Context: an optimization exercise on an open-source flow, tuned for small area. The choices shown serve that exercise and are no tape-out recipe. Only simulation tests tie the RTL to the original design; equivalence was not proved. Not every run is shown, and edits may drop behaviour that the tests do not exercise.

`design/flow/config.mk`:
```
export PLATFORM = sky130hd
export DESIGN_NAME = mag_dig_top
export DESIGN_NICKNAME = mag_dig_top
export VERILOG_FILES = /design/flow/design.v
export SDC_FILE = /design/flow/constraint.sdc
export NUM_CORES = 8
export LEC_CHECK = 0
export ABC_AREA = 1
export CAP_MARGIN = 20
export CORE_MARGIN = 2
export CORE_UTILIZATION = 45
export CTS_CLUSTER_DIAMETER = 84
export CTS_CLUSTER_SIZE = 28
export GPL_TIMING_DRIVEN = 1
export PLACE_DENSITY = 0.6
export SLEW_MARGIN = 20
```
`design/flow/constraint.sdc`:
```
create_clock -name core_clock -period 55.0 [get_ports {clk}]
set_input_delay 11.0000 -clock core_clock [delete_from_list [all_inputs] [get_ports {clk}]]
set_output_delay 11.0000 -clock core_clock [all_outputs]
set_load 0.01 [all_outputs]
```
`design/flow/design.v`:
```
module mag_dig_top #(
  parameter ADC_BITS=10,
  parameter W=24,
  parameter FRAC=12,
  parameter LOG2_OSR_MAX=8
)(
  input                 clk,
  input                 rst_n,
  input  [ADC_BITS-1:0] adc_code,
  input                 adc_valid,
  input  [1:0]          mux_sel,
  input  sclk,
  input  cs_n,
  input  mosi,
  output miso,
  input  [31:0]         version_id
);
  reg  [3:0] ph;
  reg        sweep;
  wire [15:0] P = 16'd1 << ph;
  reg        rtC, rtR;         
  reg  [1:0] wax;              
  wire       rtCR = rtC | rtR;
  wire       adc_ok = adc_valid & (mux_sel != 2'd3);
  reg        bv;
  wire [1:0] bax;
  wire [9:0] bs;
  reg        rp;
  reg  [1:0] rpax;
  always @(posedge clk or negedge rst_n) begin
    if (!rst_n) begin
      ph <= 4'd0; sweep <= 1'b1;
      rtC <= 1'b0; rtR <= 1'b0; wax <= 2'd0;
      bv <= 1'b0;
    end else begin
      ph <= ph + 4'd1;
      if (P[15]) begin
        sweep <= 1'b0;
        if (bv | adc_ok) begin
          rtC <= 1'b1; rtR <= 1'b0; wax <= adc_ok ? mux_sel : bax;
        end else if (rp) begin
          rtC <= 1'b0; rtR <= 1'b1; wax <= rpax;
        end else begin
          rtC <= 1'b0; rtR <= 1'b0;
        end
      end
      if (adc_ok) bv <= 1'b1;
      else if (P[0] & rtC) bv <= 1'b0;
    end
  end
  reg        n50, n60, st;
  reg  [7:0] alpha, osr;
  reg        crc_error;
  reg  [2:0] slope24;           
  reg  [2:0] offs, gains;       
  reg  [383:0] LX, LY, LZ, G;
  reg  [1:0] cap_ax;
  reg        cap, cap_g, cap_o;    
  wire [1:0] lsel = rtCR ? wax : cap_ax;
  wire [23:0] HEAD  = (lsel == 2'd0) ? LX[360 +: 24] : (lsel == 2'd1) ? LY[360 +: 24] : LZ[360 +: 24];
  wire [23:0] NEXT  = (lsel == 2'd0) ? LX[336 +: 24] : (lsel == 2'd1) ? LY[336 +: 24] : LZ[336 +: 24];
  wire [23:0] NEXT2 = (lsel == 2'd0) ? LX[312 +: 24] : (lsel == 2'd1) ? LY[312 +: 24] : LZ[312 +: 24];
  wire [23:0] GH  = G[360 +: 24];
  wire [23:0] GN2 = G[312 +: 24];
  reg  [23:0] T;
  reg  [24:0] S;
  reg         ev_r, sl_r, cond_r, flo;
  reg         pyok;             
  wire        pyld;             
  reg  [23:0] OUT0, OUT1;
  reg  [24:0] OUT2;
  reg  [1:0]  dcnt;
  reg  [1:0]  mq;
  wire        mseq = (mq != 2'd0);
  reg         mab;              
  wire        mw = ~rtCR & ~mab & ~mseq & (dcnt != 2'd0);    
  reg  [23:0] MA, MB;
  reg         rnd;
  wire [35:0] PR;
  mul24b UMUL (.a(MA), .b(MB), .rnd(rnd), .p(PR));
  wire [23:0] rq = PR[35:12];
  wire [31:0] sq = PR[31:0];
  wire        alo = (alpha <= 8'd12);
  wire [4:0]  ash = alo ? (5'd12 - alpha[4:0]) : ((alpha >= 8'd23) ? 5'd1 : (5'd24 - alpha[4:0]));
  wire [23:0] Tsh = alo ? T : {{12{T[23]}}, T[23:12]};
  wire [4:0]  dsh = 5'd21 - {2'b0, osr[2:0]};
  wire [23:0] cwd_cp;
  wire        ocap = cap & cap_o & P[13];
  wire mrow = ~rtCR & ~mseq;
  wire [24:0] OSEL25 = ({25{(mq == 2'd1) | (ocap & (cap_ax == 2'd0)) | (mrow & (P[2] | P[3]))}} & sx25(OUT0)) |
                       ({25{(mq == 2'd2) | (ocap & (cap_ax == 2'd1)) | (mrow & (P[5] | P[6]))}} & sx25(OUT1)) |
                       ({25{(mq == 2'd3) | (ocap & (cap_ax == 2'd2)) | (mrow & (P[8] | P[10])) |
                            (rtCR & (P[12] | P[13] | P[14]))}} & OUT2);
  wire [23:0] OSEL = OSEL25[23:0];
  wire [4:0]  osh = P[0] ? dsh : ash;
  wire [23:0] OH  = 24'd1 << osh;
  wire mHEAD = rtCR & (P[0] | P[4]);
  wire mTSH  = rtCR & (P[7] | P[15]);
  wire mGN2  = rtCR & ~(P[0] | P[4] | P[7] | P[15]);
  wire mOSL  = mseq | ocap;
  wire mGH   = ~rtCR & ~mseq & ~ocap;
  wire nOH   = rtCR & (P[0] | P[7] | P[15]);
  wire nT    = rtCR & P[4];
  wire nX1B  = rtCR & P[9];
  wire nHEAD = rtCR & (P[10] | P[11] | P[12] | P[13] | P[14]);
  wire nPX   = ~rtCR & ~mseq & ~st & (P[1] | P[4] | P[7]);
  wire nPY   = ~rtCR & ~mseq & ~st & (P[2] | P[5] | P[8]);
  wire nPZ   = ~rtCR & ~mseq & ~st & (P[3] | P[6] | P[10]);
  always @* begin
    rnd = ~(mTSH | mOSL);
    MA = ({24{mHEAD}} & HEAD) | ({24{mTSH}} & Tsh) | ({24{mGN2}} & GN2) |
         ({24{mOSL}} & OSEL) | ({24{mGH}} & GH);
    MB = ({24{nOH}} & OH) | ({24{nT | nPX}} & T) | ({24{nX1B}} & cwd_cp) |
         ({24{nHEAD}} & HEAD) | ({24{nPY}} & SH) | ({24{nPZ}} & S[23:0]) |
         ({24{mOSL}} & OSEL);
  end
  reg  [31:0] A1, B1; reg sub1;
  function [31:0] radd32; input [31:0] a; input [31:0] b; input ci;
    integer i; reg c;
    begin c = ci; for (i = 0; i < 32; i = i + 1) begin radd32[i] = a[i] ^ b[i] ^ c; c = (a[i] & b[i]) | (c & (a[i] ^ b[i])); end end
  endfunction
  function [24:0] radd25; input [24:0] a; input [24:0] b; input ci;
    integer i; reg c;
    begin c = ci; for (i = 0; i < 25; i = i + 1) begin radd25[i] = a[i] ^ b[i] ^ c; c = (a[i] & b[i]) | (c & (a[i] ^ b[i])); end end
  endfunction
  wire [31:0] R1 = radd32(A1, sub1 ? ~B1 : B1, sub1);
  reg  [24:0] A2, B2; reg sub2;
  wire [24:0] R2 = radd25(A2, sub2 ? ~B2 : B2, sub2);
  wire [31:0] rq32 = {{8{rq[23]}}, rq};
  wire [24:0] rq25 = {rq[23], rq};
  function [24:0] sx25; input [23:0] v; sx25 = {v[23], v}; endfunction
  function [31:0] sx32; input [23:0] v; sx32 = {{8{v[23]}}, v}; endfunction
  function [23:0] sat25; input [24:0] v;
    sat25 = (v[24] ^ v[23]) ? (v[24] ? 24'h800000 : 24'h7FFFFF) : v[23:0];
  endfunction
  function carry24; input [23:0] a; input [23:0] b; input ci;
    integer i; reg c;
    begin c = ci; for (i = 0; i < 24; i = i + 1) c = (a[i] & b[i]) | (c & (a[i] ^ b[i])); carry24 = c; end
  endfunction
  wire        cond = carry24(GN2, T[23] ? T : ~T, ~T[23]);
  wire [20:0] s21 = {{11{bs[9]}}, bs};
  wire mprod = ~rtCR & ~mseq & (P[1] | P[2] | P[3] | P[4] | P[5] | P[6] | P[7] | P[8] | P[10]);
  wire a1S  = rtCR & (P[10] | P[11] | P[12]);
  wire a1M  = (mq == 2'd2) | (mq == 2'd3);    
  wire a1T  = rtCR & (P[8] | P[15]);
  wire b1rq = rtCR & (P[10] | P[11] | P[12] | (P[15] & cond_r));
  wire b1H  = rtCR & P[8];
  wire b1sq = mseq;
  wire a2H  = rtCR & (P[0] | P[1] | P[7] | P[9]);
  wire b2c1 = rtCR & P[1] & ~ev_r;
  wire b2c9 = rtCR & P[1] & ev_r;
  wire [24:0] a2Hm = ~(rtCR & P[1]) ? 25'h1FFFFFF : ev_r ? 25'h007FE00 : 25'h007FEFF;
  wire a2T  = rtCR & (P[3] | P[6]);
  wire a2N2 = rtCR & P[5];
  wire a2S2 = (rtCR & (P[12] | P[13] | P[14])) | (~rtCR & ~mseq & (P[2] | P[3] | P[5] | P[6] | P[8] | P[10]));
  wire b2s  = rtCR & P[0];
  wire b2H  = rtCR & (P[3] | (P[12] & n50));
  wire b2N  = rtCR & (P[5] | P[6]);
  wire b2T  = rtCR & P[12] & ~n50;
  wire b2rq = (rtCR & (P[9] | P[13] | P[14] | (P[7] & cond))) | mprod;
  always @* begin
    sub1 = rtCR & (P[11] | P[12] | P[15]);
    sub2 = rtCR & (P[3] | P[5] | P[6] | P[13] | P[14]);
    A1 = ({32{a1S}} & {{7{S[24]}}, S}) | ({32{a1M}} & {cmd, S[23:0]}) | ({32{a1T}} & sx32(T));
    B1 = ({32{b1rq}} & rq32) | ({32{b1H}} & sx32(HEAD)) | ({32{b1sq}} & sq);
    A2 = ({25{a2H}} & a2Hm & sx25(HEAD)) | ({25{a2T}} & sx25(T)) | ({25{a2N2}} & sx25(NEXT2)) | ({25{a2S2}} & OSEL25);
    B2 = ({25{b2s}} & sx25({s21, 3'b0})) | ({25{b2H}} & sx25(HEAD)) | ({25{b2N}} & sx25(NEXT)) |
         ({25{b2T}} & sx25(T)) | ({25{b2rq}} & rq25) | {15'd0, b2c9, 8'd0, b2c1};
  end
  wire [7:0]  omask = (8'd1 << osr[2:0]) - 8'd1;
  wire        ev = rtC & (osr[7:3] == 5'd0) & (NEXT[7:0] == omask);
  wire        sl = ev & (NEXT[18:9] == 10'h3FF);
  wire w_R2  = (P[0] & ~ev) | P[1] | P[5] | P[7];
  wire w_N   = P[6] | P[11] | P[13] | (P[9] & ~flo);
  wire w_N2  = P[8] | (P[9] & flo);
  assign cwd_cp = ({24{w_N}} & NEXT) | ({24{w_N2}} & NEXT2);
  wire w_T   = P[2] | P[10];
  wire w_S1  = P[12] | P[15];
  wire w_S2  = P[14];
  wire [23:0] cwd = ({24{w_R2}} & R2[23:0]) | cwd_cp |
                    ({24{w_T}} & T) | {23'd0, P[2] & n50} |
                    ({24{w_S1}} & sat25(R1[24:0])) | ({24{w_S2}} & sat25(R2));
  wire cwe = rtCR & ((rtC & (P[0] | P[1])) | (ev_r & (P[2] | P[7] | P[8] | P[9] | P[10] | P[11] | P[12] | P[13] | P[14])) |
                     (sl_r & (P[5] | P[6])) | P[15]);
  always @(posedge clk) begin
    if (rtCR) begin
      if (P[0]) begin ev_r <= ev; sl_r <= sl; end
      if (P[2]) flo <= HEAD[0];
      if (P[0] | (P[2] & ~ev_r) | P[3] | P[4] | P[6])
        T <= ({24{P[0] | P[4]}} & rq) | ({24{P[2]}} & {HEAD[23:5], 5'd0}) | ({24{P[3] | P[6]}} & R2[23:0]);
      if (P[7]) cond_r <= cond & ev_r;
      if (P[8] | P[10] | P[11]) S <= R1[24:0];
      if (P[9] | P[12] | P[13]) OUT2 <= R2;
    end else begin
      ev_r <= 1'b0; sl_r <= 1'b0;
      if (P[0]) T <= n60 ? LX[47:24] : n50 ? LX[95:72] : LX[23:0];
      if (mw & (P[1] | P[2] | P[3]))  OUT0 <= sat25(R2);
      if (mw & (P[4] | P[5] | P[6]))  OUT1 <= sat25(R2);
      if (mw & (P[7] | P[8] | P[10])) OUT2 <= sx25(sat25(R2));
    end
    if ((mq == 2'd1) | (mq == 2'd2)) S <= R1[24:0];
    if (pyld) S <= {1'b0, LZ[23:0]};
  end
  reg sclk_d, sclk_dd, cs_d;
  wire srise = sclk_d & ~sclk_dd & ~cs_d;
  wire sfall = ~sclk_d & sclk_dd & ~cs_d;
  reg  [5:0]  fc;
  reg  [7:0]  cmd;
  reg  [7:0]  lf;
  reg         rwr;           
  reg  [23:0] SH;
  reg         miso_r;
  assign miso = miso_r;
  wire        rw = rwr;
  reg         wp;
  wire        wp_g;
  wire [1:0]  wp_ax;
  wire [3:0]  wp_slot;
  reg  [3:0]  cap_slot;
  wire        land  = wp & (ph == wp_slot);
  wire        lland = land & ~wp_g;
  wire        gland = land & wp_g;
  function [7:0] crc_step; input [7:0] r; input b;
    reg fb; begin fb = b ^ r[7]; crc_step = {r[6:2], r[1] ^ fb, r[0] ^ fb, fb}; end
  endfunction
  wire        crc_in = (fc < 6'd8 || !rw) ? mosi : miso_r;
  wire [7:0]  lf_next = crc_step((fc == 6'd0) ? 8'd0 : lf, crc_in);
  assign bs  = {lf[1:0], cmd};
  assign bax = lf[3:2];
  wire [6:0]  ra = {cmd[5:0], mosi};
  reg  [31:0] rv;          
  reg         rring;       
  reg         rg;          
  reg  [1:0]  rax;
  reg  [3:0]  rslot;
  reg         rsgn_l;      
  reg         ro;          
  always @* begin
    rv = 32'd0; rring = 1'b0; rg = 1'b0; ro = 1'b0; rax = ra[1:0]; rslot = 4'd0; rsgn_l = 1'b0;
    case (ra)
      7'h00: rv = 32'h4D41474D;
      7'h01: rv = version_id;
      7'h02: rv = {28'd0, st, n60, n50, 1'b0};
      7'h04: rv = {crc_error, 31'd0};
      7'h19: rv = {24'd0, alpha};
      7'h1A: rv = {24'd0, osr};
      7'h50: begin rring = 1'b1; ro = 1'b1; rslot = 4'd13; rsgn_l = OUT0[23]; end
      7'h51: begin rring = 1'b1; ro = 1'b1; rslot = 4'd13; rsgn_l = OUT1[23]; end
      7'h52: begin rring = 1'b1; ro = 1'b1; rslot = 4'd13; rsgn_l = OUT2[23]; end
      7'h10, 7'h11, 7'h12: begin rring = 1'b1; rslot = 4'd3; rsgn_l = offs[ra[1:0]]; end
      7'h14, 7'h15, 7'h16: begin rring = 1'b1; rslot = 4'd4; rsgn_l = gains[ra[1:0]]; end
      7'h40, 7'h41, 7'h42: begin rring = 1'b1; rslot = 4'd5; rsgn_l = slope24[ra[1:0]]; end
      7'h18: begin rring = 1'b1; rg = 1'b1; rslot = 4'd9;  end
      7'h1B: begin rring = 1'b1; rg = 1'b1; rslot = 4'd12; end
      7'h1C: begin rring = 1'b1; rg = 1'b1; rslot = 4'd14; end
      7'h1D: begin rring = 1'b1; rg = 1'b1; rslot = 4'd13; end
      7'h1E: begin rring = 1'b1; rg = 1'b1; rslot = 4'd11; end
      7'h1F: begin rring = 1'b1; rg = 1'b1; rslot = 4'd0;  end
      7'h20: begin rring = 1'b1; rg = 1'b1; rslot = 4'd15; end
      7'h30: begin rring = 1'b1; rg = 1'b1; rslot = 4'd1;  end
      7'h31: begin rring = 1'b1; rg = 1'b1; rslot = 4'd2;  end
      7'h32: begin rring = 1'b1; rg = 1'b1; rslot = 4'd3;  end
      7'h33: begin rring = 1'b1; rg = 1'b1; rslot = 4'd4;  end
      7'h34: begin rring = 1'b1; rg = 1'b1; rslot = 4'd5;  end
      7'h35: begin rring = 1'b1; rg = 1'b1; rslot = 4'd6;  end
      7'h36: begin rring = 1'b1; rg = 1'b1; rslot = 4'd7;  end
      7'h37: begin rring = 1'b1; rg = 1'b1; rslot = 4'd8;  end
      7'h38: begin rring = 1'b1; rg = 1'b1; rslot = 4'd10; end
      default: ;
    endcase
  end
  wire [3:0]  gpos = ph + 4'd15 - rslot;
  wire [15:0] gmsb = {G[383], G[359], G[335], G[311], G[287], G[263], G[239], G[215],
                      G[191], G[167], G[143], G[119], G[95],  G[71],  G[47],  G[23]};
  wire        gsgn = gmsb[gpos];
  wire        rsgn = rg ? gsgn : rsgn_l;
  wire [6:0]  wa = cmd[6:0];
  reg         wring, wg;
  reg  [3:0]  wslot;
  always @* begin
    wring = 1'b1; wg = 1'b1; wslot = 4'd0;
    case (wa)
      7'h10, 7'h11, 7'h12: begin wg = 1'b0; wslot = 4'd3; end
      7'h14, 7'h15, 7'h16: begin wg = 1'b0; wslot = 4'd4; end
      7'h18: wslot = 4'd9;
      7'h1B: wslot = 4'd12;
      7'h1C: wslot = 4'd14;
      7'h1D: wslot = 4'd13;
      7'h1E: wslot = 4'd11;
      7'h1F: wslot = 4'd0;
      7'h20: wslot = 4'd15;
      7'h30: wslot = 4'd1;
      7'h31: wslot = 4'd2;
      7'h32: wslot = 4'd3;
      7'h33: wslot = 4'd4;
      7'h34: wslot = 4'd5;
      7'h35: wslot = 4'd6;
      7'h36: wslot = 4'd7;
      7'h37: wslot = 4'd8;
      7'h38: wslot = 4'd10;
      default: wring = 1'b0;
    endcase
  end
  wire commit_cyc = srise & (fc == 6'd47) & ~rw;
  wire rd_dec = ~cs_n & srise & (fc == 6'd7) & cmd[6];
  wire rd53   = rd_dec & (ra == 7'h53);
  wire cmd_ld = rd_dec & ~rd53;
  wire cmd_sh = ~cs_n & ~rd_dec & ((srise & (fc < 6'd8)) | (sfall & rw & (fc >= 6'd8) & (fc < 6'd16)));
  wire sh_ld  = rd_dec & ~rring & ~rd53;
  wire sh_cap = cap & (ph == cap_slot);
  wire shbusy = (~cs_n & (fc >= 6'd8)) | wp | cap | rd_dec | mseq;
  assign pyld = ~shbusy & (n60 ? P[15] : n50 ? P[13] : P[0]);
  wire sh_sh  = ~cs_n & ~sh_cap & ((srise & ~rw & (fc >= 6'd8) & (fc < 6'd40)) | (sfall & rw & (fc >= 6'd16) & (fc < 6'd40)));
  assign wp_g = wg;
  assign wp_ax = wa[1:0];
  assign wp_slot = wslot;
  wire crc_ok = (lf_next == 8'd0);
  always @(posedge clk or negedge rst_n) begin
    if (!rst_n) begin
      sclk_d <= 1'b0; sclk_dd <= 1'b0; cs_d <= 1'b1;
      n50 <= 1'b0; n60 <= 1'b0; st <= 1'b0;
      alpha <= 8'd18; osr <= 8'd3; crc_error <= 1'b0;
      wp <= 1'b0; cap <= 1'b0; rp <= 1'b0; mq <= 2'd0; mab <= 1'b1; pyok <= 1'b0; dcnt <= 2'd2;
      offs <= 3'd0; gains <= 3'd0; slope24 <= 3'd0;
    end else begin
      sclk_d <= sclk; sclk_dd <= sclk_d; cs_d <= cs_n;
      mq <= rd53 ? 2'd1 : mseq ? mq + 2'd1 : 2'd0;
      if ((commit_cyc & crc_ok & (wa == 7'h02)) | gland) dcnt <= 2'd2;
      else if (P[15] & rtCR) begin if (dcnt == 2'd0) dcnt <= 2'd1; end
      else if (P[15] & ~mab & ~mseq & (dcnt != 2'd0)) dcnt <= dcnt - 2'd1;
      if (rd53 | shbusy) mab <= 1'b1;
      else if (P[0] & ~mseq & (pyok | pyld)) mab <= 1'b0;
      if (shbusy) pyok <= 1'b0;
      else if (pyld) pyok <= 1'b1;
      if (commit_cyc) begin
        crc_error <= ~crc_ok;
        if (crc_ok) begin
          if (wa == 7'h02) begin n50 <= SH[2]; n60 <= SH[3]; st <= SH[4]; end
          if (wa == 7'h19) alpha <= SH[7:0];
          if (wa == 7'h1A) osr <= SH[7:0];
          if (wring) wp <= 1'b1;
        end
      end
      if (land) wp <= 1'b0;
      if (lland) begin
        rp <= 1'b1; rpax <= wp_ax;
        if (wp_slot == 4'd3) offs[wp_ax] <= SH[23];
        else gains[wp_ax] <= SH[23];
      end else if (P[15] & ~(bv | adc_ok)) rp <= 1'b0;
      if (srise & (fc == 6'd7) & cmd[6] & rring) begin
        cap <= 1'b1; cap_g <= rg; cap_o <= ro; cap_ax <= ra[1:0]; cap_slot <= rslot;
      end else if (cap & (ph == cap_slot)) cap <= 1'b0;
      if (rtCR & P[5] & sl_r) slope24[wax] <= R2[24];
    end
  end
  always @(posedge clk) begin
    if (cs_n) begin
      fc <= 6'd0;
      if (adc_ok) lf[3:0] <= {mux_sel, ~adc_code[9], adc_code[8]};
    end else begin
      if (srise) begin
        fc <= fc + 6'd1;
        if (fc == 6'd7) rwr <= cmd[6];
        if (fc < 6'd40 || !rw) lf <= lf_next;
      end
      if (sfall && rw) begin
        if (fc >= 6'd8 && fc < 6'd16) miso_r <= cmd[7];
        else if (fc >= 6'd16 && fc < 6'd40) miso_r <= SH[23];
        else if (fc >= 6'd40 && fc < 6'd48) begin miso_r <= lf[7]; lf <= {lf[6:0], 1'b0}; end
      end
    end
    if (cmd_ld | cmd_sh | mseq | adc_ok)
      cmd <= ({8{cmd_ld & rring}} & {8{rsgn}}) | ({8{cmd_ld & ~rring}} & rv[31:24]) | ({8{cmd_sh}} & {cmd[6:0], mosi}) |
             ({8{adc_ok}} & adc_code[7:0]) |
             ({8{mseq}} & R1[31:24]);
    if (sh_ld | sh_cap | sh_sh | (mq == 2'd3) | pyld)
      SH <= ({24{sh_ld}} & rv[23:0]) | ({24{pyld}} & LY[23:0]) | ({24{mq == 2'd3}} & R1[23:0]) | ({24{sh_cap & (cap_g | cap_o)}} & MA) | ({24{sh_cap & ~cap_g & ~cap_o}} & HEAD) |
            ({24{sh_sh}} & {SH[22:0], mosi});
  end
  wire [23:0] BUS = ({24{~sweep}} & (cwd | ({24{lland}} & SH))) | {11'd0, sweep & P[4], 12'd0};
  wire weX = sweep | (cwe & (wax == 2'd0)) | (lland & (wp_ax == 2'd0));
  wire weY = sweep | (cwe & (wax == 2'd1)) | (lland & (wp_ax == 2'd1));
  wire weZ = sweep | (cwe & (wax == 2'd2)) | (lland & (wp_ax == 2'd2));
  wire [23:0] Gin = ({24{~sweep & gland}} & SH) | ({24{~sweep & ~gland}} & GH);
  always @(posedge clk) begin
    LX <= {LX[359:0], weX ? BUS : LX[360 +: 24]};
    LY <= {LY[359:0], weY ? BUS : LY[360 +: 24]};
    LZ <= {LZ[359:0], weZ ? BUS : LZ[360 +: 24]};
    G  <= {G[359:0], Gin};
  end
endmodule
module mul24b(input [23:0] a, input [23:0] b, input rnd, output [35:0] p);
  wire neg0 = b[1];
  wire one0 = b[0] ^ 1'b0;
  wire two0 = (b[1] & ~b[0] & ~1'b0) | (~b[1] & b[0] & 1'b0);
  wire pp0_0 = (((one0 & a[0]) | (two0 & 1'b0)) ^ neg0);
  wire pp0_1 = (((one0 & a[1]) | (two0 & a[0])) ^ neg0);
  wire pp0_2 = (((one0 & a[2]) | (two0 & a[1])) ^ neg0);
  wire pp0_3 = (((one0 & a[3]) | (two0 & a[2])) ^ neg0);
  wire pp0_4 = (((one0 & a[4]) | (two0 & a[3])) ^ neg0);
  wire pp0_5 = (((one0 & a[5]) | (two0 & a[4])) ^ neg0);
  wire pp0_6 = (((one0 & a[6]) | (two0 & a[5])) ^ neg0);
  wire pp0_7 = (((one0 & a[7]) | (two0 & a[6])) ^ neg0);
  wire pp0_8 = (((one0 & a[8]) | (two0 & a[7])) ^ neg0);
  wire pp0_9 = (((one0 & a[9]) | (two0 & a[8])) ^ neg0);
  wire pp0_10 = (((one0 & a[10]) | (two0 & a[9])) ^ neg0);
  wire pp0_11 = (((one0 & a[11]) | (two0 & a[10])) ^ neg0);
  wire pp0_12 = (((one0 & a[12]) | (two0 & a[11])) ^ neg0);
  wire pp0_13 = (((one0 & a[13]) | (two0 & a[12])) ^ neg0);
  wire pp0_14 = (((one0 & a[14]) | (two0 & a[13])) ^ neg0);
  wire pp0_15 = (((one0 & a[15]) | (two0 & a[14])) ^ neg0);
  wire pp0_16 = (((one0 & a[16]) | (two0 & a[15])) ^ neg0);
  wire pp0_17 = (((one0 & a[17]) | (two0 & a[16])) ^ neg0);
  wire pp0_18 = (((one0 & a[18]) | (two0 & a[17])) ^ neg0);
  wire pp0_19 = (((one0 & a[19]) | (two0 & a[18])) ^ neg0);
  wire pp0_20 = (((one0 & a[20]) | (two0 & a[19])) ^ neg0);
  wire pp0_21 = (((one0 & a[21]) | (two0 & a[20])) ^ neg0);
  wire pp0_22 = (((one0 & a[22]) | (two0 & a[21])) ^ neg0);
  wire pp0_23 = (((one0 & a[23]) | (two0 & a[22])) ^ neg0);
  wire pp0_24 = ~(((one0 & a[23]) | (two0 & a[23])) ^ neg0);
  wire neg1 = b[3];
  wire one1 = b[2] ^ b[1];
  wire two1 = (b[3] & ~b[2] & ~b[1]) | (~b[3] & b[2] & b[1]);
  wire pp1_0 = (((one1 & a[0]) | (two1 & 1'b0)) ^ neg1);
  wire pp1_1 = (((one1 & a[1]) | (two1 & a[0])) ^ neg1);
  wire pp1_2 = (((one1 & a[2]) | (two1 & a[1])) ^ neg1);
  wire pp1_3 = (((one1 & a[3]) | (two1 & a[2])) ^ neg1);
  wire pp1_4 = (((one1 & a[4]) | (two1 & a[3])) ^ neg1);
  wire pp1_5 = (((one1 & a[5]) | (two1 & a[4])) ^ neg1);
  wire pp1_6 = (((one1 & a[6]) | (two1 & a[5])) ^ neg1);
  wire pp1_7 = (((one1 & a[7]) | (two1 & a[6])) ^ neg1);
  wire pp1_8 = (((one1 & a[8]) | (two1 & a[7])) ^ neg1);
  wire pp1_9 = (((one1 & a[9]) | (two1 & a[8])) ^ neg1);
  wire pp1_10 = (((one1 & a[10]) | (two1 & a[9])) ^ neg1);
  wire pp1_11 = (((one1 & a[11]) | (two1 & a[10])) ^ neg1);
  wire pp1_12 = (((one1 & a[12]) | (two1 & a[11])) ^ neg1);
  wire pp1_13 = (((one1 & a[13]) | (two1 & a[12])) ^ neg1);
  wire pp1_14 = (((one1 & a[14]) | (two1 & a[13])) ^ neg1);
  wire pp1_15 = (((one1 & a[15]) | (two1 & a[14])) ^ neg1);
  wire pp1_16 = (((one1 & a[16]) | (two1 & a[15])) ^ neg1);
  wire pp1_17 = (((one1 & a[17]) | (two1 & a[16])) ^ neg1);
  wire pp1_18 = (((one1 & a[18]) | (two1 & a[17])) ^ neg1);
  wire pp1_19 = (((one1 & a[19]) | (two1 & a[18])) ^ neg1);
  wire pp1_20 = (((one1 & a[20]) | (two1 & a[19])) ^ neg1);
  wire pp1_21 = (((one1 & a[21]) | (two1 & a[20])) ^ neg1);
  wire pp1_22 = (((one1 & a[22]) | (two1 & a[21])) ^ neg1);
  wire pp1_23 = (((one1 & a[23]) | (two1 & a[22])) ^ neg1);
  wire pp1_24 = ~(((one1 & a[23]) | (two1 & a[23])) ^ neg1);
  wire neg2 = b[5];
  wire one2 = b[4] ^ b[3];
  wire two2 = (b[5] & ~b[4] & ~b[3]) | (~b[5] & b[4] & b[3]);
  wire pp2_0 = (((one2 & a[0]) | (two2 & 1'b0)) ^ neg2);
  wire pp2_1 = (((one2 & a[1]) | (two2 & a[0])) ^ neg2);
  wire pp2_2 = (((one2 & a[2]) | (two2 & a[1])) ^ neg2);
  wire pp2_3 = (((one2 & a[3]) | (two2 & a[2])) ^ neg2);
  wire pp2_4 = (((one2 & a[4]) | (two2 & a[3])) ^ neg2);
  wire pp2_5 = (((one2 & a[5]) | (two2 & a[4])) ^ neg2);
  wire pp2_6 = (((one2 & a[6]) | (two2 & a[5])) ^ neg2);
  wire pp2_7 = (((one2 & a[7]) | (two2 & a[6])) ^ neg2);
  wire pp2_8 = (((one2 & a[8]) | (two2 & a[7])) ^ neg2);
  wire pp2_9 = (((one2 & a[9]) | (two2 & a[8])) ^ neg2);
  wire pp2_10 = (((one2 & a[10]) | (two2 & a[9])) ^ neg2);
  wire pp2_11 = (((one2 & a[11]) | (two2 & a[10])) ^ neg2);
  wire pp2_12 = (((one2 & a[12]) | (two2 & a[11])) ^ neg2);
  wire pp2_13 = (((one2 & a[13]) | (two2 & a[12])) ^ neg2);
  wire pp2_14 = (((one2 & a[14]) | (two2 & a[13])) ^ neg2);
  wire pp2_15 = (((one2 & a[15]) | (two2 & a[14])) ^ neg2);
  wire pp2_16 = (((one2 & a[16]) | (two2 & a[15])) ^ neg2);
  wire pp2_17 = (((one2 & a[17]) | (two2 & a[16])) ^ neg2);
  wire pp2_18 = (((one2 & a[18]) | (two2 & a[17])) ^ neg2);
  wire pp2_19 = (((one2 & a[19]) | (two2 & a[18])) ^ neg2);
  wire pp2_20 = (((one2 & a[20]) | (two2 & a[19])) ^ neg2);
  wire pp2_21 = (((one2 & a[21]) | (two2 & a[20])) ^ neg2);
  wire pp2_22 = (((one2 & a[22]) | (two2 & a[21])) ^ neg2);
  wire pp2_23 = (((one2 & a[23]) | (two2 & a[22])) ^ neg2);
  wire pp2_24 = ~(((one2 & a[23]) | (two2 & a[23])) ^ neg2);
  wire neg3 = b[7];
  wire one3 = b[6] ^ b[5];
  wire two3 = (b[7] & ~b[6] & ~b[5]) | (~b[7] & b[6] & b[5]);
  wire pp3_0 = (((one3 & a[0]) | (two3 & 1'b0)) ^ neg3);
  wire pp3_1 = (((one3 & a[1]) | (two3 & a[0])) ^ neg3);
  wire pp3_2 = (((one3 & a[2]) | (two3 & a[1])) ^ neg3);
  wire pp3_3 = (((one3 & a[3]) | (two3 & a[2])) ^ neg3);
  wire pp3_4 = (((one3 & a[4]) | (two3 & a[3])) ^ neg3);
  wire pp3_5 = (((one3 & a[5]) | (two3 & a[4])) ^ neg3);
  wire pp3_6 = (((one3 & a[6]) | (two3 & a[5])) ^ neg3);
  wire pp3_7 = (((one3 & a[7]) | (two3 & a[6])) ^ neg3);
  wire pp3_8 = (((one3 & a[8]) | (two3 & a[7])) ^ neg3);
  wire pp3_9 = (((one3 & a[9]) | (two3 & a[8])) ^ neg3);
  wire pp3_10 = (((one3 & a[10]) | (two3 & a[9])) ^ neg3);
  wire pp3_11 = (((one3 & a[11]) | (two3 & a[10])) ^ neg3);
  wire pp3_12 = (((one3 & a[12]) | (two3 & a[11])) ^ neg3);
  wire pp3_13 = (((one3 & a[13]) | (two3 & a[12])) ^ neg3);
  wire pp3_14 = (((one3 & a[14]) | (two3 & a[13])) ^ neg3);
  wire pp3_15 = (((one3 & a[15]) | (two3 & a[14])) ^ neg3);
  wire pp3_16 = (((one3 & a[16]) | (two3 & a[15])) ^ neg3);
  wire pp3_17 = (((one3 & a[17]) | (two3 & a[16])) ^ neg3);
  wire pp3_18 = (((one3 & a[18]) | (two3 & a[17])) ^ neg3);
  wire pp3_19 = (((one3 & a[19]) | (two3 & a[18])) ^ neg3);
  wire pp3_20 = (((one3 & a[20]) | (two3 & a[19])) ^ neg3);
  wire pp3_21 = (((one3 & a[21]) | (two3 & a[20])) ^ neg3);
  wire pp3_22 = (((one3 & a[22]) | (two3 & a[21])) ^ neg3);
  wire pp3_23 = (((one3 & a[23]) | (two3 & a[22])) ^ neg3);
  wire pp3_24 = ~(((one3 & a[23]) | (two3 & a[23])) ^ neg3);
  wire neg4 = b[9];
  wire one4 = b[8] ^ b[7];
  wire two4 = (b[9] & ~b[8] & ~b[7]) | (~b[9] & b[8] & b[7]);
  wire pp4_0 = (((one4 & a[0]) | (two4 & 1'b0)) ^ neg4);
  wire pp4_1 = (((one4 & a[1]) | (two4 & a[0])) ^ neg4);
  wire pp4_2 = (((one4 & a[2]) | (two4 & a[1])) ^ neg4);
  wire pp4_3 = (((one4 & a[3]) | (two4 & a[2])) ^ neg4);
  wire pp4_4 = (((one4 & a[4]) | (two4 & a[3])) ^ neg4);
  wire pp4_5 = (((one4 & a[5]) | (two4 & a[4])) ^ neg4);
  wire pp4_6 = (((one4 & a[6]) | (two4 & a[5])) ^ neg4);
  wire pp4_7 = (((one4 & a[7]) | (two4 & a[6])) ^ neg4);
  wire pp4_8 = (((one4 & a[8]) | (two4 & a[7])) ^ neg4);
  wire pp4_9 = (((one4 & a[9]) | (two4 & a[8])) ^ neg4);
  wire pp4_10 = (((one4 & a[10]) | (two4 & a[9])) ^ neg4);
  wire pp4_11 = (((one4 & a[11]) | (two4 & a[10])) ^ neg4);
  wire pp4_12 = (((one4 & a[12]) | (two4 & a[11])) ^ neg4);
  wire pp4_13 = (((one4 & a[13]) | (two4 & a[12])) ^ neg4);
  wire pp4_14 = (((one4 & a[14]) | (two4 & a[13])) ^ neg4);
  wire pp4_15 = (((one4 & a[15]) | (two4 & a[14])) ^ neg4);
  wire pp4_16 = (((one4 & a[16]) | (two4 & a[15])) ^ neg4);
  wire pp4_17 = (((one4 & a[17]) | (two4 & a[16])) ^ neg4);
  wire pp4_18 = (((one4 & a[18]) | (two4 & a[17])) ^ neg4);
  wire pp4_19 = (((one4 & a[19]) | (two4 & a[18])) ^ neg4);
  wire pp4_20 = (((one4 & a[20]) | (two4 & a[19])) ^ neg4);
  wire pp4_21 = (((one4 & a[21]) | (two4 & a[20])) ^ neg4);
  wire pp4_22 = (((one4 & a[22]) | (two4 & a[21])) ^ neg4);
  wire pp4_23 = (((one4 & a[23]) | (two4 & a[22])) ^ neg4);
  wire pp4_24 = ~(((one4 & a[23]) | (two4 & a[23])) ^ neg4);
  wire neg5 = b[11];
  wire one5 = b[10] ^ b[9];
  wire two5 = (b[11] & ~b[10] & ~b[9]) | (~b[11] & b[10] & b[9]);
  wire pp5_0 = (((one5 & a[0]) | (two5 & 1'b0)) ^ neg5);
  wire pp5_1 = (((one5 & a[1]) | (two5 & a[0])) ^ neg5);
  wire pp5_2 = (((one5 & a[2]) | (two5 & a[1])) ^ neg5);
  wire pp5_3 = (((one5 & a[3]) | (two5 & a[2])) ^ neg5);
  wire pp5_4 = (((one5 & a[4]) | (two5 & a[3])) ^ neg5);
  wire pp5_5 = (((one5 & a[5]) | (two5 & a[4])) ^ neg5);
  wire pp5_6 = (((one5 & a[6]) | (two5 & a[5])) ^ neg5);
  wire pp5_7 = (((one5 & a[7]) | (two5 & a[6])) ^ neg5);
  wire pp5_8 = (((one5 & a[8]) | (two5 & a[7])) ^ neg5);
  wire pp5_9 = (((one5 & a[9]) | (two5 & a[8])) ^ neg5);
  wire pp5_10 = (((one5 & a[10]) | (two5 & a[9])) ^ neg5);
  wire pp5_11 = (((one5 & a[11]) | (two5 & a[10])) ^ neg5);
  wire pp5_12 = (((one5 & a[12]) | (two5 & a[11])) ^ neg5);
  wire pp5_13 = (((one5 & a[13]) | (two5 & a[12])) ^ neg5);
  wire pp5_14 = (((one5 & a[14]) | (two5 & a[13])) ^ neg5);
  wire pp5_15 = (((one5 & a[15]) | (two5 & a[14])) ^ neg5);
  wire pp5_16 = (((one5 & a[16]) | (two5 & a[15])) ^ neg5);
  wire pp5_17 = (((one5 & a[17]) | (two5 & a[16])) ^ neg5);
  wire pp5_18 = (((one5 & a[18]) | (two5 & a[17])) ^ neg5);
  wire pp5_19 = (((one5 & a[19]) | (two5 & a[18])) ^ neg5);
  wire pp5_20 = (((one5 & a[20]) | (two5 & a[19])) ^ neg5);
  wire pp5_21 = (((one5 & a[21]) | (two5 & a[20])) ^ neg5);
  wire pp5_22 = (((one5 & a[22]) | (two5 & a[21])) ^ neg5);
  wire pp5_23 = (((one5 & a[23]) | (two5 & a[22])) ^ neg5);
  wire pp5_24 = ~(((one5 & a[23]) | (two5 & a[23])) ^ neg5);
  wire neg6 = b[13];
  wire one6 = b[12] ^ b[11];
  wire two6 = (b[13] & ~b[12] & ~b[11]) | (~b[13] & b[12] & b[11]);
  wire pp6_0 = (((one6 & a[0]) | (two6 & 1'b0)) ^ neg6);
  wire pp6_1 = (((one6 & a[1]) | (two6 & a[0])) ^ neg6);
  wire pp6_2 = (((one6 & a[2]) | (two6 & a[1])) ^ neg6);
  wire pp6_3 = (((one6 & a[3]) | (two6 & a[2])) ^ neg6);
  wire pp6_4 = (((one6 & a[4]) | (two6 & a[3])) ^ neg6);
  wire pp6_5 = (((one6 & a[5]) | (two6 & a[4])) ^ neg6);
  wire pp6_6 = (((one6 & a[6]) | (two6 & a[5])) ^ neg6);
  wire pp6_7 = (((one6 & a[7]) | (two6 & a[6])) ^ neg6);
  wire pp6_8 = (((one6 & a[8]) | (two6 & a[7])) ^ neg6);
  wire pp6_9 = (((one6 & a[9]) | (two6 & a[8])) ^ neg6);
  wire pp6_10 = (((one6 & a[10]) | (two6 & a[9])) ^ neg6);
  wire pp6_11 = (((one6 & a[11]) | (two6 & a[10])) ^ neg6);
  wire pp6_12 = (((one6 & a[12]) | (two6 & a[11])) ^ neg6);
  wire pp6_13 = (((one6 & a[13]) | (two6 & a[12])) ^ neg6);
  wire pp6_14 = (((one6 & a[14]) | (two6 & a[13])) ^ neg6);
  wire pp6_15 = (((one6 & a[15]) | (two6 & a[14])) ^ neg6);
  wire pp6_16 = (((one6 & a[16]) | (two6 & a[15])) ^ neg6);
  wire pp6_17 = (((one6 & a[17]) | (two6 & a[16])) ^ neg6);
  wire pp6_18 = (((one6 & a[18]) | (two6 & a[17])) ^ neg6);
  wire pp6_19 = (((one6 & a[19]) | (two6 & a[18])) ^ neg6);
  wire pp6_20 = (((one6 & a[20]) | (two6 & a[19])) ^ neg6);
  wire pp6_21 = (((one6 & a[21]) | (two6 & a[20])) ^ neg6);
  wire pp6_22 = (((one6 & a[22]) | (two6 & a[21])) ^ neg6);
  wire pp6_23 = (((one6 & a[23]) | (two6 & a[22])) ^ neg6);
  wire neg7 = b[15];
  wire one7 = b[14] ^ b[13];
  wire two7 = (b[15] & ~b[14] & ~b[13]) | (~b[15] & b[14] & b[13]);
  wire pp7_0 = (((one7 & a[0]) | (two7 & 1'b0)) ^ neg7);
  wire pp7_1 = (((one7 & a[1]) | (two7 & a[0])) ^ neg7);
  wire pp7_2 = (((one7 & a[2]) | (two7 & a[1])) ^ neg7);
  wire pp7_3 = (((one7 & a[3]) | (two7 & a[2])) ^ neg7);
  wire pp7_4 = (((one7 & a[4]) | (two7 & a[3])) ^ neg7);
  wire pp7_5 = (((one7 & a[5]) | (two7 & a[4])) ^ neg7);
  wire pp7_6 = (((one7 & a[6]) | (two7 & a[5])) ^ neg7);
  wire pp7_7 = (((one7 & a[7]) | (two7 & a[6])) ^ neg7);
  wire pp7_8 = (((one7 & a[8]) | (two7 & a[7])) ^ neg7);
  wire pp7_9 = (((one7 & a[9]) | (two7 & a[8])) ^ neg7);
  wire pp7_10 = (((one7 & a[10]) | (two7 & a[9])) ^ neg7);
  wire pp7_11 = (((one7 & a[11]) | (two7 & a[10])) ^ neg7);
  wire pp7_12 = (((one7 & a[12]) | (two7 & a[11])) ^ neg7);
  wire pp7_13 = (((one7 & a[13]) | (two7 & a[12])) ^ neg7);
  wire pp7_14 = (((one7 & a[14]) | (two7 & a[13])) ^ neg7);
  wire pp7_15 = (((one7 & a[15]) | (two7 & a[14])) ^ neg7);
  wire pp7_16 = (((one7 & a[16]) | (two7 & a[15])) ^ neg7);
  wire pp7_17 = (((one7 & a[17]) | (two7 & a[16])) ^ neg7);
  wire pp7_18 = (((one7 & a[18]) | (two7 & a[17])) ^ neg7);
  wire pp7_19 = (((one7 & a[19]) | (two7 & a[18])) ^ neg7);
  wire pp7_20 = (((one7 & a[20]) | (two7 & a[19])) ^ neg7);
  wire pp7_21 = (((one7 & a[21]) | (two7 & a[20])) ^ neg7);
  wire neg8 = b[17];
  wire one8 = b[16] ^ b[15];
  wire two8 = (b[17] & ~b[16] & ~b[15]) | (~b[17] & b[16] & b[15]);
  wire pp8_0 = (((one8 & a[0]) | (two8 & 1'b0)) ^ neg8);
  wire pp8_1 = (((one8 & a[1]) | (two8 & a[0])) ^ neg8);
  wire pp8_2 = (((one8 & a[2]) | (two8 & a[1])) ^ neg8);
  wire pp8_3 = (((one8 & a[3]) | (two8 & a[2])) ^ neg8);
  wire pp8_4 = (((one8 & a[4]) | (two8 & a[3])) ^ neg8);
  wire pp8_5 = (((one8 & a[5]) | (two8 & a[4])) ^ neg8);
  wire pp8_6 = (((one8 & a[6]) | (two8 & a[5])) ^ neg8);
  wire pp8_7 = (((one8 & a[7]) | (two8 & a[6])) ^ neg8);
  wire pp8_8 = (((one8 & a[8]) | (two8 & a[7])) ^ neg8);
  wire pp8_9 = (((one8 & a[9]) | (two8 & a[8])) ^ neg8);
  wire pp8_10 = (((one8 & a[10]) | (two8 & a[9])) ^ neg8);
  wire pp8_11 = (((one8 & a[11]) | (two8 & a[10])) ^ neg8);
  wire pp8_12 = (((one8 & a[12]) | (two8 & a[11])) ^ neg8);
  wire pp8_13 = (((one8 & a[13]) | (two8 & a[12])) ^ neg8);
  wire pp8_14 = (((one8 & a[14]) | (two8 & a[13])) ^ neg8);
  wire pp8_15 = (((one8 & a[15]) | (two8 & a[14])) ^ neg8);
  wire pp8_16 = (((one8 & a[16]) | (two8 & a[15])) ^ neg8);
  wire pp8_17 = (((one8 & a[17]) | (two8 & a[16])) ^ neg8);
  wire pp8_18 = (((one8 & a[18]) | (two8 & a[17])) ^ neg8);
  wire pp8_19 = (((one8 & a[19]) | (two8 & a[18])) ^ neg8);
  wire neg9 = b[19];
  wire one9 = b[18] ^ b[17];
  wire two9 = (b[19] & ~b[18] & ~b[17]) | (~b[19] & b[18] & b[17]);
  wire pp9_0 = (((one9 & a[0]) | (two9 & 1'b0)) ^ neg9);
  wire pp9_1 = (((one9 & a[1]) | (two9 & a[0])) ^ neg9);
  wire pp9_2 = (((one9 & a[2]) | (two9 & a[1])) ^ neg9);
  wire pp9_3 = (((one9 & a[3]) | (two9 & a[2])) ^ neg9);
  wire pp9_4 = (((one9 & a[4]) | (two9 & a[3])) ^ neg9);
  wire pp9_5 = (((one9 & a[5]) | (two9 & a[4])) ^ neg9);
  wire pp9_6 = (((one9 & a[6]) | (two9 & a[5])) ^ neg9);
  wire pp9_7 = (((one9 & a[7]) | (two9 & a[6])) ^ neg9);
  wire pp9_8 = (((one9 & a[8]) | (two9 & a[7])) ^ neg9);
  wire pp9_9 = (((one9 & a[9]) | (two9 & a[8])) ^ neg9);
  wire pp9_10 = (((one9 & a[10]) | (two9 & a[9])) ^ neg9);
  wire pp9_11 = (((one9 & a[11]) | (two9 & a[10])) ^ neg9);
  wire pp9_12 = (((one9 & a[12]) | (two9 & a[11])) ^ neg9);
  wire pp9_13 = (((one9 & a[13]) | (two9 & a[12])) ^ neg9);
  wire pp9_14 = (((one9 & a[14]) | (two9 & a[13])) ^ neg9);
  wire pp9_15 = (((one9 & a[15]) | (two9 & a[14])) ^ neg9);
  wire pp9_16 = (((one9 & a[16]) | (two9 & a[15])) ^ neg9);
  wire pp9_17 = (((one9 & a[17]) | (two9 & a[16])) ^ neg9);
  wire neg10 = b[21];
  wire one10 = b[20] ^ b[19];
  wire two10 = (b[21] & ~b[20] & ~b[19]) | (~b[21] & b[20] & b[19]);
  wire pp10_0 = (((one10 & a[0]) | (two10 & 1'b0)) ^ neg10);
  wire pp10_1 = (((one10 & a[1]) | (two10 & a[0])) ^ neg10);
  wire pp10_2 = (((one10 & a[2]) | (two10 & a[1])) ^ neg10);
  wire pp10_3 = (((one10 & a[3]) | (two10 & a[2])) ^ neg10);
  wire pp10_4 = (((one10 & a[4]) | (two10 & a[3])) ^ neg10);
  wire pp10_5 = (((one10 & a[5]) | (two10 & a[4])) ^ neg10);
  wire pp10_6 = (((one10 & a[6]) | (two10 & a[5])) ^ neg10);
  wire pp10_7 = (((one10 & a[7]) | (two10 & a[6])) ^ neg10);
  wire pp10_8 = (((one10 & a[8]) | (two10 & a[7])) ^ neg10);
  wire pp10_9 = (((one10 & a[9]) | (two10 & a[8])) ^ neg10);
  wire pp10_10 = (((one10 & a[10]) | (two10 & a[9])) ^ neg10);
  wire pp10_11 = (((one10 & a[11]) | (two10 & a[10])) ^ neg10);
  wire pp10_12 = (((one10 & a[12]) | (two10 & a[11])) ^ neg10);
  wire pp10_13 = (((one10 & a[13]) | (two10 & a[12])) ^ neg10);
  wire pp10_14 = (((one10 & a[14]) | (two10 & a[13])) ^ neg10);
  wire pp10_15 = (((one10 & a[15]) | (two10 & a[14])) ^ neg10);
  wire neg11 = b[23];
  wire one11 = b[22] ^ b[21];
  wire two11 = (b[23] & ~b[22] & ~b[21]) | (~b[23] & b[22] & b[21]);
  wire pp11_0 = (((one11 & a[0]) | (two11 & 1'b0)) ^ neg11);
  wire pp11_1 = (((one11 & a[1]) | (two11 & a[0])) ^ neg11);
  wire pp11_2 = (((one11 & a[2]) | (two11 & a[1])) ^ neg11);
  wire pp11_3 = (((one11 & a[3]) | (two11 & a[2])) ^ neg11);
  wire pp11_4 = (((one11 & a[4]) | (two11 & a[3])) ^ neg11);
  wire pp11_5 = (((one11 & a[5]) | (two11 & a[4])) ^ neg11);
  wire pp11_6 = (((one11 & a[6]) | (two11 & a[5])) ^ neg11);
  wire pp11_7 = (((one11 & a[7]) | (two11 & a[6])) ^ neg11);
  wire pp11_8 = (((one11 & a[8]) | (two11 & a[7])) ^ neg11);
  wire pp11_9 = (((one11 & a[9]) | (two11 & a[8])) ^ neg11);
  wire pp11_10 = (((one11 & a[10]) | (two11 & a[9])) ^ neg11);
  wire pp11_11 = (((one11 & a[11]) | (two11 & a[10])) ^ neg11);
  wire pp11_12 = (((one11 & a[12]) | (two11 & a[11])) ^ neg11);
  wire pp11_13 = (((one11 & a[13]) | (two11 & a[12])) ^ neg11);
  wire s1 = pp0_16 ^ pp1_14;
  wire c2 = pp0_16 & pp1_14;
  wire s3 = pp0_17 ^ pp1_15;
  wire c4 = pp0_17 & pp1_15;
  wire s5 = pp0_18 ^ pp1_16 ^ pp2_14;
  wire c6 = (pp0_18 & pp1_16) | (pp0_18 & pp2_14) | (pp1_16 & pp2_14);
  wire s7 = pp3_12 ^ pp4_10;
  wire c8 = pp3_12 & pp4_10;
  wire s9 = pp0_19 ^ pp1_17 ^ pp2_15;
  wire c10 = (pp0_19 & pp1_17) | (pp0_19 & pp2_15) | (pp1_17 & pp2_15);
  wire s11 = pp3_13 ^ pp4_11;
  wire c12 = pp3_13 & pp4_11;
  wire s13 = pp0_20 ^ pp1_18 ^ pp2_16;
  wire c14 = (pp0_20 & pp1_18) | (pp0_20 & pp2_16) | (pp1_18 & pp2_16);
  wire s15 = pp3_14 ^ pp4_12 ^ pp5_10;
  wire c16 = (pp3_14 & pp4_12) | (pp3_14 & pp5_10) | (pp4_12 & pp5_10);
  wire s17 = pp6_8 ^ pp7_6;
  wire c18 = pp6_8 & pp7_6;
  wire s19 = pp0_21 ^ pp1_19 ^ pp2_17;
  wire c20 = (pp0_21 & pp1_19) | (pp0_21 & pp2_17) | (pp1_19 & pp2_17);
  wire s21 = pp3_15 ^ pp4_13 ^ pp5_11;
  wire c22 = (pp3_15 & pp4_13) | (pp3_15 & pp5_11) | (pp4_13 & pp5_11);
  wire s23 = pp6_9 ^ pp7_7;
  wire c24 = pp6_9 & pp7_7;
  wire s25 = pp0_22 ^ pp1_20 ^ pp2_18;
  wire c26 = (pp0_22 & pp1_20) | (pp0_22 & pp2_18) | (pp1_20 & pp2_18);
  wire s27 = pp3_16 ^ pp4_14 ^ pp5_12;
  wire c28 = (pp3_16 & pp4_14) | (pp3_16 & pp5_12) | (pp4_14 & pp5_12);
  wire s29 = pp6_10 ^ pp7_8 ^ pp8_6;
  wire c30 = (pp6_10 & pp7_8) | (pp6_10 & pp8_6) | (pp7_8 & pp8_6);
  wire s31 = pp9_4 ^ pp10_2;
  wire c32 = pp9_4 & pp10_2;
  wire s33 = pp0_23 ^ pp1_21 ^ pp2_19;
  wire c34 = (pp0_23 & pp1_21) | (pp0_23 & pp2_19) | (pp1_21 & pp2_19);
  wire s35 = pp3_17 ^ pp4_15 ^ pp5_13;
  wire c36 = (pp3_17 & pp4_15) | (pp3_17 & pp5_13) | (pp4_15 & pp5_13);
  wire s37 = pp6_11 ^ pp7_9 ^ pp8_7;
  wire c38 = (pp6_11 & pp7_9) | (pp6_11 & pp8_7) | (pp7_9 & pp8_7);
  wire s39 = pp9_5 ^ pp10_3;
  wire c40 = pp9_5 & pp10_3;
  wire s41 = pp0_24 ^ pp1_22 ^ pp2_20;
  wire c42 = (pp0_24 & pp1_22) | (pp0_24 & pp2_20) | (pp1_22 & pp2_20);
  wire s43 = pp3_18 ^ pp4_16 ^ pp5_14;
  wire c44 = (pp3_18 & pp4_16) | (pp3_18 & pp5_14) | (pp4_16 & pp5_14);
  wire s45 = pp6_12 ^ pp7_10 ^ pp8_8;
  wire c46 = (pp6_12 & pp7_10) | (pp6_12 & pp8_8) | (pp7_10 & pp8_8);
  wire s47 = pp9_6 ^ pp10_4 ^ pp11_2;
  wire c48 = (pp9_6 & pp10_4) | (pp9_6 & pp11_2) | (pp10_4 & pp11_2);
  wire s49 = pp1_23 ^ pp2_21 ^ pp3_19;
  wire c50 = (pp1_23 & pp2_21) | (pp1_23 & pp3_19) | (pp2_21 & pp3_19);
  wire s51 = pp4_17 ^ pp5_15 ^ pp6_13;
  wire c52 = (pp4_17 & pp5_15) | (pp4_17 & pp6_13) | (pp5_15 & pp6_13);
  wire s53 = pp7_11 ^ pp8_9 ^ pp9_7;
  wire c54 = (pp7_11 & pp8_9) | (pp7_11 & pp9_7) | (pp8_9 & pp9_7);
  wire s55 = pp10_5 ^ pp11_3;
  wire c56 = pp10_5 & pp11_3;
  wire s57 = pp1_24 ^ pp2_22 ^ pp3_20;
  wire c58 = (pp1_24 & pp2_22) | (pp1_24 & pp3_20) | (pp2_22 & pp3_20);
  wire s59 = pp4_18 ^ pp5_16 ^ pp6_14;
  wire c60 = (pp4_18 & pp5_16) | (pp4_18 & pp6_14) | (pp5_16 & pp6_14);
  wire s61 = pp7_12 ^ pp8_10 ^ pp9_8;
  wire c62 = (pp7_12 & pp8_10) | (pp7_12 & pp9_8) | (pp8_10 & pp9_8);
  wire s63 = pp2_23 ^ pp3_21 ^ pp4_19;
  wire c64 = (pp2_23 & pp3_21) | (pp2_23 & pp4_19) | (pp3_21 & pp4_19);
  wire s65 = pp5_17 ^ pp6_15 ^ pp7_13;
  wire c66 = (pp5_17 & pp6_15) | (pp5_17 & pp7_13) | (pp6_15 & pp7_13);
  wire s67 = pp8_11 ^ pp9_9;
  wire c68 = pp8_11 & pp9_9;
  wire s69 = pp2_24 ^ pp3_22 ^ pp4_20;
  wire c70 = (pp2_24 & pp3_22) | (pp2_24 & pp4_20) | (pp3_22 & pp4_20);
  wire s71 = pp5_18 ^ pp6_16 ^ pp7_14;
  wire c72 = (pp5_18 & pp6_16) | (pp5_18 & pp7_14) | (pp6_16 & pp7_14);
  wire s73 = pp3_23 ^ pp4_21 ^ pp5_19;
  wire c74 = (pp3_23 & pp4_21) | (pp3_23 & pp5_19) | (pp4_21 & pp5_19);
  wire s75 = pp6_17 ^ pp7_15;
  wire c76 = pp6_17 & pp7_15;
  wire s77 = pp3_24 ^ pp4_22 ^ pp5_20;
  wire c78 = (pp3_24 & pp4_22) | (pp3_24 & pp5_20) | (pp4_22 & pp5_20);
  wire s79 = pp4_23 ^ pp5_21;
  wire c80 = pp4_23 & pp5_21;
  wire s81 = pp0_10 ^ pp1_8;
  wire c82 = pp0_10 & pp1_8;
  wire s83 = pp0_11 ^ pp1_9 ^ pp2_7;
  wire c84 = (pp0_11 & pp1_9) | (pp0_11 & pp2_7) | (pp1_9 & pp2_7);
  wire s85 = pp0_12 ^ pp1_10 ^ pp2_8;
  wire c86 = (pp0_12 & pp1_10) | (pp0_12 & pp2_8) | (pp1_10 & pp2_8);
  wire s87 = pp3_6 ^ pp4_4;
  wire c88 = pp3_6 & pp4_4;
  wire s89 = pp0_13 ^ pp1_11 ^ pp2_9;
  wire c90 = (pp0_13 & pp1_11) | (pp0_13 & pp2_9) | (pp1_11 & pp2_9);
  wire s91 = pp3_7 ^ pp4_5;
  wire c92 = pp3_7 & pp4_5;
  wire s93 = pp0_14 ^ pp1_12 ^ pp2_10;
  wire c94 = (pp0_14 & pp1_12) | (pp0_14 & pp2_10) | (pp1_12 & pp2_10);
  wire s95 = pp3_8 ^ pp4_6 ^ pp5_4;
  wire c96 = (pp3_8 & pp4_6) | (pp3_8 & pp5_4) | (pp4_6 & pp5_4);
  wire s97 = pp6_2 ^ pp7_0;
  wire c98 = pp6_2 & pp7_0;
  wire s99 = pp0_15 ^ pp1_13 ^ pp2_11;
  wire c100 = (pp0_15 & pp1_13) | (pp0_15 & pp2_11) | (pp1_13 & pp2_11);
  wire s101 = pp3_9 ^ pp4_7 ^ pp5_5;
  wire c102 = (pp3_9 & pp4_7) | (pp3_9 & pp5_5) | (pp4_7 & pp5_5);
  wire s103 = pp6_3 ^ pp7_1;
  wire c104 = pp6_3 & pp7_1;
  wire s105 = s1 ^ pp2_12 ^ pp3_10;
  wire c106 = (s1 & pp2_12) | (s1 & pp3_10) | (pp2_12 & pp3_10);
  wire s107 = pp4_8 ^ pp5_6 ^ pp6_4;
  wire c108 = (pp4_8 & pp5_6) | (pp4_8 & pp6_4) | (pp5_6 & pp6_4);
  wire s109 = pp7_2 ^ pp8_0 ^ neg8;
  wire c110 = (pp7_2 & pp8_0) | (pp7_2 & neg8) | (pp8_0 & neg8);
  wire s111 = c2 ^ s3 ^ pp2_13;
  wire c112 = (c2 & s3) | (c2 & pp2_13) | (s3 & pp2_13);
  wire s113 = pp3_11 ^ pp4_9 ^ pp5_7;
  wire c114 = (pp3_11 & pp4_9) | (pp3_11 & pp5_7) | (pp4_9 & pp5_7);
  wire s115 = pp6_5 ^ pp7_3 ^ pp8_1;
  wire c116 = (pp6_5 & pp7_3) | (pp6_5 & pp8_1) | (pp7_3 & pp8_1);
  wire s117 = c4 ^ s5 ^ s7;
  wire c118 = (c4 & s5) | (c4 & s7) | (s5 & s7);
  wire s119 = pp5_8 ^ pp6_6 ^ pp7_4;
  wire c120 = (pp5_8 & pp6_6) | (pp5_8 & pp7_4) | (pp6_6 & pp7_4);
  wire s121 = pp8_2 ^ pp9_0 ^ neg9;
  wire c122 = (pp8_2 & pp9_0) | (pp8_2 & neg9) | (pp9_0 & neg9);
  wire s123 = c6 ^ c8 ^ s9;
  wire c124 = (c6 & c8) | (c6 & s9) | (c8 & s9);
  wire s125 = s11 ^ pp5_9 ^ pp6_7;
  wire c126 = (s11 & pp5_9) | (s11 & pp6_7) | (pp5_9 & pp6_7);
  wire s127 = pp7_5 ^ pp8_3 ^ pp9_1;
  wire c128 = (pp7_5 & pp8_3) | (pp7_5 & pp9_1) | (pp8_3 & pp9_1);
  wire s129 = c10 ^ c12 ^ s13;
  wire c130 = (c10 & c12) | (c10 & s13) | (c12 & s13);
  wire s131 = s15 ^ s17 ^ pp8_4;
  wire c132 = (s15 & s17) | (s15 & pp8_4) | (s17 & pp8_4);
  wire s133 = pp9_2 ^ pp10_0 ^ neg10;
  wire c134 = (pp9_2 & pp10_0) | (pp9_2 & neg10) | (pp10_0 & neg10);
  wire s135 = c14 ^ c16 ^ c18;
  wire c136 = (c14 & c16) | (c14 & c18) | (c16 & c18);
  wire s137 = s19 ^ s21 ^ s23;
  wire c138 = (s19 & s21) | (s19 & s23) | (s21 & s23);
  wire s139 = pp8_5 ^ pp9_3 ^ pp10_1;
  wire c140 = (pp8_5 & pp9_3) | (pp8_5 & pp10_1) | (pp9_3 & pp10_1);
  wire s141 = c20 ^ c22 ^ c24;
  wire c142 = (c20 & c22) | (c20 & c24) | (c22 & c24);
  wire s143 = s25 ^ s27 ^ s29;
  wire c144 = (s25 & s27) | (s25 & s29) | (s27 & s29);
  wire s145 = s31 ^ pp11_0 ^ neg11;
  wire c146 = (s31 & pp11_0) | (s31 & neg11) | (pp11_0 & neg11);
  wire s147 = c26 ^ c28 ^ c30;
  wire c148 = (c26 & c28) | (c26 & c30) | (c28 & c30);
  wire s149 = c32 ^ s33 ^ s35;
  wire c150 = (c32 & s33) | (c32 & s35) | (s33 & s35);
  wire s151 = s37 ^ s39 ^ pp11_1;
  wire c152 = (s37 & s39) | (s37 & pp11_1) | (s39 & pp11_1);
  wire s153 = c34 ^ c36 ^ c38;
  wire c154 = (c34 & c36) | (c34 & c38) | (c36 & c38);
  wire s155 = c40 ^ s41 ^ s43;
  wire c156 = (c40 & s41) | (c40 & s43) | (s41 & s43);
  wire s157 = s45 ^ s47 ^ 1'b1;
  wire c158 = (s45 & s47) | (s45 & 1'b1) | (s47 & 1'b1);
  wire s159 = c42 ^ c44 ^ c46;
  wire c160 = (c42 & c44) | (c42 & c46) | (c44 & c46);
  wire s161 = c48 ^ s49 ^ s51;
  wire c162 = (c48 & s49) | (c48 & s51) | (s49 & s51);
  wire s163 = s53 ^ s55 ^ 1'b1;
  wire c164 = (s53 & s55) | (s53 & 1'b1) | (s55 & 1'b1);
  wire s165 = c50 ^ c52 ^ c54;
  wire c166 = (c50 & c52) | (c50 & c54) | (c52 & c54);
  wire s167 = c56 ^ s57 ^ s59;
  wire c168 = (c56 & s57) | (c56 & s59) | (s57 & s59);
  wire s169 = s61 ^ pp10_6 ^ pp11_4;
  wire c170 = (s61 & pp10_6) | (s61 & pp11_4) | (pp10_6 & pp11_4);
  wire s171 = c58 ^ c60 ^ c62;
  wire c172 = (c58 & c60) | (c58 & c62) | (c60 & c62);
  wire s173 = s63 ^ s65 ^ s67;
  wire c174 = (s63 & s65) | (s63 & s67) | (s65 & s67);
  wire s175 = pp10_7 ^ pp11_5 ^ 1'b1;
  wire c176 = (pp10_7 & pp11_5) | (pp10_7 & 1'b1) | (pp11_5 & 1'b1);
  wire s177 = c64 ^ c66 ^ c68;
  wire c178 = (c64 & c66) | (c64 & c68) | (c66 & c68);
  wire s179 = s69 ^ s71 ^ pp8_12;
  wire c180 = (s69 & s71) | (s69 & pp8_12) | (s71 & pp8_12);
  wire s181 = pp9_10 ^ pp10_8 ^ pp11_6;
  wire c182 = (pp9_10 & pp10_8) | (pp9_10 & pp11_6) | (pp10_8 & pp11_6);
  wire s183 = c70 ^ c72 ^ s73;
  wire c184 = (c70 & c72) | (c70 & s73) | (c72 & s73);
  wire s185 = s75 ^ pp8_13 ^ pp9_11;
  wire c186 = (s75 & pp8_13) | (s75 & pp9_11) | (pp8_13 & pp9_11);
  wire s187 = pp10_9 ^ pp11_7 ^ 1'b1;
  wire c188 = (pp10_9 & pp11_7) | (pp10_9 & 1'b1) | (pp11_7 & 1'b1);
  wire s189 = c74 ^ c76 ^ s77;
  wire c190 = (c74 & c76) | (c74 & s77) | (c76 & s77);
  wire s191 = pp6_18 ^ pp7_16 ^ pp8_14;
  wire c192 = (pp6_18 & pp7_16) | (pp6_18 & pp8_14) | (pp7_16 & pp8_14);
  wire s193 = pp9_12 ^ pp10_10 ^ pp11_8;
  wire c194 = (pp9_12 & pp10_10) | (pp9_12 & pp11_8) | (pp10_10 & pp11_8);
  wire s195 = c78 ^ s79 ^ pp6_19;
  wire c196 = (c78 & s79) | (c78 & pp6_19) | (s79 & pp6_19);
  wire s197 = pp7_17 ^ pp8_15 ^ pp9_13;
  wire c198 = (pp7_17 & pp8_15) | (pp7_17 & pp9_13) | (pp8_15 & pp9_13);
  wire s199 = pp10_11 ^ pp11_9 ^ 1'b1;
  wire c200 = (pp10_11 & pp11_9) | (pp10_11 & 1'b1) | (pp11_9 & 1'b1);
  wire s201 = c80 ^ pp4_24 ^ pp5_22;
  wire c202 = (c80 & pp4_24) | (c80 & pp5_22) | (pp4_24 & pp5_22);
  wire s203 = pp6_20 ^ pp7_18 ^ pp8_16;
  wire c204 = (pp6_20 & pp7_18) | (pp6_20 & pp8_16) | (pp7_18 & pp8_16);
  wire s205 = pp9_14 ^ pp10_12 ^ pp11_10;
  wire c206 = (pp9_14 & pp10_12) | (pp9_14 & pp11_10) | (pp10_12 & pp11_10);
  wire s207 = pp5_23 ^ pp6_21 ^ pp7_19;
  wire c208 = (pp5_23 & pp6_21) | (pp5_23 & pp7_19) | (pp6_21 & pp7_19);
  wire s209 = pp8_17 ^ pp9_15 ^ pp10_13;
  wire c210 = (pp8_17 & pp9_15) | (pp8_17 & pp10_13) | (pp9_15 & pp10_13);
  wire s211 = pp11_11 ^ 1'b1;
  wire c212 = pp11_11 & 1'b1;
  wire s213 = pp5_24 ^ pp6_22 ^ pp7_20;
  wire c214 = (pp5_24 & pp6_22) | (pp5_24 & pp7_20) | (pp6_22 & pp7_20);
  wire s215 = pp8_18 ^ pp9_16 ^ pp10_14;
  wire c216 = (pp8_18 & pp9_16) | (pp8_18 & pp10_14) | (pp9_16 & pp10_14);
  wire s217 = pp6_23 ^ pp7_21 ^ pp8_19;
  wire c218 = (pp6_23 & pp7_21) | (pp6_23 & pp8_19) | (pp7_21 & pp8_19);
  wire s219 = pp9_17 ^ pp10_15;
  wire c220 = pp9_17 & pp10_15;
  wire s221 = pp0_6 ^ pp1_4;
  wire c222 = pp0_6 & pp1_4;
  wire s223 = pp0_7 ^ pp1_5;
  wire c224 = pp0_7 & pp1_5;
  wire s225 = pp0_8 ^ pp1_6 ^ pp2_4;
  wire c226 = (pp0_8 & pp1_6) | (pp0_8 & pp2_4) | (pp1_6 & pp2_4);
  wire s227 = pp3_2 ^ pp4_0;
  wire c228 = pp3_2 & pp4_0;
  wire s229 = pp0_9 ^ pp1_7 ^ pp2_5;
  wire c230 = (pp0_9 & pp1_7) | (pp0_9 & pp2_5) | (pp1_7 & pp2_5);
  wire s231 = pp3_3 ^ pp4_1;
  wire c232 = pp3_3 & pp4_1;
  wire s233 = s81 ^ pp2_6 ^ pp3_4;
  wire c234 = (s81 & pp2_6) | (s81 & pp3_4) | (pp2_6 & pp3_4);
  wire s235 = pp4_2 ^ pp5_0 ^ neg5;
  wire c236 = (pp4_2 & pp5_0) | (pp4_2 & neg5) | (pp5_0 & neg5);
  wire s237 = c82 ^ s83 ^ pp3_5;
  wire c238 = (c82 & s83) | (c82 & pp3_5) | (s83 & pp3_5);
  wire s239 = pp4_3 ^ pp5_1 ^ rnd;
  wire c240 = (pp4_3 & pp5_1) | (pp4_3 & rnd) | (pp5_1 & rnd);
  wire s241 = c84 ^ s85 ^ s87;
  wire c242 = (c84 & s85) | (c84 & s87) | (s85 & s87);
  wire s243 = pp5_2 ^ pp6_0 ^ neg6;
  wire c244 = (pp5_2 & pp6_0) | (pp5_2 & neg6) | (pp6_0 & neg6);
  wire s245 = c86 ^ c88 ^ s89;
  wire c246 = (c86 & c88) | (c86 & s89) | (c88 & s89);
  wire s247 = s91 ^ pp5_3 ^ pp6_1;
  wire c248 = (s91 & pp5_3) | (s91 & pp6_1) | (pp5_3 & pp6_1);
  wire s249 = c90 ^ c92 ^ s93;
  wire c250 = (c90 & c92) | (c90 & s93) | (c92 & s93);
  wire s251 = s95 ^ s97 ^ neg7;
  wire c252 = (s95 & s97) | (s95 & neg7) | (s97 & neg7);
  wire s253 = c94 ^ c96 ^ c98;
  wire c254 = (c94 & c96) | (c94 & c98) | (c96 & c98);
  wire s255 = s99 ^ s101 ^ s103;
  wire c256 = (s99 & s101) | (s99 & s103) | (s101 & s103);
  wire s257 = c100 ^ c102 ^ c104;
  wire c258 = (c100 & c102) | (c100 & c104) | (c102 & c104);
  wire s259 = s105 ^ s107 ^ s109;
  wire c260 = (s105 & s107) | (s105 & s109) | (s107 & s109);
  wire s261 = c106 ^ c108 ^ c110;
  wire c262 = (c106 & c108) | (c106 & c110) | (c108 & c110);
  wire s263 = s111 ^ s113 ^ s115;
  wire c264 = (s111 & s113) | (s111 & s115) | (s113 & s115);
  wire s265 = c112 ^ c114 ^ c116;
  wire c266 = (c112 & c114) | (c112 & c116) | (c114 & c116);
  wire s267 = s117 ^ s119 ^ s121;
  wire c268 = (s117 & s119) | (s117 & s121) | (s119 & s121);
  wire s269 = c118 ^ c120 ^ c122;
  wire c270 = (c118 & c120) | (c118 & c122) | (c120 & c122);
  wire s271 = s123 ^ s125 ^ s127;
  wire c272 = (s123 & s125) | (s123 & s127) | (s125 & s127);
  wire s273 = c124 ^ c126 ^ c128;
  wire c274 = (c124 & c126) | (c124 & c128) | (c126 & c128);
  wire s275 = s129 ^ s131 ^ s133;
  wire c276 = (s129 & s131) | (s129 & s133) | (s131 & s133);
  wire s277 = c130 ^ c132 ^ c134;
  wire c278 = (c130 & c132) | (c130 & c134) | (c132 & c134);
  wire s279 = s135 ^ s137 ^ s139;
  wire c280 = (s135 & s137) | (s135 & s139) | (s137 & s139);
  wire s281 = c136 ^ c138 ^ c140;
  wire c282 = (c136 & c138) | (c136 & c140) | (c138 & c140);
  wire s283 = s141 ^ s143 ^ s145;
  wire c284 = (s141 & s143) | (s141 & s145) | (s143 & s145);
  wire s285 = c142 ^ c144 ^ c146;
  wire c286 = (c142 & c144) | (c142 & c146) | (c144 & c146);
  wire s287 = s147 ^ s149 ^ s151;
  wire c288 = (s147 & s149) | (s147 & s151) | (s149 & s151);
  wire s289 = c148 ^ c150 ^ c152;
  wire c290 = (c148 & c150) | (c148 & c152) | (c150 & c152);
  wire s291 = s153 ^ s155 ^ s157;
  wire c292 = (s153 & s155) | (s153 & s157) | (s155 & s157);
  wire s293 = c154 ^ c156 ^ c158;
  wire c294 = (c154 & c156) | (c154 & c158) | (c156 & c158);
  wire s295 = s159 ^ s161 ^ s163;
  wire c296 = (s159 & s161) | (s159 & s163) | (s161 & s163);
  wire s297 = c160 ^ c162 ^ c164;
  wire c298 = (c160 & c162) | (c160 & c164) | (c162 & c164);
  wire s299 = s165 ^ s167 ^ s169;
  wire c300 = (s165 & s167) | (s165 & s169) | (s167 & s169);
  wire s301 = c166 ^ c168 ^ c170;
  wire c302 = (c166 & c168) | (c166 & c170) | (c168 & c170);
  wire s303 = s171 ^ s173 ^ s175;
  wire c304 = (s171 & s173) | (s171 & s175) | (s173 & s175);
  wire s305 = c172 ^ c174 ^ c176;
  wire c306 = (c172 & c174) | (c172 & c176) | (c174 & c176);
  wire s307 = s177 ^ s179 ^ s181;
  wire c308 = (s177 & s179) | (s177 & s181) | (s179 & s181);
  wire s309 = c178 ^ c180 ^ c182;
  wire c310 = (c178 & c180) | (c178 & c182) | (c180 & c182);
  wire s311 = s183 ^ s185 ^ s187;
  wire c312 = (s183 & s185) | (s183 & s187) | (s185 & s187);
  wire s313 = c184 ^ c186 ^ c188;
  wire c314 = (c184 & c186) | (c184 & c188) | (c186 & c188);
  wire s315 = s189 ^ s191 ^ s193;
  wire c316 = (s189 & s191) | (s189 & s193) | (s191 & s193);
  wire s317 = c190 ^ c192 ^ c194;
  wire c318 = (c190 & c192) | (c190 & c194) | (c192 & c194);
  wire s319 = s195 ^ s197 ^ s199;
  wire c320 = (s195 & s197) | (s195 & s199) | (s197 & s199);
  wire s321 = c196 ^ c198 ^ c200;
  wire c322 = (c196 & c198) | (c196 & c200) | (c198 & c200);
  wire s323 = s201 ^ s203 ^ s205;
  wire c324 = (s201 & s203) | (s201 & s205) | (s203 & s205);
  wire s325 = c202 ^ c204 ^ c206;
  wire c326 = (c202 & c204) | (c202 & c206) | (c204 & c206);
  wire s327 = s207 ^ s209 ^ s211;
  wire c328 = (s207 & s209) | (s207 & s211) | (s209 & s211);
  wire s329 = c208 ^ c210 ^ c212;
  wire c330 = (c208 & c210) | (c208 & c212) | (c210 & c212);
  wire s331 = s213 ^ s215 ^ pp11_12;
  wire c332 = (s213 & s215) | (s213 & pp11_12) | (s215 & pp11_12);
  wire s333 = c214 ^ c216 ^ s217;
  wire c334 = (c214 & c216) | (c214 & s217) | (c216 & s217);
  wire s335 = s219 ^ pp11_13 ^ 1'b1;
  wire c336 = (s219 & pp11_13) | (s219 & 1'b1) | (pp11_13 & 1'b1);
  wire s337 = pp0_4 ^ pp1_2;
  wire c338 = pp0_4 & pp1_2;
  wire s339 = pp0_5 ^ pp1_3;
  wire c340 = pp0_5 & pp1_3;
  wire s341 = s221 ^ pp2_2 ^ pp3_0;
  wire c342 = (s221 & pp2_2) | (s221 & pp3_0) | (pp2_2 & pp3_0);
  wire s343 = c222 ^ s223 ^ pp2_3;
  wire c344 = (c222 & s223) | (c222 & pp2_3) | (s223 & pp2_3);
  wire s345 = c224 ^ s225 ^ s227;
  wire c346 = (c224 & s225) | (c224 & s227) | (s225 & s227);
  wire s347 = c226 ^ c228 ^ s229;
  wire c348 = (c226 & c228) | (c226 & s229) | (c228 & s229);
  wire s349 = c230 ^ c232 ^ s233;
  wire c350 = (c230 & c232) | (c230 & s233) | (c232 & s233);
  wire s351 = c234 ^ c236 ^ s237;
  wire c352 = (c234 & c236) | (c234 & s237) | (c236 & s237);
  wire s353 = c238 ^ c240 ^ s241;
  wire c354 = (c238 & c240) | (c238 & s241) | (c240 & s241);
  wire s355 = c242 ^ c244 ^ s245;
  wire c356 = (c242 & c244) | (c242 & s245) | (c244 & s245);
  wire s357 = c246 ^ c248 ^ s249;
  wire c358 = (c246 & c248) | (c246 & s249) | (c248 & s249);
  wire s359 = c250 ^ c252 ^ s253;
  wire c360 = (c250 & c252) | (c250 & s253) | (c252 & s253);
  wire s361 = c254 ^ c256 ^ s257;
  wire c362 = (c254 & c256) | (c254 & s257) | (c256 & s257);
  wire s363 = c258 ^ c260 ^ s261;
  wire c364 = (c258 & c260) | (c258 & s261) | (c260 & s261);
  wire s365 = c262 ^ c264 ^ s265;
  wire c366 = (c262 & c264) | (c262 & s265) | (c264 & s265);
  wire s367 = c266 ^ c268 ^ s269;
  wire c368 = (c266 & c268) | (c266 & s269) | (c268 & s269);
  wire s369 = c270 ^ c272 ^ s273;
  wire c370 = (c270 & c272) | (c270 & s273) | (c272 & s273);
  wire s371 = c274 ^ c276 ^ s277;
  wire c372 = (c274 & c276) | (c274 & s277) | (c276 & s277);
  wire s373 = c278 ^ c280 ^ s281;
  wire c374 = (c278 & c280) | (c278 & s281) | (c280 & s281);
  wire s375 = c282 ^ c284 ^ s285;
  wire c376 = (c282 & c284) | (c282 & s285) | (c284 & s285);
  wire s377 = c286 ^ c288 ^ s289;
  wire c378 = (c286 & c288) | (c286 & s289) | (c288 & s289);
  wire s379 = c290 ^ c292 ^ s293;
  wire c380 = (c290 & c292) | (c290 & s293) | (c292 & s293);
  wire s381 = c294 ^ c296 ^ s297;
  wire c382 = (c294 & c296) | (c294 & s297) | (c296 & s297);
  wire s383 = c298 ^ c300 ^ s301;
  wire c384 = (c298 & c300) | (c298 & s301) | (c300 & s301);
  wire s385 = c302 ^ c304 ^ s305;
  wire c386 = (c302 & c304) | (c302 & s305) | (c304 & s305);
  wire s387 = c306 ^ c308 ^ s309;
  wire c388 = (c306 & c308) | (c306 & s309) | (c308 & s309);
  wire s389 = c310 ^ c312 ^ s313;
  wire c390 = (c310 & c312) | (c310 & s313) | (c312 & s313);
  wire s391 = c314 ^ c316 ^ s317;
  wire c392 = (c314 & c316) | (c314 & s317) | (c316 & s317);
  wire s393 = c318 ^ c320 ^ s321;
  wire c394 = (c318 & c320) | (c318 & s321) | (c320 & s321);
  wire s395 = c322 ^ c324 ^ s325;
  wire c396 = (c322 & c324) | (c322 & s325) | (c324 & s325);
  wire s397 = c326 ^ c328 ^ s329;
  wire c398 = (c326 & c328) | (c326 & s329) | (c328 & s329);
  wire s399 = c330 ^ c332 ^ s333;
  wire c400 = (c330 & c332) | (c330 & s333) | (c332 & s333);
  wire s401 = pp0_2 ^ pp1_0;
  wire c402 = pp0_2 & pp1_0;
  wire s403 = pp0_3 ^ pp1_1;
  wire c404 = pp0_3 & pp1_1;
  wire s405 = s337 ^ pp2_0 ^ neg2;
  wire c406 = (s337 & pp2_0) | (s337 & neg2) | (pp2_0 & neg2);
  wire s407 = c338 ^ s339 ^ pp2_1;
  wire c408 = (c338 & s339) | (c338 & pp2_1) | (s339 & pp2_1);
  wire s409 = c340 ^ s341 ^ neg3;
  wire c410 = (c340 & s341) | (c340 & neg3) | (s341 & neg3);
  wire s411 = c342 ^ s343 ^ pp3_1;
  wire c412 = (c342 & s343) | (c342 & pp3_1) | (s343 & pp3_1);
  wire s413 = c344 ^ s345 ^ neg4;
  wire c414 = (c344 & s345) | (c344 & neg4) | (s345 & neg4);
  wire s415 = c346 ^ s347 ^ s231;
  wire c416 = (c346 & s347) | (c346 & s231) | (s347 & s231);
  wire s417 = c348 ^ s349 ^ s235;
  wire c418 = (c348 & s349) | (c348 & s235) | (s349 & s235);
  wire s419 = c350 ^ s351 ^ s239;
  wire c420 = (c350 & s351) | (c350 & s239) | (s351 & s239);
  wire s421 = c352 ^ s353 ^ s243;
  wire c422 = (c352 & s353) | (c352 & s243) | (s353 & s243);
  wire s423 = c354 ^ s355 ^ s247;
  wire c424 = (c354 & s355) | (c354 & s247) | (s355 & s247);
  wire s425 = c356 ^ s357 ^ s251;
  wire c426 = (c356 & s357) | (c356 & s251) | (s357 & s251);
  wire s427 = c358 ^ s359 ^ s255;
  wire c428 = (c358 & s359) | (c358 & s255) | (s359 & s255);
  wire s429 = c360 ^ s361 ^ s259;
  wire c430 = (c360 & s361) | (c360 & s259) | (s361 & s259);
  wire s431 = c362 ^ s363 ^ s263;
  wire c432 = (c362 & s363) | (c362 & s263) | (s363 & s263);
  wire s433 = c364 ^ s365 ^ s267;
  wire c434 = (c364 & s365) | (c364 & s267) | (s365 & s267);
  wire s435 = c366 ^ s367 ^ s271;
  wire c436 = (c366 & s367) | (c366 & s271) | (s367 & s271);
  wire s437 = c368 ^ s369 ^ s275;
  wire c438 = (c368 & s369) | (c368 & s275) | (s369 & s275);
  wire s439 = c370 ^ s371 ^ s279;
  wire c440 = (c370 & s371) | (c370 & s279) | (s371 & s279);
  wire s441 = c372 ^ s373 ^ s283;
  wire c442 = (c372 & s373) | (c372 & s283) | (s373 & s283);
  wire s443 = c374 ^ s375 ^ s287;
  wire c444 = (c374 & s375) | (c374 & s287) | (s375 & s287);
  wire s445 = c376 ^ s377 ^ s291;
  wire c446 = (c376 & s377) | (c376 & s291) | (s377 & s291);
  wire s447 = c378 ^ s379 ^ s295;
  wire c448 = (c378 & s379) | (c378 & s295) | (s379 & s295);
  wire s449 = c380 ^ s381 ^ s299;
  wire c450 = (c380 & s381) | (c380 & s299) | (s381 & s299);
  wire s451 = c382 ^ s383 ^ s303;
  wire c452 = (c382 & s383) | (c382 & s303) | (s383 & s303);
  wire s453 = c384 ^ s385 ^ s307;
  wire c454 = (c384 & s385) | (c384 & s307) | (s385 & s307);
  wire s455 = c386 ^ s387 ^ s311;
  wire c456 = (c386 & s387) | (c386 & s311) | (s387 & s311);
  wire s457 = c388 ^ s389 ^ s315;
  wire c458 = (c388 & s389) | (c388 & s315) | (s389 & s315);
  wire s459 = c390 ^ s391 ^ s319;
  wire c460 = (c390 & s391) | (c390 & s319) | (s391 & s319);
  wire s461 = c392 ^ s393 ^ s323;
  wire c462 = (c392 & s393) | (c392 & s323) | (s393 & s323);
  wire s463 = c394 ^ s395 ^ s327;
  wire c464 = (c394 & s395) | (c394 & s327) | (s395 & s327);
  wire s465 = c396 ^ s397 ^ s331;
  wire c466 = (c396 & s397) | (c396 & s331) | (s397 & s331);
  wire s467 = c398 ^ s399 ^ s335;
  wire c468 = (c398 & s399) | (c398 & s335) | (s399 & s335);
  wire [35:0] xs = {c466, c464, c462, c460, c458, c456, c454, c452, c450, c448, c446, c444, c442, c440, c438, c436, c434, c432, c430, c428, c426, c424, c422, c420, c418, c416, c414, c412, c410, c408, c406, c404, c402, s401, pp0_1, pp0_0};
  wire [35:0] ys = {s467, s465, s463, s461, s459, s457, s455, s453, s451, s449, s447, s445, s443, s441, s439, s437, s435, s433, s431, s429, s427, s425, s423, s421, s419, s417, s415, s413, s411, s409, s407, s405, s403, neg1, 1'b0, neg0};
  function [35:0] radd36; input [35:0] a; input [35:0] b;
    integer i; reg c;
    begin c = 1'b0; for (i = 0; i < 36; i = i + 1) begin radd36[i] = a[i] ^ b[i] ^ c; c = (a[i] & b[i]) | (c & (a[i] ^ b[i])); end end
  endfunction
  assign p = radd36(xs, ys);
endmodule
```
`design/flow/flow/run.sh`:
```
#!/bin/bash
# Own layout flow: the standard ORFS flow (standard.sh, standard synthesis) with two
# changes to how the layout is made:
#  - the port buffers are sky130_fd_sc_hd__buf_1 (every port still gets a buffer);
#  - clock tree synthesis adds no dummy loads (the H-tree is still balanced by its
#    clustering; no register's clock is delayed on purpose).
set -euo pipefail
export BUFFER_PORTS_ARGS="-buffer_cell sky130_fd_sc_hd__buf_1"
export CTS_ARGS="-sink_clustering_enable -repair_clock_nets -sink_clustering_size 32 -sink_clustering_max_diameter 84 -dont_use_dummy_load"
bash standard.sh finish > flow_standard.log 2>&1
```
`design/flow/standard.sh`:
```
#!/bin/bash
# synth_recipe.tcl (not shown) runs the flow's synth.tcl, then flattens the netlist and writes it again
# the make line also repeats each setting of config.mk as NAME=value (left out here)
make -C /OpenROAD-flow-scripts/flow DESIGN_CONFIG=/design/flow/config.mk WORK_HOME=/design/flow/orfs CLKGATE_MAP_FILE= SYNTH_SCRIPT=/design/flow/synth_recipe.tcl "${@:-finish}"
```
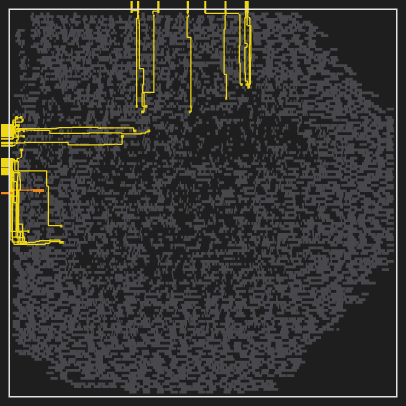
run_1/port_nets.png
(1 px per µm)
[version_id] yellow | direction: input | edge: 23 left, 9 top | end cells: 32 | buffers: 32 | wire: 2430 µm
[miso] orange | direction: output | edge: left | end cells: 1 | buffers: 1 | wire: 42.3 µm
Top Ports: 51
PortBufs: 50

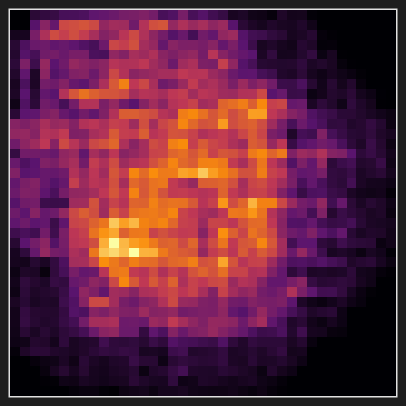
run_1/wire_density.png
(1 px per µm) The die is cut into 39 by 39 equal tiles; black is low, pale yellow is high, scaled to the fullest tile. Values are wire area over tile area, all layers added.
fullest tile: 0.96
nearly empty tiles: 11%
emptiest ninth of the die: bottom right
DRT Wirelength: 237 mm
drt wl/cell: 29.0 µm
DR vias: 47292
gr usage total: 31.5%

==> impl_results.md, run 1 <==
- Outcome: no timing/DRC/antenna violations
- Tapcell count: 1917
- Placeable Area: 0.145 mm²
- Placed Area: 0.0684 mm²
- Dpl hpwl: 171 mm
- Flop-to-flop setup slack: 29.99 ns
- Largest stage delay, worst path: 0.59 ns
- Inserted Clock Buffers: 82
- Postcts setup bufs: 0
- Clock-pin slew on the worst setup and hold paths: 0.11 ns
- GPL Wtd Cong: 1.05
- Met1 wire length: 95.3 mm
- Die span in x: 386 µm
- Clock buf count: 82
- Max layer used: met5
- CTS tree: done
- Post-synth top cells: dfxtp_1, nand2_1, inv_1
- Leading area contributor after synthesis: dfxtp_1
- WP buf/inv: 8
- Register Area: 0.0376 mm²
- Final Max Tran Viols: 0
- Setup crit end kind: register
- Sequential fraction of total cell area: 53.3%
- 1st-pass router iterations: 9
- Clock skew: 0.149 ns
- WL met3: 27.4 mm
- Final-layout clock-cell area share: 2.91%
- Compound-cell area share of the yosys netlist: 11.7%
- Nonclk buf count: 197
- Top cell type's share of synthesized area: 47.3%
- Top Usage Layer GRT: met2
- Pre-CTS setup slack: 30.43 ns
- RSZ-0062 raised after global routing: false
- Largest family of logic cells by synthesized area: compound AO/OA/AOI/OAI gates
- Layout cells sized above 1: 6.38%
- Yosys reg bits: 1777
- Hold path endpoint: LZ[218]
- Setup Viol. Count Final: 0
- Synthesis-to-finish area growth: 7.30%
- Adder-cell share of the synthesized area: 10.2%
- Met2 global-route usage: 45.4%
- Ys flop type: dfxtp_1
- Sequential element share of the synthesized area: 57.2%
- Sequential cell count: 1777
- First-pass GRT wire length: 333 mm
- Multi-input gate count: 3528
- Final Util: 48.5%
- Avg Inst Size Synth: 10.5 µm²
- EDFF count, synth: 175
- Most frequent cell after synthesis: dfxtp_1
- Initial antenna violation count: 11
- CP required: 55.61 ns
- Mux cell area share after synthesis: 0.0324%
- Multi-input combinational area share: 35.0%
- Vias in the first global route: 45089
- Antenna cells: 5
- H-tree depth: 3
- Kind of critical path: reg2reg
- Initial drt markers: 5917
- DP Cell Count: 8060
- Worst Reg-to-Reg Cells: 77
- Non-Clock Buffer Area Fraction: 1.87%
- Tcrit/Tclk final: 45.5%
- Final instance area: 0.0705 mm²
- Final Non-Filler Cells: 8148
- DR DRC count: 0
- Final hold viol count: 0
- Peak Freq: 40.0 MHz
- CP delay by family, top: adder cells
- Largest net degree at the start of global routing: 59
- Cell variety after synth: 76
- Worst relative slew slack: 17.6%
- Share of flip-flops with an asynchronous set or reset: 2.87%
- Row count: 140
- Most Frequent Cell on Critical Path: fa_1
- Die extent in y: 386 µm
- Hold Slack: 0.252 ns
- Synth Area in Simple Gates: 10.6%
- HP Class: reg2reg
- Final worst slack: 29.99 ns
- Signal inverters: 642
- Area of the multi-input gates: 0.0247 mm²
- Min Tclk post-route: 25.01 ns
- WP data arrival: 25.63 ns
- Met3 global-route usage: 8.52%
- CTS root buffer: clkbuf_16
- Antenna Nets Post-Route: 0
- Worst Tran Pin Value: 1.23 ns
- Number of fill cells in the layout: 13518
- Initial Util: 45.2%
- Area contributors post-synth: dfxtp_1, fa_1, edfxtp_1, nand2_1, xor2_1
- Ys Warns: 2
- Max-area cell class: sequential cells
- Hold_sp: LZ[194]
- Mapped Area: 0.0657 mm²
- Post-Synth XOR/XNOR Area: 4.76%
- CTS sink cnt: 1777
- Hold_buf cts: 0
- Most frequent cells in the layout: dfxtp_1, nand2_1, inv_1
- Total grt overflow: 0
- CTS max path bufs: 3
- Cells after Synth: 6234
- R2R Path Start: rtC
- CP Launch Point: rtC
- Nets: 6648
- Met1 usage: 42.6%
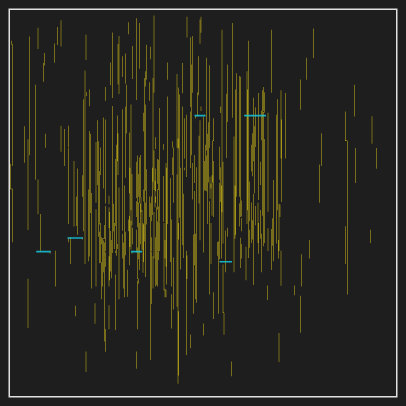
run_1/metal_stack.png
(1 px per µm) Only two layers are drawn.
[met4] yellow | wire length: 16400 µm
[met5] cyan | wire length: 76.4 µm

## Run 2: what changed since run 1
--- a/design/flow/flow/run.sh
+++ b/design/flow/flow/run.sh
@@ -6,5 +6,5 @@
 #    clustering; no register's clock is delayed on purpose).
 set -euo pipefail
 export BUFFER_PORTS_ARGS="-buffer_cell sky130_fd_sc_hd__buf_1"
-export CTS_ARGS="-sink_clustering_enable -repair_clock_nets -sink_clustering_size 32 -sink_clustering_max_diameter 84 -dont_use_dummy_load"
+export CTS_ARGS="-sink_clustering_enable -repair_clock_nets -sink_clustering_size 34 -sink_clustering_max_diameter 70 -dont_use_dummy_load"
 bash standard.sh finish > flow_standard.log 2>&1
--- a/design/flow/config.mk
+++ b/design/flow/config.mk
@@ -9,8 +9,8 @@
 export CAP_MARGIN = 20
 export CORE_MARGIN = 2
 export CORE_UTILIZATION = 45
-export CTS_CLUSTER_DIAMETER = 84
-export CTS_CLUSTER_SIZE = 28
+export CTS_CLUSTER_DIAMETER = 70
+export CTS_CLUSTER_SIZE = 34
 export GPL_TIMING_DRIVEN = 1
-export PLACE_DENSITY = 0.6
+export PLACE_DENSITY = 0.7
 export SLEW_MARGIN = 20
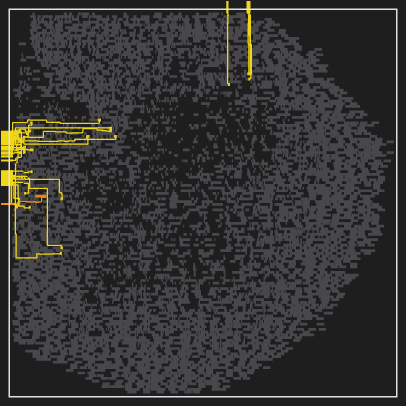
run_2/port_nets.png
(1 px per µm)
[version_id] yellow | direction: input | edge: 28 left, 4 top | end cells: 32 | buffers: 32 | wire: 1720 µm
[miso] orange | direction: output | edge: left | end cells: 1 | buffers: 1 | wire: 44.7 µm

==> run 2 against run 1 <==
  * Synthesized cell count unchanged
  * Highest routed layer unchanged
  * Setup slack better by 0.016 ns
  * Still clean on timing, DRC and antenna
==> impl_results.md, run 2 <==
- Outcome: no timing/DRC/antenna violations
- WL met3: 29.2 mm (+6.3%)
- Clock skew: 0.142 ns (-0.00705 ns)
- Setup crit end kind: register
- Area of the multi-input gates: 0.0247 mm² (about the same)
- Hold_buf cts: 0 (unchanged)
- Post-Synth XOR/XNOR Area: 4.76% (unchanged)
- Mapped Area: 0.0657 mm² (unchanged)
- Total grt overflow: 0 (unchanged)
- Setup Viol. Count Final: 0 (unchanged)
- Synthesis-to-finish area growth: 7.55%
- Vias in the first global route: 45495 (+0.90%)
- RSZ-0062 raised after global routing: false
- Final instance area: 0.0707 mm² (+0.24%)
- Nets: 6649 (+0.015%)
- Postcts setup bufs: 0 (unchanged)
- Leading area contributor after synthesis: dfxtp_1
- PortBufs: 50 (unchanged)
- Avg Inst Size Synth: 10.5 µm² (unchanged)
- Initial Util: 45.2% (unchanged)
- Number of fill cells in the layout: 13248 (-2.0%)
- Final Util: 48.6% (+0.11 points)
- Multi-input gate count: 3528 (unchanged)
- Ys flop type: dfxtp_1
- Largest family of logic cells by synthesized area: compound AO/OA/AOI/OAI gates
- Sequential element share of the synthesized area: 57.2% (unchanged)
- Clock-pin slew on the worst setup and hold paths: 0.11 ns (about the same)
- Met2 global-route usage: 43.7% (-1.7 points)
- HP Class: reg2reg
- Final Max Tran Viols: 0 (unchanged)
- Peak Freq: 40.0 MHz (about the same)
- CTS tree: done
- Row count: 140 (unchanged)
- Dpl hpwl: 168 mm (-1.8%)
- Largest net degree at the start of global routing: 61 (+3.4%)
- Top Ports: 51 (unchanged)
- Synth Area in Simple Gates: 10.6% (unchanged)
- Final-layout clock-cell area share: 3.15% (+0.24 points)
- Worst Reg-to-Reg Cells: 76 (-1.3%)
- DP Cell Count: 8055 (-0.062%)
- Min Tclk post-route: 25.00 ns (-0.0164 ns)
- H-tree depth: 3 (unchanged)
- CP required: 55.54 ns (-0.07 ns)
- Area contributors post-synth: dfxtp_1, fa_1, edfxtp_1, nand2_1, xor2_1
- Kind of critical path: reg2reg
- Met1 wire length: 91.8 mm (-3.7%)
- Post-synth top cells: dfxtp_1, nand2_1, inv_1
- Register Area: 0.0376 mm² (unchanged)
- CP Launch Point: rtC
- Final worst slack: 30.00 ns (+0.0164 ns)
- Worst Tran Pin Value: 1.26 ns (+0.0329 ns)
- Tcrit/Tclk final: 45.4% (about the same)
- WP buf/inv: 6 (-2)
- Non-Clock Buffer Area Fraction: 1.82% (-0.050 points)
- CTS sink cnt: 1777 (unchanged)
- GPL Wtd Cong: 1.09 (+3.9%)
- EDFF count, synth: 175 (unchanged)
- Met1 usage: 41.5% (-1.1 points)
- Final Non-Filler Cells: 8151 (+0.037%)
- Tapcell count: 1917 (unchanged)
- 1st-pass router iterations: 7 (-2)
- DR DRC count: 0 (unchanged)
- Die span in x: 386 µm (unchanged)
- Die extent in y: 386 µm (unchanged)
- Signal inverters: 642 (unchanged)
- Initial antenna violation count: 12 (+1)
- Layout cells sized above 1: 6.39% (+0.015 points)
- R2R Path Start: rtC
- Worst relative slew slack: 16.1% (-1.4 points)
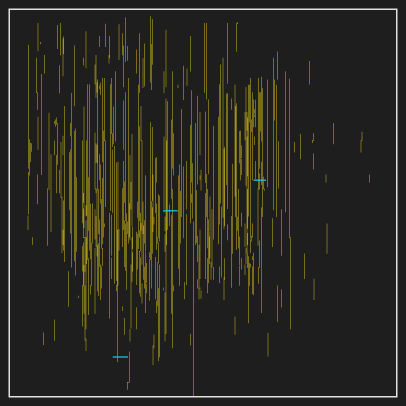
run_2/metal_stack.png
(1 px per µm) Only two layers are drawn.
[met4] yellow | wire length: 18200 µm
[met5] cyan | wire length: 37.7 µm
DR vias: 48152
DRT Wirelength: 234 mm
gr usage total: 31.0%
drt wl/cell: 28.7 µm

## Run 3: what changed since run 2
--- a/design/flow/design.v
+++ b/design/flow/design.v
@@ -146,11 +146,11 @@
   wire b1rq = rtCR & (P[10] | P[11] | P[12] | (P[15] & cond_r));
   wire b1H  = rtCR & P[8];
   wire b1sq = mseq;
-  wire a2H  = rtCR & (P[0] | P[1] | P[7] | P[9]);
+  wire a2H  = rtCR & (P[0] | P[1] | (P[2] & ~ev_r) | P[7] | P[9]);
   wire b2c1 = rtCR & P[1] & ~ev_r;
   wire b2c9 = rtCR & P[1] & ev_r;
-  wire [24:0] a2Hm = ~(rtCR & P[1]) ? 25'h1FFFFFF : ev_r ? 25'h007FE00 : 25'h007FEFF;
-  wire a2T  = rtCR & (P[3] | P[6]);
+  wire [24:0] a2Hm = (rtCR & P[2]) ? 25'h1FFFFE0 : ~(rtCR & P[1]) ? 25'h1FFFFFF : ev_r ? 25'h007FE00 : 25'h007FEFF;
+  wire a2T  = rtCR & (P[3] | P[6] | P[10] | (P[2] & ev_r));
   wire a2N2 = rtCR & P[5];
   wire a2S2 = (rtCR & (P[12] | P[13] | P[14])) | (~rtCR & ~mseq & (P[2] | P[3] | P[5] | P[6] | P[8] | P[10]));
   wire b2s  = rtCR & P[0];
@@ -170,15 +170,14 @@
   wire [7:0]  omask = (8'd1 << osr[2:0]) - 8'd1;
   wire        ev = rtC & (osr[7:3] == 5'd0) & (NEXT[7:0] == omask);
   wire        sl = ev & (NEXT[18:9] == 10'h3FF);
-  wire w_R2  = (P[0] & ~ev) | P[1] | P[5] | P[7];
+  wire w_R2  = (P[0] & ~ev) | P[1] | P[2] | P[5] | P[7] | P[10];
   wire w_N   = P[6] | P[11] | P[13] | (P[9] & ~flo);
   wire w_N2  = P[8] | (P[9] & flo);
   assign cwd_cp = ({24{w_N}} & NEXT) | ({24{w_N2}} & NEXT2);
-  wire w_T   = P[2] | P[10];
   wire w_S1  = P[12] | P[15];
   wire w_S2  = P[14];
   wire [23:0] cwd = ({24{w_R2}} & R2[23:0]) | cwd_cp |
-                    ({24{w_T}} & T) | {23'd0, P[2] & n50} |
+                    {23'd0, P[2] & n50} |
                     ({24{w_S1}} & sat25(R1[24:0])) | ({24{w_S2}} & sat25(R2));
   wire cwe = rtCR & ((rtC & (P[0] | P[1])) | (ev_r & (P[2] | P[7] | P[8] | P[9] | P[10] | P[11] | P[12] | P[13] | P[14])) |
                      (sl_r & (P[5] | P[6])) | P[15]);
@@ -187,7 +186,7 @@
       if (P[0]) begin ev_r <= ev; sl_r <= sl; end
       if (P[2]) flo <= HEAD[0];
       if (P[0] | (P[2] & ~ev_r) | P[3] | P[4] | P[6])
-        T <= ({24{P[0] | P[4]}} & rq) | ({24{P[2]}} & {HEAD[23:5], 5'd0}) | ({24{P[3] | P[6]}} & R2[23:0]);
+        T <= ({24{P[0] | P[4]}} & rq) | ({24{P[2] | P[3] | P[6]}} & R2[23:0]);
       if (P[7]) cond_r <= cond & ev_r;
       if (P[8] | P[10] | P[11]) S <= R1[24:0];
       if (P[9] | P[12] | P[13]) OUT2 <= R2;
--- a/design/flow/flow/run.sh
+++ b/design/flow/flow/run.sh
@@ -6,5 +6,5 @@
 #    clustering; no register's clock is delayed on purpose).
 set -euo pipefail
 export BUFFER_PORTS_ARGS="-buffer_cell sky130_fd_sc_hd__buf_1"
-export CTS_ARGS="-sink_clustering_enable -repair_clock_nets -sink_clustering_size 34 -sink_clustering_max_diameter 70 -dont_use_dummy_load"
+export CTS_ARGS="-sink_clustering_enable -repair_clock_nets -sink_clustering_size 31 -sink_clustering_max_diameter 84 -dont_use_dummy_load"
 bash standard.sh finish > flow_standard.log 2>&1
--- a/design/flow/config.mk
+++ b/design/flow/config.mk
@@ -9,8 +9,8 @@
 export CAP_MARGIN = 20
 export CORE_MARGIN = 2
 export CORE_UTILIZATION = 45
-export CTS_CLUSTER_DIAMETER = 70
-export CTS_CLUSTER_SIZE = 34
+export CTS_CLUSTER_DIAMETER = 84
+export CTS_CLUSTER_SIZE = 28
 export GPL_TIMING_DRIVEN = 1
-export PLACE_DENSITY = 0.7
+export PLACE_DENSITY = 0.6
 export SLEW_MARGIN = 20
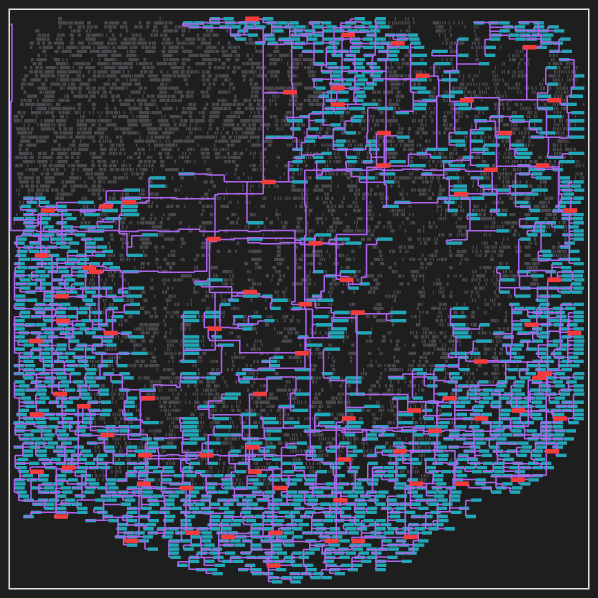
run_3/clock_map.png
(1.5 px per µm)
[flip-flops] cyan | count: 1777
[clock wires] purple | length: 16900 µm
[cells driving clock nets] red | count: 80
flops lie: all over the die
clock skew: 0.0971 ns
Worst-Skew Late Latency: 0.76 ns

==> run 3 against run 2 <==
  * First-iteration DRC count is 19% lower
  * Sequential cell count is the same
  * Highest routed layer unchanged
  * Setup slack worse by 1.2 ns
  * Wire length up 1.6%
  * Non-clock buffer count down 7
  * Final cell count decreased by 0.49%
  * Critical path depth did not move
  * Critical path type unchanged
==> impl_results.md, run 3 <==
- Total grt overflow: 0 (unchanged)
- Final hold viol count: 0
- Final Util: 48.7% (+0.059 points)
- Hold path endpoint: G[295]
- Ys Warns: 2
- CP delay by family, top: adder cells
- Most frequent cell after synthesis: dfxtp_1
- Most frequent cells in the layout: dfxtp_1, nand2_1, inv_1
- Non-Clock Buffer Area Fraction: 1.73% (-0.092 points)
- Postcts setup bufs: 0 (unchanged)
- Signal inverters: 600 (-6.5%)
- Die extent in y: 385 µm (-0.22%)
- Pre-CTS setup slack: 29.13 ns
- PortBufs: 50 (unchanged)
- Sequential fraction of total cell area: 53.6%
- Met3 global-route usage: 7.75%
- Tapcell count: 1903 (-0.73%)
- Tcrit/Tclk final: 47.6% (+2.1 points)
- DRT Wirelength: 238 mm (+1.6%)
- Gr usage total: 31.8% (+0.78 points)
- CP Launch Point: rtC
- Initial Util: 45.4% (+0.23 points)
- RSZ-0062 raised after global routing: false
- Ys flop type: dfxtp_1
- Final worst slack: 28.83 ns (-1.17 ns)
- Cells after Synth: 6226
- Row count: 139 (-0.71%)
- Min Tclk post-route: 26.17 ns (+1.17 ns)
- Type of origin of the critical path: register
- Area of the multi-input gates: 0.0246 mm² (-0.45%)
- Placeable Area: 0.144 mm²
- Post-Synth XOR/XNOR Area: 4.93% (+0.17 points)
- Crit. path cell count: 76
- GPL Wtd Cong: 1.04 (-5.3%)
- Largest family of logic cells by synthesized area: compound AO/OA/AOI/OAI gates
- DR DRC count: 0 (unchanged)
- Hold_buf cts: 0 (unchanged)
- Setup Viol. Count Final: 0 (unchanged)
- DP Cell Count: 8023 (-0.40%)
- Register Area: 0.0376 mm² (unchanged)
- Yosys reg bits: 1777
- Final Max Tran Viols: 0 (unchanged)
- Nets: 6623 (-0.39%)
- EDFF count, synth: 175 (unchanged)
- Initial drt markers: 5335
- Max layer used: met5
- Final-layout clock-cell area share: 2.86% (-0.29 points)
- Max-area cell class: sequential cells
- CP required: 55.61 ns (+0.07 ns)
- Dpl hpwl: 172 mm (+2.4%)
- CTS sink cnt: 1777 (unchanged)
- Most Frequent Cell on Critical Path: fa_1
- Drt wl/cell: 29.3 µm (+2.1%)
- Worst Tran Pin Value: 1.14 ns (-0.114 ns)
- Setup crit end kind: register
- Largest stage delay, worst path: 0.74 ns
- Post-synth top cells: dfxtp_1, nand2_1, inv_1
- Largest net degree at the start of global routing: 57 (-6.6%)
- Leading area contributor after synthesis: dfxtp_1
- Area contributors post-synth: dfxtp_1, fa_1, edfxtp_1, nand2_1, xor2_1
- Die ar.: 0.148 mm²
- Final instance area: 0.0701 mm² (-0.83%)
- CTS max path bufs: 3
- Cell variety after synth: 71
- CP Max Fanout: 47
- Hold depth: 0
- Top cell type's share of synthesized area: 47.5%
- Top Usage Layer GRT: met2
- Share of flip-flops with an asynchronous set or reset: 2.87%
- R2R Path Start: rtC
- Final Non-Filler Cells: 8111 (-0.49%)
- Synth Area in Simple Gates: 11.0% (+0.37 points)
- Sequential cell count: 1777
- Worst relative slew slack: 22.9% (+6.8 points)
- Peak Freq: 38.2 MHz (-4.5%)
- WP data arrival: 26.78 ns
- Flop-to-flop setup slack: 28.83 ns
- Met1 wire length: 94.1 mm (+2.5%)
- First-pass GRT wire length: 333 mm
- Outcome: no timing/DRC/antenna violations
- Sequential element share of the synthesized area: 57.5% (+0.25 points)
- Worst Reg-to-Reg Cells: 76 (unchanged)
- 1st-pass router iterations: 6 (-1)
- CTS resizes: 0
- Placed Area: 0.0680 mm²
- Layout cells sized above 1: 5.90% (-0.49 points)
- Mapped Area: 0.0654 mm² (-0.44%)
- Die span in x: 385 µm (-0.22%)
- Adder-cell share of the synthesized area: 10.3%
- Vias/cell: 5.80
- Number of fill cells in the layout: 13314 (+0.50%)
- Vias in the first global route: 44686 (-1.8%)
- Inserted Clock Buffers: 80
- WP buf/inv: 8 (+2)
- Antenna Nets Post-Route: 0
- CTS tree: done
- CTS root buffer: clkbuf_16
- Top Ports: 51 (unchanged)
- Met1 usage: 41.5% (about the same)
- Met2 WL post-DR: 101 mm
- Antenna cells: 7
- Mux cell area share after synthesis: 0.0497%
- WL met3: 24.4 mm (-16%)
- Max-cap viol count: 0
- Compound-cell area share of the yosys netlist: 11.1%
- HP Class: reg2reg
- Avg Inst Size Synth: 10.5 µm² (-0.31%)
- Hold_sp: G[271]
- DR vias: 47007 (-2.4%)
- Hold Slack: 0.273 ns
- Setup TNS: 0 ns
- Multi-input gate count: 3560 (+0.91%)
- Clock-pin slew on the worst setup and hold paths: 0.11 ns (about the same)
- Met2 global-route usage: 47.2% (+3.5 points)
- H-tree depth: 3 (unchanged)
- Synthesis-to-finish area growth: 7.12%
- Multi-input combinational area share: 35.1%
- CP max stage cell: nand2_1
- Most common cell after layout, fill and taps aside: dfxtp_1
- Nonclk buf count: 184
- Initial antenna violation count: 16 (+4)
- Clock buf count: 80
- Kind of critical path: reg2reg
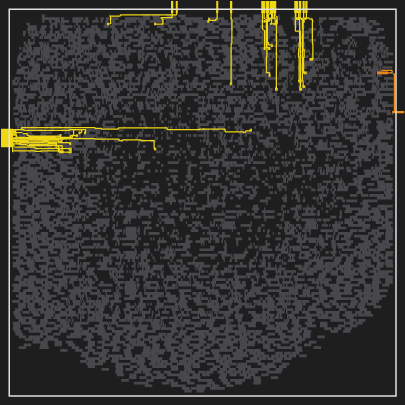
run_3/port_nets.png
(1 px per µm)
[version_id] yellow | direction: input | edge: 19 top, 13 left | end cells: 32 | buffers: 32 | wire: 2070 µm
[miso] orange | direction: output | edge: right | end cells: 1 | buffers: 1 | wire: 57.2 µm

## Run 4: what changed since run 3
--- a/design/flow/flow/run.sh
+++ b/design/flow/flow/run.sh
@@ -6,5 +6,5 @@
 #    clustering; no register's clock is delayed on purpose).
 set -euo pipefail
 export BUFFER_PORTS_ARGS="-buffer_cell sky130_fd_sc_hd__buf_1"
-export CTS_ARGS="-sink_clustering_enable -repair_clock_nets -sink_clustering_size 31 -sink_clustering_max_diameter 84 -dont_use_dummy_load"
+export CTS_ARGS="-sink_clustering_enable -repair_clock_nets -sink_clustering_size 28 -sink_clustering_max_diameter 84 -dont_use_dummy_load"
 bash standard.sh finish > flow_standard.log 2>&1
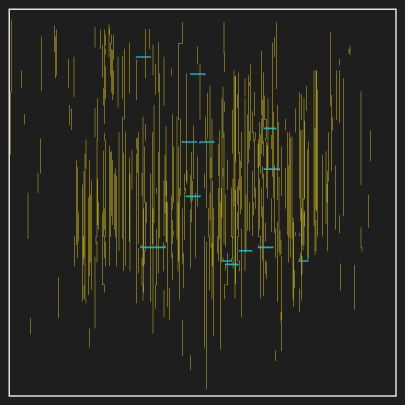
run_4/metal_stack.png
(1 px per µm) Only two layers are drawn.
[met4] yellow | wire length: 17800 µm
[met5] cyan | wire length: 173 µm
DR vias: 46835
DRT Wirelength: 238 mm
gr usage total: 31.8%
drt wl/cell: 29.4 µm

==> run 4 against run 3 <==
  * Non-clock buffer count unchanged
  * Synthesized area unchanged
  * Synthesized cell count unchanged
  * Wire length up 0.15%
  * Cell area up 0.15%
  * Largest cell class unchanged
==> impl_results.md, run 4 <==
- RSZ-0062 raised after global routing: false
- Flop-to-flop setup slack: 28.82 ns (about the same)
- Met3 global-route usage: 7.49% (-0.26 points)
- Cell variety after synth: 71 (unchanged)
- HP Class: reg2reg
- Tcrit/Tclk final: 47.6% (about the same)
- Die ar.: 0.148 mm² (unchanged)
- Met1 usage: 41.7% (+0.26 points)
- Vias/cell: 5.77 (-0.43%)
- Setup Viol. Count Final: 0 (unchanged)
- Setup TNS: 0 ns (unchanged)
- Postcts setup bufs: 0 (unchanged)
- Area contributors post-synth: dfxtp_1, fa_1, edfxtp_1, nand2_1, xor2_1
- Nonclk buf count: 184 (unchanged)
- Sequential cell count: 1777 (unchanged)
- Final Max Tran Viols: 0 (unchanged)
- 1st-pass router iterations: 6 (unchanged)
- Row count: 139 (unchanged)
- GPL Wtd Cong: 1.04 (unchanged)
- Outcome: no timing/DRC/antenna violations
- Cells after Synth: 6226 (unchanged)
- Worst relative slew slack: 24.0% (+1.1 points)
- CTS resizes: 0 (unchanged)
- Nets: 6627 (+0.060%)
- Most frequent cells in the layout: dfxtp_1, nand2_1, inv_1
- Max-cap viol count: 0 (unchanged)
- Dpl hpwl: 172 mm (unchanged)
- Crit. path cell count: 76 (unchanged)
- Sequential fraction of total cell area: 53.6% (-0.080 points)
- Initial drt markers: 5738 (+7.6%)
- First-pass GRT wire length: 333 mm (about the same)
- Hold_sp: G[271]
- Total grt overflow: 0 (unchanged)
- Final Util: 48.7% (+0.073 points)
- Number of fill cells in the layout: 13322 (+0.060%)
- Adder-cell share of the synthesized area: 10.3% (unchanged)
- Max layer used: met5
- Most common cell after layout, fill and taps aside: dfxtp_1
- Top Usage Layer GRT: met2
- Synthesis-to-finish area growth: 7.29%
- Met2 WL post-DR: 102 mm (+0.57%)
- Hold path endpoint: G[295]
- Area of the multi-input gates: 0.0246 mm² (unchanged)
- Met1 wire length: 94.8 mm (+0.78%)
- Final Non-Filler Cells: 8116 (+0.062%)
- Layout cells sized above 1: 5.96% (+0.061 points)
- Placed Area: 0.0680 mm² (unchanged)
- Leading area contributor after synthesis: dfxtp_1
- Placeable Area: 0.144 mm² (unchanged)
- Peak Freq: 38.2 MHz (about the same)
- Final hold viol count: 0 (unchanged)
- Setup crit end kind: register
- Hold depth: 0 (unchanged)
- CTS root buffer: clkbuf_16
- WL met3: 23.8 mm (-2.6%)
- Ys Warns: 2 (unchanged)
- Ys flop type: dfxtp_1
- Tapcell count: 1903 (unchanged)
- PortBufs: 50 (unchanged)
- Initial Util: 45.4% (unchanged)
- Antenna Nets Post-Route: 0 (unchanged)
- Die span in x: 385 µm (unchanged)
- EDFF count, synth: 175 (unchanged)
- Synth Area in Simple Gates: 11.0% (unchanged)
- WP data arrival: 26.84 ns (+0.06 ns)
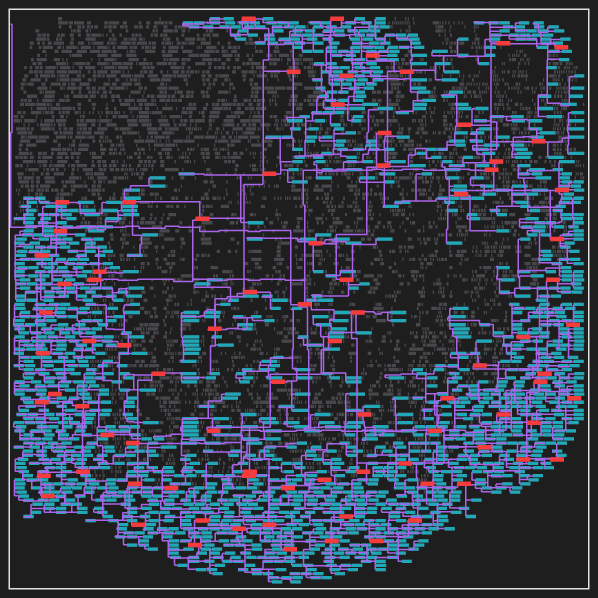
run_4/clock_map.png
(1.5 px per µm)
[cells driving clock nets] red | count: 84
[flip-flops] cyan | count: 1777
[clock wires] purple | length: 17200 µm
flops lie: all over the die
routed clock nets: 85
Worst-Skew Late Latency: 0.78 ns
clock skew: 0.108 ns

## Run 5: what changed since run 4
--- a/design/flow/config.mk
+++ b/design/flow/config.mk
@@ -8,9 +8,9 @@
 export ABC_AREA = 1
 export CAP_MARGIN = 20
 export CORE_MARGIN = 2
-export CORE_UTILIZATION = 45
+export CORE_UTILIZATION = 40
 export CTS_CLUSTER_DIAMETER = 84
 export CTS_CLUSTER_SIZE = 28
 export GPL_TIMING_DRIVEN = 1
-export PLACE_DENSITY = 0.6
+export PLACE_DENSITY = 0.55
 export SLEW_MARGIN = 20
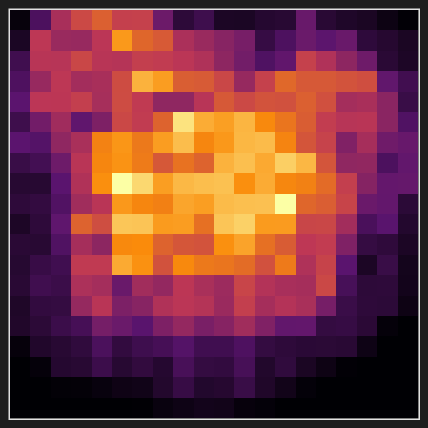
run_5/wire_density.png
(1 px per µm) The die is cut into 20 by 20 equal tiles; black is low, pale yellow is high, scaled to the fullest tile. Values are wire area over tile area, all layers added.
nearly empty tiles: 9.8%
mean over tiles: 0.25
emptiest ninth of the die: bottom right
densest ninth of the die: middle
tiles over half the peak: 33%
fullest tile: 0.66
drt wl/cell: 28.8 µm
DRT Wirelength: 241 mm
gr usage total: 28.4%
DR vias: 46588

==> run 5 against run 4 <==
  * Clock-buffer cell count rose by 4
  * Cell area is 0.64% higher
  * First-iteration DRC count fell by 2.1%
  * Final cell count is 3.4% higher
  * Maximum frequency grew 5.6%
  * Sequential share of layout area down 0.34 points
  * Critical path type unchanged
  * Highest routed layer is now met4
==> impl_results.md, run 5 <==
- Outcome: no timing/DRC/antenna violations
- Tapcell count: 2175 (+14%)
- First-pass GRT wire length: 339 mm (+1.8%)
- Antenna cells: 7
- Top Ports: 51
- Most common cell after layout, fill and taps aside: dfxtp_1
- Sequential element share of the synthesized area: 57.5%
- Clock skew: 0.127 ns (+0.0183 ns)
- Initial Util: 40.2% (-5.2 points)
- Worst relative slew slack: 13.3% (-11 points)
- Min Tclk post-route: 24.79 ns
- Placed Area: 0.0684 mm² (+0.53%)
- Register Area: 0.0376 mm²
- CP Max Fanout: 36
- Met3 global-route usage: 5.88% (-1.6 points)
- Avg Inst Size Synth: 10.5 µm²
- Final worst slack: 30.21 ns
- Initial drt markers: 5619 (-2.1%)
- CTS sink cnt: 1777
- EDFF count, synth: 175 (unchanged)
- Hold_buf cts: 0
- Non-Clock Buffer Area Fraction: 1.72%
- Met1 usage: 37.3% (-4.4 points)
- Die ar.: 0.167 mm² (+12%)
- R2R Path Start: rtC
- Largest family of logic cells by synthesized area: compound AO/OA/AOI/OAI gates
- Worst-Skew Late Latency: 0.76 ns (-0.02 ns)
- Kind of critical path: reg2reg
- Sequential cell count: 1777 (unchanged)
- DP Cell Count: 8295
- Mapped Area: 0.0654 mm²
- Ys flop type: dfxtp_1
- Antenna Nets Post-Route: 0 (unchanged)
- Hold path endpoint: LZ[318]
- Hold Slack: 0.268 ns
- Area contributors post-synth: dfxtp_1, fa_1, edfxtp_1, nand2_1, xor2_1
- Final Max Tran Viols: 0 (unchanged)
- Die span in x: 408 µm (+6.0%)
- CTS max path bufs: 3
- CP Launch Point: rtC
- Initial antenna violation count: 14
- Leading area contributor after synthesis: dfxtp_1
- Cells after Synth: 6226 (unchanged)
- Synthesis-to-finish area growth: 7.97%
- Crit. path cell count: 73 (-3.9%)
- Clock buf count: 88
- Tcrit/Tclk final: 45.1% (-2.5 points)
- Type of origin of the critical path: register
- HP Class: reg2reg
- Most frequent cell after synthesis: dfxtp_1
- Cell variety after synth: 71 (unchanged)
- Total grt overflow: 0 (unchanged)
- CTS root buffer: clkbuf_16
- WP data arrival: 25.48 ns (-1.36 ns)
- CP max stage cell: inv_1
- Yosys reg bits: 1777
- Share of flip-flops with an asynchronous set or reset: 2.87%
- Compound-cell area share of the yosys netlist: 11.1%
- Largest net degree at the start of global routing: 66
- WL met3: 20.2 mm (-15%)
- Met2 WL post-DR: 105 mm (+3.5%)
- Inserted Clock Buffers: 88
- Clock-pin slew on the worst setup and hold paths: 0.10 ns
- Multi-input combinational area share: 34.9%
- Setup TNS: 0 ns (unchanged)
- Final-layout clock-cell area share: 3.12%
- Top Usage Layer GRT: met2
- WP buf/inv: 5
- Area of the multi-input gates: 0.0246 mm² (about the same)
- Largest stage delay, worst path: 0.72 ns
- 1st-pass router iterations: 8 (+2)
- CTS resizes: 0 (unchanged)
- GPL Wtd Cong: 1.01 (-2.2%)
- Nets: 6631 (+0.060%)
- Row count: 148 (+6.5%)
- Final Util: 43.4% (-5.3 points)
- Met1 wire length: 99.1 mm (+4.5%)
- Sequential fraction of total cell area: 53.2% (-0.34 points)
- Synth Area in Simple Gates: 11.0% (unchanged)
- Worst Tran Pin Value: 1.29 ns
- Most Frequent Cell on Critical Path: fa_1
- Postcts setup bufs: 0 (unchanged)
- Final Non-Filler Cells: 8391 (+3.4%)
- Post-Synth XOR/XNOR Area: 4.93%
- RSZ-0062 raised after global routing: false
- Multi-input gate count: 3560
- Nonclk buf count: 184 (unchanged)
- Mux cell area share after synthesis: 0.0497%
- Max layer used: met4
- Layout cells sized above 1: 6.06% (+0.093 points)
- Ys Warns: 2 (unchanged)
- Hold depth: 0 (unchanged)
- Met2 global-route usage: 43.4%
- Max-area cell class: sequential cells
- Number of fill cells in the layout: 15684 (+18%)
- Post-synth top cells: dfxtp_1, nand2_1, inv_1
- Pre-CTS setup slack: 30.28 ns
- Worst Reg-to-Reg Cells: 73
- CP required: 55.69 ns
- Vias in the first global route: 44913
- Final hold viol count: 0 (unchanged)
- DR DRC count: 0
- Setup Viol. Count Final: 0 (unchanged)
- Setup crit end kind: register
- Max-cap viol count: 0 (unchanged)
- CP delay by family, top: adder cells
- PortBufs: 50 (unchanged)
- Hold_sp: LZ[294]
- Placeable Area: 0.163 mm² (+13%)
- Die extent in y: 408 µm
- Dpl hpwl: 177 mm (+3.2%)
- Top cell type's share of synthesized area: 47.5%
- Vias/cell: 5.55 (-3.8%)
- Flop-to-flop setup slack: 30.21 ns (+1.39 ns)
- CTS tree: done
- Signal inverters: 600
- Final instance area: 0.0706 mm²
- Peak Freq: 40.3 MHz (+5.6%)
- Adder-cell share of the synthesized area: 10.3% (unchanged)
- H-tree depth: 3
- Most frequent cells in the layout: dfxtp_1, nand2_1, inv_1
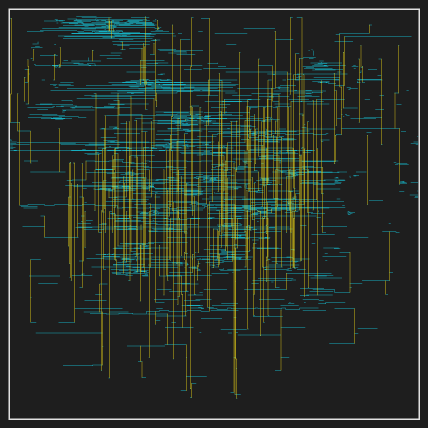
run_5/metal_stack.png
(1 px per µm) Only two layers are drawn.
[met3] cyan | wire length: 20.2 mm
[met4] yellow | wire length: 16800 µm

## Run 6: what changed since run 5
==> design/flow/flow/run.sh (replaced) <==
#!/bin/bash
# Own layout flow: the standard ORFS flow (standard.sh) with these changes to how
# the layout is made (synthesis is the standard one, run first and unchanged):
#  - the port buffers are sky130_fd_sc_hd__buf_1 (every port still gets a buffer);
#  - clock tree synthesis adds no dummy loads (the H-tree is still balanced by its
#    clustering; no register's clock is delayed on purpose);
#  - after synthesis, the resizer may only use the small buffers buf_1 / buf_2 when it
#    repairs slew and capacitance.
set -euo pipefail
bash standard.sh synth > flow_synth.log 2>&1
export BUFFER_PORTS_ARGS="-buffer_cell sky130_fd_sc_hd__buf_1"
export CTS_ARGS="-sink_clustering_enable -repair_clock_nets -sink_clustering_size 28 -sink_clustering_max_diameter 84 -dont_use_dummy_load"
export DONT_USE_CELLS="sky130_fd_sc_hd__buf_4 sky130_fd_sc_hd__buf_6 sky130_fd_sc_hd__buf_8 sky130_fd_sc_hd__buf_12 sky130_fd_sc_hd__buf_16 sky130_fd_sc_hd__bufbuf_8 sky130_fd_sc_hd__bufbuf_16"
bash standard.sh finish > flow_standard.log 2>&1
--- a/design/flow/config.mk
+++ b/design/flow/config.mk
@@ -8,9 +8,9 @@
 export ABC_AREA = 1
 export CAP_MARGIN = 20
 export CORE_MARGIN = 2
-export CORE_UTILIZATION = 40
+export CORE_UTILIZATION = 45
 export CTS_CLUSTER_DIAMETER = 84
 export CTS_CLUSTER_SIZE = 28
 export GPL_TIMING_DRIVEN = 1
-export PLACE_DENSITY = 0.55
+export PLACE_DENSITY = 0.6
 export SLEW_MARGIN = 20
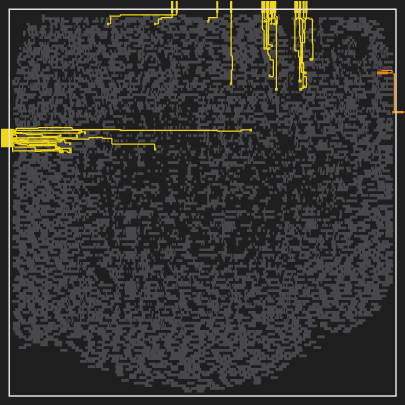
run_6/port_nets.png
(1 px per µm)
[version_id] yellow | direction: input | edge: 19 top, 13 left | end cells: 32 | buffers: 32 | wire: 2060 µm
[miso] orange | direction: output | edge: right | end cells: 1 | buffers: 1 | wire: 57.2 µm

==> run 6 against run 5 <==
  * Still clean
  * Clock skew is 0.018 ns lower
  * Die area is 11% lower
  * Hold slack hardly changed
  * Largest cell class unchanged
==> impl_results.md, run 6 <==
- Layout cells sized above 1: 5.96% (-0.093 points)
- Final Max Tran Viols: 0 (unchanged)
- Leading area contributor after synthesis: dfxtp_1
- Avg Inst Size Synth: 10.5 µm² (unchanged)
- Initial drt markers: 5738 (+2.1%)
- Sequential cell count: 1777 (unchanged)
- First-pass GRT wire length: 333 mm (-1.7%)
- Synthesis-to-finish area growth: 7.29%
- Most frequent cell after synthesis: dfxtp_1
- CTS resizes: 0 (unchanged)
- Tcrit/Tclk final: 47.6% (+2.5 points)
- Most Frequent Cell on Critical Path: fa_1
- Met1 usage: 41.7% (+4.4 points)
- R2R Path Start: rtC
- Met2 WL post-DR: 102 mm (-3.3%)
- WP buf/inv: 8 (+3)
- Setup TNS: 0 ns (unchanged)
- Cells after Synth: 6226 (unchanged)
- Kind of critical path: reg2reg
- Initial Util: 45.4% (+5.2 points)
- Synth Area in Simple Gates: 11.0% (unchanged)
- Cell variety after synth: 71 (unchanged)
- Met2 global-route usage: 47.4% (+4.0 points)
- CTS max path bufs: 3 (unchanged)
- Most common cell after layout, fill and taps aside: dfxtp_1
- CP max stage cell: nand2_1
- WL met3: 23.8 mm (+18%)
- Yosys reg bits: 1777 (unchanged)
- Die extent in y: 385 µm (-5.7%)
- Final worst slack: 28.82 ns (-1.39 ns)
- Multi-input gate count: 3560 (unchanged)
- Dpl hpwl: 172 mm (-3.1%)
- Share of flip-flops with an asynchronous set or reset: 2.87% (unchanged)
- Met1 wire length: 94.8 mm (-4.3%)
- Outcome: no timing/DRC/antenna violations
- Antenna Nets Post-Route: 0 (unchanged)
- Vias/cell: 5.77 (+3.9%)
- Top cell type's share of synthesized area: 47.5% (unchanged)
- Top Ports: 51 (unchanged)
- Met3 global-route usage: 7.49% (+1.6 points)
- Area of the multi-input gates: 0.0246 mm² (about the same)
- Peak Freq: 38.2 MHz (-5.3%)
- Die span in x: 385 µm (-5.7%)
- Pre-CTS setup slack: 29.13 ns (-1.16 ns)
- CP Max Fanout: 47 (+31%)
- Postcts setup bufs: 0 (unchanged)
- Largest stage delay, worst path: 0.73 ns (about the same)
- Ys flop type: dfxtp_1
- Ys Warns: 2 (unchanged)
- Sequential element share of the synthesized area: 57.5% (unchanged)
- PortBufs: 50 (unchanged)
- Clock skew: 0.108 ns (-0.0183 ns)
- Signal inverters: 600 (unchanged)
- Final instance area: 0.0702 mm² (-0.64%)
- Initial antenna violation count: 20 (+6)
- Placeable Area: 0.144 mm² (-11%)
- Final hold viol count: 0 (unchanged)
- Max-cap viol count: 0 (unchanged)
- Hold Slack: 0.267 ns (-0.000139 ns)
- DP Cell Count: 8023 (-3.3%)
- CTS root buffer: clkbuf_16
- Most frequent cells in the layout: dfxtp_1, nand2_1, inv_1
- RSZ-0062 raised after global routing: false
- Register Area: 0.0376 mm² (unchanged)
- Final-layout clock-cell area share: 3.00% (-0.12 points)
- Vias in the first global route: 44753 (-0.36%)
- Area contributors post-synth: dfxtp_1, fa_1, edfxtp_1, nand2_1, xor2_1
- Tapcell count: 1903 (-13%)
- Setup crit end kind: register
- EDFF count, synth: 175 (unchanged)
- HP Class: reg2reg
- Worst Tran Pin Value: 1.13 ns (-0.159 ns)
- Hold depth: 0 (unchanged)
- Min Tclk post-route: 26.18 ns (+1.39 ns)
- Total grt overflow: 0 (unchanged)
- Mux cell area share after synthesis: 0.0497% (unchanged)
- Hold path endpoint: G[295]
- Antenna cells: 8 (+1)
- CP required: 55.66 ns (-0.03 ns)
- Multi-input combinational area share: 35.1% (+0.21 points)
- CP delay by family, top: adder cells
- Type of origin of the critical path: register
- H-tree depth: 3 (unchanged)
- Worst-Skew Late Latency: 0.78 ns (+0.02 ns)
- DR DRC count: 0 (unchanged)
- Post-synth top cells: dfxtp_1, nand2_1, inv_1
- Drt wl/cell: 29.4 µm (+2.1%)
- Final Util: 48.7% (+5.3 points)
- Nonclk buf count: 184 (unchanged)
- Flop-to-flop setup slack: 28.82 ns (-1.39 ns)
- Die ar.: 0.148 mm² (-11%)
- Row count: 139 (-6.1%)
- CTS sink cnt: 1777 (unchanged)
- Max-area cell class: sequential cells
- Clock buf count: 84 (-4.5%)
- Sequential fraction of total cell area: 53.6% (+0.34 points)
- 1st-pass router iterations: 6 (-2)
- Worst relative slew slack: 24.0% (+11 points)
- Clock-pin slew on the worst setup and hold paths: 0.09 ns (about the same)
- Mapped Area: 0.0654 mm² (unchanged)
- Nets: 6627 (-0.060%)
- CTS tree: done
- Largest net degree at the start of global routing: 57 (-14%)
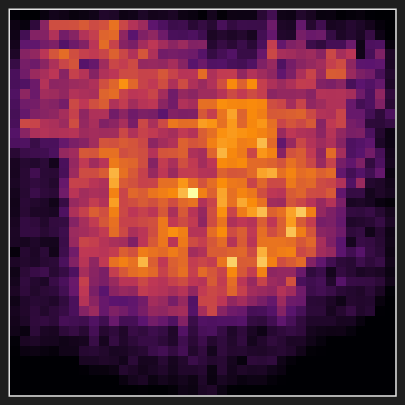
run_6/wire_density.png
(1 px per µm) The die is cut into 39 by 39 equal tiles; black is low, pale yellow is high, scaled to the fullest tile. Values are wire area over tile area, all layers added.
emptiest ninth of the die: bottom right
mean over tiles: 0.28
nearly empty tiles: 9.2%
tiles over half the peak: 28%
densest ninth of the die: middle
DRT Wirelength: 238 mm
gr usage total: 31.8%

## Run 7: what changed since run 6
==> design/flow/flow/run.sh (replaced) <==
#!/bin/bash
# Own layout flow: the standard ORFS flow (standard.sh) with these changes to how
# the layout is made (synthesis is the standard one, run first and unchanged):
#  - the port buffers are sky130_fd_sc_hd__buf_1 (every port still gets a buffer);
#  - clock tree synthesis adds no dummy loads (the H-tree is still balanced by its
#    clustering; no register's clock is delayed on purpose);
#  - after synthesis, the resizer may only use the small buffers buf_1 / buf_2 when it
#    repairs slew and capacitance (the platform's own don't-use list is kept).
set -euo pipefail
bash standard.sh synth > flow_synth.log 2>&1
export BUFFER_PORTS_ARGS="-buffer_cell sky130_fd_sc_hd__buf_1"
export CTS_ARGS="-sink_clustering_enable -repair_clock_nets -sink_clustering_size 28 -sink_clustering_max_diameter 84 -dont_use_dummy_load"
DU="sky130_fd_sc_hd__probe_p_8 sky130_fd_sc_hd__probec_p_8 sky130_fd_sc_hd__lpflow_bleeder_1 sky130_fd_sc_hd__lpflow_clkbufkapwr_1 sky130_fd_sc_hd__lpflow_clkbufkapwr_16 sky130_fd_sc_hd__lpflow_clkbufkapwr_2 sky130_fd_sc_hd__lpflow_clkbufkapwr_4 sky130_fd_sc_hd__lpflow_clkbufkapwr_8 sky130_fd_sc_hd__lpflow_clkinvkapwr_1 sky130_fd_sc_hd__lpflow_clkinvkapwr_16 sky130_fd_sc_hd__lpflow_clkinvkapwr_2 sky130_fd_sc_hd__lpflow_clkinvkapwr_4 sky130_fd_sc_hd__lpflow_clkinvkapwr_8 sky130_fd_sc_hd__lpflow_decapkapwr_12 sky130_fd_sc_hd__lpflow_decapkapwr_3 sky130_fd_sc_hd__lpflow_decapkapwr_4 sky130_fd_sc_hd__lpflow_decapkapwr_6 sky130_fd_sc_hd__lpflow_decapkapwr_8 sky130_fd_sc_hd__lpflow_inputiso0n_1 sky130_fd_sc_hd__lpflow_inputiso0p_1 sky130_fd_sc_hd__lpflow_inputiso1n_1 sky130_fd_sc_hd__lpflow_inputiso1p_1 sky130_fd_sc_hd__lpflow_inputisolatch_1 sky130_fd_sc_hd__lpflow_isobufsrc_1 sky130_fd_sc_hd__lpflow_isobufsrc_16 sky130_fd_sc_hd__lpflow_isobufsrc_2 sky130_fd_sc_hd__lpflow_isobufsrc_4 sky130_fd_sc_hd__lpflow_isobufsrc_8 sky130_fd_sc_hd__lpflow_isobufsrckapwr_16 sky130_fd_sc_hd__lpflow_lsbuf_lh_hl_isowell_tap_1 sky130_fd_sc_hd__lpflow_lsbuf_lh_hl_isowell_tap_2 sky130_fd_sc_hd__lpflow_lsbuf_lh_hl_isowell_tap_4 sky130_fd_sc_hd__lpflow_lsbuf_lh_isowell_4 sky130_fd_sc_hd__lpflow_lsbuf_lh_isowell_tap_1 sky130_fd_sc_hd__lpflow_lsbuf_lh_isowell_tap_2 sky130_fd_sc_hd__lpflow_lsbuf_lh_isowell_tap_4  sky130_fd_sc_hd__buf_4 sky130_fd_sc_hd__buf_6 sky130_fd_sc_hd__buf_8 sky130_fd_sc_hd__buf_12 sky130_fd_sc_hd__buf_16 sky130_fd_sc_hd__bufbuf_8 sky130_fd_sc_hd__bufbuf_16"
bash standard.sh finish "DONT_USE_CELLS=$DU" > flow_standard.log 2>&1
--- a/design/flow/config.mk
+++ b/design/flow/config.mk
@@ -6,11 +6,11 @@
 export NUM_CORES = 8
 export LEC_CHECK = 0
 export ABC_AREA = 1
-export CAP_MARGIN = 20
+export CAP_MARGIN = 10
 export CORE_MARGIN = 2
 export CORE_UTILIZATION = 45
 export CTS_CLUSTER_DIAMETER = 84
 export CTS_CLUSTER_SIZE = 28
 export GPL_TIMING_DRIVEN = 1
 export PLACE_DENSITY = 0.6
-export SLEW_MARGIN = 20
+export SLEW_MARGIN = 10
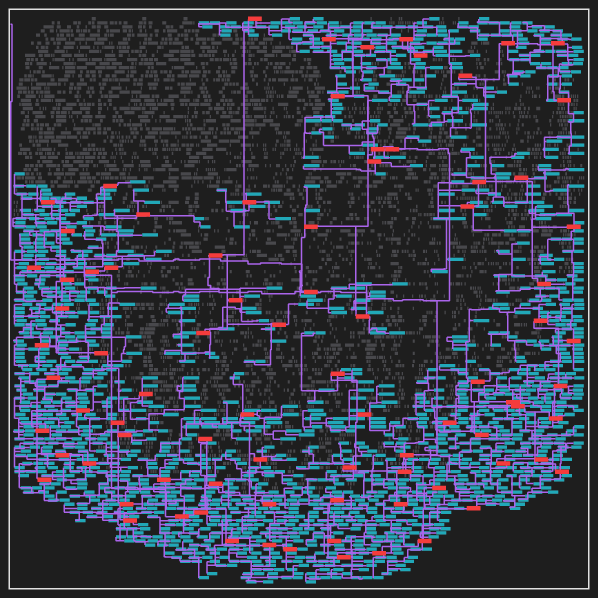
run_7/clock_map.png
(1.5 px per µm)
[cells driving clock nets] red | count: 84
[flip-flops] cyan | count: 1777
[clock wires] purple | length: 16900 µm
flops lie: all over the die
Worst-Skew Late Latency: 0.75 ns
clock skew: 0.109 ns

==> run 7 against run 6 <==
  * Clock skew increased by 0.00075 ns
  * Synthesized area unchanged
  * Wire length increased by 1.8%
  * Utilization decreased by 0.27 points
  * Cell area decreased by 0.55%
  * Via count increased by 1.3%
  * First-iteration DRC count increased by 7.0%
  * Critical path type unchanged
==> impl_results.md, run 7 <==
- Yosys reg bits: 1777 (unchanged)
- Multi-input combinational area share: 35.2% (+0.18 points)
- Synthesis-to-finish area growth: 6.69%
- Vias/cell: 5.83 (+1.1%)
- Flop-to-flop setup slack: 28.95 ns (+0.13 ns)
- Initial antenna violation count: 15 (-25%)
- Layout cells sized above 1: 5.00% (-0.96 points)
- Die ar.: 0.148 mm² (unchanged)
- Row count: 139 (unchanged)
- PortBufs: 50 (unchanged)
- Postcts setup bufs: 0 (unchanged)
- Clock-pin slew on the worst setup and hold paths: 0.09 ns (about the same)
- Max-cap viol count: 0 (unchanged)
- Clock buf count: 84 (unchanged)
- Setup Viol. Count Final: 0
- Final Non-Filler Cells: 8131
- Worst Reg-to-Reg Cells: 74
- Nets: 6643 (+0.24%)
- EDFF count, synth: 175 (unchanged)
- Met2 global-route usage: 48.1% (+0.71 points)
- Hold_sp: LZ[79]
- RSZ-0062 raised after global routing: false
- GPL Wtd Cong: 1.07
- Outcome: no timing/DRC/antenna violations
- CTS sink cnt: 1777 (unchanged)
- Max layer used: met5
- Max-area cell class: sequential cells
- Hold Slack: 0.274 ns (+0.00626 ns)
- Met1 usage: 42.9% (+1.1 points)
- R2R Path Start: rtC
- Area contributors post-synth: dfxtp_1, fa_1, edfxtp_1, nand2_1, xor2_1
- Die extent in y: 385 µm (unchanged)
- Placeable Area: 0.144 mm² (unchanged)
- H-tree depth: 3 (unchanged)
- Peak Freq: 38.4 MHz (+0.50%)
- Top Ports: 51 (unchanged)
- Pre-CTS setup slack: 29.40 ns (+0.274 ns)
- Multi-input gate count: 3560 (unchanged)
- Inserted Clock Buffers: 84
- Post-Synth XOR/XNOR Area: 4.93%
- Mapped Area: 0.0654 mm² (unchanged)
- Met2 WL post-DR: 103 mm (+1.4%)
- Largest net degree at the start of global routing: 41 (-28%)
- WL met3: 24.4 mm (+2.5%)
- Die span in x: 385 µm (unchanged)
- Worst relative slew slack: 9.13% (-15 points)
- Setup TNS: 0 ns (unchanged)
- Sequential element share of the synthesized area: 57.5% (unchanged)
- CP Max Fanout: 23 (-51%)
- CP required: 55.66 ns (about the same)
- Nonclk buf count: 200 (+8.7%)
- CTS max path bufs: 3 (unchanged)
- DP Cell Count: 8040 (+0.21%)
- Mux cell area share after synthesis: 0.0497% (unchanged)
- Most frequent cell after synthesis: dfxtp_1
- Dpl hpwl: 183 mm (+6.5%)
- Tcrit/Tclk final: 47.4% (-0.24 points)
- Ys flop type: dfxtp_1
- Top Usage Layer GRT: met2
- CTS root buffer: clkbuf_16
- Final Util: 48.5% (-0.27 points)
- CP max stage cell: inv_1
- Top cell type's share of synthesized area: 47.5% (unchanged)
- Final instance area: 0.0698 mm² (-0.55%)
- CP Launch Point: rtC
- First-pass GRT wire length: 338 mm (+1.4%)
- Most common cell after layout, fill and taps aside: dfxtp_1
- DR DRC count: 0 (unchanged)
- CTS resizes: 0 (unchanged)
- Cell variety after synth: 71 (unchanged)
- Initial Util: 45.4% (unchanged)
- Compound-cell area share of the yosys netlist: 11.1%
- Antenna cells: 7 (-1)
- Area of the multi-input gates: 0.0246 mm² (about the same)
- Type of origin of the critical path: register
- Most Frequent Cell on Critical Path: fa_1
- Vias in the first global route: 44751 (-0.0045%)
- Cells after Synth: 6226 (unchanged)
- Kind of critical path: reg2reg
- Share of flip-flops with an asynchronous set or reset: 2.87% (unchanged)
- Most frequent cells in the layout: dfxtp_1, nand2_1, inv_1
- Tapcell count: 1903 (unchanged)
- 1st-pass router iterations: 7 (+1)
- DR vias: 47423
- Sequential cell count: 1777 (unchanged)
- Min Tclk post-route: 26.05 ns (-0.130 ns)
- Largest stage delay, worst path: 0.83 ns (+0.10 ns)
- HP Class: reg2reg
- Sequential fraction of total cell area: 53.9% (+0.30 points)
- Crit. path cell count: 74
- WP buf/inv: 7 (-1)
- Adder-cell share of the synthesized area: 10.3%
- Non-Clock Buffer Area Fraction: 1.21%
- Number of fill cells in the layout: 13294
- Final hold viol count: 0 (unchanged)
- Ys Warns: 2 (unchanged)
- CP delay by family, top: adder cells
- Worst Tran Pin Value: 1.36 ns (+0.235 ns)
- Hold depth: 0 (unchanged)
- Met1 wire length: 97.1 mm (+2.4%)
- Initial drt markers: 6141 (+7.0%)
- CTS tree: done
- Post-synth top cells: dfxtp_1, nand2_1, inv_1
- WP data arrival: 26.71 ns
- Hold_buf cts: 0
- Register Area: 0.0376 mm² (unchanged)
- Hold path endpoint: LZ[103]
- Final Max Tran Viols: 0 (unchanged)
- Final-layout clock-cell area share: 3.01% (+0.017 points)
- Synth Area in Simple Gates: 11.0% (unchanged)
- Total grt overflow: 0 (unchanged)
- Signal inverters: 600 (unchanged)
- Setup crit end kind: register
- Met3 global-route usage: 7.32% (-0.18 points)
- Final worst slack: 28.95 ns (+0.130 ns)
- Avg Inst Size Synth: 10.5 µm² (unchanged)
- Placed Area: 0.0677 mm²
- Leading area contributor after synthesis: dfxtp_1
- Largest family of logic cells by synthesized area: compound AO/OA/AOI/OAI gates
- Antenna Nets Post-Route: 0 (unchanged)
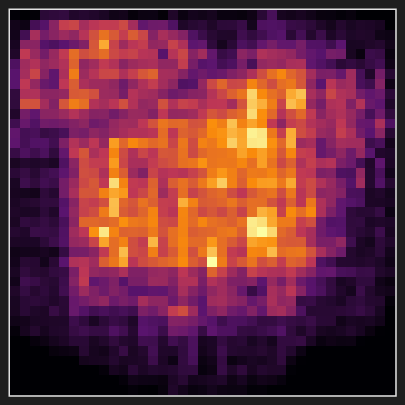
run_7/wire_density.png
(1 px per µm) The die is cut into 39 by 39 equal tiles; black is low, pale yellow is high, scaled to the fullest tile. Values are wire area over tile area, all layers added.
mean over tiles: 0.28
tiles over half the peak: 27%
nearly empty tiles: 8.4%
fullest tile: 0.87
densest ninth of the die: middle
drt wl/cell: 29.8 µm
DRT Wirelength: 243 mm
gr usage total: 32.3%

## Run 8: what changed since run 7
--- a/design/flow/config.mk
+++ b/design/flow/config.mk
@@ -6,11 +6,11 @@
 export NUM_CORES = 8
 export LEC_CHECK = 0
 export ABC_AREA = 1
-export CAP_MARGIN = 10
+export CAP_MARGIN = 20
 export CORE_MARGIN = 2
 export CORE_UTILIZATION = 45
 export CTS_CLUSTER_DIAMETER = 84
 export CTS_CLUSTER_SIZE = 28
 export GPL_TIMING_DRIVEN = 1
 export PLACE_DENSITY = 0.6
-export SLEW_MARGIN = 10
+export SLEW_MARGIN = 20
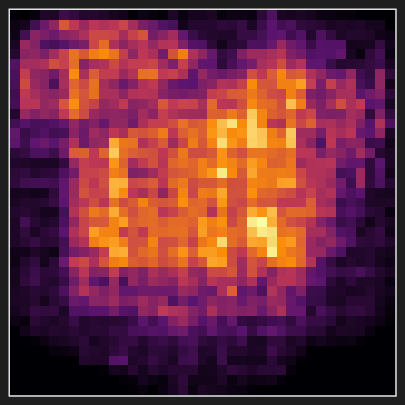
run_8/wire_density.png
(1 px per µm) The die is cut into 39 by 39 equal tiles; black is low, pale yellow is high, scaled to the fullest tile. Values are wire area over tile area, all layers added.
densest ninth of the die: middle
tiles over half the peak: 27%
nearly empty tiles: 8.3%
mean over tiles: 0.28
emptiest ninth of the die: bottom right
DRT Wirelength: 242 mm
DR vias: 47384
drt wl/cell: 29.8 µm
gr usage total: 32.4%

==> run 8 against run 7 <==
  * Wire length about the same
  * Die area unchanged
  * Sequential share of layout area about the same
  * Hold slack got worse by 0.018 ns
  * Largest cell class unchanged
==> impl_results.md, run 8 <==
- Outcome: no timing/DRC/antenna violations
- Yosys reg bits: 1777 (unchanged)
- Met2 global-route usage: 48.0% (-0.15 points)
- CTS sink cnt: 1777 (unchanged)
- Mux cell area share after synthesis: 0.0497% (unchanged)
- 1st-pass router iterations: 6 (-1)
- Die span in x: 385 µm (unchanged)
- Hold_sp: LX[300]
- Nonclk buf count: 202 (+1.0%)
- Inserted Clock Buffers: 83 (-1.2%)
- Ys Warns: 2 (unchanged)
- Placeable Area: 0.144 mm² (unchanged)
- Final hold viol count: 0 (unchanged)
- Placed Area: 0.0677 mm² (about the same)
- Cells after Synth: 6226 (unchanged)
- Sequential cell count: 1777 (unchanged)
- Tcrit/Tclk final: 47.0% (-0.31 points)
- Initial Util: 45.4% (unchanged)
- Synth Area in Simple Gates: 11.0% (unchanged)
- Initial antenna violation count: 17 (+2)
- Hold Slack: 0.255 ns (-0.0182 ns)
- Antenna cells: 7 (unchanged)
- Worst Reg-to-Reg Cells: 76 (+2.7%)
- Final Util: 48.5% (about the same)
- Largest family of logic cells by synthesized area: compound AO/OA/AOI/OAI gates
- Clock buf count: 83 (-1.2%)
- Leading area contributor after synthesis: dfxtp_1
- GPL Wtd Cong: 1.07 (unchanged)
- CP required: 55.67 ns (about the same)
- DR DRC count: 0 (unchanged)
- Met2 WL post-DR: 102 mm (-0.53%)
- Compound-cell area share of the yosys netlist: 11.1% (unchanged)
- EDFF count, synth: 175 (unchanged)
- Final-layout clock-cell area share: 2.98% (-0.036 points)
- Cell variety after synth: 71 (unchanged)
- H-tree depth: 3 (unchanged)
- CTS max path bufs: 3 (unchanged)
- Flop-to-flop setup slack: 29.12 ns (+0.17 ns)
- Clock-pin slew on the worst setup and hold paths: 0.10 ns (about the same)
- Row count: 139 (unchanged)
- RSZ-0062 raised after global routing: false
- CP Launch Point: rtC
- Multi-input combinational area share: 35.3% (about the same)
- Kind of critical path: reg2reg
- Initial drt markers: 6103 (-0.62%)
- DP Cell Count: 8041 (+0.012%)
- Number of fill cells in the layout: 13440 (+1.1%)
- Tapcell count: 1903 (unchanged)
- CTS resizes: 0 (unchanged)
- Sequential fraction of total cell area: 53.9% (about the same)
- Setup Viol. Count Final: 0 (unchanged)
- Crit. path cell count: 76 (+2.7%)
- CP Max Fanout: 24 (+4.3%)
- Max layer used: met5
- CTS root buffer: clkbuf_16
- Sequential element share of the synthesized area: 57.5% (unchanged)
- Signal inverters: 600 (unchanged)
- Setup TNS: 0 ns (unchanged)
- Die ar.: 0.148 mm² (unchanged)
- Most Frequent Cell on Critical Path: fa_1
- Mapped Area: 0.0654 mm² (unchanged)
- Met1 wire length: 96.9 mm (-0.18%)
- Total grt overflow: 0 (unchanged)
- Max-area cell class: sequential cells
- Most frequent cell after synthesis: dfxtp_1
- Final Non-Filler Cells: 8132 (+0.012%)
- Final instance area: 0.0698 mm² (about the same)
- Synthesis-to-finish area growth: 6.69% (about the same)
- CTS tree: done
- Largest net degree at the start of global routing: 41 (unchanged)
- Min Tclk post-route: 25.88 ns (-0.173 ns)
- PortBufs: 50 (unchanged)
- WP data arrival: 26.55 ns (-0.16 ns)
- HP Class: reg2reg
- Antenna Nets Post-Route: 0 (unchanged)
- Multi-input gate count: 3560 (unchanged)
- Final worst slack: 29.12 ns (+0.173 ns)
- Most common cell after layout, fill and taps aside: dfxtp_1
- WP buf/inv: 7 (unchanged)
- CP delay by family, top: adder cells
- Avg Inst Size Synth: 10.5 µm² (unchanged)
- Type of origin of the critical path: register
- Register Area: 0.0376 mm² (unchanged)
- Most frequent cells in the layout: dfxtp_1, nand2_1, inv_1
- Post-Synth XOR/XNOR Area: 4.93% (unchanged)
- Non-Clock Buffer Area Fraction: 1.23% (+0.023 points)
- Max-cap viol count: 0 (unchanged)
- Vias in the first global route: 44881 (+0.29%)
- Adder-cell share of the synthesized area: 10.3% (unchanged)
- Nets: 6644 (+0.015%)
- Hold_buf cts: 0 (unchanged)
- Setup crit end kind: register
- First-pass GRT wire length: 338 mm (+0.11%)
- Dpl hpwl: 183 mm (+0.12%)
- Vias/cell: 5.83 (about the same)
- Die extent in y: 385 µm (unchanged)
- Postcts setup bufs: 0 (unchanged)
- Met1 usage: 42.5% (-0.33 points)
- Largest stage delay, worst path: 0.69 ns (-0.14 ns)
- Hold depth: 0 (unchanged)
- Final Max Tran Viols: 0 (unchanged)
- R2R Path Start: rtC
- Met3 global-route usage: 7.85% (+0.54 points)
- WL met3: 24.7 mm (+1.3%)
- Post-synth top cells: dfxtp_1, nand2_1, inv_1
- Pre-CTS setup slack: 29.54 ns (+0.141 ns)
- Top cell type's share of synthesized area: 47.5% (unchanged)
- Area contributors post-synth: dfxtp_1, fa_1, edfxtp_1, nand2_1, xor2_1
- Worst relative slew slack: 19.6% (+10 points)
- Hold path endpoint: LX[324]
- Worst Tran Pin Value: 1.20 ns (-0.158 ns)
- Top Ports: 51 (unchanged)
- Ys flop type: dfxtp_1
- Share of flip-flops with an asynchronous set or reset: 2.87% (unchanged)
- Layout cells sized above 1: 5.08% (+0.080 points)
- CP max stage cell: nand2_1
- Top Usage Layer GRT: met2
- Peak Freq: 38.6 MHz (+0.67%)
- Area of the multi-input gates: 0.0246 mm² (about the same)
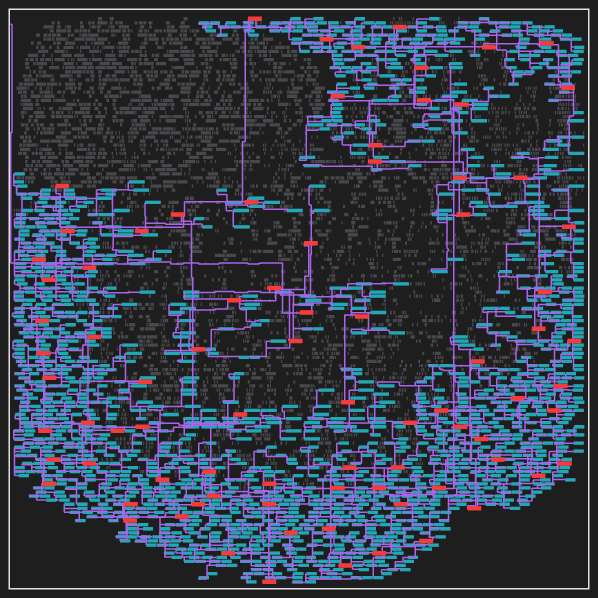
run_8/clock_map.png
(1.5 px per µm)
[clock wires] purple | length: 16900 µm
[cells driving clock nets] red | count: 83
[flip-flops] cyan | count: 1777
flops lie: all over the die
Worst-Skew Late Latency: 0.77 ns
clock skew: 0.122 ns

## Run 9: what changed since run 8
--- a/design/flow/flow/run.sh
+++ b/design/flow/flow/run.sh
@@ -11,4 +11,5 @@
 export BUFFER_PORTS_ARGS="-buffer_cell sky130_fd_sc_hd__buf_1"
 export CTS_ARGS="-sink_clustering_enable -repair_clock_nets -sink_clustering_size 28 -sink_clustering_max_diameter 84 -dont_use_dummy_load"
 DU="sky130_fd_sc_hd__probe_p_8 sky130_fd_sc_hd__probec_p_8 sky130_fd_sc_hd__lpflow_bleeder_1 sky130_fd_sc_hd__lpflow_clkbufkapwr_1 sky130_fd_sc_hd__lpflow_clkbufkapwr_16 sky130_fd_sc_hd__lpflow_clkbufkapwr_2 sky130_fd_sc_hd__lpflow_clkbufkapwr_4 sky130_fd_sc_hd__lpflow_clkbufkapwr_8 sky130_fd_sc_hd__lpflow_clkinvkapwr_1 sky130_fd_sc_hd__lpflow_clkinvkapwr_16 sky130_fd_sc_hd__lpflow_clkinvkapwr_2 sky130_fd_sc_hd__lpflow_clkinvkapwr_4 sky130_fd_sc_hd__lpflow_clkinvkapwr_8 sky130_fd_sc_hd__lpflow_decapkapwr_12 sky130_fd_sc_hd__lpflow_decapkapwr_3 sky130_fd_sc_hd__lpflow_decapkapwr_4 sky130_fd_sc_hd__lpflow_decapkapwr_6 sky130_fd_sc_hd__lpflow_decapkapwr_8 sky130_fd_sc_hd__lpflow_inputiso0n_1 sky130_fd_sc_hd__lpflow_inputiso0p_1 sky130_fd_sc_hd__lpflow_inputiso1n_1 sky130_fd_sc_hd__lpflow_inputiso1p_1 sky130_fd_sc_hd__lpflow_inputisolatch_1 sky130_fd_sc_hd__lpflow_isobufsrc_1 sky130_fd_sc_hd__lpflow_isobufsrc_16 sky130_fd_sc_hd__lpflow_isobufsrc_2 sky130_fd_sc_hd__lpflow_isobufsrc_4 sky130_fd_sc_hd__lpflow_isobufsrc_8 sky130_fd_sc_hd__lpflow_isobufsrckapwr_16 sky130_fd_sc_hd__lpflow_lsbuf_lh_hl_isowell_tap_1 sky130_fd_sc_hd__lpflow_lsbuf_lh_hl_isowell_tap_2 sky130_fd_sc_hd__lpflow_lsbuf_lh_hl_isowell_tap_4 sky130_fd_sc_hd__lpflow_lsbuf_lh_isowell_4 sky130_fd_sc_hd__lpflow_lsbuf_lh_isowell_tap_1 sky130_fd_sc_hd__lpflow_lsbuf_lh_isowell_tap_2 sky130_fd_sc_hd__lpflow_lsbuf_lh_isowell_tap_4  sky130_fd_sc_hd__buf_4 sky130_fd_sc_hd__buf_6 sky130_fd_sc_hd__buf_8 sky130_fd_sc_hd__buf_12 sky130_fd_sc_hd__buf_16 sky130_fd_sc_hd__bufbuf_8 sky130_fd_sc_hd__bufbuf_16"
+export REMOVE_ABC_BUFFERS=1
 bash standard.sh finish "DONT_USE_CELLS=$DU" > flow_standard.log 2>&1
--- a/design/flow/config.mk
+++ b/design/flow/config.mk
@@ -11,6 +11,6 @@
 export CORE_UTILIZATION = 45
 export CTS_CLUSTER_DIAMETER = 84
 export CTS_CLUSTER_SIZE = 28
-export GPL_TIMING_DRIVEN = 1
+export GPL_TIMING_DRIVEN = 0
 export PLACE_DENSITY = 0.6
 export SLEW_MARGIN = 20
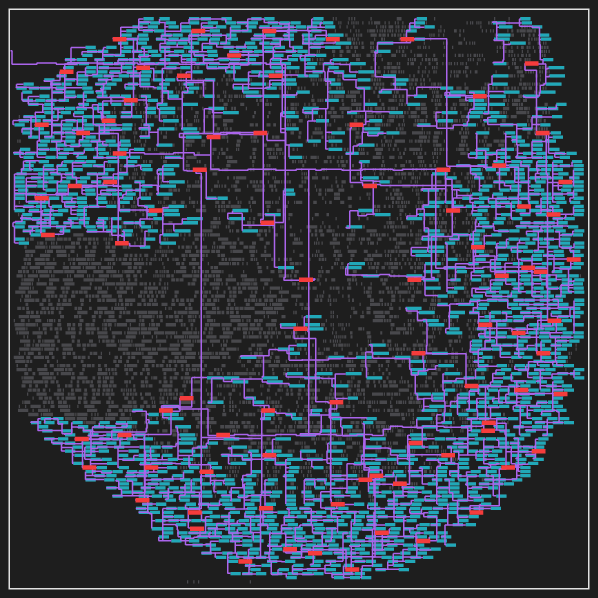
run_9/clock_map.png
(1.5 px per µm)
[cells driving clock nets] red | count: 84
[flip-flops] cyan | count: 1777
[clock wires] purple | length: 17000 µm
flops lie: all over the die
clock skew: 0.153 ns

==> run 9 against run 8 <==
  * Final cell count fell by 0.32%
  * Via count fell by 0.83%
  * Sequential cell count did not move
  * Setup slack got worse by 3.0 ns
  * Register-to-register slack got worse by 3.0 ns
  * Clock skew rose by 0.031 ns
  * Hold slack got worse by 0.016 ns
  * Cell area rose by 0.39%
  * Die area did not move
  * Highest routed layer unchanged
==> impl_results.md, run 9 <==
- Layout cells sized above 1: 6.73% (+1.6 points)
- Clock-pin slew on the worst setup and hold paths: 0.10 ns (about the same)
- Initial drt markers: 6200 (+1.6%)
- CTS sink cnt: 1777 (unchanged)
- CP Max Fanout: 41 (+71%)
- Sequential fraction of total cell area: 53.7% (-0.21 points)
- Leading area contributor after synthesis: dfxtp_1
- Hold_buf cts: 0 (unchanged)
- Type of origin of the critical path: register
- Most common cell after layout, fill and taps aside: dfxtp_1
- Dpl hpwl: 160 mm (-12%)
- Max-cap viol count: 0 (unchanged)
- Inserted Clock Buffers: 84 (+1.2%)
- Final instance area: 0.0701 mm² (+0.39%)
- Worst relative slew slack: 15.4% (-4.2 points)
- Antenna Nets Post-Route: 0 (unchanged)
- Post-Synth XOR/XNOR Area: 4.93% (unchanged)
- Area contributors post-synth: dfxtp_1, fa_1, edfxtp_1, nand2_1, xor2_1
- Final-layout clock-cell area share: 3.00% (+0.024 points)
- Min Tclk post-route: 28.92 ns (+3.04 ns)
- Adder-cell share of the synthesized area: 10.3% (unchanged)
- Post-synth top cells: dfxtp_1, nand2_1, inv_1
- Max layer used: met5
- Placeable Area: 0.144 mm² (unchanged)
- CP required: 55.66 ns (about the same)
- Final Non-Filler Cells: 8106 (-0.32%)
- Mux cell area share after synthesis: 0.0497% (unchanged)
- HP Class: reg2reg
- Drt wl/cell: 27.0 µm (-9.5%)
- Mapped Area: 0.0654 mm² (unchanged)
- Non-Clock Buffer Area Fraction: 1.23% (-0.0083 points)
- Setup crit end kind: register
- Postcts setup bufs: 0 (unchanged)
- Flop-to-flop setup slack: 26.08 ns (-3.04 ns)
- First-pass GRT wire length: 311 mm (-8.2%)
- CTS resizes: 0 (unchanged)
- Hold depth: 0 (unchanged)
- EDFF count, synth: 175 (unchanged)
- Tapcell count: 1903 (unchanged)
- Top Ports: 51 (unchanged)
- Final Max Tran Viols: 0 (unchanged)
- Synth Area in Simple Gates: 11.0% (unchanged)
- Final worst slack: 26.08 ns (-3.04 ns)
- Most frequent cell after synthesis: dfxtp_1
- Synthesis-to-finish area growth: 7.10%
- Outcome: no timing/DRC/antenna violations
- DR DRC count: 0 (unchanged)
- Number of fill cells in the layout: 13305 (-1.0%)
- WL met3: 26.0 mm (+5.4%)
- Signal inverters: 600 (unchanged)
- Met2 global-route usage: 41.4% (-6.5 points)
- R2R Path Start: rtC
- Initial Util: 45.4% (unchanged)
- CP delay by family, top: adder cells
- Met2 WL post-DR: 88.8 mm (-13%)
- Met1 wire length: 91.0 mm (-6.1%)
- CTS tree: done
- GPL Wtd Cong: 1.04 (-3.5%)
- Hold path endpoint: G[92]
- Largest net degree at the start of global routing: 57 (+39%)
- Vias/cell: 5.80 (-0.51%)
- Setup TNS: 0 ns (unchanged)
- RSZ-0062 raised after global routing: false
- WP buf/inv: 7 (unchanged)
- Placed Area: 0.0679 mm² (+0.30%)
- DP Cell Count: 8013 (-0.35%)
- Worst Tran Pin Value: 1.27 ns (+0.0646 ns)
- Vias in the first global route: 43784 (-2.4%)
- Most frequent cells in the layout: dfxtp_1, nand2_1, inv_1
- Die span in x: 385 µm (unchanged)
- Tcrit/Tclk final: 52.6% (+5.5 points)
- Share of flip-flops with an asynchronous set or reset: 2.87% (unchanged)
- Setup Viol. Count Final: 0 (unchanged)
- Ys flop type: dfxtp_1
- PortBufs: 50 (unchanged)
- Cell variety after synth: 71 (unchanged)
- Die extent in y: 385 µm (unchanged)
- Clock buf count: 84 (+1.2%)
- Row count: 139 (unchanged)
- Avg Inst Size Synth: 10.5 µm² (unchanged)
- Met1 usage: 41.4% (-1.1 points)
- Sequential cell count: 1777 (unchanged)
- Final Util: 48.7% (+0.19 points)
- Total grt overflow: 0 (unchanged)
- Antenna cells: 4 (-3)
- Worst-Skew Late Latency: 0.77 ns (about the same)
- Multi-input gate count: 3560 (unchanged)
- WP data arrival: 29.58 ns (+3.03 ns)
- Largest family of logic cells by synthesized area: compound AO/OA/AOI/OAI gates
- Nets: 6621 (-0.35%)
- Crit. path cell count: 72 (-5.3%)
- Max-area cell class: sequential cells
- Most Frequent Cell on Critical Path: fa_1
- Top cell type's share of synthesized area: 47.5% (unchanged)
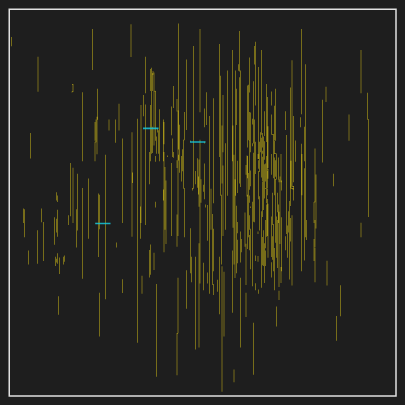
run_9/metal_stack.png
(1 px per µm) Only two layers are drawn.
[met4] yellow | wire length: 12700 µm
[met5] cyan | wire length: 41.4 µm
DRT Wirelength: 218 mm
DR vias: 46993

## Run 10: what changed since run 9
--- a/design/flow/flow/run.sh
+++ b/design/flow/flow/run.sh
@@ -9,7 +9,6 @@
 set -euo pipefail
 bash standard.sh synth > flow_synth.log 2>&1
 export BUFFER_PORTS_ARGS="-buffer_cell sky130_fd_sc_hd__buf_1"
-export CTS_ARGS="-sink_clustering_enable -repair_clock_nets -sink_clustering_size 28 -sink_clustering_max_diameter 84 -dont_use_dummy_load"
+export CTS_ARGS="-sink_clustering_enable -repair_clock_nets -sink_clustering_size 31 -sink_clustering_max_diameter 84 -dont_use_dummy_load"
 DU="sky130_fd_sc_hd__probe_p_8 sky130_fd_sc_hd__probec_p_8 sky130_fd_sc_hd__lpflow_bleeder_1 sky130_fd_sc_hd__lpflow_clkbufkapwr_1 sky130_fd_sc_hd__lpflow_clkbufkapwr_16 sky130_fd_sc_hd__lpflow_clkbufkapwr_2 sky130_fd_sc_hd__lpflow_clkbufkapwr_4 sky130_fd_sc_hd__lpflow_clkbufkapwr_8 sky130_fd_sc_hd__lpflow_clkinvkapwr_1 sky130_fd_sc_hd__lpflow_clkinvkapwr_16 sky130_fd_sc_hd__lpflow_clkinvkapwr_2 sky130_fd_sc_hd__lpflow_clkinvkapwr_4 sky130_fd_sc_hd__lpflow_clkinvkapwr_8 sky130_fd_sc_hd__lpflow_decapkapwr_12 sky130_fd_sc_hd__lpflow_decapkapwr_3 sky130_fd_sc_hd__lpflow_decapkapwr_4 sky130_fd_sc_hd__lpflow_decapkapwr_6 sky130_fd_sc_hd__lpflow_decapkapwr_8 sky130_fd_sc_hd__lpflow_inputiso0n_1 sky130_fd_sc_hd__lpflow_inputiso0p_1 sky130_fd_sc_hd__lpflow_inputiso1n_1 sky130_fd_sc_hd__lpflow_inputiso1p_1 sky130_fd_sc_hd__lpflow_inputisolatch_1 sky130_fd_sc_hd__lpflow_isobufsrc_1 sky130_fd_sc_hd__lpflow_isobufsrc_16 sky130_fd_sc_hd__lpflow_isobufsrc_2 sky130_fd_sc_hd__lpflow_isobufsrc_4 sky130_fd_sc_hd__lpflow_isobufsrc_8 sky130_fd_sc_hd__lpflow_isobufsrckapwr_16 sky130_fd_sc_hd__lpflow_lsbuf_lh_hl_isowell_tap_1 sky130_fd_sc_hd__lpflow_lsbuf_lh_hl_isowell_tap_2 sky130_fd_sc_hd__lpflow_lsbuf_lh_hl_isowell_tap_4 sky130_fd_sc_hd__lpflow_lsbuf_lh_isowell_4 sky130_fd_sc_hd__lpflow_lsbuf_lh_isowell_tap_1 sky130_fd_sc_hd__lpflow_lsbuf_lh_isowell_tap_2 sky130_fd_sc_hd__lpflow_lsbuf_lh_isowell_tap_4  sky130_fd_sc_hd__buf_4 sky130_fd_sc_hd__buf_6 sky130_fd_sc_hd__buf_8 sky130_fd_sc_hd__buf_12 sky130_fd_sc_hd__buf_16 sky130_fd_sc_hd__bufbuf_8 sky130_fd_sc_hd__bufbuf_16"
-export REMOVE_ABC_BUFFERS=1
 bash standard.sh finish "DONT_USE_CELLS=$DU" > flow_standard.log 2>&1
--- a/design/flow/config.mk
+++ b/design/flow/config.mk
@@ -11,6 +11,6 @@
 export CORE_UTILIZATION = 45
 export CTS_CLUSTER_DIAMETER = 84
 export CTS_CLUSTER_SIZE = 28
-export GPL_TIMING_DRIVEN = 0
+export GPL_TIMING_DRIVEN = 1
 export PLACE_DENSITY = 0.6
 export SLEW_MARGIN = 20
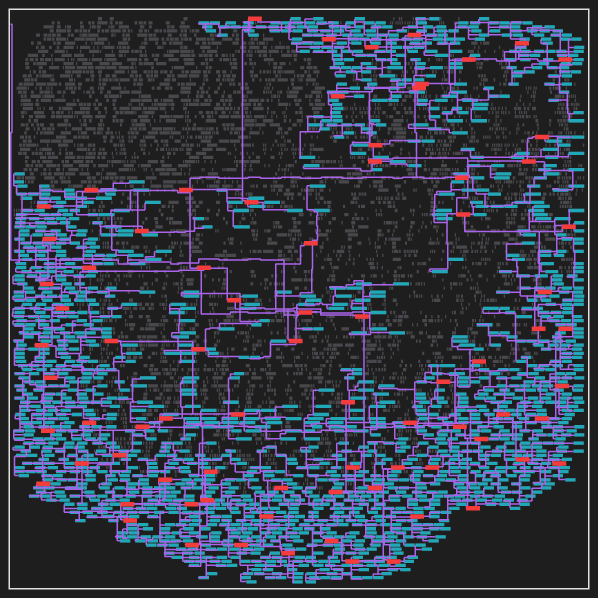
run_10/clock_map.png
(1.5 px per µm)
[cells driving clock nets] red | count: 79
[flip-flops] cyan | count: 1777
[clock wires] purple | length: 17000 µm
routed clock nets: 80
flops lie: all over the die
Worst-Skew Late Latency: 0.78 ns
clock skew: 0.121 ns

==> run 10 against run 9 <==
  * Final cell count rose by 0.30%
  * Wire length up 11%
  * Synthesized cell count stayed put
  * Largest cell class unchanged
  * First-iteration DRC count grew 2.8%
  * Clock-buffer cell count shrank 5
  * Maximum frequency is 12% higher
  * Die area unchanged
==> impl_results.md, run 10 <==
- Row count: 139 (unchanged)
- EDFF count, synth: 175 (unchanged)
- Ys flop type: dfxtp_1
- Tapcell count: 1903 (unchanged)
- Initial Util: 45.4% (unchanged)
- WP buf/inv: 7 (unchanged)
- Area contributors post-synth: dfxtp_1, fa_1, edfxtp_1, nand2_1, xor2_1
- Cell variety after synth: 71 (unchanged)
- Leading area contributor after synthesis: dfxtp_1
- Final worst slack: 29.11 ns (+3.02 ns)
- Met1 wire length: 97.1 mm (+6.8%)
- R2R Path Start: rtC
- Initial drt markers: 6372 (+2.8%)
- Setup TNS: 0 ns (unchanged)
- Clock buf count: 79 (-6.0%)
- Top cell type's share of synthesized area: 47.5% (unchanged)
- Postcts setup bufs: 0 (unchanged)
- CP required: 55.68 ns (+0.02 ns)
- Flop-to-flop setup slack: 29.11 ns (+3.02 ns)
- Most Frequent Cell on Critical Path: fa_1
- Type of origin of the critical path: register
- Sequential fraction of total cell area: 53.9% (+0.27 points)
- Met2 WL post-DR: 103 mm (+16%)
- Max layer used: met5
- Antenna cells: 8 (+4)
- Mux cell area share after synthesis: 0.0497% (unchanged)
- Most frequent cell after synthesis: dfxtp_1
- Signal inverters: 600 (unchanged)
- Setup crit end kind: register
- CP max stage cell: nand2_1
- CTS tree: done
- DP Cell Count: 8041 (+0.35%)
- Antenna Nets Post-Route: 0 (unchanged)
- Die extent in y: 385 µm (unchanged)
- Number of fill cells in the layout: 13456 (+1.1%)
- Most common cell after layout, fill and taps aside: dfxtp_1
- Hold path endpoint: LZ[213]
- Multi-input combinational area share: 35.3%
- Vias in the first global route: 44732 (+2.2%)
- Post-synth top cells: dfxtp_1, nand2_1, inv_1
- Worst relative slew slack: 21.0% (+5.6 points)
- Adder-cell share of the synthesized area: 10.3% (unchanged)
- CP Max Fanout: 24 (-41%)
- Inserted Clock Buffers: 79 (-6.0%)
- WP data arrival: 26.57 ns (-3.01 ns)
- Largest family of logic cells by synthesized area: compound AO/OA/AOI/OAI gates
- Clock-pin slew on the worst setup and hold paths: 0.10 ns (about the same)
- Met2 global-route usage: 47.9% (+6.4 points)
- Dpl hpwl: 183 mm (+14%)
- Share of flip-flops with an asynchronous set or reset: 2.87% (unchanged)
- GPL Wtd Cong: 1.07 (+3.6%)
- Worst Tran Pin Value: 1.18 ns (-0.0880 ns)
- First-pass GRT wire length: 338 mm (+8.7%)
- Total grt overflow: 0 (unchanged)
- Most frequent cells in the layout: dfxtp_1, nand2_1, inv_1
- Nets: 6641 (+0.30%)
- PortBufs: 50 (unchanged)
- DR DRC count: 0 (unchanged)
- Non-Clock Buffer Area Fraction: 1.25% (+0.030 points)
- CTS sink cnt: 1777 (unchanged)
- Placed Area: 0.0677 mm² (-0.30%)
- Mapped Area: 0.0654 mm² (unchanged)
- Initial antenna violation count: 15
- Final Util: 48.4% (-0.25 points)
- Final instance area: 0.0697 mm² (-0.50%)
- Avg Inst Size Synth: 10.5 µm² (unchanged)
- Sequential cell count: 1777 (unchanged)
- Tcrit/Tclk final: 47.1% (-5.5 points)
- Setup Viol. Count Final: 0 (unchanged)
- Outcome: no timing/DRC/antenna violations
- Met1 usage: 42.5% (+1.1 points)
- Min Tclk post-route: 25.89 ns (-3.02 ns)
- Max-cap viol count: 0 (unchanged)
- Max-area cell class: sequential cells
- CTS resizes: 0 (unchanged)
- Synthesis-to-finish area growth: 6.56%
- HP Class: reg2reg
- Crit. path cell count: 76 (+5.6%)
- Hold_buf cts: 0 (unchanged)
- CP delay by family, top: adder cells
- Multi-input gate count: 3560 (unchanged)
- Placeable Area: 0.144 mm² (unchanged)
- Die span in x: 385 µm (unchanged)
- Top Ports: 51 (unchanged)
- Final-layout clock-cell area share: 2.84% (-0.16 points)
- Area of the multi-input gates: 0.0246 mm²
- Layout cells sized above 1: 5.03% (-1.7 points)
- WL met3: 24.9 mm (-4.4%)
- Final hold viol count: 0
- RSZ-0062 raised after global routing: false
- Final Non-Filler Cells: 8130 (+0.30%)
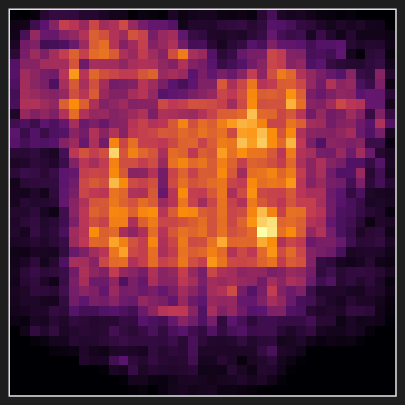
run_10/wire_density.png
(1 px per µm) The die is cut into 39 by 39 equal tiles; black is low, pale yellow is high, scaled to the fullest tile. Values are wire area over tile area, all layers added.
nearly empty tiles: 8.5%
densest ninth of the die: middle
fullest tile: 0.92
emptiest ninth of the die: bottom right
mean over tiles: 0.28
tiles over half the peak: 25%
drt wl/cell: 29.8 µm
DR vias: 47335
DRT Wirelength: 242 mm

-- what the ideal ports hide --
Ports are ideal in the flow. The routed layouts listed here were re-timed in OpenROAD. Step 1, drivers: a clkbuf_16 drives clk and a buf_2 each remaining input, both assumed. Step 2 adds t to the input delays and takes it off the output delays; t is the mean of the earliest and latest rising clock arrival at the registers after step 1. Input paths then give back, and output paths get back, about the clock's delay inside the block. Three values: no drivers, after step 1, after step 2; two values: the first two.
| run | shift t [ns] | setup WS [ns] | latest minus earliest clock arrival (ns) | pins driven straight from the clock port |
|---|---|---|---|---|
| run 1 | 0.791 | 29.986 / 29.986 / 29.986 | 0.151 / 0.151 | 1 |
| run 2 | 0.777 | 30.003 / 30.003 / 30.003 | 0.147 / 0.146 | 1 |
| run 3 | 0.797 | 28.831 / 28.831 / 28.831 | 0.097 / 0.097 | 1 |
| run 4 | 0.811 | 28.821 / 28.821 / 28.821 | 0.109 / 0.109 | 1 |
| run 5 | 0.777 | 30.212 / 30.212 / 30.212 | 0.126 / 0.126 | 1 |
| run 6 | 0.811 | 28.821 / 28.821 / 28.821 | 0.109 / 0.109 | 1 |
| run 7 | 0.780 | 28.951 / 28.951 / 28.951 | 0.110 / 0.109 | 1 |
| run 8 | 0.788 | 29.124 / 29.124 / 29.124 | 0.122 / 0.122 | 1 |
| run 9 | 0.773 | 26.082 / 26.082 / 26.082 | 0.153 / 0.153 | 1 |
| run 10 | 0.799 | 29.107 / 29.107 / 29.107 | 0.121 / 0.121 | 1 |
After both steps setup and hold are still met in every run listed.
